From an optimization exercise on the open Yosys and OpenROAD flow, aimed at small area; shortcuts taken in it are not production practice. Where RTL was checked, it was by simulation tests only, not by an equivalence proof against the original. Some runs may be left out. An edit can pass the tests and still lose a function that they never use. The RTL of run 3 was laid out without a check of its function.

===== flow/constraint.sdc =====
create_clock -name core_clock -period 10.0 [get_ports {clk}]
set_input_delay 2.0000 -clock core_clock [delete_from_list [all_inputs] [get_ports {clk}]]
set_output_delay 2.0000 -clock core_clock [all_outputs]
set_load 0.01 [all_outputs]

===== flow/design.v =====
module fir_control (
    input             clk,
    input             rst,
    input             we_in,
    input      [31:0] cr_in,
    output reg [15:0] c_val,
    output reg [3:0]  c_idx,
    output            c_sto,
    output            c_clr
);
    reg op_set, op_clr, idx_ok;
    reg dec, sto, clr_all;
    wire idle = ~dec & ~sto & ~clr_all;
    always @(posedge clk) begin
        if (we_in) begin
            c_val  <= cr_in[31:16];
            c_idx  <= cr_in[11:8];
            idx_ok <= (cr_in[15:12] == 4'd0);
            op_set <= (cr_in[7:4] == 4'b0100);
            op_clr <= (cr_in[7:4] == 4'b1000);
        end
        if (rst) begin
            dec     <= 1'b0;
            sto     <= 1'b0;
            clr_all <= 1'b0;
        end else begin
            dec     <= we_in & idle;
            sto     <= dec & op_set;
            clr_all <= dec & op_clr;
        end
    end
    assign c_sto = sto & idx_ok;
    assign c_clr = clr_all;
endmodule
module fir_fa (input a, input b, input c, output s, output co);
    assign s = a ^ b ^ c;
    assign co = (a & b) | (a & c) | (b & c);
endmodule
module fir_ha (input a, input b, output s, output co);
    assign s = a ^ b;
    assign co = a & b;
endmodule
module fir_ppn (input s1, input x1, input s2, input x2, input s3, input x3, output y);
    assign y = ~((s1 & x1) | (s2 & x2) | (s3 & x3));
endmodule
module fir_ppp (input s1, input x1, input s2, input x2, input s3, input x3, output y);
    assign y = (s1 & x1) | (s2 & x2) | (s3 & x3);
endmodule
module fir_bel_first (
    input clk,
    input clr,
    input en,
    input [15:0] c,
    input [17:0] d1,
    input [17:0] d3,
    input [16:0] nd1,
    output reg [30:0] r,
    output reg [2:0] rk
);
    wire [30:0] y;
    wire [2:0] k;
    wire t0 = c[0] & ~c[1];
    wire t1 = ~c[0] & c[1];
    wire t2 = c[0] & c[1];
    wire t3 = ~((t0 & d1[0]) | (t2 & d3[0]));
    wire t4;
    fir_ppn u5 (.s1(t0), .x1(d1[1]), .s2(t1), .x2(d1[0]), .s3(t2), .x3(d3[1]), .y(t4));
    wire t6;
    fir_ppn u7 (.s1(t0), .x1(d1[2]), .s2(t1), .x2(d1[1]), .s3(t2), .x3(d3[2]), .y(t6));
    wire t8;
    fir_ppn u9 (.s1(t0), .x1(d1[3]), .s2(t1), .x2(d1[2]), .s3(t2), .x3(d3[3]), .y(t8));
    wire t10;
    fir_ppn u11 (.s1(t0), .x1(d1[4]), .s2(t1), .x2(d1[3]), .s3(t2), .x3(d3[4]), .y(t10));
    wire t12;
    fir_ppn u13 (.s1(t0), .x1(d1[5]), .s2(t1), .x2(d1[4]), .s3(t2), .x3(d3[5]), .y(t12));
    wire t14;
    fir_ppn u15 (.s1(t0), .x1(d1[6]), .s2(t1), .x2(d1[5]), .s3(t2), .x3(d3[6]), .y(t14));
    wire t16;
    fir_ppn u17 (.s1(t0), .x1(d1[7]), .s2(t1), .x2(d1[6]), .s3(t2), .x3(d3[7]), .y(t16));
    wire t18;
    fir_ppn u19 (.s1(t0), .x1(d1[8]), .s2(t1), .x2(d1[7]), .s3(t2), .x3(d3[8]), .y(t18));
    wire t20;
    fir_ppn u21 (.s1(t0), .x1(d1[9]), .s2(t1), .x2(d1[8]), .s3(t2), .x3(d3[9]), .y(t20));
    wire t22;
    fir_ppn u23 (.s1(t0), .x1(d1[10]), .s2(t1), .x2(d1[9]), .s3(t2), .x3(d3[10]), .y(t22));
    wire t24;
    fir_ppn u25 (.s1(t0), .x1(d1[11]), .s2(t1), .x2(d1[10]), .s3(t2), .x3(d3[11]), .y(t24));
    wire t26;
    fir_ppn u27 (.s1(t0), .x1(d1[12]), .s2(t1), .x2(d1[11]), .s3(t2), .x3(d3[12]), .y(t26));
    wire t28;
    fir_ppn u29 (.s1(t0), .x1(d1[13]), .s2(t1), .x2(d1[12]), .s3(t2), .x3(d3[13]), .y(t28));
    wire t30;
    fir_ppn u31 (.s1(t0), .x1(d1[14]), .s2(t1), .x2(d1[13]), .s3(t2), .x3(d3[14]), .y(t30));
    wire t32;
    fir_ppn u33 (.s1(t0), .x1(d1[15]), .s2(t1), .x2(d1[14]), .s3(t2), .x3(d3[15]), .y(t32));
    wire t34;
    fir_ppn u35 (.s1(t0), .x1(d1[16]), .s2(t1), .x2(d1[15]), .s3(t2), .x3(d3[16]), .y(t34));
    wire t36;
    fir_ppp u37 (.s1(t0), .x1(d1[17]), .s2(t1), .x2(d1[16]), .s3(t2), .x3(d3[17]), .y(t36));
    wire t38 = c[2] & ~c[3];
    wire t39 = ~c[2] & c[3];
    wire t40 = c[2] & c[3];
    wire t41 = ~((t38 & d1[0]) | (t40 & d3[0]));
    wire t42;
    fir_ppn u43 (.s1(t38), .x1(d1[1]), .s2(t39), .x2(d1[0]), .s3(t40), .x3(d3[1]), .y(t42));
    wire t44;
    fir_ppn u45 (.s1(t38), .x1(d1[2]), .s2(t39), .x2(d1[1]), .s3(t40), .x3(d3[2]), .y(t44));
    wire t46;
    fir_ppn u47 (.s1(t38), .x1(d1[3]), .s2(t39), .x2(d1[2]), .s3(t40), .x3(d3[3]), .y(t46));
    wire t48;
    fir_ppn u49 (.s1(t38), .x1(d1[4]), .s2(t39), .x2(d1[3]), .s3(t40), .x3(d3[4]), .y(t48));
    wire t50;
    fir_ppn u51 (.s1(t38), .x1(d1[5]), .s2(t39), .x2(d1[4]), .s3(t40), .x3(d3[5]), .y(t50));
    wire t52;
    fir_ppn u53 (.s1(t38), .x1(d1[6]), .s2(t39), .x2(d1[5]), .s3(t40), .x3(d3[6]), .y(t52));
    wire t54;
    fir_ppn u55 (.s1(t38), .x1(d1[7]), .s2(t39), .x2(d1[6]), .s3(t40), .x3(d3[7]), .y(t54));
    wire t56;
    fir_ppn u57 (.s1(t38), .x1(d1[8]), .s2(t39), .x2(d1[7]), .s3(t40), .x3(d3[8]), .y(t56));
    wire t58;
    fir_ppn u59 (.s1(t38), .x1(d1[9]), .s2(t39), .x2(d1[8]), .s3(t40), .x3(d3[9]), .y(t58));
    wire t60;
    fir_ppn u61 (.s1(t38), .x1(d1[10]), .s2(t39), .x2(d1[9]), .s3(t40), .x3(d3[10]), .y(t60));
    wire t62;
    fir_ppn u63 (.s1(t38), .x1(d1[11]), .s2(t39), .x2(d1[10]), .s3(t40), .x3(d3[11]), .y(t62));
    wire t64;
    fir_ppn u65 (.s1(t38), .x1(d1[12]), .s2(t39), .x2(d1[11]), .s3(t40), .x3(d3[12]), .y(t64));
    wire t66;
    fir_ppn u67 (.s1(t38), .x1(d1[13]), .s2(t39), .x2(d1[12]), .s3(t40), .x3(d3[13]), .y(t66));
    wire t68;
    fir_ppn u69 (.s1(t38), .x1(d1[14]), .s2(t39), .x2(d1[13]), .s3(t40), .x3(d3[14]), .y(t68));
    wire t70;
    fir_ppn u71 (.s1(t38), .x1(d1[15]), .s2(t39), .x2(d1[14]), .s3(t40), .x3(d3[15]), .y(t70));
    wire t72;
    fir_ppn u73 (.s1(t38), .x1(d1[16]), .s2(t39), .x2(d1[15]), .s3(t40), .x3(d3[16]), .y(t72));
    wire t74;
    fir_ppp u75 (.s1(t38), .x1(d1[17]), .s2(t39), .x2(d1[16]), .s3(t40), .x3(d3[17]), .y(t74));
    wire t76 = c[4] & ~c[5];
    wire t77 = ~c[4] & c[5];
    wire t78 = c[4] & c[5];
    wire t79 = ~((t76 & d1[0]) | (t78 & d3[0]));
    wire t80;
    fir_ppn u81 (.s1(t76), .x1(d1[1]), .s2(t77), .x2(d1[0]), .s3(t78), .x3(d3[1]), .y(t80));
    wire t82;
    fir_ppn u83 (.s1(t76), .x1(d1[2]), .s2(t77), .x2(d1[1]), .s3(t78), .x3(d3[2]), .y(t82));
    wire t84;
    fir_ppn u85 (.s1(t76), .x1(d1[3]), .s2(t77), .x2(d1[2]), .s3(t78), .x3(d3[3]), .y(t84));
    wire t86;
    fir_ppn u87 (.s1(t76), .x1(d1[4]), .s2(t77), .x2(d1[3]), .s3(t78), .x3(d3[4]), .y(t86));
    wire t88;
    fir_ppn u89 (.s1(t76), .x1(d1[5]), .s2(t77), .x2(d1[4]), .s3(t78), .x3(d3[5]), .y(t88));
    wire t90;
    fir_ppn u91 (.s1(t76), .x1(d1[6]), .s2(t77), .x2(d1[5]), .s3(t78), .x3(d3[6]), .y(t90));
    wire t92;
    fir_ppn u93 (.s1(t76), .x1(d1[7]), .s2(t77), .x2(d1[6]), .s3(t78), .x3(d3[7]), .y(t92));
    wire t94;
    fir_ppn u95 (.s1(t76), .x1(d1[8]), .s2(t77), .x2(d1[7]), .s3(t78), .x3(d3[8]), .y(t94));
    wire t96;
    fir_ppn u97 (.s1(t76), .x1(d1[9]), .s2(t77), .x2(d1[8]), .s3(t78), .x3(d3[9]), .y(t96));
    wire t98;
    fir_ppn u99 (.s1(t76), .x1(d1[10]), .s2(t77), .x2(d1[9]), .s3(t78), .x3(d3[10]), .y(t98));
    wire t100;
    fir_ppn u101 (.s1(t76), .x1(d1[11]), .s2(t77), .x2(d1[10]), .s3(t78), .x3(d3[11]), .y(t100));
    wire t102;
    fir_ppn u103 (.s1(t76), .x1(d1[12]), .s2(t77), .x2(d1[11]), .s3(t78), .x3(d3[12]), .y(t102));
    wire t104;
    fir_ppn u105 (.s1(t76), .x1(d1[13]), .s2(t77), .x2(d1[12]), .s3(t78), .x3(d3[13]), .y(t104));
    wire t106;
    fir_ppn u107 (.s1(t76), .x1(d1[14]), .s2(t77), .x2(d1[13]), .s3(t78), .x3(d3[14]), .y(t106));
    wire t108;
    fir_ppn u109 (.s1(t76), .x1(d1[15]), .s2(t77), .x2(d1[14]), .s3(t78), .x3(d3[15]), .y(t108));
    wire t110;
    fir_ppn u111 (.s1(t76), .x1(d1[16]), .s2(t77), .x2(d1[15]), .s3(t78), .x3(d3[16]), .y(t110));
    wire t112;
    fir_ppp u113 (.s1(t76), .x1(d1[17]), .s2(t77), .x2(d1[16]), .s3(t78), .x3(d3[17]), .y(t112));
    wire t114 = c[6] & ~c[7];
    wire t115 = ~c[6] & c[7];
    wire t116 = c[6] & c[7];
    wire t117 = ~((t114 & d1[0]) | (t116 & d3[0]));
    wire t118;
    fir_ppn u119 (.s1(t114), .x1(d1[1]), .s2(t115), .x2(d1[0]), .s3(t116), .x3(d3[1]), .y(t118));
    wire t120;
    fir_ppn u121 (.s1(t114), .x1(d1[2]), .s2(t115), .x2(d1[1]), .s3(t116), .x3(d3[2]), .y(t120));
    wire t122;
    fir_ppn u123 (.s1(t114), .x1(d1[3]), .s2(t115), .x2(d1[2]), .s3(t116), .x3(d3[3]), .y(t122));
    wire t124;
    fir_ppn u125 (.s1(t114), .x1(d1[4]), .s2(t115), .x2(d1[3]), .s3(t116), .x3(d3[4]), .y(t124));
    wire t126;
    fir_ppn u127 (.s1(t114), .x1(d1[5]), .s2(t115), .x2(d1[4]), .s3(t116), .x3(d3[5]), .y(t126));
    wire t128;
    fir_ppn u129 (.s1(t114), .x1(d1[6]), .s2(t115), .x2(d1[5]), .s3(t116), .x3(d3[6]), .y(t128));
    wire t130;
    fir_ppn u131 (.s1(t114), .x1(d1[7]), .s2(t115), .x2(d1[6]), .s3(t116), .x3(d3[7]), .y(t130));
    wire t132;
    fir_ppn u133 (.s1(t114), .x1(d1[8]), .s2(t115), .x2(d1[7]), .s3(t116), .x3(d3[8]), .y(t132));
    wire t134;
    fir_ppn u135 (.s1(t114), .x1(d1[9]), .s2(t115), .x2(d1[8]), .s3(t116), .x3(d3[9]), .y(t134));
    wire t136;
    fir_ppn u137 (.s1(t114), .x1(d1[10]), .s2(t115), .x2(d1[9]), .s3(t116), .x3(d3[10]), .y(t136));
    wire t138;
    fir_ppn u139 (.s1(t114), .x1(d1[11]), .s2(t115), .x2(d1[10]), .s3(t116), .x3(d3[11]), .y(t138));
    wire t140;
    fir_ppn u141 (.s1(t114), .x1(d1[12]), .s2(t115), .x2(d1[11]), .s3(t116), .x3(d3[12]), .y(t140));
    wire t142;
    fir_ppn u143 (.s1(t114), .x1(d1[13]), .s2(t115), .x2(d1[12]), .s3(t116), .x3(d3[13]), .y(t142));
    wire t144;
    fir_ppn u145 (.s1(t114), .x1(d1[14]), .s2(t115), .x2(d1[13]), .s3(t116), .x3(d3[14]), .y(t144));
    wire t146;
    fir_ppn u147 (.s1(t114), .x1(d1[15]), .s2(t115), .x2(d1[14]), .s3(t116), .x3(d3[15]), .y(t146));
    wire t148;
    fir_ppn u149 (.s1(t114), .x1(d1[16]), .s2(t115), .x2(d1[15]), .s3(t116), .x3(d3[16]), .y(t148));
    wire t150;
    fir_ppp u151 (.s1(t114), .x1(d1[17]), .s2(t115), .x2(d1[16]), .s3(t116), .x3(d3[17]), .y(t150));
    wire t152 = c[8] & ~c[9];
    wire t153 = ~c[8] & c[9];
    wire t154 = c[8] & c[9];
    wire t155 = ~((t152 & d1[0]) | (t154 & d3[0]));
    wire t156;
    fir_ppn u157 (.s1(t152), .x1(d1[1]), .s2(t153), .x2(d1[0]), .s3(t154), .x3(d3[1]), .y(t156));
    wire t158;
    fir_ppn u159 (.s1(t152), .x1(d1[2]), .s2(t153), .x2(d1[1]), .s3(t154), .x3(d3[2]), .y(t158));
    wire t160;
    fir_ppn u161 (.s1(t152), .x1(d1[3]), .s2(t153), .x2(d1[2]), .s3(t154), .x3(d3[3]), .y(t160));
    wire t162;
    fir_ppn u163 (.s1(t152), .x1(d1[4]), .s2(t153), .x2(d1[3]), .s3(t154), .x3(d3[4]), .y(t162));
    wire t164;
    fir_ppn u165 (.s1(t152), .x1(d1[5]), .s2(t153), .x2(d1[4]), .s3(t154), .x3(d3[5]), .y(t164));
    wire t166;
    fir_ppn u167 (.s1(t152), .x1(d1[6]), .s2(t153), .x2(d1[5]), .s3(t154), .x3(d3[6]), .y(t166));
    wire t168;
    fir_ppn u169 (.s1(t152), .x1(d1[7]), .s2(t153), .x2(d1[6]), .s3(t154), .x3(d3[7]), .y(t168));
    wire t170;
    fir_ppn u171 (.s1(t152), .x1(d1[8]), .s2(t153), .x2(d1[7]), .s3(t154), .x3(d3[8]), .y(t170));
    wire t172;
    fir_ppn u173 (.s1(t152), .x1(d1[9]), .s2(t153), .x2(d1[8]), .s3(t154), .x3(d3[9]), .y(t172));
    wire t174;
    fir_ppn u175 (.s1(t152), .x1(d1[10]), .s2(t153), .x2(d1[9]), .s3(t154), .x3(d3[10]), .y(t174));
    wire t176;
    fir_ppn u177 (.s1(t152), .x1(d1[11]), .s2(t153), .x2(d1[10]), .s3(t154), .x3(d3[11]), .y(t176));
    wire t178;
    fir_ppn u179 (.s1(t152), .x1(d1[12]), .s2(t153), .x2(d1[11]), .s3(t154), .x3(d3[12]), .y(t178));
    wire t180;
    fir_ppn u181 (.s1(t152), .x1(d1[13]), .s2(t153), .x2(d1[12]), .s3(t154), .x3(d3[13]), .y(t180));
    wire t182;
    fir_ppn u183 (.s1(t152), .x1(d1[14]), .s2(t153), .x2(d1[13]), .s3(t154), .x3(d3[14]), .y(t182));
    wire t184;
    fir_ppn u185 (.s1(t152), .x1(d1[15]), .s2(t153), .x2(d1[14]), .s3(t154), .x3(d3[15]), .y(t184));
    wire t186;
    fir_ppn u187 (.s1(t152), .x1(d1[16]), .s2(t153), .x2(d1[15]), .s3(t154), .x3(d3[16]), .y(t186));
    wire t188;
    fir_ppp u189 (.s1(t152), .x1(d1[17]), .s2(t153), .x2(d1[16]), .s3(t154), .x3(d3[17]), .y(t188));
    wire t190 = c[10] & ~c[11];
    wire t191 = ~c[10] & c[11];
    wire t192 = c[10] & c[11];
    wire t193 = ~((t190 & d1[0]) | (t192 & d3[0]));
    wire t194;
    fir_ppn u195 (.s1(t190), .x1(d1[1]), .s2(t191), .x2(d1[0]), .s3(t192), .x3(d3[1]), .y(t194));
    wire t196;
    fir_ppn u197 (.s1(t190), .x1(d1[2]), .s2(t191), .x2(d1[1]), .s3(t192), .x3(d3[2]), .y(t196));
    wire t198;
    fir_ppn u199 (.s1(t190), .x1(d1[3]), .s2(t191), .x2(d1[2]), .s3(t192), .x3(d3[3]), .y(t198));
    wire t200;
    fir_ppn u201 (.s1(t190), .x1(d1[4]), .s2(t191), .x2(d1[3]), .s3(t192), .x3(d3[4]), .y(t200));
    wire t202;
    fir_ppn u203 (.s1(t190), .x1(d1[5]), .s2(t191), .x2(d1[4]), .s3(t192), .x3(d3[5]), .y(t202));
    wire t204;
    fir_ppn u205 (.s1(t190), .x1(d1[6]), .s2(t191), .x2(d1[5]), .s3(t192), .x3(d3[6]), .y(t204));
    wire t206;
    fir_ppn u207 (.s1(t190), .x1(d1[7]), .s2(t191), .x2(d1[6]), .s3(t192), .x3(d3[7]), .y(t206));
    wire t208;
    fir_ppn u209 (.s1(t190), .x1(d1[8]), .s2(t191), .x2(d1[7]), .s3(t192), .x3(d3[8]), .y(t208));
    wire t210;
    fir_ppn u211 (.s1(t190), .x1(d1[9]), .s2(t191), .x2(d1[8]), .s3(t192), .x3(d3[9]), .y(t210));
    wire t212;
    fir_ppn u213 (.s1(t190), .x1(d1[10]), .s2(t191), .x2(d1[9]), .s3(t192), .x3(d3[10]), .y(t212));
    wire t214;
    fir_ppn u215 (.s1(t190), .x1(d1[11]), .s2(t191), .x2(d1[10]), .s3(t192), .x3(d3[11]), .y(t214));
    wire t216;
    fir_ppn u217 (.s1(t190), .x1(d1[12]), .s2(t191), .x2(d1[11]), .s3(t192), .x3(d3[12]), .y(t216));
    wire t218;
    fir_ppn u219 (.s1(t190), .x1(d1[13]), .s2(t191), .x2(d1[12]), .s3(t192), .x3(d3[13]), .y(t218));
    wire t220;
    fir_ppn u221 (.s1(t190), .x1(d1[14]), .s2(t191), .x2(d1[13]), .s3(t192), .x3(d3[14]), .y(t220));
    wire t222;
    fir_ppn u223 (.s1(t190), .x1(d1[15]), .s2(t191), .x2(d1[14]), .s3(t192), .x3(d3[15]), .y(t222));
    wire t224;
    fir_ppn u225 (.s1(t190), .x1(d1[16]), .s2(t191), .x2(d1[15]), .s3(t192), .x3(d3[16]), .y(t224));
    wire t226;
    fir_ppp u227 (.s1(t190), .x1(d1[17]), .s2(t191), .x2(d1[16]), .s3(t192), .x3(d3[17]), .y(t226));
    wire t228 = c[12] & ~c[13];
    wire t229 = ~c[12] & c[13];
    wire t230 = c[12] & c[13];
    wire t231 = ~((t228 & d1[0]) | (t230 & d3[0]));
    wire t232;
    fir_ppn u233 (.s1(t228), .x1(d1[1]), .s2(t229), .x2(d1[0]), .s3(t230), .x3(d3[1]), .y(t232));
    wire t234;
    fir_ppn u235 (.s1(t228), .x1(d1[2]), .s2(t229), .x2(d1[1]), .s3(t230), .x3(d3[2]), .y(t234));
    wire t236;
    fir_ppn u237 (.s1(t228), .x1(d1[3]), .s2(t229), .x2(d1[2]), .s3(t230), .x3(d3[3]), .y(t236));
    wire t238;
    fir_ppn u239 (.s1(t228), .x1(d1[4]), .s2(t229), .x2(d1[3]), .s3(t230), .x3(d3[4]), .y(t238));
    wire t240;
    fir_ppn u241 (.s1(t228), .x1(d1[5]), .s2(t229), .x2(d1[4]), .s3(t230), .x3(d3[5]), .y(t240));
    wire t242;
    fir_ppn u243 (.s1(t228), .x1(d1[6]), .s2(t229), .x2(d1[5]), .s3(t230), .x3(d3[6]), .y(t242));
    wire t244;
    fir_ppn u245 (.s1(t228), .x1(d1[7]), .s2(t229), .x2(d1[6]), .s3(t230), .x3(d3[7]), .y(t244));
    wire t246;
    fir_ppn u247 (.s1(t228), .x1(d1[8]), .s2(t229), .x2(d1[7]), .s3(t230), .x3(d3[8]), .y(t246));
    wire t248;
    fir_ppn u249 (.s1(t228), .x1(d1[9]), .s2(t229), .x2(d1[8]), .s3(t230), .x3(d3[9]), .y(t248));
    wire t250;
    fir_ppn u251 (.s1(t228), .x1(d1[10]), .s2(t229), .x2(d1[9]), .s3(t230), .x3(d3[10]), .y(t250));
    wire t252;
    fir_ppn u253 (.s1(t228), .x1(d1[11]), .s2(t229), .x2(d1[10]), .s3(t230), .x3(d3[11]), .y(t252));
    wire t254;
    fir_ppn u255 (.s1(t228), .x1(d1[12]), .s2(t229), .x2(d1[11]), .s3(t230), .x3(d3[12]), .y(t254));
    wire t256;
    fir_ppn u257 (.s1(t228), .x1(d1[13]), .s2(t229), .x2(d1[12]), .s3(t230), .x3(d3[13]), .y(t256));
    wire t258;
    fir_ppn u259 (.s1(t228), .x1(d1[14]), .s2(t229), .x2(d1[13]), .s3(t230), .x3(d3[14]), .y(t258));
    wire t260;
    fir_ppn u261 (.s1(t228), .x1(d1[15]), .s2(t229), .x2(d1[14]), .s3(t230), .x3(d3[15]), .y(t260));
    wire t262;
    fir_ppn u263 (.s1(t228), .x1(d1[16]), .s2(t229), .x2(d1[15]), .s3(t230), .x3(d3[16]), .y(t262));
    wire t264;
    fir_ppp u265 (.s1(t228), .x1(d1[17]), .s2(t229), .x2(d1[16]), .s3(t230), .x3(d3[17]), .y(t264));
    wire t266 = c[14] & ~c[15];
    wire t267 = c[15] & ~c[14];
    wire t268 = c[15] & c[14];
    wire t269 = ~((t266 & d1[0]) | t267 | (t268 & nd1[0]));
    wire t270;
    fir_ppn u271 (.s1(t266), .x1(d1[1]), .s2(t267), .x2(nd1[0]), .s3(t268), .x3(nd1[1]), .y(t270));
    wire t272;
    fir_ppn u273 (.s1(t266), .x1(d1[2]), .s2(t267), .x2(nd1[1]), .s3(t268), .x3(nd1[2]), .y(t272));
    wire t274;
    fir_ppn u275 (.s1(t266), .x1(d1[3]), .s2(t267), .x2(nd1[2]), .s3(t268), .x3(nd1[3]), .y(t274));
    wire t276;
    fir_ppn u277 (.s1(t266), .x1(d1[4]), .s2(t267), .x2(nd1[3]), .s3(t268), .x3(nd1[4]), .y(t276));
    wire t278;
    fir_ppn u279 (.s1(t266), .x1(d1[5]), .s2(t267), .x2(nd1[4]), .s3(t268), .x3(nd1[5]), .y(t278));
    wire t280;
    fir_ppn u281 (.s1(t266), .x1(d1[6]), .s2(t267), .x2(nd1[5]), .s3(t268), .x3(nd1[6]), .y(t280));
    wire t282;
    fir_ppn u283 (.s1(t266), .x1(d1[7]), .s2(t267), .x2(nd1[6]), .s3(t268), .x3(nd1[7]), .y(t282));
    wire t284;
    fir_ppn u285 (.s1(t266), .x1(d1[8]), .s2(t267), .x2(nd1[7]), .s3(t268), .x3(nd1[8]), .y(t284));
    wire t286;
    fir_ppn u287 (.s1(t266), .x1(d1[9]), .s2(t267), .x2(nd1[8]), .s3(t268), .x3(nd1[9]), .y(t286));
    wire t288;
    fir_ppn u289 (.s1(t266), .x1(d1[10]), .s2(t267), .x2(nd1[9]), .s3(t268), .x3(nd1[10]), .y(t288));
    wire t290;
    fir_ppn u291 (.s1(t266), .x1(d1[11]), .s2(t267), .x2(nd1[10]), .s3(t268), .x3(nd1[11]), .y(t290));
    wire t292;
    fir_ppn u293 (.s1(t266), .x1(d1[12]), .s2(t267), .x2(nd1[11]), .s3(t268), .x3(nd1[12]), .y(t292));
    wire t294;
    fir_ppn u295 (.s1(t266), .x1(d1[13]), .s2(t267), .x2(nd1[12]), .s3(t268), .x3(nd1[13]), .y(t294));
    wire t296;
    fir_ppn u297 (.s1(t266), .x1(d1[14]), .s2(t267), .x2(nd1[13]), .s3(t268), .x3(nd1[14]), .y(t296));
    wire t298;
    fir_ppn u299 (.s1(t266), .x1(d1[15]), .s2(t267), .x2(nd1[14]), .s3(t268), .x3(nd1[15]), .y(t298));
    wire t300;
    fir_ppn u301 (.s1(t266), .x1(d1[16]), .s2(t267), .x2(nd1[15]), .s3(t268), .x3(nd1[16]), .y(t300));
    wire t302 = ~c[15];
    wire t303;
    wire t304;
    fir_fa u305 (.a(t10), .b(t44), .c(t79), .s(t303), .co(t304));
    wire t306;
    wire t307;
    fir_fa u308 (.a(t12), .b(t46), .c(t80), .s(t306), .co(t307));
    wire t309;
    wire t310;
    fir_fa u311 (.a(t117), .b(t14), .c(t48), .s(t309), .co(t310));
    wire t312;
    wire t313;
    fir_fa u314 (.a(t82), .b(t307), .c(t309), .s(t312), .co(t313));
    wire t315;
    wire t316;
    fir_fa u317 (.a(t118), .b(t16), .c(t50), .s(t315), .co(t316));
    wire t318;
    wire t319;
    fir_fa u320 (.a(t84), .b(t310), .c(t315), .s(t318), .co(t319));
    wire t321;
    wire t322;
    fir_fa u323 (.a(t120), .b(t155), .c(t18), .s(t321), .co(t322));
    wire t324;
    wire t325;
    fir_fa u326 (.a(t52), .b(t86), .c(t316), .s(t324), .co(t325));
    wire t327;
    wire t328;
    fir_fa u329 (.a(t321), .b(t319), .c(t324), .s(t327), .co(t328));
    wire t330;
    wire t331;
    fir_fa u332 (.a(t122), .b(t156), .c(t20), .s(t330), .co(t331));
    wire t333;
    wire t334;
    fir_fa u335 (.a(t54), .b(t88), .c(t322), .s(t333), .co(t334));
    wire t336;
    wire t337;
    fir_fa u338 (.a(t330), .b(t325), .c(t333), .s(t336), .co(t337));
    wire t339;
    wire t340;
    fir_fa u341 (.a(t124), .b(t158), .c(t193), .s(t339), .co(t340));
    wire t342;
    wire t343;
    fir_fa u344 (.a(t22), .b(t56), .c(t90), .s(t342), .co(t343));
    wire t345;
    wire t346;
    fir_fa u347 (.a(t331), .b(t339), .c(t342), .s(t345), .co(t346));
    wire t348;
    wire t349;
    fir_fa u350 (.a(t334), .b(t345), .c(t337), .s(t348), .co(t349));
    wire t351;
    wire t352;
    fir_fa u353 (.a(t126), .b(t160), .c(t194), .s(t351), .co(t352));
    wire t354;
    wire t355;
    fir_fa u356 (.a(t24), .b(t58), .c(t92), .s(t354), .co(t355));
    wire t357;
    wire t358;
    fir_fa u359 (.a(t340), .b(t343), .c(t351), .s(t357), .co(t358));
    wire t360;
    wire t361;
    fir_fa u362 (.a(t354), .b(t346), .c(t357), .s(t360), .co(t361));
    wire t363;
    wire t364;
    fir_fa u365 (.a(t128), .b(t162), .c(t196), .s(t363), .co(t364));
    wire t366;
    wire t367;
    fir_fa u368 (.a(t231), .b(t26), .c(t60), .s(t366), .co(t367));
    wire t369;
    wire t370;
    fir_fa u371 (.a(t94), .b(t352), .c(t355), .s(t369), .co(t370));
    wire t372;
    wire t373;
    fir_fa u374 (.a(t363), .b(t366), .c(t358), .s(t372), .co(t373));
    wire t375;
    wire t376;
    fir_fa u377 (.a(t369), .b(t361), .c(t372), .s(t375), .co(t376));
    wire t378;
    wire t379;
    fir_fa u380 (.a(t130), .b(t164), .c(t198), .s(t378), .co(t379));
    wire t381;
    wire t382;
    fir_fa u383 (.a(t232), .b(t28), .c(t62), .s(t381), .co(t382));
    wire t384;
    wire t385;
    fir_fa u386 (.a(t96), .b(t364), .c(t367), .s(t384), .co(t385));
    wire t387;
    wire t388;
    fir_fa u389 (.a(t378), .b(t381), .c(t370), .s(t387), .co(t388));
    wire t390;
    wire t391;
    fir_fa u392 (.a(t384), .b(t373), .c(t387), .s(t390), .co(t391));
    wire t393;
    wire t394;
    fir_fa u395 (.a(t302), .b(t269), .c(t132), .s(t393), .co(t394));
    wire t396;
    wire t397;
    fir_fa u398 (.a(t166), .b(t200), .c(t234), .s(t396), .co(t397));
    wire t399;
    wire t400;
    fir_fa u401 (.a(t30), .b(t64), .c(t98), .s(t399), .co(t400));
    wire t402;
    wire t403;
    fir_fa u404 (.a(t379), .b(t382), .c(t393), .s(t402), .co(t403));
    wire t405;
    wire t406;
    fir_fa u407 (.a(t396), .b(t399), .c(t385), .s(t405), .co(t406));
    wire t408;
    wire t409;
    fir_fa u410 (.a(t402), .b(t388), .c(t405), .s(t408), .co(t409));
    wire t411;
    wire t412;
    fir_fa u413 (.a(t270), .b(t100), .c(t134), .s(t411), .co(t412));
    wire t414;
    wire t415;
    fir_fa u416 (.a(t168), .b(t202), .c(t236), .s(t414), .co(t415));
    wire t417;
    wire t418;
    fir_fa u419 (.a(t32), .b(t66), .c(t394), .s(t417), .co(t418));
    wire t420;
    wire t421;
    fir_fa u422 (.a(t397), .b(t400), .c(t411), .s(t420), .co(t421));
    wire t423;
    wire t424;
    fir_fa u425 (.a(t414), .b(t403), .c(t417), .s(t423), .co(t424));
    wire t426;
    wire t427;
    fir_fa u428 (.a(t420), .b(t406), .c(t423), .s(t426), .co(t427));
    wire t429;
    wire t430;
    fir_fa u431 (.a(t272), .b(t102), .c(t136), .s(t429), .co(t430));
    wire t432;
    wire t433;
    fir_fa u434 (.a(t170), .b(t204), .c(t238), .s(t432), .co(t433));
    wire t435;
    wire t436;
    fir_fa u437 (.a(t34), .b(t68), .c(t412), .s(t435), .co(t436));
    wire t438;
    wire t439;
    fir_fa u440 (.a(t415), .b(t429), .c(t432), .s(t438), .co(t439));
    wire t441;
    wire t442;
    fir_fa u443 (.a(t418), .b(t421), .c(t435), .s(t441), .co(t442));
    wire t444;
    wire t445;
    fir_fa u446 (.a(t438), .b(t424), .c(t441), .s(t444), .co(t445));
    wire t447;
    wire t448;
    fir_fa u449 (.a(t274), .b(t104), .c(t138), .s(t447), .co(t448));
    wire t450;
    wire t451;
    fir_fa u452 (.a(t172), .b(t206), .c(t240), .s(t450), .co(t451));
    wire t453;
    wire t454;
    fir_fa u455 (.a(t36), .b(t70), .c(t430), .s(t453), .co(t454));
    wire t456;
    wire t457;
    fir_fa u458 (.a(t433), .b(t447), .c(t450), .s(t456), .co(t457));
    wire t459;
    wire t460;
    fir_fa u461 (.a(t436), .b(t439), .c(t453), .s(t459), .co(t460));
    wire t462;
    wire t463;
    fir_fa u464 (.a(t456), .b(t442), .c(t459), .s(t462), .co(t463));
    wire t465;
    wire t466;
    fir_fa u467 (.a(t276), .b(t106), .c(t140), .s(t465), .co(t466));
    wire t468;
    wire t469;
    fir_fa u470 (.a(t174), .b(t208), .c(t242), .s(t468), .co(t469));
    wire t471;
    wire t472;
    fir_fa u473 (.a(t72), .b(t448), .c(t451), .s(t471), .co(t472));
    wire t474;
    wire t475;
    fir_fa u476 (.a(t465), .b(t468), .c(t454), .s(t474), .co(t475));
    wire t477;
    wire t478;
    fir_fa u479 (.a(t457), .b(t471), .c(t460), .s(t477), .co(t478));
    wire t480;
    wire t481;
    fir_fa u482 (.a(t474), .b(t463), .c(t477), .s(t480), .co(t481));
    wire t483;
    wire t484;
    fir_fa u485 (.a(t278), .b(t108), .c(t142), .s(t483), .co(t484));
    wire t486;
    wire t487;
    fir_fa u488 (.a(t176), .b(t210), .c(t244), .s(t486), .co(t487));
    wire t489;
    wire t490;
    fir_fa u491 (.a(t74), .b(t466), .c(t469), .s(t489), .co(t490));
    wire t492;
    wire t493;
    fir_fa u494 (.a(t483), .b(t486), .c(t472), .s(t492), .co(t493));
    wire t495;
    wire t496;
    fir_fa u497 (.a(t489), .b(t475), .c(t492), .s(t495), .co(t496));
    wire t498;
    wire t499;
    fir_fa u500 (.a(t478), .b(t495), .c(t481), .s(t498), .co(t499));
    wire t501;
    wire t502;
    fir_fa u503 (.a(t280), .b(t110), .c(t144), .s(t501), .co(t502));
    wire t504;
    wire t505;
    fir_fa u506 (.a(t178), .b(t212), .c(t246), .s(t504), .co(t505));
    wire t507;
    wire t508;
    fir_fa u509 (.a(t484), .b(t487), .c(t501), .s(t507), .co(t508));
    wire t510;
    wire t511;
    fir_fa u512 (.a(t504), .b(t490), .c(t507), .s(t510), .co(t511));
    wire t513;
    wire t514;
    fir_fa u515 (.a(t493), .b(t510), .c(t496), .s(t513), .co(t514));
    wire t516;
    wire t517;
    fir_fa u518 (.a(t282), .b(t112), .c(t146), .s(t516), .co(t517));
    wire t519;
    wire t520;
    fir_fa u521 (.a(t180), .b(t214), .c(t248), .s(t519), .co(t520));
    wire t522;
    wire t523;
    fir_fa u524 (.a(t502), .b(t505), .c(t516), .s(t522), .co(t523));
    wire t525;
    wire t526;
    fir_fa u527 (.a(t519), .b(t508), .c(t522), .s(t525), .co(t526));
    wire t528;
    wire t529;
    fir_fa u530 (.a(t511), .b(t525), .c(t514), .s(t528), .co(t529));
    wire t531;
    wire t532;
    fir_fa u533 (.a(t284), .b(t148), .c(t182), .s(t531), .co(t532));
    wire t534;
    wire t535;
    fir_fa u536 (.a(t216), .b(t250), .c(t517), .s(t534), .co(t535));
    wire t537;
    wire t538;
    fir_fa u539 (.a(t520), .b(t531), .c(t523), .s(t537), .co(t538));
    wire t540;
    wire t541;
    fir_fa u542 (.a(t534), .b(t526), .c(t537), .s(t540), .co(t541));
    wire t543;
    wire t544;
    fir_fa u545 (.a(t286), .b(t150), .c(t184), .s(t543), .co(t544));
    wire t546;
    wire t547;
    fir_fa u548 (.a(t218), .b(t252), .c(t532), .s(t546), .co(t547));
    wire t549;
    wire t550;
    fir_fa u551 (.a(t543), .b(t535), .c(t546), .s(t549), .co(t550));
    wire t552;
    wire t553;
    fir_fa u554 (.a(t538), .b(t549), .c(t541), .s(t552), .co(t553));
    wire t555;
    wire t556;
    fir_fa u557 (.a(t288), .b(t186), .c(t220), .s(t555), .co(t556));
    wire t558;
    wire t559;
    fir_fa u560 (.a(t254), .b(t544), .c(t555), .s(t558), .co(t559));
    wire t561;
    wire t562;
    fir_fa u563 (.a(t547), .b(t558), .c(t550), .s(t561), .co(t562));
    wire t564;
    wire t565;
    fir_fa u566 (.a(t290), .b(t188), .c(t222), .s(t564), .co(t565));
    wire t567;
    wire t568;
    fir_fa u569 (.a(t256), .b(t556), .c(t564), .s(t567), .co(t568));
    wire t570;
    wire t571;
    fir_fa u572 (.a(t559), .b(t567), .c(t562), .s(t570), .co(t571));
    wire t573;
    wire t574;
    fir_fa u575 (.a(t292), .b(t224), .c(t258), .s(t573), .co(t574));
    wire t576;
    wire t577;
    fir_fa u578 (.a(t565), .b(t573), .c(t568), .s(t576), .co(t577));
    wire t579;
    wire t580;
    fir_fa u581 (.a(t294), .b(t226), .c(t260), .s(t579), .co(t580));
    wire t582;
    wire t583;
    fir_fa u584 (.a(t574), .b(t579), .c(t577), .s(t582), .co(t583));
    wire t585;
    wire t586;
    fir_fa u587 (.a(t296), .b(t262), .c(t580), .s(t585), .co(t586));
    wire t588;
    wire t589;
    fir_fa u590 (.a(t298), .b(t264), .c(t586), .s(t588), .co(t589));
    wire t591;
    wire t592;
    fir_ha u593 (.a(t41), .b(t6), .s(t591), .co(t592));
    wire t594;
    wire t595;
    fir_fa u596 (.a(t42), .b(t8), .c(t592), .s(t594), .co(t595));
    wire t597;
    wire t598;
    fir_ha u599 (.a(t303), .b(t595), .s(t597), .co(t598));
    wire t600;
    wire t601;
    fir_fa u602 (.a(t304), .b(t306), .c(t598), .s(t600), .co(t601));
    wire t603;
    wire t604;
    fir_ha u605 (.a(t312), .b(t601), .s(t603), .co(t604));
    wire t606;
    wire t607;
    fir_fa u608 (.a(t313), .b(t318), .c(t604), .s(t606), .co(t607));
    wire t609;
    wire t610;
    fir_ha u611 (.a(t328), .b(t336), .s(t609), .co(t610));
    wire t612;
    wire t613;
    fir_ha u614 (.a(t348), .b(t610), .s(t612), .co(t613));
    wire t615;
    wire t616;
    fir_fa u617 (.a(t360), .b(t349), .c(t613), .s(t615), .co(t616));
    wire t618;
    wire t619;
    fir_ha u620 (.a(t375), .b(t616), .s(t618), .co(t619));
    wire t621;
    wire t622;
    fir_fa u623 (.a(t376), .b(t390), .c(t619), .s(t621), .co(t622));
    wire t624;
    wire t625;
    fir_fa u626 (.a(t391), .b(t408), .c(t622), .s(t624), .co(t625));
    wire t627;
    wire t628;
    fir_fa u629 (.a(t409), .b(t426), .c(t625), .s(t627), .co(t628));
    wire t630;
    wire t631;
    fir_ha u632 (.a(t427), .b(t444), .s(t630), .co(t631));
    wire t633;
    wire t634;
    fir_fa u635 (.a(t445), .b(t462), .c(t631), .s(t633), .co(t634));
    wire t636;
    wire t637;
    fir_ha u638 (.a(t480), .b(t634), .s(t636), .co(t637));
    wire t639;
    wire t640;
    fir_ha u641 (.a(t498), .b(t637), .s(t639), .co(t640));
    wire t642;
    wire t643;
    fir_fa u644 (.a(t513), .b(t499), .c(t640), .s(t642), .co(t643));
    wire t645;
    wire t646;
    fir_ha u647 (.a(t528), .b(t643), .s(t645), .co(t646));
    wire t648;
    wire t649;
    fir_fa u650 (.a(t540), .b(t529), .c(t646), .s(t648), .co(t649));
    wire t651;
    wire t652;
    fir_ha u653 (.a(t552), .b(t649), .s(t651), .co(t652));
    wire t654;
    wire t655;
    fir_ha u656 (.a(t561), .b(t553), .s(t654), .co(t655));
    wire t657;
    wire t658;
    fir_ha u659 (.a(t570), .b(t655), .s(t657), .co(t658));
    wire t660;
    wire t661;
    fir_fa u662 (.a(t576), .b(t571), .c(t658), .s(t660), .co(t661));
    wire t663;
    wire t664;
    fir_ha u665 (.a(t582), .b(t661), .s(t663), .co(t664));
    wire t666;
    wire t667;
    fir_fa u668 (.a(t585), .b(t583), .c(t664), .s(t666), .co(t667));
    wire t669;
    wire t670;
    fir_ha u671 (.a(t588), .b(t667), .s(t669), .co(t670));
    wire t672;
    wire t673;
    fir_fa u674 (.a(t300), .b(t589), .c(t670), .s(t672), .co(t673));
    assign y = {t672, t669, t666, t663, t660, t657, t654, t651, t648, t645, t642, t639, t636, t633, t630, t627, t624, t621, t618, t615, t612, t609, t327, t606, t603, t600, t597, t594, t591, t4, t3};
    assign k = {t652, t628, t607};
    always @(posedge clk)
        if (clr) begin
            r  <= 31'h2aa9eaab;
            rk <= 3'd0;
        end else if (en) begin
            r  <= y[30:0];
            rk <= k;
        end
endmodule
module fir_bel #(parameter [30:0] QCLR = 0) (
    input clk,
    input clr,
    input en,
    input [15:0] c,
    input [17:0] d1,
    input [17:0] d3,
    input [16:0] nd1,
    input [30:0] a,
    input [2:0] ak,
    output reg [30:0] r,
    output reg [2:0] rk
);
    wire [30:0] y;
    wire [2:0] k;
    wire t0 = c[0] & ~c[1];
    wire t1 = ~c[0] & c[1];
    wire t2 = c[0] & c[1];
    wire t3 = ~((t0 & d1[0]) | (t2 & d3[0]));
    wire t4;
    fir_ppn u5 (.s1(t0), .x1(d1[1]), .s2(t1), .x2(d1[0]), .s3(t2), .x3(d3[1]), .y(t4));
    wire t6;
    fir_ppn u7 (.s1(t0), .x1(d1[2]), .s2(t1), .x2(d1[1]), .s3(t2), .x3(d3[2]), .y(t6));
    wire t8;
    fir_ppn u9 (.s1(t0), .x1(d1[3]), .s2(t1), .x2(d1[2]), .s3(t2), .x3(d3[3]), .y(t8));
    wire t10;
    fir_ppn u11 (.s1(t0), .x1(d1[4]), .s2(t1), .x2(d1[3]), .s3(t2), .x3(d3[4]), .y(t10));
    wire t12;
    fir_ppn u13 (.s1(t0), .x1(d1[5]), .s2(t1), .x2(d1[4]), .s3(t2), .x3(d3[5]), .y(t12));
    wire t14;
    fir_ppn u15 (.s1(t0), .x1(d1[6]), .s2(t1), .x2(d1[5]), .s3(t2), .x3(d3[6]), .y(t14));
    wire t16;
    fir_ppn u17 (.s1(t0), .x1(d1[7]), .s2(t1), .x2(d1[6]), .s3(t2), .x3(d3[7]), .y(t16));
    wire t18;
    fir_ppn u19 (.s1(t0), .x1(d1[8]), .s2(t1), .x2(d1[7]), .s3(t2), .x3(d3[8]), .y(t18));
    wire t20;
    fir_ppn u21 (.s1(t0), .x1(d1[9]), .s2(t1), .x2(d1[8]), .s3(t2), .x3(d3[9]), .y(t20));
    wire t22;
    fir_ppn u23 (.s1(t0), .x1(d1[10]), .s2(t1), .x2(d1[9]), .s3(t2), .x3(d3[10]), .y(t22));
    wire t24;
    fir_ppn u25 (.s1(t0), .x1(d1[11]), .s2(t1), .x2(d1[10]), .s3(t2), .x3(d3[11]), .y(t24));
    wire t26;
    fir_ppn u27 (.s1(t0), .x1(d1[12]), .s2(t1), .x2(d1[11]), .s3(t2), .x3(d3[12]), .y(t26));
    wire t28;
    fir_ppn u29 (.s1(t0), .x1(d1[13]), .s2(t1), .x2(d1[12]), .s3(t2), .x3(d3[13]), .y(t28));
    wire t30;
    fir_ppn u31 (.s1(t0), .x1(d1[14]), .s2(t1), .x2(d1[13]), .s3(t2), .x3(d3[14]), .y(t30));
    wire t32;
    fir_ppn u33 (.s1(t0), .x1(d1[15]), .s2(t1), .x2(d1[14]), .s3(t2), .x3(d3[15]), .y(t32));
    wire t34;
    fir_ppn u35 (.s1(t0), .x1(d1[16]), .s2(t1), .x2(d1[15]), .s3(t2), .x3(d3[16]), .y(t34));
    wire t36;
    fir_ppp u37 (.s1(t0), .x1(d1[17]), .s2(t1), .x2(d1[16]), .s3(t2), .x3(d3[17]), .y(t36));
    wire t38 = c[2] & ~c[3];
    wire t39 = ~c[2] & c[3];
    wire t40 = c[2] & c[3];
    wire t41 = ~((t38 & d1[0]) | (t40 & d3[0]));
    wire t42;
    fir_ppn u43 (.s1(t38), .x1(d1[1]), .s2(t39), .x2(d1[0]), .s3(t40), .x3(d3[1]), .y(t42));
    wire t44;
    fir_ppn u45 (.s1(t38), .x1(d1[2]), .s2(t39), .x2(d1[1]), .s3(t40), .x3(d3[2]), .y(t44));
    wire t46;
    fir_ppn u47 (.s1(t38), .x1(d1[3]), .s2(t39), .x2(d1[2]), .s3(t40), .x3(d3[3]), .y(t46));
    wire t48;
    fir_ppn u49 (.s1(t38), .x1(d1[4]), .s2(t39), .x2(d1[3]), .s3(t40), .x3(d3[4]), .y(t48));
    wire t50;
    fir_ppn u51 (.s1(t38), .x1(d1[5]), .s2(t39), .x2(d1[4]), .s3(t40), .x3(d3[5]), .y(t50));
    wire t52;
    fir_ppn u53 (.s1(t38), .x1(d1[6]), .s2(t39), .x2(d1[5]), .s3(t40), .x3(d3[6]), .y(t52));
    wire t54;
    fir_ppn u55 (.s1(t38), .x1(d1[7]), .s2(t39), .x2(d1[6]), .s3(t40), .x3(d3[7]), .y(t54));
    wire t56;
    fir_ppn u57 (.s1(t38), .x1(d1[8]), .s2(t39), .x2(d1[7]), .s3(t40), .x3(d3[8]), .y(t56));
    wire t58;
    fir_ppn u59 (.s1(t38), .x1(d1[9]), .s2(t39), .x2(d1[8]), .s3(t40), .x3(d3[9]), .y(t58));
    wire t60;
    fir_ppn u61 (.s1(t38), .x1(d1[10]), .s2(t39), .x2(d1[9]), .s3(t40), .x3(d3[10]), .y(t60));
    wire t62;
    fir_ppn u63 (.s1(t38), .x1(d1[11]), .s2(t39), .x2(d1[10]), .s3(t40), .x3(d3[11]), .y(t62));
    wire t64;
    fir_ppn u65 (.s1(t38), .x1(d1[12]), .s2(t39), .x2(d1[11]), .s3(t40), .x3(d3[12]), .y(t64));
    wire t66;
    fir_ppn u67 (.s1(t38), .x1(d1[13]), .s2(t39), .x2(d1[12]), .s3(t40), .x3(d3[13]), .y(t66));
    wire t68;
    fir_ppn u69 (.s1(t38), .x1(d1[14]), .s2(t39), .x2(d1[13]), .s3(t40), .x3(d3[14]), .y(t68));
    wire t70;
    fir_ppn u71 (.s1(t38), .x1(d1[15]), .s2(t39), .x2(d1[14]), .s3(t40), .x3(d3[15]), .y(t70));
    wire t72;
    fir_ppn u73 (.s1(t38), .x1(d1[16]), .s2(t39), .x2(d1[15]), .s3(t40), .x3(d3[16]), .y(t72));
    wire t74;
    fir_ppp u75 (.s1(t38), .x1(d1[17]), .s2(t39), .x2(d1[16]), .s3(t40), .x3(d3[17]), .y(t74));
    wire t76 = c[4] & ~c[5];
    wire t77 = ~c[4] & c[5];
    wire t78 = c[4] & c[5];
    wire t79 = ~((t76 & d1[0]) | (t78 & d3[0]));
    wire t80;
    fir_ppn u81 (.s1(t76), .x1(d1[1]), .s2(t77), .x2(d1[0]), .s3(t78), .x3(d3[1]), .y(t80));
    wire t82;
    fir_ppn u83 (.s1(t76), .x1(d1[2]), .s2(t77), .x2(d1[1]), .s3(t78), .x3(d3[2]), .y(t82));
    wire t84;
    fir_ppn u85 (.s1(t76), .x1(d1[3]), .s2(t77), .x2(d1[2]), .s3(t78), .x3(d3[3]), .y(t84));
    wire t86;
    fir_ppn u87 (.s1(t76), .x1(d1[4]), .s2(t77), .x2(d1[3]), .s3(t78), .x3(d3[4]), .y(t86));
    wire t88;
    fir_ppn u89 (.s1(t76), .x1(d1[5]), .s2(t77), .x2(d1[4]), .s3(t78), .x3(d3[5]), .y(t88));
    wire t90;
    fir_ppn u91 (.s1(t76), .x1(d1[6]), .s2(t77), .x2(d1[5]), .s3(t78), .x3(d3[6]), .y(t90));
    wire t92;
    fir_ppn u93 (.s1(t76), .x1(d1[7]), .s2(t77), .x2(d1[6]), .s3(t78), .x3(d3[7]), .y(t92));
    wire t94;
    fir_ppn u95 (.s1(t76), .x1(d1[8]), .s2(t77), .x2(d1[7]), .s3(t78), .x3(d3[8]), .y(t94));
    wire t96;
    fir_ppn u97 (.s1(t76), .x1(d1[9]), .s2(t77), .x2(d1[8]), .s3(t78), .x3(d3[9]), .y(t96));
    wire t98;
    fir_ppn u99 (.s1(t76), .x1(d1[10]), .s2(t77), .x2(d1[9]), .s3(t78), .x3(d3[10]), .y(t98));
    wire t100;
    fir_ppn u101 (.s1(t76), .x1(d1[11]), .s2(t77), .x2(d1[10]), .s3(t78), .x3(d3[11]), .y(t100));
    wire t102;
    fir_ppn u103 (.s1(t76), .x1(d1[12]), .s2(t77), .x2(d1[11]), .s3(t78), .x3(d3[12]), .y(t102));
    wire t104;
    fir_ppn u105 (.s1(t76), .x1(d1[13]), .s2(t77), .x2(d1[12]), .s3(t78), .x3(d3[13]), .y(t104));
    wire t106;
    fir_ppn u107 (.s1(t76), .x1(d1[14]), .s2(t77), .x2(d1[13]), .s3(t78), .x3(d3[14]), .y(t106));
    wire t108;
    fir_ppn u109 (.s1(t76), .x1(d1[15]), .s2(t77), .x2(d1[14]), .s3(t78), .x3(d3[15]), .y(t108));
    wire t110;
    fir_ppn u111 (.s1(t76), .x1(d1[16]), .s2(t77), .x2(d1[15]), .s3(t78), .x3(d3[16]), .y(t110));
    wire t112;
    fir_ppp u113 (.s1(t76), .x1(d1[17]), .s2(t77), .x2(d1[16]), .s3(t78), .x3(d3[17]), .y(t112));
    wire t114 = c[6] & ~c[7];
    wire t115 = ~c[6] & c[7];
    wire t116 = c[6] & c[7];
    wire t117 = ~((t114 & d1[0]) | (t116 & d3[0]));
    wire t118;
    fir_ppn u119 (.s1(t114), .x1(d1[1]), .s2(t115), .x2(d1[0]), .s3(t116), .x3(d3[1]), .y(t118));
    wire t120;
    fir_ppn u121 (.s1(t114), .x1(d1[2]), .s2(t115), .x2(d1[1]), .s3(t116), .x3(d3[2]), .y(t120));
    wire t122;
    fir_ppn u123 (.s1(t114), .x1(d1[3]), .s2(t115), .x2(d1[2]), .s3(t116), .x3(d3[3]), .y(t122));
    wire t124;
    fir_ppn u125 (.s1(t114), .x1(d1[4]), .s2(t115), .x2(d1[3]), .s3(t116), .x3(d3[4]), .y(t124));
    wire t126;
    fir_ppn u127 (.s1(t114), .x1(d1[5]), .s2(t115), .x2(d1[4]), .s3(t116), .x3(d3[5]), .y(t126));
    wire t128;
    fir_ppn u129 (.s1(t114), .x1(d1[6]), .s2(t115), .x2(d1[5]), .s3(t116), .x3(d3[6]), .y(t128));
    wire t130;
    fir_ppn u131 (.s1(t114), .x1(d1[7]), .s2(t115), .x2(d1[6]), .s3(t116), .x3(d3[7]), .y(t130));
    wire t132;
    fir_ppn u133 (.s1(t114), .x1(d1[8]), .s2(t115), .x2(d1[7]), .s3(t116), .x3(d3[8]), .y(t132));
    wire t134;
    fir_ppn u135 (.s1(t114), .x1(d1[9]), .s2(t115), .x2(d1[8]), .s3(t116), .x3(d3[9]), .y(t134));
    wire t136;
    fir_ppn u137 (.s1(t114), .x1(d1[10]), .s2(t115), .x2(d1[9]), .s3(t116), .x3(d3[10]), .y(t136));
    wire t138;
    fir_ppn u139 (.s1(t114), .x1(d1[11]), .s2(t115), .x2(d1[10]), .s3(t116), .x3(d3[11]), .y(t138));
    wire t140;
    fir_ppn u141 (.s1(t114), .x1(d1[12]), .s2(t115), .x2(d1[11]), .s3(t116), .x3(d3[12]), .y(t140));
    wire t142;
    fir_ppn u143 (.s1(t114), .x1(d1[13]), .s2(t115), .x2(d1[12]), .s3(t116), .x3(d3[13]), .y(t142));
    wire t144;
    fir_ppn u145 (.s1(t114), .x1(d1[14]), .s2(t115), .x2(d1[13]), .s3(t116), .x3(d3[14]), .y(t144));
    wire t146;
    fir_ppn u147 (.s1(t114), .x1(d1[15]), .s2(t115), .x2(d1[14]), .s3(t116), .x3(d3[15]), .y(t146));
    wire t148;
    fir_ppn u149 (.s1(t114), .x1(d1[16]), .s2(t115), .x2(d1[15]), .s3(t116), .x3(d3[16]), .y(t148));
    wire t150;
    fir_ppp u151 (.s1(t114), .x1(d1[17]), .s2(t115), .x2(d1[16]), .s3(t116), .x3(d3[17]), .y(t150));
    wire t152 = c[8] & ~c[9];
    wire t153 = ~c[8] & c[9];
    wire t154 = c[8] & c[9];
    wire t155 = ~((t152 & d1[0]) | (t154 & d3[0]));
    wire t156;
    fir_ppn u157 (.s1(t152), .x1(d1[1]), .s2(t153), .x2(d1[0]), .s3(t154), .x3(d3[1]), .y(t156));
    wire t158;
    fir_ppn u159 (.s1(t152), .x1(d1[2]), .s2(t153), .x2(d1[1]), .s3(t154), .x3(d3[2]), .y(t158));
    wire t160;
    fir_ppn u161 (.s1(t152), .x1(d1[3]), .s2(t153), .x2(d1[2]), .s3(t154), .x3(d3[3]), .y(t160));
    wire t162;
    fir_ppn u163 (.s1(t152), .x1(d1[4]), .s2(t153), .x2(d1[3]), .s3(t154), .x3(d3[4]), .y(t162));
    wire t164;
    fir_ppn u165 (.s1(t152), .x1(d1[5]), .s2(t153), .x2(d1[4]), .s3(t154), .x3(d3[5]), .y(t164));
    wire t166;
    fir_ppn u167 (.s1(t152), .x1(d1[6]), .s2(t153), .x2(d1[5]), .s3(t154), .x3(d3[6]), .y(t166));
    wire t168;
    fir_ppn u169 (.s1(t152), .x1(d1[7]), .s2(t153), .x2(d1[6]), .s3(t154), .x3(d3[7]), .y(t168));
    wire t170;
    fir_ppn u171 (.s1(t152), .x1(d1[8]), .s2(t153), .x2(d1[7]), .s3(t154), .x3(d3[8]), .y(t170));
    wire t172;
    fir_ppn u173 (.s1(t152), .x1(d1[9]), .s2(t153), .x2(d1[8]), .s3(t154), .x3(d3[9]), .y(t172));
    wire t174;
    fir_ppn u175 (.s1(t152), .x1(d1[10]), .s2(t153), .x2(d1[9]), .s3(t154), .x3(d3[10]), .y(t174));
    wire t176;
    fir_ppn u177 (.s1(t152), .x1(d1[11]), .s2(t153), .x2(d1[10]), .s3(t154), .x3(d3[11]), .y(t176));
    wire t178;
    fir_ppn u179 (.s1(t152), .x1(d1[12]), .s2(t153), .x2(d1[11]), .s3(t154), .x3(d3[12]), .y(t178));
    wire t180;
    fir_ppn u181 (.s1(t152), .x1(d1[13]), .s2(t153), .x2(d1[12]), .s3(t154), .x3(d3[13]), .y(t180));
    wire t182;
    fir_ppn u183 (.s1(t152), .x1(d1[14]), .s2(t153), .x2(d1[13]), .s3(t154), .x3(d3[14]), .y(t182));
    wire t184;
    fir_ppn u185 (.s1(t152), .x1(d1[15]), .s2(t153), .x2(d1[14]), .s3(t154), .x3(d3[15]), .y(t184));
    wire t186;
    fir_ppn u187 (.s1(t152), .x1(d1[16]), .s2(t153), .x2(d1[15]), .s3(t154), .x3(d3[16]), .y(t186));
    wire t188;
    fir_ppp u189 (.s1(t152), .x1(d1[17]), .s2(t153), .x2(d1[16]), .s3(t154), .x3(d3[17]), .y(t188));
    wire t190 = c[10] & ~c[11];
    wire t191 = ~c[10] & c[11];
    wire t192 = c[10] & c[11];
    wire t193 = ~((t190 & d1[0]) | (t192 & d3[0]));
    wire t194;
    fir_ppn u195 (.s1(t190), .x1(d1[1]), .s2(t191), .x2(d1[0]), .s3(t192), .x3(d3[1]), .y(t194));
    wire t196;
    fir_ppn u197 (.s1(t190), .x1(d1[2]), .s2(t191), .x2(d1[1]), .s3(t192), .x3(d3[2]), .y(t196));
    wire t198;
    fir_ppn u199 (.s1(t190), .x1(d1[3]), .s2(t191), .x2(d1[2]), .s3(t192), .x3(d3[3]), .y(t198));
    wire t200;
    fir_ppn u201 (.s1(t190), .x1(d1[4]), .s2(t191), .x2(d1[3]), .s3(t192), .x3(d3[4]), .y(t200));
    wire t202;
    fir_ppn u203 (.s1(t190), .x1(d1[5]), .s2(t191), .x2(d1[4]), .s3(t192), .x3(d3[5]), .y(t202));
    wire t204;
    fir_ppn u205 (.s1(t190), .x1(d1[6]), .s2(t191), .x2(d1[5]), .s3(t192), .x3(d3[6]), .y(t204));
    wire t206;
    fir_ppn u207 (.s1(t190), .x1(d1[7]), .s2(t191), .x2(d1[6]), .s3(t192), .x3(d3[7]), .y(t206));
    wire t208;
    fir_ppn u209 (.s1(t190), .x1(d1[8]), .s2(t191), .x2(d1[7]), .s3(t192), .x3(d3[8]), .y(t208));
    wire t210;
    fir_ppn u211 (.s1(t190), .x1(d1[9]), .s2(t191), .x2(d1[8]), .s3(t192), .x3(d3[9]), .y(t210));
    wire t212;
    fir_ppn u213 (.s1(t190), .x1(d1[10]), .s2(t191), .x2(d1[9]), .s3(t192), .x3(d3[10]), .y(t212));
    wire t214;
    fir_ppn u215 (.s1(t190), .x1(d1[11]), .s2(t191), .x2(d1[10]), .s3(t192), .x3(d3[11]), .y(t214));
    wire t216;
    fir_ppn u217 (.s1(t190), .x1(d1[12]), .s2(t191), .x2(d1[11]), .s3(t192), .x3(d3[12]), .y(t216));
    wire t218;
    fir_ppn u219 (.s1(t190), .x1(d1[13]), .s2(t191), .x2(d1[12]), .s3(t192), .x3(d3[13]), .y(t218));
    wire t220;
    fir_ppn u221 (.s1(t190), .x1(d1[14]), .s2(t191), .x2(d1[13]), .s3(t192), .x3(d3[14]), .y(t220));
    wire t222;
    fir_ppn u223 (.s1(t190), .x1(d1[15]), .s2(t191), .x2(d1[14]), .s3(t192), .x3(d3[15]), .y(t222));
    wire t224;
    fir_ppn u225 (.s1(t190), .x1(d1[16]), .s2(t191), .x2(d1[15]), .s3(t192), .x3(d3[16]), .y(t224));
    wire t226;
    fir_ppp u227 (.s1(t190), .x1(d1[17]), .s2(t191), .x2(d1[16]), .s3(t192), .x3(d3[17]), .y(t226));
    wire t228 = c[12] & ~c[13];
    wire t229 = ~c[12] & c[13];
    wire t230 = c[12] & c[13];
    wire t231 = ~((t228 & d1[0]) | (t230 & d3[0]));
    wire t232;
    fir_ppn u233 (.s1(t228), .x1(d1[1]), .s2(t229), .x2(d1[0]), .s3(t230), .x3(d3[1]), .y(t232));
    wire t234;
    fir_ppn u235 (.s1(t228), .x1(d1[2]), .s2(t229), .x2(d1[1]), .s3(t230), .x3(d3[2]), .y(t234));
    wire t236;
    fir_ppn u237 (.s1(t228), .x1(d1[3]), .s2(t229), .x2(d1[2]), .s3(t230), .x3(d3[3]), .y(t236));
    wire t238;
    fir_ppn u239 (.s1(t228), .x1(d1[4]), .s2(t229), .x2(d1[3]), .s3(t230), .x3(d3[4]), .y(t238));
    wire t240;
    fir_ppn u241 (.s1(t228), .x1(d1[5]), .s2(t229), .x2(d1[4]), .s3(t230), .x3(d3[5]), .y(t240));
    wire t242;
    fir_ppn u243 (.s1(t228), .x1(d1[6]), .s2(t229), .x2(d1[5]), .s3(t230), .x3(d3[6]), .y(t242));
    wire t244;
    fir_ppn u245 (.s1(t228), .x1(d1[7]), .s2(t229), .x2(d1[6]), .s3(t230), .x3(d3[7]), .y(t244));
    wire t246;
    fir_ppn u247 (.s1(t228), .x1(d1[8]), .s2(t229), .x2(d1[7]), .s3(t230), .x3(d3[8]), .y(t246));
    wire t248;
    fir_ppn u249 (.s1(t228), .x1(d1[9]), .s2(t229), .x2(d1[8]), .s3(t230), .x3(d3[9]), .y(t248));
    wire t250;
    fir_ppn u251 (.s1(t228), .x1(d1[10]), .s2(t229), .x2(d1[9]), .s3(t230), .x3(d3[10]), .y(t250));
    wire t252;
    fir_ppn u253 (.s1(t228), .x1(d1[11]), .s2(t229), .x2(d1[10]), .s3(t230), .x3(d3[11]), .y(t252));
    wire t254;
    fir_ppn u255 (.s1(t228), .x1(d1[12]), .s2(t229), .x2(d1[11]), .s3(t230), .x3(d3[12]), .y(t254));
    wire t256;
    fir_ppn u257 (.s1(t228), .x1(d1[13]), .s2(t229), .x2(d1[12]), .s3(t230), .x3(d3[13]), .y(t256));
    wire t258;
    fir_ppn u259 (.s1(t228), .x1(d1[14]), .s2(t229), .x2(d1[13]), .s3(t230), .x3(d3[14]), .y(t258));
    wire t260;
    fir_ppn u261 (.s1(t228), .x1(d1[15]), .s2(t229), .x2(d1[14]), .s3(t230), .x3(d3[15]), .y(t260));
    wire t262;
    fir_ppn u263 (.s1(t228), .x1(d1[16]), .s2(t229), .x2(d1[15]), .s3(t230), .x3(d3[16]), .y(t262));
    wire t264;
    fir_ppp u265 (.s1(t228), .x1(d1[17]), .s2(t229), .x2(d1[16]), .s3(t230), .x3(d3[17]), .y(t264));
    wire t266 = c[14] & ~c[15];
    wire t267 = c[15] & ~c[14];
    wire t268 = c[15] & c[14];
    wire t269 = ~((t266 & d1[0]) | t267 | (t268 & nd1[0]));
    wire t270;
    fir_ppn u271 (.s1(t266), .x1(d1[1]), .s2(t267), .x2(nd1[0]), .s3(t268), .x3(nd1[1]), .y(t270));
    wire t272;
    fir_ppn u273 (.s1(t266), .x1(d1[2]), .s2(t267), .x2(nd1[1]), .s3(t268), .x3(nd1[2]), .y(t272));
    wire t274;
    fir_ppn u275 (.s1(t266), .x1(d1[3]), .s2(t267), .x2(nd1[2]), .s3(t268), .x3(nd1[3]), .y(t274));
    wire t276;
    fir_ppn u277 (.s1(t266), .x1(d1[4]), .s2(t267), .x2(nd1[3]), .s3(t268), .x3(nd1[4]), .y(t276));
    wire t278;
    fir_ppn u279 (.s1(t266), .x1(d1[5]), .s2(t267), .x2(nd1[4]), .s3(t268), .x3(nd1[5]), .y(t278));
    wire t280;
    fir_ppn u281 (.s1(t266), .x1(d1[6]), .s2(t267), .x2(nd1[5]), .s3(t268), .x3(nd1[6]), .y(t280));
    wire t282;
    fir_ppn u283 (.s1(t266), .x1(d1[7]), .s2(t267), .x2(nd1[6]), .s3(t268), .x3(nd1[7]), .y(t282));
    wire t284;
    fir_ppn u285 (.s1(t266), .x1(d1[8]), .s2(t267), .x2(nd1[7]), .s3(t268), .x3(nd1[8]), .y(t284));
    wire t286;
    fir_ppn u287 (.s1(t266), .x1(d1[9]), .s2(t267), .x2(nd1[8]), .s3(t268), .x3(nd1[9]), .y(t286));
    wire t288;
    fir_ppn u289 (.s1(t266), .x1(d1[10]), .s2(t267), .x2(nd1[9]), .s3(t268), .x3(nd1[10]), .y(t288));
    wire t290;
    fir_ppn u291 (.s1(t266), .x1(d1[11]), .s2(t267), .x2(nd1[10]), .s3(t268), .x3(nd1[11]), .y(t290));
    wire t292;
    fir_ppn u293 (.s1(t266), .x1(d1[12]), .s2(t267), .x2(nd1[11]), .s3(t268), .x3(nd1[12]), .y(t292));
    wire t294;
    fir_ppn u295 (.s1(t266), .x1(d1[13]), .s2(t267), .x2(nd1[12]), .s3(t268), .x3(nd1[13]), .y(t294));
    wire t296;
    fir_ppn u297 (.s1(t266), .x1(d1[14]), .s2(t267), .x2(nd1[13]), .s3(t268), .x3(nd1[14]), .y(t296));
    wire t298;
    fir_ppn u299 (.s1(t266), .x1(d1[15]), .s2(t267), .x2(nd1[14]), .s3(t268), .x3(nd1[15]), .y(t298));
    wire t300;
    fir_ppn u301 (.s1(t266), .x1(d1[16]), .s2(t267), .x2(nd1[15]), .s3(t268), .x3(nd1[16]), .y(t300));
    wire t302 = ~c[15];
    wire t303;
    wire t304;
    fir_fa u305 (.a(a[2]), .b(t41), .c(t6), .s(t303), .co(t304));
    wire t306;
    wire t307;
    fir_fa u308 (.a(a[3]), .b(t42), .c(t8), .s(t306), .co(t307));
    wire t309;
    wire t310;
    fir_fa u311 (.a(a[4]), .b(t10), .c(t44), .s(t309), .co(t310));
    wire t312;
    wire t313;
    fir_fa u314 (.a(t79), .b(t307), .c(t309), .s(t312), .co(t313));
    wire t315;
    wire t316;
    fir_fa u317 (.a(a[5]), .b(t12), .c(t46), .s(t315), .co(t316));
    wire t318;
    wire t319;
    fir_fa u320 (.a(t80), .b(t310), .c(t315), .s(t318), .co(t319));
    wire t321;
    wire t322;
    fir_fa u323 (.a(a[6]), .b(t117), .c(t14), .s(t321), .co(t322));
    wire t324;
    wire t325;
    fir_fa u326 (.a(t48), .b(t82), .c(t316), .s(t324), .co(t325));
    wire t327;
    wire t328;
    fir_fa u329 (.a(t321), .b(t319), .c(t324), .s(t327), .co(t328));
    wire t330;
    wire t331;
    fir_fa u332 (.a(a[7]), .b(t118), .c(t16), .s(t330), .co(t331));
    wire t333;
    wire t334;
    fir_fa u335 (.a(t50), .b(t84), .c(t322), .s(t333), .co(t334));
    wire t336;
    wire t337;
    fir_fa u338 (.a(t330), .b(t325), .c(t333), .s(t336), .co(t337));
    wire t339;
    wire t340;
    fir_fa u341 (.a(a[8]), .b(ak[0]), .c(t120), .s(t339), .co(t340));
    wire t342;
    wire t343;
    fir_fa u344 (.a(t155), .b(t18), .c(t52), .s(t342), .co(t343));
    wire t345;
    wire t346;
    fir_fa u347 (.a(t86), .b(t331), .c(t339), .s(t345), .co(t346));
    wire t348;
    wire t349;
    fir_fa u350 (.a(t342), .b(t334), .c(t345), .s(t348), .co(t349));
    wire t351;
    wire t352;
    fir_fa u353 (.a(a[9]), .b(t122), .c(t156), .s(t351), .co(t352));
    wire t354;
    wire t355;
    fir_fa u356 (.a(t20), .b(t54), .c(t88), .s(t354), .co(t355));
    wire t357;
    wire t358;
    fir_fa u359 (.a(t340), .b(t343), .c(t351), .s(t357), .co(t358));
    wire t360;
    wire t361;
    fir_fa u362 (.a(t354), .b(t346), .c(t357), .s(t360), .co(t361));
    wire t363;
    wire t364;
    fir_fa u365 (.a(a[10]), .b(t124), .c(t158), .s(t363), .co(t364));
    wire t366;
    wire t367;
    fir_fa u368 (.a(t193), .b(t22), .c(t56), .s(t366), .co(t367));
    wire t369;
    wire t370;
    fir_fa u371 (.a(t90), .b(t352), .c(t355), .s(t369), .co(t370));
    wire t372;
    wire t373;
    fir_fa u374 (.a(t363), .b(t366), .c(t358), .s(t372), .co(t373));
    wire t375;
    wire t376;
    fir_fa u377 (.a(t369), .b(t361), .c(t372), .s(t375), .co(t376));
    wire t378;
    wire t379;
    fir_fa u380 (.a(a[11]), .b(t126), .c(t160), .s(t378), .co(t379));
    wire t381;
    wire t382;
    fir_fa u383 (.a(t194), .b(t24), .c(t58), .s(t381), .co(t382));
    wire t384;
    wire t385;
    fir_fa u386 (.a(t92), .b(t364), .c(t367), .s(t384), .co(t385));
    wire t387;
    wire t388;
    fir_fa u389 (.a(t378), .b(t381), .c(t370), .s(t387), .co(t388));
    wire t390;
    wire t391;
    fir_fa u392 (.a(t384), .b(t373), .c(t387), .s(t390), .co(t391));
    wire t393;
    wire t394;
    fir_fa u395 (.a(a[12]), .b(t128), .c(t162), .s(t393), .co(t394));
    wire t396;
    wire t397;
    fir_fa u398 (.a(t196), .b(t231), .c(t26), .s(t396), .co(t397));
    wire t399;
    wire t400;
    fir_fa u401 (.a(t60), .b(t94), .c(t379), .s(t399), .co(t400));
    wire t402;
    wire t403;
    fir_fa u404 (.a(t382), .b(t393), .c(t396), .s(t402), .co(t403));
    wire t405;
    wire t406;
    fir_fa u407 (.a(t385), .b(t399), .c(t402), .s(t405), .co(t406));
    wire t408;
    wire t409;
    fir_fa u410 (.a(t388), .b(t405), .c(t391), .s(t408), .co(t409));
    wire t411;
    wire t412;
    fir_fa u413 (.a(a[13]), .b(t130), .c(t164), .s(t411), .co(t412));
    wire t414;
    wire t415;
    fir_fa u416 (.a(t198), .b(t232), .c(t28), .s(t414), .co(t415));
    wire t417;
    wire t418;
    fir_fa u419 (.a(t62), .b(t96), .c(t394), .s(t417), .co(t418));
    wire t420;
    wire t421;
    fir_fa u422 (.a(t397), .b(t411), .c(t414), .s(t420), .co(t421));
    wire t423;
    wire t424;
    fir_fa u425 (.a(t400), .b(t403), .c(t417), .s(t423), .co(t424));
    wire t426;
    wire t427;
    fir_fa u428 (.a(t420), .b(t406), .c(t423), .s(t426), .co(t427));
    wire t429;
    wire t430;
    fir_fa u431 (.a(a[14]), .b(t302), .c(t269), .s(t429), .co(t430));
    wire t432;
    wire t433;
    fir_fa u434 (.a(t132), .b(t166), .c(t200), .s(t432), .co(t433));
    wire t435;
    wire t436;
    fir_fa u437 (.a(t234), .b(t30), .c(t64), .s(t435), .co(t436));
    wire t438;
    wire t439;
    fir_fa u440 (.a(t98), .b(t429), .c(t412), .s(t438), .co(t439));
    wire t441;
    wire t442;
    fir_fa u443 (.a(t415), .b(t432), .c(t435), .s(t441), .co(t442));
    wire t444;
    wire t445;
    fir_fa u446 (.a(t418), .b(t421), .c(t438), .s(t444), .co(t445));
    wire t447;
    wire t448;
    fir_fa u449 (.a(t441), .b(t424), .c(t444), .s(t447), .co(t448));
    wire t450;
    wire t451;
    fir_fa u452 (.a(a[15]), .b(t270), .c(t100), .s(t450), .co(t451));
    wire t453;
    wire t454;
    fir_fa u455 (.a(t134), .b(t168), .c(t202), .s(t453), .co(t454));
    wire t456;
    wire t457;
    fir_fa u458 (.a(t236), .b(t32), .c(t66), .s(t456), .co(t457));
    wire t459;
    wire t460;
    fir_fa u461 (.a(t430), .b(t433), .c(t436), .s(t459), .co(t460));
    wire t462;
    wire t463;
    fir_fa u464 (.a(t450), .b(t453), .c(t456), .s(t462), .co(t463));
    wire t465;
    wire t466;
    fir_fa u467 (.a(t439), .b(t442), .c(t459), .s(t465), .co(t466));
    wire t468;
    wire t469;
    fir_fa u470 (.a(t462), .b(t445), .c(t465), .s(t468), .co(t469));
    wire t471;
    wire t472;
    fir_fa u473 (.a(a[16]), .b(ak[1]), .c(t272), .s(t471), .co(t472));
    wire t474;
    wire t475;
    fir_fa u476 (.a(t102), .b(t136), .c(t170), .s(t474), .co(t475));
    wire t477;
    wire t478;
    fir_fa u479 (.a(t204), .b(t238), .c(t34), .s(t477), .co(t478));
    wire t480;
    wire t481;
    fir_fa u482 (.a(t68), .b(t471), .c(t451), .s(t480), .co(t481));
    wire t483;
    wire t484;
    fir_fa u485 (.a(t454), .b(t457), .c(t474), .s(t483), .co(t484));
    wire t486;
    wire t487;
    fir_fa u488 (.a(t477), .b(t460), .c(t463), .s(t486), .co(t487));
    wire t489;
    wire t490;
    fir_fa u491 (.a(t480), .b(t483), .c(t466), .s(t489), .co(t490));
    wire t492;
    wire t493;
    fir_fa u494 (.a(t486), .b(t469), .c(t489), .s(t492), .co(t493));
    wire t495;
    wire t496;
    fir_fa u497 (.a(a[17]), .b(t274), .c(t104), .s(t495), .co(t496));
    wire t498;
    wire t499;
    fir_fa u500 (.a(t138), .b(t172), .c(t206), .s(t498), .co(t499));
    wire t501;
    wire t502;
    fir_fa u503 (.a(t240), .b(t36), .c(t70), .s(t501), .co(t502));
    wire t504;
    wire t505;
    fir_fa u506 (.a(t472), .b(t475), .c(t478), .s(t504), .co(t505));
    wire t507;
    wire t508;
    fir_fa u509 (.a(t495), .b(t498), .c(t501), .s(t507), .co(t508));
    wire t510;
    wire t511;
    fir_fa u512 (.a(t481), .b(t484), .c(t504), .s(t510), .co(t511));
    wire t513;
    wire t514;
    fir_fa u515 (.a(t507), .b(t487), .c(t510), .s(t513), .co(t514));
    wire t516;
    wire t517;
    fir_fa u518 (.a(t490), .b(t513), .c(t493), .s(t516), .co(t517));
    wire t519;
    wire t520;
    fir_fa u521 (.a(a[18]), .b(t276), .c(t106), .s(t519), .co(t520));
    wire t522;
    wire t523;
    fir_fa u524 (.a(t140), .b(t174), .c(t208), .s(t522), .co(t523));
    wire t525;
    wire t526;
    fir_fa u527 (.a(t242), .b(t72), .c(t496), .s(t525), .co(t526));
    wire t528;
    wire t529;
    fir_fa u530 (.a(t499), .b(t502), .c(t519), .s(t528), .co(t529));
    wire t531;
    wire t532;
    fir_fa u533 (.a(t522), .b(t505), .c(t508), .s(t531), .co(t532));
    wire t534;
    wire t535;
    fir_fa u536 (.a(t525), .b(t528), .c(t511), .s(t534), .co(t535));
    wire t537;
    wire t538;
    fir_fa u539 (.a(t531), .b(t514), .c(t534), .s(t537), .co(t538));
    wire t540;
    wire t541;
    fir_fa u542 (.a(a[19]), .b(t278), .c(t108), .s(t540), .co(t541));
    wire t543;
    wire t544;
    fir_fa u545 (.a(t142), .b(t176), .c(t210), .s(t543), .co(t544));
    wire t546;
    wire t547;
    fir_fa u548 (.a(t244), .b(t74), .c(t520), .s(t546), .co(t547));
    wire t549;
    wire t550;
    fir_fa u551 (.a(t523), .b(t540), .c(t543), .s(t549), .co(t550));
    wire t552;
    wire t553;
    fir_fa u554 (.a(t526), .b(t529), .c(t546), .s(t552), .co(t553));
    wire t555;
    wire t556;
    fir_fa u557 (.a(t549), .b(t532), .c(t552), .s(t555), .co(t556));
    wire t558;
    wire t559;
    fir_fa u560 (.a(t535), .b(t555), .c(t538), .s(t558), .co(t559));
    wire t561;
    wire t562;
    fir_fa u563 (.a(a[20]), .b(t280), .c(t110), .s(t561), .co(t562));
    wire t564;
    wire t565;
    fir_fa u566 (.a(t144), .b(t178), .c(t212), .s(t564), .co(t565));
    wire t567;
    wire t568;
    fir_fa u569 (.a(t246), .b(t541), .c(t544), .s(t567), .co(t568));
    wire t570;
    wire t571;
    fir_fa u572 (.a(t561), .b(t564), .c(t547), .s(t570), .co(t571));
    wire t573;
    wire t574;
    fir_fa u575 (.a(t550), .b(t567), .c(t553), .s(t573), .co(t574));
    wire t576;
    wire t577;
    fir_fa u578 (.a(t570), .b(t556), .c(t573), .s(t576), .co(t577));
    wire t579;
    wire t580;
    fir_fa u581 (.a(a[21]), .b(t282), .c(t112), .s(t579), .co(t580));
    wire t582;
    wire t583;
    fir_fa u584 (.a(t146), .b(t180), .c(t214), .s(t582), .co(t583));
    wire t585;
    wire t586;
    fir_fa u587 (.a(t248), .b(t562), .c(t565), .s(t585), .co(t586));
    wire t588;
    wire t589;
    fir_fa u590 (.a(t579), .b(t582), .c(t568), .s(t588), .co(t589));
    wire t591;
    wire t592;
    fir_fa u593 (.a(t585), .b(t571), .c(t588), .s(t591), .co(t592));
    wire t594;
    wire t595;
    fir_fa u596 (.a(t574), .b(t591), .c(t577), .s(t594), .co(t595));
    wire t597;
    wire t598;
    fir_fa u599 (.a(a[22]), .b(t284), .c(t148), .s(t597), .co(t598));
    wire t600;
    wire t601;
    fir_fa u602 (.a(t182), .b(t216), .c(t250), .s(t600), .co(t601));
    wire t603;
    wire t604;
    fir_fa u605 (.a(t580), .b(t583), .c(t597), .s(t603), .co(t604));
    wire t606;
    wire t607;
    fir_fa u608 (.a(t600), .b(t586), .c(t603), .s(t606), .co(t607));
    wire t609;
    wire t610;
    fir_fa u611 (.a(t589), .b(t606), .c(t592), .s(t609), .co(t610));
    wire t612;
    wire t613;
    fir_fa u614 (.a(a[23]), .b(t286), .c(t150), .s(t612), .co(t613));
    wire t615;
    wire t616;
    fir_fa u617 (.a(t184), .b(t218), .c(t252), .s(t615), .co(t616));
    wire t618;
    wire t619;
    fir_fa u620 (.a(t598), .b(t601), .c(t612), .s(t618), .co(t619));
    wire t621;
    wire t622;
    fir_fa u623 (.a(t615), .b(t604), .c(t618), .s(t621), .co(t622));
    wire t624;
    wire t625;
    fir_fa u626 (.a(t607), .b(t621), .c(t610), .s(t624), .co(t625));
    wire t627;
    wire t628;
    fir_fa u629 (.a(a[24]), .b(ak[2]), .c(t288), .s(t627), .co(t628));
    wire t630;
    wire t631;
    fir_fa u632 (.a(t186), .b(t220), .c(t254), .s(t630), .co(t631));
    wire t633;
    wire t634;
    fir_fa u635 (.a(t627), .b(t613), .c(t616), .s(t633), .co(t634));
    wire t636;
    wire t637;
    fir_fa u638 (.a(t630), .b(t619), .c(t633), .s(t636), .co(t637));
    wire t639;
    wire t640;
    fir_fa u641 (.a(t622), .b(t636), .c(t625), .s(t639), .co(t640));
    wire t642;
    wire t643;
    fir_fa u644 (.a(a[25]), .b(t290), .c(t188), .s(t642), .co(t643));
    wire t645;
    wire t646;
    fir_fa u647 (.a(t222), .b(t256), .c(t628), .s(t645), .co(t646));
    wire t648;
    wire t649;
    fir_fa u650 (.a(t631), .b(t642), .c(t645), .s(t648), .co(t649));
    wire t651;
    wire t652;
    fir_fa u653 (.a(t634), .b(t648), .c(t637), .s(t651), .co(t652));
    wire t654;
    wire t655;
    fir_fa u656 (.a(a[26]), .b(t292), .c(t224), .s(t654), .co(t655));
    wire t657;
    wire t658;
    fir_fa u659 (.a(t258), .b(t643), .c(t654), .s(t657), .co(t658));
    wire t660;
    wire t661;
    fir_fa u662 (.a(t646), .b(t657), .c(t649), .s(t660), .co(t661));
    wire t663;
    wire t664;
    fir_fa u665 (.a(a[27]), .b(t294), .c(t226), .s(t663), .co(t664));
    wire t666;
    wire t667;
    fir_fa u668 (.a(t260), .b(t655), .c(t663), .s(t666), .co(t667));
    wire t669;
    wire t670;
    fir_fa u671 (.a(t658), .b(t666), .c(t661), .s(t669), .co(t670));
    wire t672;
    wire t673;
    fir_fa u674 (.a(a[28]), .b(t296), .c(t262), .s(t672), .co(t673));
    wire t675;
    wire t676;
    fir_fa u677 (.a(t664), .b(t672), .c(t667), .s(t675), .co(t676));
    wire t678;
    wire t679;
    fir_fa u680 (.a(a[29]), .b(t298), .c(t264), .s(t678), .co(t679));
    wire t681;
    wire t682;
    fir_fa u683 (.a(t673), .b(t678), .c(t676), .s(t681), .co(t682));
    wire t684;
    wire t685;
    fir_fa u686 (.a(a[30]), .b(t300), .c(t679), .s(t684), .co(t685));
    wire t687;
    wire t688;
    fir_ha u689 (.a(a[0]), .b(t3), .s(t687), .co(t688));
    wire t690;
    wire t691;
    fir_fa u692 (.a(a[1]), .b(t4), .c(t688), .s(t690), .co(t691));
    wire t693;
    wire t694;
    fir_ha u695 (.a(t303), .b(t691), .s(t693), .co(t694));
    wire t696;
    wire t697;
    fir_fa u698 (.a(t304), .b(t306), .c(t694), .s(t696), .co(t697));
    wire t699;
    wire t700;
    fir_ha u701 (.a(t312), .b(t697), .s(t699), .co(t700));
    wire t702;
    wire t703;
    fir_fa u704 (.a(t313), .b(t318), .c(t700), .s(t702), .co(t703));
    wire t705;
    wire t706;
    fir_ha u707 (.a(t327), .b(t703), .s(t705), .co(t706));
    wire t708;
    wire t709;
    fir_fa u710 (.a(t328), .b(t336), .c(t706), .s(t708), .co(t709));
    wire t711;
    wire t712;
    fir_ha u713 (.a(t337), .b(t348), .s(t711), .co(t712));
    wire t714;
    wire t715;
    fir_fa u716 (.a(t349), .b(t360), .c(t712), .s(t714), .co(t715));
    wire t717;
    wire t718;
    fir_ha u719 (.a(t375), .b(t715), .s(t717), .co(t718));
    wire t720;
    wire t721;
    fir_fa u722 (.a(t376), .b(t390), .c(t718), .s(t720), .co(t721));
    wire t723;
    wire t724;
    fir_ha u725 (.a(t408), .b(t721), .s(t723), .co(t724));
    wire t726;
    wire t727;
    fir_fa u728 (.a(t426), .b(t409), .c(t724), .s(t726), .co(t727));
    wire t729;
    wire t730;
    fir_fa u731 (.a(t427), .b(t447), .c(t727), .s(t729), .co(t730));
    wire t732;
    wire t733;
    fir_fa u734 (.a(t448), .b(t468), .c(t730), .s(t732), .co(t733));
    wire t735;
    wire t736;
    fir_ha u737 (.a(t537), .b(t517), .s(t735), .co(t736));
    wire t738;
    wire t739;
    fir_ha u740 (.a(t558), .b(t736), .s(t738), .co(t739));
    wire t741;
    wire t742;
    fir_fa u743 (.a(t576), .b(t559), .c(t739), .s(t741), .co(t742));
    wire t744;
    wire t745;
    fir_ha u746 (.a(t594), .b(t742), .s(t744), .co(t745));
    wire t747;
    wire t748;
    fir_fa u749 (.a(t609), .b(t595), .c(t745), .s(t747), .co(t748));
    wire t750;
    wire t751;
    fir_ha u752 (.a(t624), .b(t748), .s(t750), .co(t751));
    wire t753;
    wire t754;
    fir_ha u755 (.a(t651), .b(t640), .s(t753), .co(t754));
    wire t756;
    wire t757;
    fir_fa u758 (.a(t660), .b(t652), .c(t754), .s(t756), .co(t757));
    wire t759;
    wire t760;
    fir_ha u761 (.a(t669), .b(t757), .s(t759), .co(t760));
    wire t762;
    wire t763;
    fir_fa u764 (.a(t675), .b(t670), .c(t760), .s(t762), .co(t763));
    wire t765;
    wire t766;
    fir_ha u767 (.a(t681), .b(t763), .s(t765), .co(t766));
    wire t768;
    wire t769;
    fir_fa u770 (.a(t684), .b(t682), .c(t766), .s(t768), .co(t769));
    assign y = {t768, t765, t762, t759, t756, t753, t639, t750, t747, t744, t741, t738, t735, t516, t492, t732, t729, t726, t723, t720, t717, t714, t711, t708, t705, t702, t699, t696, t693, t690, t687};
    assign k = {t751, t733, t709};
    always @(posedge clk)
        if (clr) begin
            r  <= QCLR;
            rk <= 3'd0;
        end else if (en) begin
            r  <= y[30:0];
            rk <= k;
        end
endmodule
module fir_bel_last (
    input clk,
    input clr,
    input en,
    input [15:0] c,
    input [17:0] d1,
    input [17:0] d3,
    input [16:0] nd1,
    input [30:0] a,
    input [2:0] ak,
    output reg [30:15] r,
    output reg [1:0] rk,
    output reg rnz
);
    wire [30:0] y;
    wire [1:0] k;
    wire t0 = c[0] & ~c[1];
    wire t1 = ~c[0] & c[1];
    wire t2 = c[0] & c[1];
    wire t3 = ~((t0 & d1[0]) | (t2 & d3[0]));
    wire t4;
    fir_ppn u5 (.s1(t0), .x1(d1[1]), .s2(t1), .x2(d1[0]), .s3(t2), .x3(d3[1]), .y(t4));
    wire t6;
    fir_ppn u7 (.s1(t0), .x1(d1[2]), .s2(t1), .x2(d1[1]), .s3(t2), .x3(d3[2]), .y(t6));
    wire t8;
    fir_ppn u9 (.s1(t0), .x1(d1[3]), .s2(t1), .x2(d1[2]), .s3(t2), .x3(d3[3]), .y(t8));
    wire t10;
    fir_ppn u11 (.s1(t0), .x1(d1[4]), .s2(t1), .x2(d1[3]), .s3(t2), .x3(d3[4]), .y(t10));
    wire t12;
    fir_ppn u13 (.s1(t0), .x1(d1[5]), .s2(t1), .x2(d1[4]), .s3(t2), .x3(d3[5]), .y(t12));
    wire t14;
    fir_ppn u15 (.s1(t0), .x1(d1[6]), .s2(t1), .x2(d1[5]), .s3(t2), .x3(d3[6]), .y(t14));
    wire t16;
    fir_ppn u17 (.s1(t0), .x1(d1[7]), .s2(t1), .x2(d1[6]), .s3(t2), .x3(d3[7]), .y(t16));
    wire t18;
    fir_ppn u19 (.s1(t0), .x1(d1[8]), .s2(t1), .x2(d1[7]), .s3(t2), .x3(d3[8]), .y(t18));
    wire t20;
    fir_ppn u21 (.s1(t0), .x1(d1[9]), .s2(t1), .x2(d1[8]), .s3(t2), .x3(d3[9]), .y(t20));
    wire t22;
    fir_ppn u23 (.s1(t0), .x1(d1[10]), .s2(t1), .x2(d1[9]), .s3(t2), .x3(d3[10]), .y(t22));
    wire t24;
    fir_ppn u25 (.s1(t0), .x1(d1[11]), .s2(t1), .x2(d1[10]), .s3(t2), .x3(d3[11]), .y(t24));
    wire t26;
    fir_ppn u27 (.s1(t0), .x1(d1[12]), .s2(t1), .x2(d1[11]), .s3(t2), .x3(d3[12]), .y(t26));
    wire t28;
    fir_ppn u29 (.s1(t0), .x1(d1[13]), .s2(t1), .x2(d1[12]), .s3(t2), .x3(d3[13]), .y(t28));
    wire t30;
    fir_ppn u31 (.s1(t0), .x1(d1[14]), .s2(t1), .x2(d1[13]), .s3(t2), .x3(d3[14]), .y(t30));
    wire t32;
    fir_ppn u33 (.s1(t0), .x1(d1[15]), .s2(t1), .x2(d1[14]), .s3(t2), .x3(d3[15]), .y(t32));
    wire t34;
    fir_ppn u35 (.s1(t0), .x1(d1[16]), .s2(t1), .x2(d1[15]), .s3(t2), .x3(d3[16]), .y(t34));
    wire t36;
    fir_ppp u37 (.s1(t0), .x1(d1[17]), .s2(t1), .x2(d1[16]), .s3(t2), .x3(d3[17]), .y(t36));
    wire t38 = c[2] & ~c[3];
    wire t39 = ~c[2] & c[3];
    wire t40 = c[2] & c[3];
    wire t41 = ~((t38 & d1[0]) | (t40 & d3[0]));
    wire t42;
    fir_ppn u43 (.s1(t38), .x1(d1[1]), .s2(t39), .x2(d1[0]), .s3(t40), .x3(d3[1]), .y(t42));
    wire t44;
    fir_ppn u45 (.s1(t38), .x1(d1[2]), .s2(t39), .x2(d1[1]), .s3(t40), .x3(d3[2]), .y(t44));
    wire t46;
    fir_ppn u47 (.s1(t38), .x1(d1[3]), .s2(t39), .x2(d1[2]), .s3(t40), .x3(d3[3]), .y(t46));
    wire t48;
    fir_ppn u49 (.s1(t38), .x1(d1[4]), .s2(t39), .x2(d1[3]), .s3(t40), .x3(d3[4]), .y(t48));
    wire t50;
    fir_ppn u51 (.s1(t38), .x1(d1[5]), .s2(t39), .x2(d1[4]), .s3(t40), .x3(d3[5]), .y(t50));
    wire t52;
    fir_ppn u53 (.s1(t38), .x1(d1[6]), .s2(t39), .x2(d1[5]), .s3(t40), .x3(d3[6]), .y(t52));
    wire t54;
    fir_ppn u55 (.s1(t38), .x1(d1[7]), .s2(t39), .x2(d1[6]), .s3(t40), .x3(d3[7]), .y(t54));
    wire t56;
    fir_ppn u57 (.s1(t38), .x1(d1[8]), .s2(t39), .x2(d1[7]), .s3(t40), .x3(d3[8]), .y(t56));
    wire t58;
    fir_ppn u59 (.s1(t38), .x1(d1[9]), .s2(t39), .x2(d1[8]), .s3(t40), .x3(d3[9]), .y(t58));
    wire t60;
    fir_ppn u61 (.s1(t38), .x1(d1[10]), .s2(t39), .x2(d1[9]), .s3(t40), .x3(d3[10]), .y(t60));
    wire t62;
    fir_ppn u63 (.s1(t38), .x1(d1[11]), .s2(t39), .x2(d1[10]), .s3(t40), .x3(d3[11]), .y(t62));
    wire t64;
    fir_ppn u65 (.s1(t38), .x1(d1[12]), .s2(t39), .x2(d1[11]), .s3(t40), .x3(d3[12]), .y(t64));
    wire t66;
    fir_ppn u67 (.s1(t38), .x1(d1[13]), .s2(t39), .x2(d1[12]), .s3(t40), .x3(d3[13]), .y(t66));
    wire t68;
    fir_ppn u69 (.s1(t38), .x1(d1[14]), .s2(t39), .x2(d1[13]), .s3(t40), .x3(d3[14]), .y(t68));
    wire t70;
    fir_ppn u71 (.s1(t38), .x1(d1[15]), .s2(t39), .x2(d1[14]), .s3(t40), .x3(d3[15]), .y(t70));
    wire t72;
    fir_ppn u73 (.s1(t38), .x1(d1[16]), .s2(t39), .x2(d1[15]), .s3(t40), .x3(d3[16]), .y(t72));
    wire t74;
    fir_ppp u75 (.s1(t38), .x1(d1[17]), .s2(t39), .x2(d1[16]), .s3(t40), .x3(d3[17]), .y(t74));
    wire t76 = c[4] & ~c[5];
    wire t77 = ~c[4] & c[5];
    wire t78 = c[4] & c[5];
    wire t79 = ~((t76 & d1[0]) | (t78 & d3[0]));
    wire t80;
    fir_ppn u81 (.s1(t76), .x1(d1[1]), .s2(t77), .x2(d1[0]), .s3(t78), .x3(d3[1]), .y(t80));
    wire t82;
    fir_ppn u83 (.s1(t76), .x1(d1[2]), .s2(t77), .x2(d1[1]), .s3(t78), .x3(d3[2]), .y(t82));
    wire t84;
    fir_ppn u85 (.s1(t76), .x1(d1[3]), .s2(t77), .x2(d1[2]), .s3(t78), .x3(d3[3]), .y(t84));
    wire t86;
    fir_ppn u87 (.s1(t76), .x1(d1[4]), .s2(t77), .x2(d1[3]), .s3(t78), .x3(d3[4]), .y(t86));
    wire t88;
    fir_ppn u89 (.s1(t76), .x1(d1[5]), .s2(t77), .x2(d1[4]), .s3(t78), .x3(d3[5]), .y(t88));
    wire t90;
    fir_ppn u91 (.s1(t76), .x1(d1[6]), .s2(t77), .x2(d1[5]), .s3(t78), .x3(d3[6]), .y(t90));
    wire t92;
    fir_ppn u93 (.s1(t76), .x1(d1[7]), .s2(t77), .x2(d1[6]), .s3(t78), .x3(d3[7]), .y(t92));
    wire t94;
    fir_ppn u95 (.s1(t76), .x1(d1[8]), .s2(t77), .x2(d1[7]), .s3(t78), .x3(d3[8]), .y(t94));
    wire t96;
    fir_ppn u97 (.s1(t76), .x1(d1[9]), .s2(t77), .x2(d1[8]), .s3(t78), .x3(d3[9]), .y(t96));
    wire t98;
    fir_ppn u99 (.s1(t76), .x1(d1[10]), .s2(t77), .x2(d1[9]), .s3(t78), .x3(d3[10]), .y(t98));
    wire t100;
    fir_ppn u101 (.s1(t76), .x1(d1[11]), .s2(t77), .x2(d1[10]), .s3(t78), .x3(d3[11]), .y(t100));
    wire t102;
    fir_ppn u103 (.s1(t76), .x1(d1[12]), .s2(t77), .x2(d1[11]), .s3(t78), .x3(d3[12]), .y(t102));
    wire t104;
    fir_ppn u105 (.s1(t76), .x1(d1[13]), .s2(t77), .x2(d1[12]), .s3(t78), .x3(d3[13]), .y(t104));
    wire t106;
    fir_ppn u107 (.s1(t76), .x1(d1[14]), .s2(t77), .x2(d1[13]), .s3(t78), .x3(d3[14]), .y(t106));
    wire t108;
    fir_ppn u109 (.s1(t76), .x1(d1[15]), .s2(t77), .x2(d1[14]), .s3(t78), .x3(d3[15]), .y(t108));
    wire t110;
    fir_ppn u111 (.s1(t76), .x1(d1[16]), .s2(t77), .x2(d1[15]), .s3(t78), .x3(d3[16]), .y(t110));
    wire t112;
    fir_ppp u113 (.s1(t76), .x1(d1[17]), .s2(t77), .x2(d1[16]), .s3(t78), .x3(d3[17]), .y(t112));
    wire t114 = c[6] & ~c[7];
    wire t115 = ~c[6] & c[7];
    wire t116 = c[6] & c[7];
    wire t117 = ~((t114 & d1[0]) | (t116 & d3[0]));
    wire t118;
    fir_ppn u119 (.s1(t114), .x1(d1[1]), .s2(t115), .x2(d1[0]), .s3(t116), .x3(d3[1]), .y(t118));
    wire t120;
    fir_ppn u121 (.s1(t114), .x1(d1[2]), .s2(t115), .x2(d1[1]), .s3(t116), .x3(d3[2]), .y(t120));
    wire t122;
    fir_ppn u123 (.s1(t114), .x1(d1[3]), .s2(t115), .x2(d1[2]), .s3(t116), .x3(d3[3]), .y(t122));
    wire t124;
    fir_ppn u125 (.s1(t114), .x1(d1[4]), .s2(t115), .x2(d1[3]), .s3(t116), .x3(d3[4]), .y(t124));
    wire t126;
    fir_ppn u127 (.s1(t114), .x1(d1[5]), .s2(t115), .x2(d1[4]), .s3(t116), .x3(d3[5]), .y(t126));
    wire t128;
    fir_ppn u129 (.s1(t114), .x1(d1[6]), .s2(t115), .x2(d1[5]), .s3(t116), .x3(d3[6]), .y(t128));
    wire t130;
    fir_ppn u131 (.s1(t114), .x1(d1[7]), .s2(t115), .x2(d1[6]), .s3(t116), .x3(d3[7]), .y(t130));
    wire t132;
    fir_ppn u133 (.s1(t114), .x1(d1[8]), .s2(t115), .x2(d1[7]), .s3(t116), .x3(d3[8]), .y(t132));
    wire t134;
    fir_ppn u135 (.s1(t114), .x1(d1[9]), .s2(t115), .x2(d1[8]), .s3(t116), .x3(d3[9]), .y(t134));
    wire t136;
    fir_ppn u137 (.s1(t114), .x1(d1[10]), .s2(t115), .x2(d1[9]), .s3(t116), .x3(d3[10]), .y(t136));
    wire t138;
    fir_ppn u139 (.s1(t114), .x1(d1[11]), .s2(t115), .x2(d1[10]), .s3(t116), .x3(d3[11]), .y(t138));
    wire t140;
    fir_ppn u141 (.s1(t114), .x1(d1[12]), .s2(t115), .x2(d1[11]), .s3(t116), .x3(d3[12]), .y(t140));
    wire t142;
    fir_ppn u143 (.s1(t114), .x1(d1[13]), .s2(t115), .x2(d1[12]), .s3(t116), .x3(d3[13]), .y(t142));
    wire t144;
    fir_ppn u145 (.s1(t114), .x1(d1[14]), .s2(t115), .x2(d1[13]), .s3(t116), .x3(d3[14]), .y(t144));
    wire t146;
    fir_ppn u147 (.s1(t114), .x1(d1[15]), .s2(t115), .x2(d1[14]), .s3(t116), .x3(d3[15]), .y(t146));
    wire t148;
    fir_ppn u149 (.s1(t114), .x1(d1[16]), .s2(t115), .x2(d1[15]), .s3(t116), .x3(d3[16]), .y(t148));
    wire t150;
    fir_ppp u151 (.s1(t114), .x1(d1[17]), .s2(t115), .x2(d1[16]), .s3(t116), .x3(d3[17]), .y(t150));
    wire t152 = c[8] & ~c[9];
    wire t153 = ~c[8] & c[9];
    wire t154 = c[8] & c[9];
    wire t155 = ~((t152 & d1[0]) | (t154 & d3[0]));
    wire t156;
    fir_ppn u157 (.s1(t152), .x1(d1[1]), .s2(t153), .x2(d1[0]), .s3(t154), .x3(d3[1]), .y(t156));
    wire t158;
    fir_ppn u159 (.s1(t152), .x1(d1[2]), .s2(t153), .x2(d1[1]), .s3(t154), .x3(d3[2]), .y(t158));
    wire t160;
    fir_ppn u161 (.s1(t152), .x1(d1[3]), .s2(t153), .x2(d1[2]), .s3(t154), .x3(d3[3]), .y(t160));
    wire t162;
    fir_ppn u163 (.s1(t152), .x1(d1[4]), .s2(t153), .x2(d1[3]), .s3(t154), .x3(d3[4]), .y(t162));
    wire t164;
    fir_ppn u165 (.s1(t152), .x1(d1[5]), .s2(t153), .x2(d1[4]), .s3(t154), .x3(d3[5]), .y(t164));
    wire t166;
    fir_ppn u167 (.s1(t152), .x1(d1[6]), .s2(t153), .x2(d1[5]), .s3(t154), .x3(d3[6]), .y(t166));
    wire t168;
    fir_ppn u169 (.s1(t152), .x1(d1[7]), .s2(t153), .x2(d1[6]), .s3(t154), .x3(d3[7]), .y(t168));
    wire t170;
    fir_ppn u171 (.s1(t152), .x1(d1[8]), .s2(t153), .x2(d1[7]), .s3(t154), .x3(d3[8]), .y(t170));
    wire t172;
    fir_ppn u173 (.s1(t152), .x1(d1[9]), .s2(t153), .x2(d1[8]), .s3(t154), .x3(d3[9]), .y(t172));
    wire t174;
    fir_ppn u175 (.s1(t152), .x1(d1[10]), .s2(t153), .x2(d1[9]), .s3(t154), .x3(d3[10]), .y(t174));
    wire t176;
    fir_ppn u177 (.s1(t152), .x1(d1[11]), .s2(t153), .x2(d1[10]), .s3(t154), .x3(d3[11]), .y(t176));
    wire t178;
    fir_ppn u179 (.s1(t152), .x1(d1[12]), .s2(t153), .x2(d1[11]), .s3(t154), .x3(d3[12]), .y(t178));
    wire t180;
    fir_ppn u181 (.s1(t152), .x1(d1[13]), .s2(t153), .x2(d1[12]), .s3(t154), .x3(d3[13]), .y(t180));
    wire t182;
    fir_ppn u183 (.s1(t152), .x1(d1[14]), .s2(t153), .x2(d1[13]), .s3(t154), .x3(d3[14]), .y(t182));
    wire t184;
    fir_ppn u185 (.s1(t152), .x1(d1[15]), .s2(t153), .x2(d1[14]), .s3(t154), .x3(d3[15]), .y(t184));
    wire t186;
    fir_ppn u187 (.s1(t152), .x1(d1[16]), .s2(t153), .x2(d1[15]), .s3(t154), .x3(d3[16]), .y(t186));
    wire t188;
    fir_ppp u189 (.s1(t152), .x1(d1[17]), .s2(t153), .x2(d1[16]), .s3(t154), .x3(d3[17]), .y(t188));
    wire t190 = c[10] & ~c[11];
    wire t191 = ~c[10] & c[11];
    wire t192 = c[10] & c[11];
    wire t193 = ~((t190 & d1[0]) | (t192 & d3[0]));
    wire t194;
    fir_ppn u195 (.s1(t190), .x1(d1[1]), .s2(t191), .x2(d1[0]), .s3(t192), .x3(d3[1]), .y(t194));
    wire t196;
    fir_ppn u197 (.s1(t190), .x1(d1[2]), .s2(t191), .x2(d1[1]), .s3(t192), .x3(d3[2]), .y(t196));
    wire t198;
    fir_ppn u199 (.s1(t190), .x1(d1[3]), .s2(t191), .x2(d1[2]), .s3(t192), .x3(d3[3]), .y(t198));
    wire t200;
    fir_ppn u201 (.s1(t190), .x1(d1[4]), .s2(t191), .x2(d1[3]), .s3(t192), .x3(d3[4]), .y(t200));
    wire t202;
    fir_ppn u203 (.s1(t190), .x1(d1[5]), .s2(t191), .x2(d1[4]), .s3(t192), .x3(d3[5]), .y(t202));
    wire t204;
    fir_ppn u205 (.s1(t190), .x1(d1[6]), .s2(t191), .x2(d1[5]), .s3(t192), .x3(d3[6]), .y(t204));
    wire t206;
    fir_ppn u207 (.s1(t190), .x1(d1[7]), .s2(t191), .x2(d1[6]), .s3(t192), .x3(d3[7]), .y(t206));
    wire t208;
    fir_ppn u209 (.s1(t190), .x1(d1[8]), .s2(t191), .x2(d1[7]), .s3(t192), .x3(d3[8]), .y(t208));
    wire t210;
    fir_ppn u211 (.s1(t190), .x1(d1[9]), .s2(t191), .x2(d1[8]), .s3(t192), .x3(d3[9]), .y(t210));
    wire t212;
    fir_ppn u213 (.s1(t190), .x1(d1[10]), .s2(t191), .x2(d1[9]), .s3(t192), .x3(d3[10]), .y(t212));
    wire t214;
    fir_ppn u215 (.s1(t190), .x1(d1[11]), .s2(t191), .x2(d1[10]), .s3(t192), .x3(d3[11]), .y(t214));
    wire t216;
    fir_ppn u217 (.s1(t190), .x1(d1[12]), .s2(t191), .x2(d1[11]), .s3(t192), .x3(d3[12]), .y(t216));
    wire t218;
    fir_ppn u219 (.s1(t190), .x1(d1[13]), .s2(t191), .x2(d1[12]), .s3(t192), .x3(d3[13]), .y(t218));
    wire t220;
    fir_ppn u221 (.s1(t190), .x1(d1[14]), .s2(t191), .x2(d1[13]), .s3(t192), .x3(d3[14]), .y(t220));
    wire t222;
    fir_ppn u223 (.s1(t190), .x1(d1[15]), .s2(t191), .x2(d1[14]), .s3(t192), .x3(d3[15]), .y(t222));
    wire t224;
    fir_ppn u225 (.s1(t190), .x1(d1[16]), .s2(t191), .x2(d1[15]), .s3(t192), .x3(d3[16]), .y(t224));
    wire t226;
    fir_ppp u227 (.s1(t190), .x1(d1[17]), .s2(t191), .x2(d1[16]), .s3(t192), .x3(d3[17]), .y(t226));
    wire t228 = c[12] & ~c[13];
    wire t229 = ~c[12] & c[13];
    wire t230 = c[12] & c[13];
    wire t231 = ~((t228 & d1[0]) | (t230 & d3[0]));
    wire t232;
    fir_ppn u233 (.s1(t228), .x1(d1[1]), .s2(t229), .x2(d1[0]), .s3(t230), .x3(d3[1]), .y(t232));
    wire t234;
    fir_ppn u235 (.s1(t228), .x1(d1[2]), .s2(t229), .x2(d1[1]), .s3(t230), .x3(d3[2]), .y(t234));
    wire t236;
    fir_ppn u237 (.s1(t228), .x1(d1[3]), .s2(t229), .x2(d1[2]), .s3(t230), .x3(d3[3]), .y(t236));
    wire t238;
    fir_ppn u239 (.s1(t228), .x1(d1[4]), .s2(t229), .x2(d1[3]), .s3(t230), .x3(d3[4]), .y(t238));
    wire t240;
    fir_ppn u241 (.s1(t228), .x1(d1[5]), .s2(t229), .x2(d1[4]), .s3(t230), .x3(d3[5]), .y(t240));
    wire t242;
    fir_ppn u243 (.s1(t228), .x1(d1[6]), .s2(t229), .x2(d1[5]), .s3(t230), .x3(d3[6]), .y(t242));
    wire t244;
    fir_ppn u245 (.s1(t228), .x1(d1[7]), .s2(t229), .x2(d1[6]), .s3(t230), .x3(d3[7]), .y(t244));
    wire t246;
    fir_ppn u247 (.s1(t228), .x1(d1[8]), .s2(t229), .x2(d1[7]), .s3(t230), .x3(d3[8]), .y(t246));
    wire t248;
    fir_ppn u249 (.s1(t228), .x1(d1[9]), .s2(t229), .x2(d1[8]), .s3(t230), .x3(d3[9]), .y(t248));
    wire t250;
    fir_ppn u251 (.s1(t228), .x1(d1[10]), .s2(t229), .x2(d1[9]), .s3(t230), .x3(d3[10]), .y(t250));
    wire t252;
    fir_ppn u253 (.s1(t228), .x1(d1[11]), .s2(t229), .x2(d1[10]), .s3(t230), .x3(d3[11]), .y(t252));
    wire t254;
    fir_ppn u255 (.s1(t228), .x1(d1[12]), .s2(t229), .x2(d1[11]), .s3(t230), .x3(d3[12]), .y(t254));
    wire t256;
    fir_ppn u257 (.s1(t228), .x1(d1[13]), .s2(t229), .x2(d1[12]), .s3(t230), .x3(d3[13]), .y(t256));
    wire t258;
    fir_ppn u259 (.s1(t228), .x1(d1[14]), .s2(t229), .x2(d1[13]), .s3(t230), .x3(d3[14]), .y(t258));
    wire t260;
    fir_ppn u261 (.s1(t228), .x1(d1[15]), .s2(t229), .x2(d1[14]), .s3(t230), .x3(d3[15]), .y(t260));
    wire t262;
    fir_ppn u263 (.s1(t228), .x1(d1[16]), .s2(t229), .x2(d1[15]), .s3(t230), .x3(d3[16]), .y(t262));
    wire t264;
    fir_ppp u265 (.s1(t228), .x1(d1[17]), .s2(t229), .x2(d1[16]), .s3(t230), .x3(d3[17]), .y(t264));
    wire t266 = c[14] & ~c[15];
    wire t267 = c[15] & ~c[14];
    wire t268 = c[15] & c[14];
    wire t269 = ~((t266 & d1[0]) | t267 | (t268 & nd1[0]));
    wire t270;
    fir_ppn u271 (.s1(t266), .x1(d1[1]), .s2(t267), .x2(nd1[0]), .s3(t268), .x3(nd1[1]), .y(t270));
    wire t272;
    fir_ppn u273 (.s1(t266), .x1(d1[2]), .s2(t267), .x2(nd1[1]), .s3(t268), .x3(nd1[2]), .y(t272));
    wire t274;
    fir_ppn u275 (.s1(t266), .x1(d1[3]), .s2(t267), .x2(nd1[2]), .s3(t268), .x3(nd1[3]), .y(t274));
    wire t276;
    fir_ppn u277 (.s1(t266), .x1(d1[4]), .s2(t267), .x2(nd1[3]), .s3(t268), .x3(nd1[4]), .y(t276));
    wire t278;
    fir_ppn u279 (.s1(t266), .x1(d1[5]), .s2(t267), .x2(nd1[4]), .s3(t268), .x3(nd1[5]), .y(t278));
    wire t280;
    fir_ppn u281 (.s1(t266), .x1(d1[6]), .s2(t267), .x2(nd1[5]), .s3(t268), .x3(nd1[6]), .y(t280));
    wire t282;
    fir_ppn u283 (.s1(t266), .x1(d1[7]), .s2(t267), .x2(nd1[6]), .s3(t268), .x3(nd1[7]), .y(t282));
    wire t284;
    fir_ppn u285 (.s1(t266), .x1(d1[8]), .s2(t267), .x2(nd1[7]), .s3(t268), .x3(nd1[8]), .y(t284));
    wire t286;
    fir_ppn u287 (.s1(t266), .x1(d1[9]), .s2(t267), .x2(nd1[8]), .s3(t268), .x3(nd1[9]), .y(t286));
    wire t288;
    fir_ppn u289 (.s1(t266), .x1(d1[10]), .s2(t267), .x2(nd1[9]), .s3(t268), .x3(nd1[10]), .y(t288));
    wire t290;
    fir_ppn u291 (.s1(t266), .x1(d1[11]), .s2(t267), .x2(nd1[10]), .s3(t268), .x3(nd1[11]), .y(t290));
    wire t292;
    fir_ppn u293 (.s1(t266), .x1(d1[12]), .s2(t267), .x2(nd1[11]), .s3(t268), .x3(nd1[12]), .y(t292));
    wire t294;
    fir_ppn u295 (.s1(t266), .x1(d1[13]), .s2(t267), .x2(nd1[12]), .s3(t268), .x3(nd1[13]), .y(t294));
    wire t296;
    fir_ppn u297 (.s1(t266), .x1(d1[14]), .s2(t267), .x2(nd1[13]), .s3(t268), .x3(nd1[14]), .y(t296));
    wire t298;
    fir_ppn u299 (.s1(t266), .x1(d1[15]), .s2(t267), .x2(nd1[14]), .s3(t268), .x3(nd1[15]), .y(t298));
    wire t300;
    fir_ppn u301 (.s1(t266), .x1(d1[16]), .s2(t267), .x2(nd1[15]), .s3(t268), .x3(nd1[16]), .y(t300));
    wire t302 = ~c[15];
    wire t303;
    wire t304;
    fir_fa u305 (.a(a[2]), .b(t41), .c(t6), .s(t303), .co(t304));
    wire t306;
    wire t307;
    fir_fa u308 (.a(a[3]), .b(t42), .c(t8), .s(t306), .co(t307));
    wire t309;
    wire t310;
    fir_fa u311 (.a(1'b1), .b(a[4]), .c(t10), .s(t309), .co(t310));
    wire t312;
    wire t313;
    fir_fa u314 (.a(t44), .b(t79), .c(t307), .s(t312), .co(t313));
    wire t315;
    wire t316;
    fir_fa u317 (.a(a[5]), .b(t12), .c(t46), .s(t315), .co(t316));
    wire t318;
    wire t319;
    fir_fa u320 (.a(t80), .b(t310), .c(t315), .s(t318), .co(t319));
    wire t321;
    wire t322;
    fir_fa u323 (.a(1'b1), .b(a[6]), .c(t117), .s(t321), .co(t322));
    wire t324;
    wire t325;
    fir_fa u326 (.a(t14), .b(t48), .c(t82), .s(t324), .co(t325));
    wire t327;
    wire t328;
    fir_fa u329 (.a(t316), .b(t321), .c(t324), .s(t327), .co(t328));
    wire t330;
    wire t331;
    fir_fa u332 (.a(a[7]), .b(t118), .c(t16), .s(t330), .co(t331));
    wire t333;
    wire t334;
    fir_fa u335 (.a(t50), .b(t84), .c(t322), .s(t333), .co(t334));
    wire t336;
    wire t337;
    fir_fa u338 (.a(t325), .b(t330), .c(t328), .s(t336), .co(t337));
    wire t339;
    wire t340;
    fir_fa u341 (.a(1'b1), .b(a[8]), .c(ak[0]), .s(t339), .co(t340));
    wire t342;
    wire t343;
    fir_fa u344 (.a(t339), .b(t120), .c(t155), .s(t342), .co(t343));
    wire t345;
    wire t346;
    fir_fa u347 (.a(t18), .b(t52), .c(t86), .s(t345), .co(t346));
    wire t348;
    wire t349;
    fir_fa u350 (.a(t331), .b(t342), .c(t345), .s(t348), .co(t349));
    wire t351;
    wire t352;
    fir_fa u353 (.a(t334), .b(t348), .c(t337), .s(t351), .co(t352));
    wire t354;
    wire t355;
    fir_fa u356 (.a(a[9]), .b(t340), .c(t122), .s(t354), .co(t355));
    wire t357;
    wire t358;
    fir_fa u359 (.a(t156), .b(t20), .c(t54), .s(t357), .co(t358));
    wire t360;
    wire t361;
    fir_fa u362 (.a(t88), .b(t343), .c(t346), .s(t360), .co(t361));
    wire t363;
    wire t364;
    fir_fa u365 (.a(t354), .b(t357), .c(t349), .s(t363), .co(t364));
    wire t366;
    wire t367;
    fir_fa u368 (.a(t360), .b(t363), .c(t352), .s(t366), .co(t367));
    wire t369;
    wire t370;
    fir_fa u371 (.a(1'b1), .b(a[10]), .c(t124), .s(t369), .co(t370));
    wire t372;
    wire t373;
    fir_fa u374 (.a(t158), .b(t193), .c(t22), .s(t372), .co(t373));
    wire t375;
    wire t376;
    fir_fa u377 (.a(t56), .b(t90), .c(t355), .s(t375), .co(t376));
    wire t378;
    wire t379;
    fir_fa u380 (.a(t358), .b(t369), .c(t372), .s(t378), .co(t379));
    wire t381;
    wire t382;
    fir_fa u383 (.a(t361), .b(t375), .c(t378), .s(t381), .co(t382));
    wire t384;
    wire t385;
    fir_fa u386 (.a(t364), .b(t381), .c(t367), .s(t384), .co(t385));
    wire t387;
    wire t388;
    fir_fa u389 (.a(a[11]), .b(t126), .c(t160), .s(t387), .co(t388));
    wire t390;
    wire t391;
    fir_fa u392 (.a(t194), .b(t24), .c(t58), .s(t390), .co(t391));
    wire t393;
    wire t394;
    fir_fa u395 (.a(t92), .b(t370), .c(t373), .s(t393), .co(t394));
    wire t396;
    wire t397;
    fir_fa u398 (.a(t387), .b(t390), .c(t376), .s(t396), .co(t397));
    wire t399;
    wire t400;
    fir_fa u401 (.a(t379), .b(t393), .c(t396), .s(t399), .co(t400));
    wire t402;
    wire t403;
    fir_fa u404 (.a(t382), .b(t399), .c(t385), .s(t402), .co(t403));
    wire t405;
    wire t406;
    fir_fa u407 (.a(1'b1), .b(a[12]), .c(t128), .s(t405), .co(t406));
    wire t408;
    wire t409;
    fir_fa u410 (.a(t162), .b(t196), .c(t231), .s(t408), .co(t409));
    wire t411;
    wire t412;
    fir_fa u413 (.a(t26), .b(t60), .c(t94), .s(t411), .co(t412));
    wire t414;
    wire t415;
    fir_fa u416 (.a(t388), .b(t391), .c(t405), .s(t414), .co(t415));
    wire t417;
    wire t418;
    fir_fa u419 (.a(t408), .b(t411), .c(t394), .s(t417), .co(t418));
    wire t420;
    wire t421;
    fir_fa u422 (.a(t414), .b(t397), .c(t417), .s(t420), .co(t421));
    wire t423;
    wire t424;
    fir_fa u425 (.a(t400), .b(t420), .c(t403), .s(t423), .co(t424));
    wire t426;
    wire t427;
    fir_fa u428 (.a(a[13]), .b(t130), .c(t164), .s(t426), .co(t427));
    wire t429;
    wire t430;
    fir_fa u431 (.a(t198), .b(t232), .c(t28), .s(t429), .co(t430));
    wire t432;
    wire t433;
    fir_fa u434 (.a(t62), .b(t96), .c(t406), .s(t432), .co(t433));
    wire t435;
    wire t436;
    fir_fa u437 (.a(t409), .b(t412), .c(t426), .s(t435), .co(t436));
    wire t438;
    wire t439;
    fir_fa u440 (.a(t429), .b(t415), .c(t432), .s(t438), .co(t439));
    wire t441;
    wire t442;
    fir_fa u443 (.a(t435), .b(t418), .c(t438), .s(t441), .co(t442));
    wire t444;
    wire t445;
    fir_fa u446 (.a(t421), .b(t441), .c(t424), .s(t444), .co(t445));
    wire t447;
    wire t448;
    fir_fa u449 (.a(1'b1), .b(a[14]), .c(t302), .s(t447), .co(t448));
    wire t450;
    wire t451;
    fir_fa u452 (.a(t447), .b(t269), .c(t132), .s(t450), .co(t451));
    wire t453;
    wire t454;
    fir_fa u455 (.a(t166), .b(t200), .c(t234), .s(t453), .co(t454));
    wire t456;
    wire t457;
    fir_fa u458 (.a(t30), .b(t64), .c(t98), .s(t456), .co(t457));
    wire t459;
    wire t460;
    fir_fa u461 (.a(t427), .b(t430), .c(t450), .s(t459), .co(t460));
    wire t462;
    wire t463;
    fir_fa u464 (.a(t453), .b(t456), .c(t433), .s(t462), .co(t463));
    wire t465;
    wire t466;
    fir_fa u467 (.a(t436), .b(t459), .c(t439), .s(t465), .co(t466));
    wire t468;
    wire t469;
    fir_fa u470 (.a(t462), .b(t442), .c(t465), .s(t468), .co(t469));
    wire t471;
    wire t472;
    fir_fa u473 (.a(a[15]), .b(t448), .c(t270), .s(t471), .co(t472));
    wire t474;
    wire t475;
    fir_fa u476 (.a(t100), .b(t134), .c(t168), .s(t474), .co(t475));
    wire t477;
    wire t478;
    fir_fa u479 (.a(t202), .b(t236), .c(t32), .s(t477), .co(t478));
    wire t480;
    wire t481;
    fir_fa u482 (.a(t66), .b(t471), .c(t451), .s(t480), .co(t481));
    wire t483;
    wire t484;
    fir_fa u485 (.a(t454), .b(t457), .c(t474), .s(t483), .co(t484));
    wire t486;
    wire t487;
    fir_fa u488 (.a(t477), .b(t460), .c(t480), .s(t486), .co(t487));
    wire t489;
    wire t490;
    fir_fa u491 (.a(t483), .b(t463), .c(t486), .s(t489), .co(t490));
    wire t492;
    wire t493;
    fir_fa u494 (.a(t466), .b(t489), .c(t469), .s(t492), .co(t493));
    wire t495;
    wire t496;
    fir_fa u497 (.a(a[16]), .b(ak[1]), .c(t272), .s(t495), .co(t496));
    wire t498;
    wire t499;
    fir_fa u500 (.a(t102), .b(t136), .c(t170), .s(t498), .co(t499));
    wire t501;
    wire t502;
    fir_fa u503 (.a(t204), .b(t238), .c(t34), .s(t501), .co(t502));
    wire t504;
    wire t505;
    fir_fa u506 (.a(t68), .b(t472), .c(t495), .s(t504), .co(t505));
    wire t507;
    wire t508;
    fir_fa u509 (.a(t475), .b(t478), .c(t498), .s(t507), .co(t508));
    wire t510;
    wire t511;
    fir_fa u512 (.a(t501), .b(t504), .c(t481), .s(t510), .co(t511));
    wire t513;
    wire t514;
    fir_fa u515 (.a(t484), .b(t507), .c(t487), .s(t513), .co(t514));
    wire t516;
    wire t517;
    fir_fa u518 (.a(t510), .b(t490), .c(t513), .s(t516), .co(t517));
    wire t519;
    wire t520;
    fir_fa u521 (.a(a[17]), .b(t274), .c(t104), .s(t519), .co(t520));
    wire t522;
    wire t523;
    fir_fa u524 (.a(t138), .b(t172), .c(t206), .s(t522), .co(t523));
    wire t525;
    wire t526;
    fir_fa u527 (.a(t240), .b(t36), .c(t70), .s(t525), .co(t526));
    wire t528;
    wire t529;
    fir_fa u530 (.a(t496), .b(t499), .c(t502), .s(t528), .co(t529));
    wire t531;
    wire t532;
    fir_fa u533 (.a(t519), .b(t522), .c(t525), .s(t531), .co(t532));
    wire t534;
    wire t535;
    fir_fa u536 (.a(t505), .b(t508), .c(t528), .s(t534), .co(t535));
    wire t537;
    wire t538;
    fir_fa u539 (.a(t531), .b(t511), .c(t534), .s(t537), .co(t538));
    wire t540;
    wire t541;
    fir_fa u542 (.a(t514), .b(t537), .c(t517), .s(t540), .co(t541));
    wire t543;
    wire t544;
    fir_fa u545 (.a(a[18]), .b(t276), .c(t106), .s(t543), .co(t544));
    wire t546;
    wire t547;
    fir_fa u548 (.a(t140), .b(t174), .c(t208), .s(t546), .co(t547));
    wire t549;
    wire t550;
    fir_fa u551 (.a(t242), .b(t72), .c(t520), .s(t549), .co(t550));
    wire t552;
    wire t553;
    fir_fa u554 (.a(t523), .b(t526), .c(t543), .s(t552), .co(t553));
    wire t555;
    wire t556;
    fir_fa u557 (.a(t546), .b(t529), .c(t532), .s(t555), .co(t556));
    wire t558;
    wire t559;
    fir_fa u560 (.a(t549), .b(t552), .c(t535), .s(t558), .co(t559));
    wire t561;
    wire t562;
    fir_fa u563 (.a(t555), .b(t538), .c(t558), .s(t561), .co(t562));
    wire t564;
    wire t565;
    fir_fa u566 (.a(a[19]), .b(t278), .c(t108), .s(t564), .co(t565));
    wire t567;
    wire t568;
    fir_fa u569 (.a(t142), .b(t176), .c(t210), .s(t567), .co(t568));
    wire t570;
    wire t571;
    fir_fa u572 (.a(t244), .b(t74), .c(t544), .s(t570), .co(t571));
    wire t573;
    wire t574;
    fir_fa u575 (.a(t547), .b(t564), .c(t567), .s(t573), .co(t574));
    wire t576;
    wire t577;
    fir_fa u578 (.a(t550), .b(t553), .c(t570), .s(t576), .co(t577));
    wire t579;
    wire t580;
    fir_fa u581 (.a(t573), .b(t556), .c(t576), .s(t579), .co(t580));
    wire t582;
    wire t583;
    fir_fa u584 (.a(t559), .b(t579), .c(t562), .s(t582), .co(t583));
    wire t585;
    wire t586;
    fir_fa u587 (.a(a[20]), .b(t280), .c(t110), .s(t585), .co(t586));
    wire t588;
    wire t589;
    fir_fa u590 (.a(t144), .b(t178), .c(t212), .s(t588), .co(t589));
    wire t591;
    wire t592;
    fir_fa u593 (.a(t246), .b(t565), .c(t568), .s(t591), .co(t592));
    wire t594;
    wire t595;
    fir_fa u596 (.a(t585), .b(t588), .c(t571), .s(t594), .co(t595));
    wire t597;
    wire t598;
    fir_fa u599 (.a(t574), .b(t591), .c(t577), .s(t597), .co(t598));
    wire t600;
    wire t601;
    fir_fa u602 (.a(t594), .b(t580), .c(t597), .s(t600), .co(t601));
    wire t603;
    wire t604;
    fir_fa u605 (.a(a[21]), .b(t282), .c(t112), .s(t603), .co(t604));
    wire t606;
    wire t607;
    fir_fa u608 (.a(t146), .b(t180), .c(t214), .s(t606), .co(t607));
    wire t609;
    wire t610;
    fir_fa u611 (.a(t248), .b(t586), .c(t589), .s(t609), .co(t610));
    wire t612;
    wire t613;
    fir_fa u614 (.a(t603), .b(t606), .c(t592), .s(t612), .co(t613));
    wire t615;
    wire t616;
    fir_fa u617 (.a(t609), .b(t595), .c(t612), .s(t615), .co(t616));
    wire t618;
    wire t619;
    fir_fa u620 (.a(t598), .b(t615), .c(t601), .s(t618), .co(t619));
    wire t621;
    wire t622;
    fir_fa u623 (.a(a[22]), .b(t284), .c(t148), .s(t621), .co(t622));
    wire t624;
    wire t625;
    fir_fa u626 (.a(t182), .b(t216), .c(t250), .s(t624), .co(t625));
    wire t627;
    wire t628;
    fir_fa u629 (.a(t604), .b(t607), .c(t621), .s(t627), .co(t628));
    wire t630;
    wire t631;
    fir_fa u632 (.a(t624), .b(t610), .c(t627), .s(t630), .co(t631));
    wire t633;
    wire t634;
    fir_fa u635 (.a(t613), .b(t630), .c(t616), .s(t633), .co(t634));
    wire t636;
    wire t637;
    fir_fa u638 (.a(a[23]), .b(t286), .c(t150), .s(t636), .co(t637));
    wire t639;
    wire t640;
    fir_fa u641 (.a(t184), .b(t218), .c(t252), .s(t639), .co(t640));
    wire t642;
    wire t643;
    fir_fa u644 (.a(t622), .b(t625), .c(t636), .s(t642), .co(t643));
    wire t645;
    wire t646;
    fir_fa u647 (.a(t639), .b(t628), .c(t642), .s(t645), .co(t646));
    wire t648;
    wire t649;
    fir_fa u650 (.a(t631), .b(t645), .c(t634), .s(t648), .co(t649));
    wire t651;
    wire t652;
    fir_fa u653 (.a(a[24]), .b(ak[2]), .c(t288), .s(t651), .co(t652));
    wire t654;
    wire t655;
    fir_fa u656 (.a(t186), .b(t220), .c(t254), .s(t654), .co(t655));
    wire t657;
    wire t658;
    fir_fa u659 (.a(t651), .b(t637), .c(t640), .s(t657), .co(t658));
    wire t660;
    wire t661;
    fir_fa u662 (.a(t654), .b(t643), .c(t657), .s(t660), .co(t661));
    wire t663;
    wire t664;
    fir_fa u665 (.a(t646), .b(t660), .c(t649), .s(t663), .co(t664));
    wire t666;
    wire t667;
    fir_fa u668 (.a(a[25]), .b(t290), .c(t188), .s(t666), .co(t667));
    wire t669;
    wire t670;
    fir_fa u671 (.a(t222), .b(t256), .c(t652), .s(t669), .co(t670));
    wire t672;
    wire t673;
    fir_fa u674 (.a(t655), .b(t666), .c(t669), .s(t672), .co(t673));
    wire t675;
    wire t676;
    fir_fa u677 (.a(t658), .b(t672), .c(t661), .s(t675), .co(t676));
    wire t678;
    wire t679;
    fir_fa u680 (.a(a[26]), .b(t292), .c(t224), .s(t678), .co(t679));
    wire t681;
    wire t682;
    fir_fa u683 (.a(t258), .b(t667), .c(t678), .s(t681), .co(t682));
    wire t684;
    wire t685;
    fir_fa u686 (.a(t670), .b(t681), .c(t673), .s(t684), .co(t685));
    wire t687;
    wire t688;
    fir_fa u689 (.a(a[27]), .b(t294), .c(t226), .s(t687), .co(t688));
    wire t690;
    wire t691;
    fir_fa u692 (.a(t260), .b(t679), .c(t687), .s(t690), .co(t691));
    wire t693;
    wire t694;
    fir_fa u695 (.a(t682), .b(t690), .c(t685), .s(t693), .co(t694));
    wire t696;
    wire t697;
    fir_fa u698 (.a(a[28]), .b(t296), .c(t262), .s(t696), .co(t697));
    wire t699;
    wire t700;
    fir_fa u701 (.a(t688), .b(t696), .c(t691), .s(t699), .co(t700));
    wire t702;
    wire t703;
    fir_fa u704 (.a(a[29]), .b(t298), .c(t264), .s(t702), .co(t703));
    wire t705;
    wire t706;
    fir_fa u707 (.a(t697), .b(t702), .c(t700), .s(t705), .co(t706));
    wire t708;
    wire t709;
    fir_fa u710 (.a(a[30]), .b(t300), .c(t703), .s(t708), .co(t709));
    wire t711;
    wire t712;
    fir_ha u713 (.a(a[0]), .b(t3), .s(t711), .co(t712));
    wire t714;
    wire t715;
    fir_fa u716 (.a(a[1]), .b(t4), .c(t712), .s(t714), .co(t715));
    wire t717;
    wire t718;
    fir_ha u719 (.a(t303), .b(t715), .s(t717), .co(t718));
    wire t720;
    wire t721;
    fir_fa u722 (.a(t304), .b(t306), .c(t718), .s(t720), .co(t721));
    wire t723;
    wire t724;
    fir_fa u725 (.a(t309), .b(t312), .c(t721), .s(t723), .co(t724));
    wire t726;
    wire t727;
    fir_fa u728 (.a(t313), .b(t318), .c(t724), .s(t726), .co(t727));
    wire t729;
    wire t730;
    fir_fa u731 (.a(t319), .b(t327), .c(t727), .s(t729), .co(t730));
    wire t732;
    wire t733;
    fir_fa u734 (.a(t333), .b(t336), .c(t730), .s(t732), .co(t733));
    wire t735;
    wire t736;
    fir_ha u737 (.a(t351), .b(t733), .s(t735), .co(t736));
    wire t738;
    wire t739;
    fir_ha u740 (.a(t366), .b(t736), .s(t738), .co(t739));
    wire t741;
    wire t742;
    fir_ha u743 (.a(t384), .b(t739), .s(t741), .co(t742));
    wire t744;
    wire t745;
    fir_ha u746 (.a(t402), .b(t742), .s(t744), .co(t745));
    wire t747;
    wire t748;
    fir_ha u749 (.a(t423), .b(t745), .s(t747), .co(t748));
    wire t750;
    wire t751;
    fir_ha u752 (.a(t444), .b(t748), .s(t750), .co(t751));
    wire t753;
    wire t754;
    fir_fa u755 (.a(t468), .b(t445), .c(t751), .s(t753), .co(t754));
    wire t756;
    wire t757;
    fir_ha u758 (.a(t516), .b(t493), .s(t756), .co(t757));
    wire t759;
    wire t760;
    fir_ha u761 (.a(t540), .b(t757), .s(t759), .co(t760));
    wire t762;
    wire t763;
    fir_fa u764 (.a(t561), .b(t541), .c(t760), .s(t762), .co(t763));
    wire t765;
    wire t766;
    fir_ha u767 (.a(t582), .b(t763), .s(t765), .co(t766));
    wire t768;
    wire t769;
    fir_fa u770 (.a(t600), .b(t583), .c(t766), .s(t768), .co(t769));
    wire t771;
    wire t772;
    fir_ha u773 (.a(t618), .b(t769), .s(t771), .co(t772));
    wire t774;
    wire t775;
    fir_fa u776 (.a(t633), .b(t619), .c(t772), .s(t774), .co(t775));
    wire t777;
    wire t778;
    fir_ha u779 (.a(t675), .b(t664), .s(t777), .co(t778));
    wire t780;
    wire t781;
    fir_fa u782 (.a(t684), .b(t676), .c(t778), .s(t780), .co(t781));
    wire t783;
    wire t784;
    fir_ha u785 (.a(t693), .b(t781), .s(t783), .co(t784));
    wire t786;
    wire t787;
    fir_fa u788 (.a(t699), .b(t694), .c(t784), .s(t786), .co(t787));
    wire t789;
    wire t790;
    fir_ha u791 (.a(t705), .b(t787), .s(t789), .co(t790));
    wire t792;
    wire t793;
    fir_fa u794 (.a(t708), .b(t706), .c(t790), .s(t792), .co(t793));
    assign y = {t792, t789, t786, t783, t780, t777, t663, t648, t774, t771, t768, t765, t762, t759, t756, t492, t753, t750, t747, t744, t741, t738, t735, t732, t729, t726, t723, t720, t717, t714, t711};
    assign k = {t775, t754};
    always @(posedge clk)
        if (clr) begin
            r  <= 16'h553e;
            rk <= 2'd0;
            rnz <= 1'b0;
        end else if (en) begin
            r  <= y[30:15];
            rk <= k;
            rnz <= |y[14:0];
        end
endmodule
module fir (clk, rst, we_in, stall, clr, cr_in, data_in, data_out);
    input clk;
    input rst;
    input we_in;
    input stall;
    input clr;
    input [31:0] cr_in;
    input signed [15:0] data_in;
    output reg signed [15:0] data_out;
    wire [15:0] c_val;
    wire [3:0]  c_idx;
    wire        c_sto, c_clr;
    fir_control FIR_CONTROL (
        .clk(clk), .rst(rst), .we_in(we_in), .cr_in(cr_in),
        .c_val(c_val), .c_idx(c_idx), .c_sto(c_sto), .c_clr(c_clr));
    wire [15:0] c_wdata = c_val & {16{~c_clr}};
    reg [15:0] coeff [0:15];
    genvar i;
    generate
        for (i = 0; i < 16; i = i + 1) begin : coeff_registers
            always @(posedge clk)
                if (c_clr || (c_sto && c_idx == i))
                    coeff[i] <= c_wdata;
        end
    endgenerate
    wire en = ~stall;
    wire [17:0] d1 = {{2{data_in[15]}}, data_in};
    wire [17:0] d3 = d1 + {d1[16:0], 1'b0};
    wire [16:0] nd1 = ~d1[16:0];
    wire [30:0] sum [1:15];
    wire [2:0] sk [1:15];
    wire [30:15] sum0;
    wire [1:0] k0;
    wire nz0;
    fir_bel_first TAP15 (.clk(clk), .clr(clr), .en(en), .c(coeff[15]), .d1(d1), .d3(d3), .nd1(nd1), .r(sum[15]), .rk(sk[15]));
    fir_bel #(.QCLR(31'h5553d556)) TAP14 (.clk(clk), .clr(clr), .en(en), .c(coeff[14]), .d1(d1), .d3(d3), .nd1(nd1), .a(sum[15]), .ak(sk[15]), .r(sum[14]), .rk(sk[14]));
    fir_bel #(.QCLR(31'h7ffdc001)) TAP13 (.clk(clk), .clr(clr), .en(en), .c(coeff[13]), .d1(d1), .d3(d3), .nd1(nd1), .a(sum[14]), .ak(sk[14]), .r(sum[13]), .rk(sk[13]));
    fir_bel #(.QCLR(31'h2aa7aaac)) TAP12 (.clk(clk), .clr(clr), .en(en), .c(coeff[12]), .d1(d1), .d3(d3), .nd1(nd1), .a(sum[13]), .ak(sk[13]), .r(sum[12]), .rk(sk[12]));
    fir_bel #(.QCLR(31'h55519557)) TAP11 (.clk(clk), .clr(clr), .en(en), .c(coeff[11]), .d1(d1), .d3(d3), .nd1(nd1), .a(sum[12]), .ak(sk[12]), .r(sum[11]), .rk(sk[11]));
    fir_bel #(.QCLR(31'h7ffb8002)) TAP10 (.clk(clk), .clr(clr), .en(en), .c(coeff[10]), .d1(d1), .d3(d3), .nd1(nd1), .a(sum[11]), .ak(sk[11]), .r(sum[10]), .rk(sk[10]));
    fir_bel #(.QCLR(31'h2aa56aad)) TAP9 (.clk(clk), .clr(clr), .en(en), .c(coeff[9]), .d1(d1), .d3(d3), .nd1(nd1), .a(sum[10]), .ak(sk[10]), .r(sum[9]), .rk(sk[9]));
    fir_bel #(.QCLR(31'h554f5558)) TAP8 (.clk(clk), .clr(clr), .en(en), .c(coeff[8]), .d1(d1), .d3(d3), .nd1(nd1), .a(sum[9]), .ak(sk[9]), .r(sum[8]), .rk(sk[8]));
    fir_bel #(.QCLR(31'h7ff94003)) TAP7 (.clk(clk), .clr(clr), .en(en), .c(coeff[7]), .d1(d1), .d3(d3), .nd1(nd1), .a(sum[8]), .ak(sk[8]), .r(sum[7]), .rk(sk[7]));
    fir_bel #(.QCLR(31'h2aa32aae)) TAP6 (.clk(clk), .clr(clr), .en(en), .c(coeff[6]), .d1(d1), .d3(d3), .nd1(nd1), .a(sum[7]), .ak(sk[7]), .r(sum[6]), .rk(sk[6]));
    fir_bel #(.QCLR(31'h554d1559)) TAP5 (.clk(clk), .clr(clr), .en(en), .c(coeff[5]), .d1(d1), .d3(d3), .nd1(nd1), .a(sum[6]), .ak(sk[6]), .r(sum[5]), .rk(sk[5]));
    fir_bel #(.QCLR(31'h7ff70004)) TAP4 (.clk(clk), .clr(clr), .en(en), .c(coeff[4]), .d1(d1), .d3(d3), .nd1(nd1), .a(sum[5]), .ak(sk[5]), .r(sum[4]), .rk(sk[4]));
    fir_bel #(.QCLR(31'h2aa0eaaf)) TAP3 (.clk(clk), .clr(clr), .en(en), .c(coeff[3]), .d1(d1), .d3(d3), .nd1(nd1), .a(sum[4]), .ak(sk[4]), .r(sum[3]), .rk(sk[3]));
    fir_bel #(.QCLR(31'h554ad55a)) TAP2 (.clk(clk), .clr(clr), .en(en), .c(coeff[2]), .d1(d1), .d3(d3), .nd1(nd1), .a(sum[3]), .ak(sk[3]), .r(sum[2]), .rk(sk[2]));
    fir_bel #(.QCLR(31'h7ff4c005)) TAP1 (.clk(clk), .clr(clr), .en(en), .c(coeff[1]), .d1(d1), .d3(d3), .nd1(nd1), .a(sum[2]), .ak(sk[2]), .r(sum[1]), .rk(sk[1]));
    fir_bel_last TAP0 (.clk(clk), .clr(clr), .en(en), .c(coeff[0]), .d1(d1), .d3(d3), .nd1(nd1), .a(sum[1]), .ak(sk[1]), .r(sum0), .rk(k0), .rnz(nz0));
    always @(posedge clk)
        if (clr)
            data_out <= 16'd0;
        else if (en)
            data_out <= 16'h553e - sum0 - ({15'd0, k0[0]} << 0) - ({15'd0, k0[1]} << 8) - {15'd0, nz0};
endmodule

===== flow/config.mk =====
export PLATFORM = sky130hd
export DESIGN_NAME = fir
export DESIGN_NICKNAME = fir
export VERILOG_FILES = /design/flow/design.v
export SDC_FILE = /design/flow/constraint.sdc
export NUM_CORES = 4
export LEC_CHECK = 0
export CAP_MARGIN = 10
export CELL_PAD_IN_SITES_DETAIL_PLACEMENT = 1
export CELL_PAD_IN_SITES_GLOBAL_PLACEMENT = 2
export CORE_MARGIN = 2
export CORE_UTILIZATION = 40
export SLEW_MARGIN = 10
export SYNTH_HIERARCHICAL = 1
export SYNTH_MINIMUM_KEEP_SIZE = 0

===== flow/run.sh =====
#!/bin/bash
# synth_recipe.tcl (not shown) runs the flow's synth.tcl, then flattens the netlist and writes it again
# the make line also repeats each setting of config.mk as NAME=value (left out here)
make -C /OpenROAD-flow-scripts/flow DESIGN_CONFIG=/design/flow/config.mk WORK_HOME=/design/flow/orfs CLKGATE_MAP_FILE= SYNTH_SCRIPT=/design/flow/synth_recipe.tcl finish

**Run 1: the metal 1 layer**

Drawn at 1 px/um.
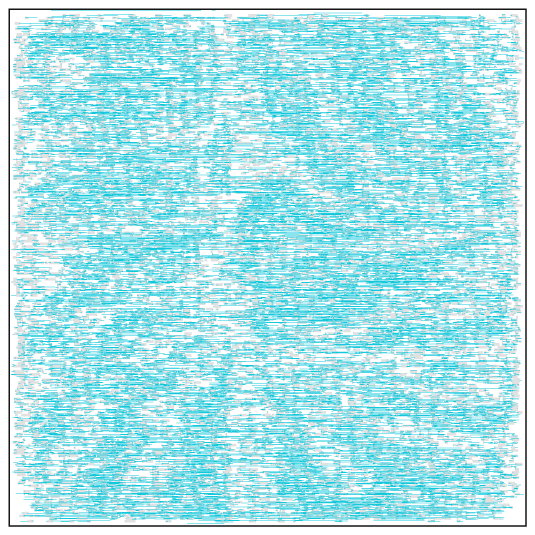
main direction: horizontal
longest straight run: 150 um
share of all routed wire: 38%
wire length on this layer: 187 mm
nets with wire on the layer: 9,961
DR vias: 91,170
M1 GR Usage: 48.34%
Routed WL: 492.7 mm

**Run 1: metal 2**

Drawn at 1 px/um.
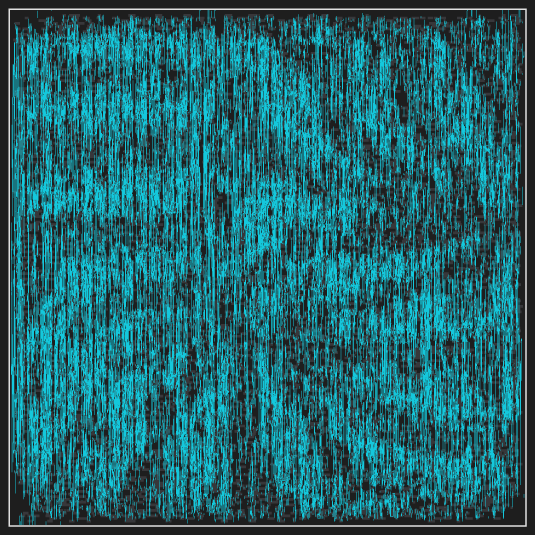
longest straight run: 138 um
share of all routed wire: 44%
nets with wire on the layer: 9,821
grt met2 use: 54.95%

==> impl_metrics.yaml, run 1 <==
status:
  status: "no timing/DRC/antenna violations"
layout:
  largest_register: "coeff"
  layout_commonest_cell: "fa_1"
  multi_input_area_mm2: 0.08402
  finalNonFillerCells: 11910
  drive_gt1_share_pct: 12.45
  most-common-layout-cells: "fa_1, a222oi_1, dfxtp_1"
  fillers: 26230
  dominant_cells: "multi-input gates"
  signal_buffers: 615
  seq_cells: 827
  finalNetCount: 10920
timing:
  setup_tns_ps: 0
  fmax_mhz: 112.0
  rsz0062_at_grt: "false"
  min_period_ps: 8927
die:
  tapCellCount: 3402
  die_y_um: 515.3
  rows: 187
  dieArea_mm2: 0.2655
synthesis:
  synth_area_leaders: "fa_1, a222oi_1, dfxtp_1, edfxtp_1, ha_1"
  synth_cell_type_count: 73
  syn_area_mm2: 0.1046
  synthXorXnorAreaFrac_pct: 0.1005
  syn_inst: 7764
  synth_compound_area_share_pct: 23.50
  async_flop_share_pct: 0
  synth_top_family_by_area: "adder cells"
cts:
  cts_hold_buf: 0
  h-tree-depth: 3
  root_buffer: "clkbuf_16"
  cts_sinks: 827
  insertion_delay_ps: 910
global_route:
  overflow: 0
  grtUsageTotal_pct: 36.59
  antenna_found_initial: 31
critical_path:
  crit_family: "adder cells"
  critPathBufInv: 4
  crit_top_cell: "fa_1"
  critPathKind: "in -> reg"
  crit_chain: "buf_8, ha_4, inv_1, fa_2, nor2b_1, o31a_1, o21ai_0, xnor2_4, buf_12, buf_4, a222oi_1, fa_1, fa_1, fa_1, fa_1, fa_1, fa_1, ha_1, fa_1, ha_1, fa_1, ha_1, a211o_1"
  cp-start-kind: "input pin"
run:
  drv_cap: 0
routing:
  via_per_inst: 7.653
**Run 1: met3 routing**

Drawn at 1 px/um.
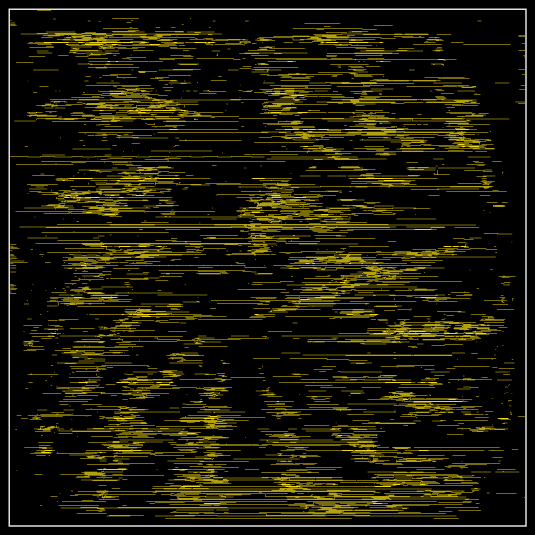
nets with wire on the layer: 1,156
wire length on this layer: 64.1 mm
main direction: horizontal
longest straight run: 331 um
GR Layer Usage met3: 10.94%

==> run 1: final timing paths <==
kind / startpoint / to / depth (start not counted)
worst min register to register: data_out[4]$_SDFFE_PP0N_ / data_out[4]$_SDFFE_PP0N_ / 2
worst min-delay path: data_out[4]$_SDFFE_PP0N_ / data_out[4]$_SDFFE_PP0N_ / 2
worst max register to register: coeff[0][3]$_DFFE_PP_ / TAP0.rnz$_SDFFE_PP0P_ / 16
worst max-delay path: data_in[1] / TAP15.r[23]$_SDFFE_PP1P_ / 23
==> run 1: worst register-to-register path, stage by stage, from the launching register on <==
cell and delay, ps:
edfxtp_1 420, and2_1 470, a222oi_1 670, fa_1 530, fa_1 410, fa_1 410
fa_1 420, fa_1 420, fa_1 410, fa_1 400, fa_1 390, fa_1 450
ha_1 230, fa_1 450, nor4_1 190, and4_1 270, nor3_2 50
==> run 1: per-layer routing <==
layer	global-route usage, %	routed length, um	vias to the layer above
li1	-	-	34800
met1	48.34	187000	47930
met2	54.95	218000	7170
met3	10.94	64110	1235
met4	17.28	23390	26
met5	0	183	-
==> run 2: changes to the inputs <==
--- a/flow/config.mk
+++ b/flow/config.mk
@@ -10,6 +10,8 @@
 export CELL_PAD_IN_SITES_GLOBAL_PLACEMENT = 2
 export CORE_MARGIN = 2
 export CORE_UTILIZATION = 40
+export CTS_BUF_LIST = sky130_fd_sc_hd__clkbuf_4 sky130_fd_sc_hd__clkbuf_8
+export PLACE_DENSITY = 0.5
 export SLEW_MARGIN = 10
 export SYNTH_HIERARCHICAL = 1
 export SYNTH_MINIMUM_KEEP_SIZE = 0
**Run 2: met3 routing**

Drawn at 1 px/um.
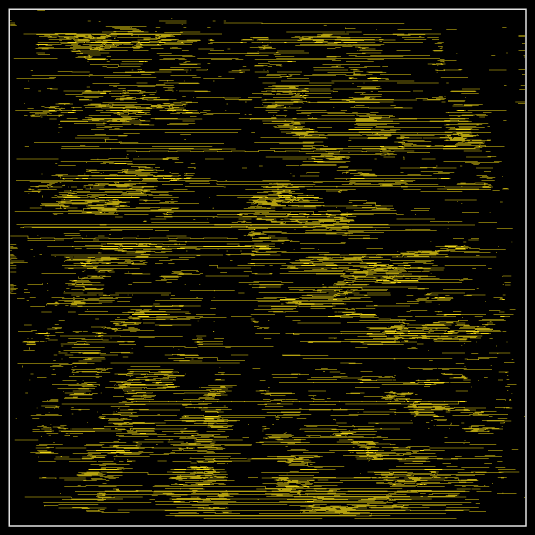
wire length on this layer: 65.4 mm
longest straight run: 372 um
share of all routed wire: 13%
GR Layer Usage met3: 11.78%
Routed WL: 492.4 mm
DR vias: 91,210

**Run 2: the metal 1 layer**

Drawn at 1 px/um.
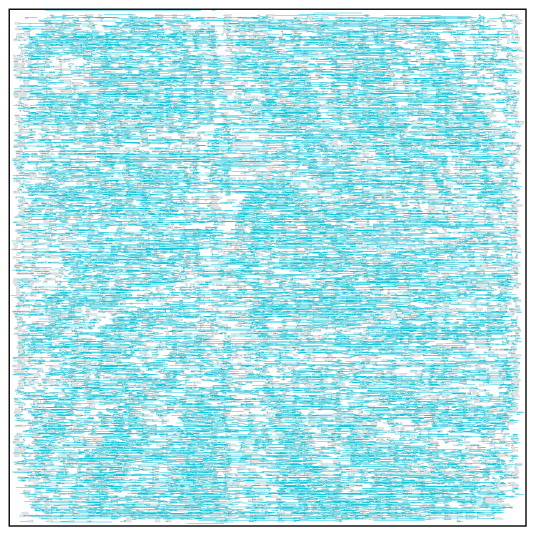
wire length on this layer: 186 mm
main direction: horizontal
M1 GR Usage: 48.22%

**Run 2: metal 4**

Drawn at 1 px/um.
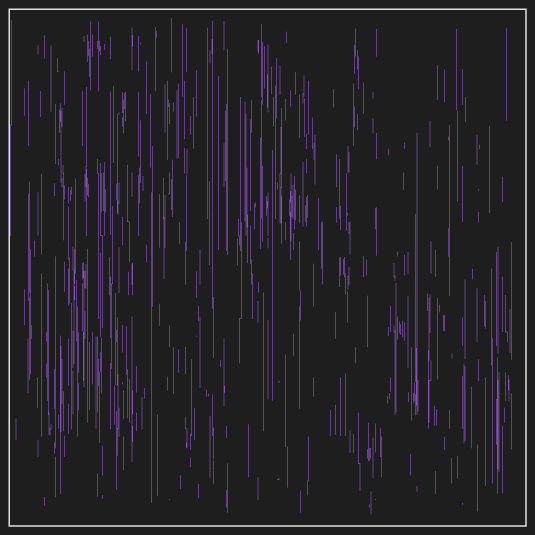
nets with wire on the layer: 276
longest straight run: 310 um
share of all routed wire: 4.6%
main direction: vertical

==> run 2 against run 1 <==
Still clean. Setup slack better by 110 ps. Maximum frequency up 1.2%. Synthesized cell count unchanged. Non-clock buffer count unchanged. Critical path type unchanged. Critical endpoint is now TAP7.r[23]$_SDFFE_PP1P_.
==> impl_metrics.yaml, run 2 <==
status:
  status: "no timing/DRC/antenna violations"
layout:
  fillers: 26300
  drive_gt1_share_pct: 13.83
  seq_cells: 827
  finalNetCount: 10980
  signal_buffers: 615
  multi_input_area_mm2: 0.08402
synthesis:
  synth_area_leaders: "fa_1, a222oi_1, dfxtp_1, edfxtp_1, ha_1"
  synth_top_family_by_area: "adder cells"
  synth_compound_area_share_pct: 23.50
  syn_area_mm2: 0.1046
  async_flop_share_pct: 0
critical_path:
  critPathKind: "in -> reg"
  crit_top_cell: "fa_1"
  crit_chain: "buf_8, ha_1, o21ai_1, nor2_2, o22ai_1, o311ai_0, nand3_4, buf_12, buf_4, a222oi_1, fa_1, fa_1, fa_1, fa_1, fa_1, fa_1, ha_1, ha_1, fa_1, ha_1, fa_1, ha_1, a211o_1"
  cp-start-kind: "input pin"
  crit_family: "adder cells"
cts:
  insertion_delay_ps: 1060
  root_buffer: "clkbuf_8"
global_route:
  overflow: 0
  grtUsageTotal_pct: 36.65
die:
  dieArea_mm2: 0.2655
  tapCellCount: 3402
  die_y_um: 515.3
  rows: 187
routing:
  via_per_inst: 7.586
## run 2: cell types whose count changed in the layout (fill, tap and decap cells not counted), sizes merged
cell / delta
clkinv: +14
inv: -6
diode: -9
bufinv: -3
clkinvlp: -2
clkbuf: +116
## run 2: layer usage
metal,part of all wire [%],up-vias,wire (um),GRT usage (%)
li1,-,34940,-,-
met1,38,47910,186400,48.22
met2,44,7182,217900,54.89
met3,13,1163,65360,11.78
met4,4.6,16,22560,16.81
met5,0.024,-,120,0
## run 2: cell families after synthesis
family          count (synthesis)
compound gates               2520
xor+xnor                       12
fa+ha+maj                    2510
buf+inv                       329
flops                         827
mux                           393
other cells                     1
simple gates                 1172
## run 2: path summary, 6_finish.rpt
check	from	to	slack [ps]	depth (start not counted)
worst max-delay path	data_in[2]	TAP7.r[23]$_SDFFE_PP1P_	1180	23
worst min-delay path	data_out[4]$_SDFFE_PP0N_	data_out[4]$_SDFFE_PP0N_	460	2
worst max register to register	coeff[0][3]$_DFFE_PP_	TAP0.rnz$_SDFFE_PP0P_	3300	16
worst min register to register	data_out[4]$_SDFFE_PP0N_	data_out[4]$_SDFFE_PP0N_	460	2
==> run 3: a larger rewrite; changed files in full <==
==> flow/design.v <==
`timescale 1ns / 1ps
module fir_control
(
    input clk,
    input rst,
    input we_in,
    input [3:0] opcodeII,
    output c_clr,
    output c_sto
);
    parameter IDLE=0, DECODE=1, C_STO_ASSERT=2, C_CLR_ASSERT=3;
    reg [1:0] cs, ns;
    reg [1:0] moore_out;
    always @(posedge clk)
        if (rst)
            cs <= IDLE;
        else
            cs <= ns;
    always @(cs, we_in, opcodeII)
        case (cs)
            IDLE            :   if (we_in)
                                    ns = DECODE;
                                else
                                    ns = IDLE;
            DECODE          :   case (opcodeII)
                                    4'b0100      :  ns = C_STO_ASSERT;
                                    4'b1000  :  ns = C_CLR_ASSERT;
                                    default         :  ns = IDLE;
                                endcase
            C_STO_ASSERT    :   ns = IDLE;
            C_CLR_ASSERT    :   ns = IDLE;
            default         :   ns = IDLE;
        endcase
    assign {c_clr, c_sto} = moore_out;
    always @(cs)
        case (cs)
            IDLE            :    moore_out = 2'b00;
            DECODE          :    moore_out = 2'b00;
            C_STO_ASSERT    :    moore_out = 2'b01;        
            C_CLR_ASSERT    :    moore_out = 2'b10;
            default         :    moore_out = 2'b00;
        endcase
endmodule
`timescale 1ns / 1ps
module fir_bel(clk, clr, en, coeff_in, data_in, adder_in, adder_out);
    parameter DIM_DATA = 16;
    parameter DIM_COEFF = 16; 
    parameter DIM_ADDER_IN = 32;
    parameter DIM_ADDER_OUT = 32;
    input clk, clr, en;
    input signed[DIM_DATA-1:0] data_in;
    input signed[DIM_COEFF-1:0] coeff_in;
    input signed[DIM_ADDER_IN-1:0] adder_in;
    output signed[DIM_ADDER_OUT-1:0] adder_out;
    reg signed [DIM_DATA+DIM_COEFF-1:0] mul_out_r;
    reg signed [DIM_ADDER_IN-1:0] adder_out_r;
    always @(posedge clk)
    if (clr) 
        begin
            mul_out_r   <= 0;
            adder_out_r <= 0;
        end
    else if (en)
                begin
                    mul_out_r   <= data_in * coeff_in;
                    adder_out_r <= adder_in + mul_out_r;
                end
    assign adder_out = adder_out_r;
endmodule
`timescale 1ns / 1ps
module fir(clk, rst, we_in, stall, clr, cr_in, data_in, data_out);
    parameter TAP = 16;
    parameter LOG2TAP = 4;
    parameter DIM_DATA = 16;     
    parameter DIM_COEFF = 16;
    parameter DIM_ADDER_IN = 32;
    parameter DIM_ADDER_OUT = 32;
    input clk;
    input rst;
    input we_in;
    input stall;
    input clr;
    input [31:0] cr_in;
    input signed [DIM_DATA-1:0] data_in;
    output signed [DIM_DATA-1:0] data_out;
    reg [31:0] cr_r;
    reg [DIM_COEFF-1:0] coeff_r [0:TAP-1];
    wire [DIM_ADDER_IN-1:0] adder_in [TAP-1:0];
    wire [DIM_ADDER_OUT-1:0] adder_out [TAP-1:0];
    wire [TAP-1:0] c_sto_bus;
    wire [DIM_COEFF-1:0] coeff_value;
    wire [3:0] opcodeII;
    wire [7:0] n_coeff;
    assign opcodeII     = cr_r [7:4];
    assign n_coeff      = cr_r [15:8];
    assign coeff_value  = cr_r [31:16];
    assign data_out     = adder_out[TAP-1][30:15];
    assign mac_en       = ~stall;
    assign mac_clr      = clr;
    fir_control FIR_CONTROL (
        .clk(clk), 
        .rst(rst), 
        .we_in(we_in), 
        .opcodeII(opcodeII), 
        .c_clr(c_clr), 
        .c_sto(c_sto)
    );
    genvar i;
    fir_bel FIR_BEL_0 (
        .clk(clk), 
        .clr(mac_clr), 
        .en(mac_en),
        .coeff_in(coeff_r[TAP-1]), 
        .data_in(data_in), 
        .adder_in({DIM_ADDER_IN{1'b0}}), 
        .adder_out(adder_out[0])
    );
    generate 
        for (i=1; i<TAP; i=i+1)
            begin:FIR_BELS
                fir_bel FIR_BEL (
                    .clk(clk), 
                    .clr(mac_clr), 
                    .en(mac_en),
                    .coeff_in(coeff_r[TAP-1-i]), 
                    .data_in(data_in), 
                    .adder_in(adder_out[i-1]), 
                    .adder_out(adder_out[i])
                );
            end
    endgenerate
    always @(posedge clk)
        if (rst)
            cr_r <= 0;
        else if (we_in)
                cr_r <= cr_in;
    generate
        for (i=0 ; i<TAP ; i=i+1)
            begin:coeff_registers
                always @(posedge clk)
                    if (c_clr)
                        coeff_r[i] <= 0;
                    else if (c_sto_bus[i])
                            coeff_r[i] <= coeff_value;
            end
    endgenerate
    generate 
        for (i=0 ; i<TAP ; i=i+1)
            begin:decoder_par
                assign c_sto_bus[i] = c_sto && (i==n_coeff);
            end
    endgenerate
endmodule
==> flow/config.mk <==
export PLATFORM = sky130hd
export DESIGN_NAME = fir
export DESIGN_NICKNAME = fir
export VERILOG_FILES = /design/flow/design.v
export SDC_FILE = /design/flow/constraint.sdc
export NUM_CORES = 4
export LEC_CHECK = 0
export CAP_MARGIN = 20
export CORE_MARGIN = 2
export CORE_UTILIZATION = 40
export SLEW_MARGIN = 20
==> run 3 against run 2 <==
Still clean. Core utilization is 2.9 points lower. Die area is 100% higher. Global-route usage is 14 points lower. Clock skew is 56 ps higher. Maximum frequency is 2.4% higher. Register-to-register slack worse by 750 ps. Sequential share of layout area is 5.3 points lower. Critical endpoint is now FIR_BELS[7].FIR_BEL.mul_out_r[27]$_SDFFE_PP0N_.
==> impl_metrics.yaml, run 3 <==
status:
  status: "no timing/DRC/antenna violations"
critical_path:
  worstReg2RegStart: "coeff_r[13][7]$_SDFFE_PP0P_"
  crit_start: "data_in[1]"
  critPathKind: "in -> reg"
  crit_family: "adder cells"
  critPathBufInv: 4
  cp_num_cells: 21
  crit_chain: "buf_8, buf_4, and2_1, fa_1, fa_1, ha_1, fa_1, inv_1, fa_1, fa_1, inv_1, ha_1, o41ai_1, o21ai_1, a221oi_1, o21ai_1, a211oi_1, o21bai_1, a21oi_1, xor2_1, o21ai_1"
  reg2reg_depth: 24
  crit_top_cell: "fa_1"
  cp-start-kind: "input pin"
die:
  rows: 269
  ioPinCount: 69
  tapCellCount: 7181
  dieArea_mm2: 0.5431
  initial_core_util_pct: 40.10
  die_y_um: 737.0
cts:
  insertion_delay_ps: 950
  clkTransAtPathRegs_ps: 60
  cts_hold_buf: 0
  root_buffer: "clkbuf_16"
  cts_sinks: 1263
  h-tree-depth: 4
synthesis:
  syn_inst: 24600
  synth_compound_area_share_pct: 8.856
  synth_top_family_by_area: "adder cells"
  async_flop_share_pct: 0
  synth_cell_type_count: 96
  synth_area_leaders: "fa_1, dfxtp_1, ha_1, inv_1, nand2_1"
timing:
  worst_slack_ps: 1388
  rsz0062_at_grt: "false"
  fmax_mhz: 116.1
  min_period_ps: 8612
layout:
  layout_commonest_cell: "inv_1"
  signal_buffers: 339
  fillers: 53100
  finalNetCount: 29820
  drive_gt1_share_pct: 2.876
  finalNonFillerCells: 31270
  multi_input_area_mm2: 0.1679
  clk_share_pct: 2.613
  dominant_cells: "multi-input gates"
routing:
  via_per_inst: 5.125
hold_path:
  holdCritStartpoint: "FIR_BELS[9].FIR_BEL.mul_out_r[27]$_SDFFE_PP0N_"
  min_path_cells: 2
  hold_path.class: "reg -> reg"
global_route:
  overflow: 0
  grtUsageTotal_pct: 22.98
  antenna_found_initial: 30
run:
  drv_cap: 0
placement:
  gp_congestion: 0.8709
-- run 3: cell types whose count changed after synthesis, moves of 715 or more --
cell	before	now
nand2_1	134	3459
and2_1	130	1913
dfxtp_1	548	1263
fa_1	2248	4110
inv_1	180	4621
ha_1	262	1729
a21oi_1	19	1316
nor2_1	318	1222
clkbuf_1	35	1132
a222oi_1	2160	0
-- run 3: tightest hold or removal path: cells and delay by family (launching register included) --
family / cells / cell delay [ps]
flops: 1 / 310
simple gates: 1 / 50
compound gates: 1 / 50
-- run 3: worst paths after layout --
| check | endpoint | slack [ps] |
|---|---|---|
| hold reg to reg | FIR_BELS[9].FIR_BEL.mul_out_r[27]$_SDFFE_PP0N_ | 460 |
| setup reg to reg | FIR_BELS[2].FIR_BEL.mul_out_r[29]$_SDFFE_PP0N_ | 2550 |
| hold / removal | FIR_BELS[9].FIR_BEL.mul_out_r[27]$_SDFFE_PP0N_ | 460 |
| setup / recovery | FIR_BELS[7].FIR_BEL.mul_out_r[27]$_SDFFE_PP0N_ | 1390 |
-- run 3: routing by layer --
metal	wire (um)	global-route usage, %	share of wire (%)
met1	264900	30.85	43
met2	287300	38.04	47
met3	36890	3.252	6.0
met4	24500	7.981	4.0
met5	176	0	0.029
**Run 3: the metal 1 layer**

Drawn at 1 px/um.
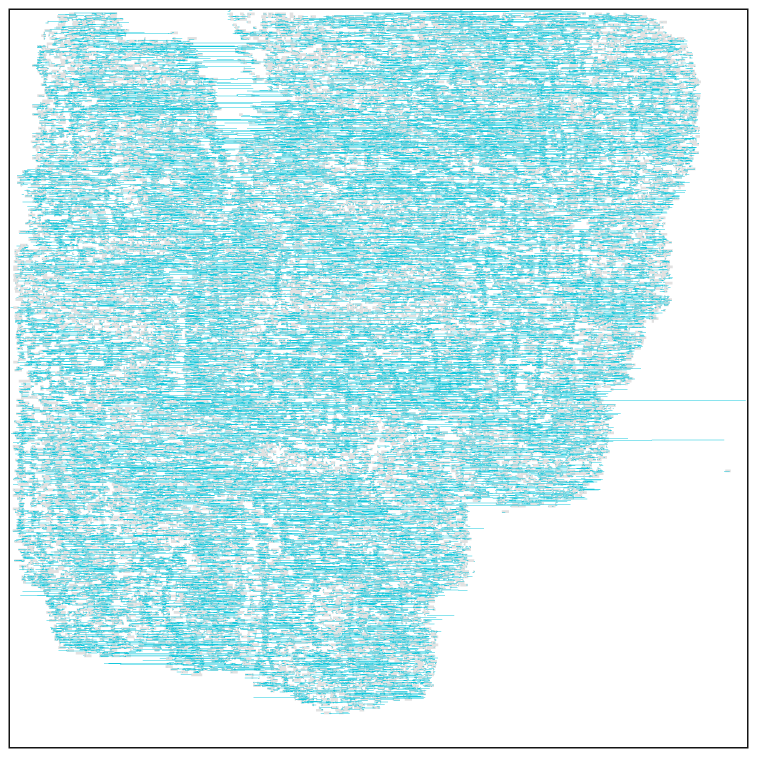
wire length on this layer: 265 mm
main direction: horizontal
Routed WL: 613.8 mm
DR vias: 160,300
M1 GR Usage: 30.85%

**Run 3: clock nets**

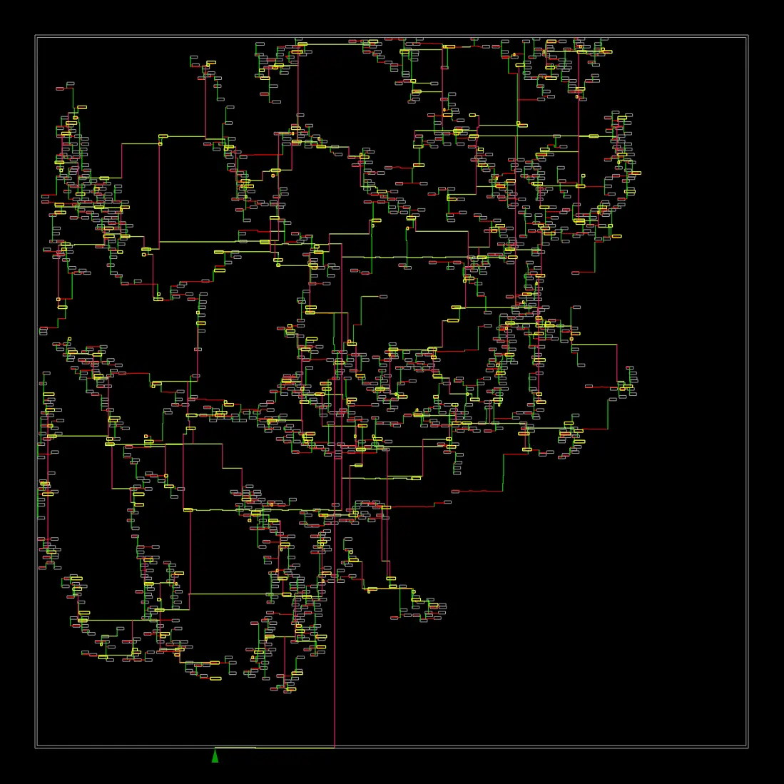
FFs & Latches: 1,263
skew final: 115.5 ps

**Run 3: metal 4**

Drawn at 1 px/um.
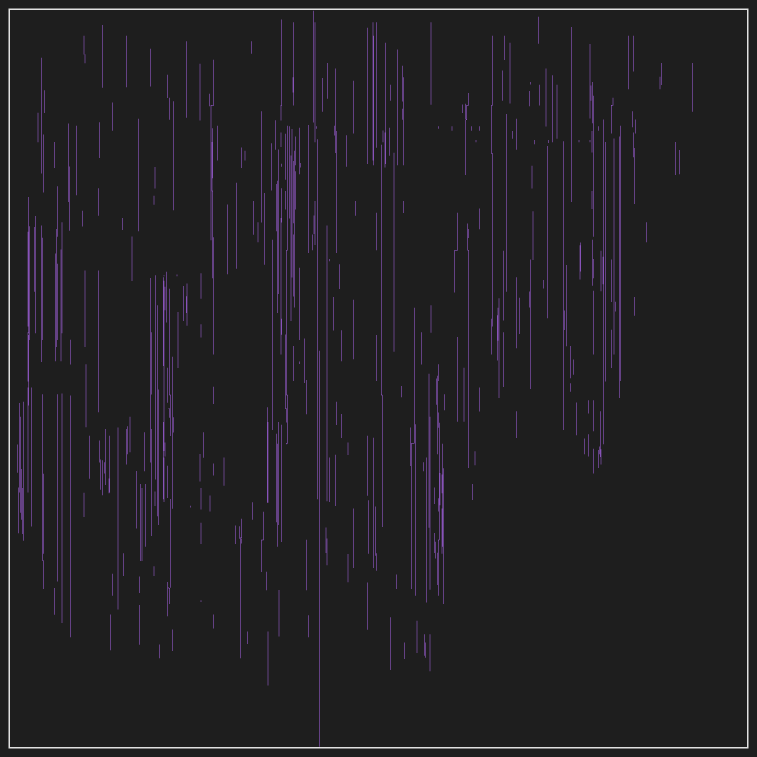
main direction: vertical
wire length on this layer: 24.5 mm
share of all routed wire: 4.0%
nets with wire on the layer: 224
longest straight run: 396 um

-- static timing again, ports no longer ideal --
How much do the figures lean on ideal ports? The routed layouts below were timed once more, with nothing changed but the port constraints. Step 1 assumes that a clkbuf_16 drives the clock port and a buf_2 every other input. Step 2 also shifts input and output timing later by t, the mid clock arrival at the registers, as if the neighbouring blocks saw the same clock. Slacks: no drivers / after step 1 / after step 2; pairs: no drivers / after step 1.
| run | t, ns | setup WS [ns] | latest minus earliest clock arrival (ns) | worst slew at a driven data input, ns | cell pins on the clock port's net |
|---|---|---|---|---|---|
| run 1 | 1.001 | 1.073 / 1.130 / 0.129 | 0.040 / 0.040 | 0.10 | 1 |
| run 2 | 1.131 | 1.179 / 1.234 / 0.103 | 0.074 / 0.074 | 0.10 | 1 |
| run 3 | 0.994 | 1.388 / 1.405 / 0.411 | 0.125 / 0.125 | 0.13 | 1 |
After both steps setup and hold are still met in every run listed. The setup slack of run 2, which loses most, moves by +0.055 ns with the drivers and by -1.076 ns with both steps.
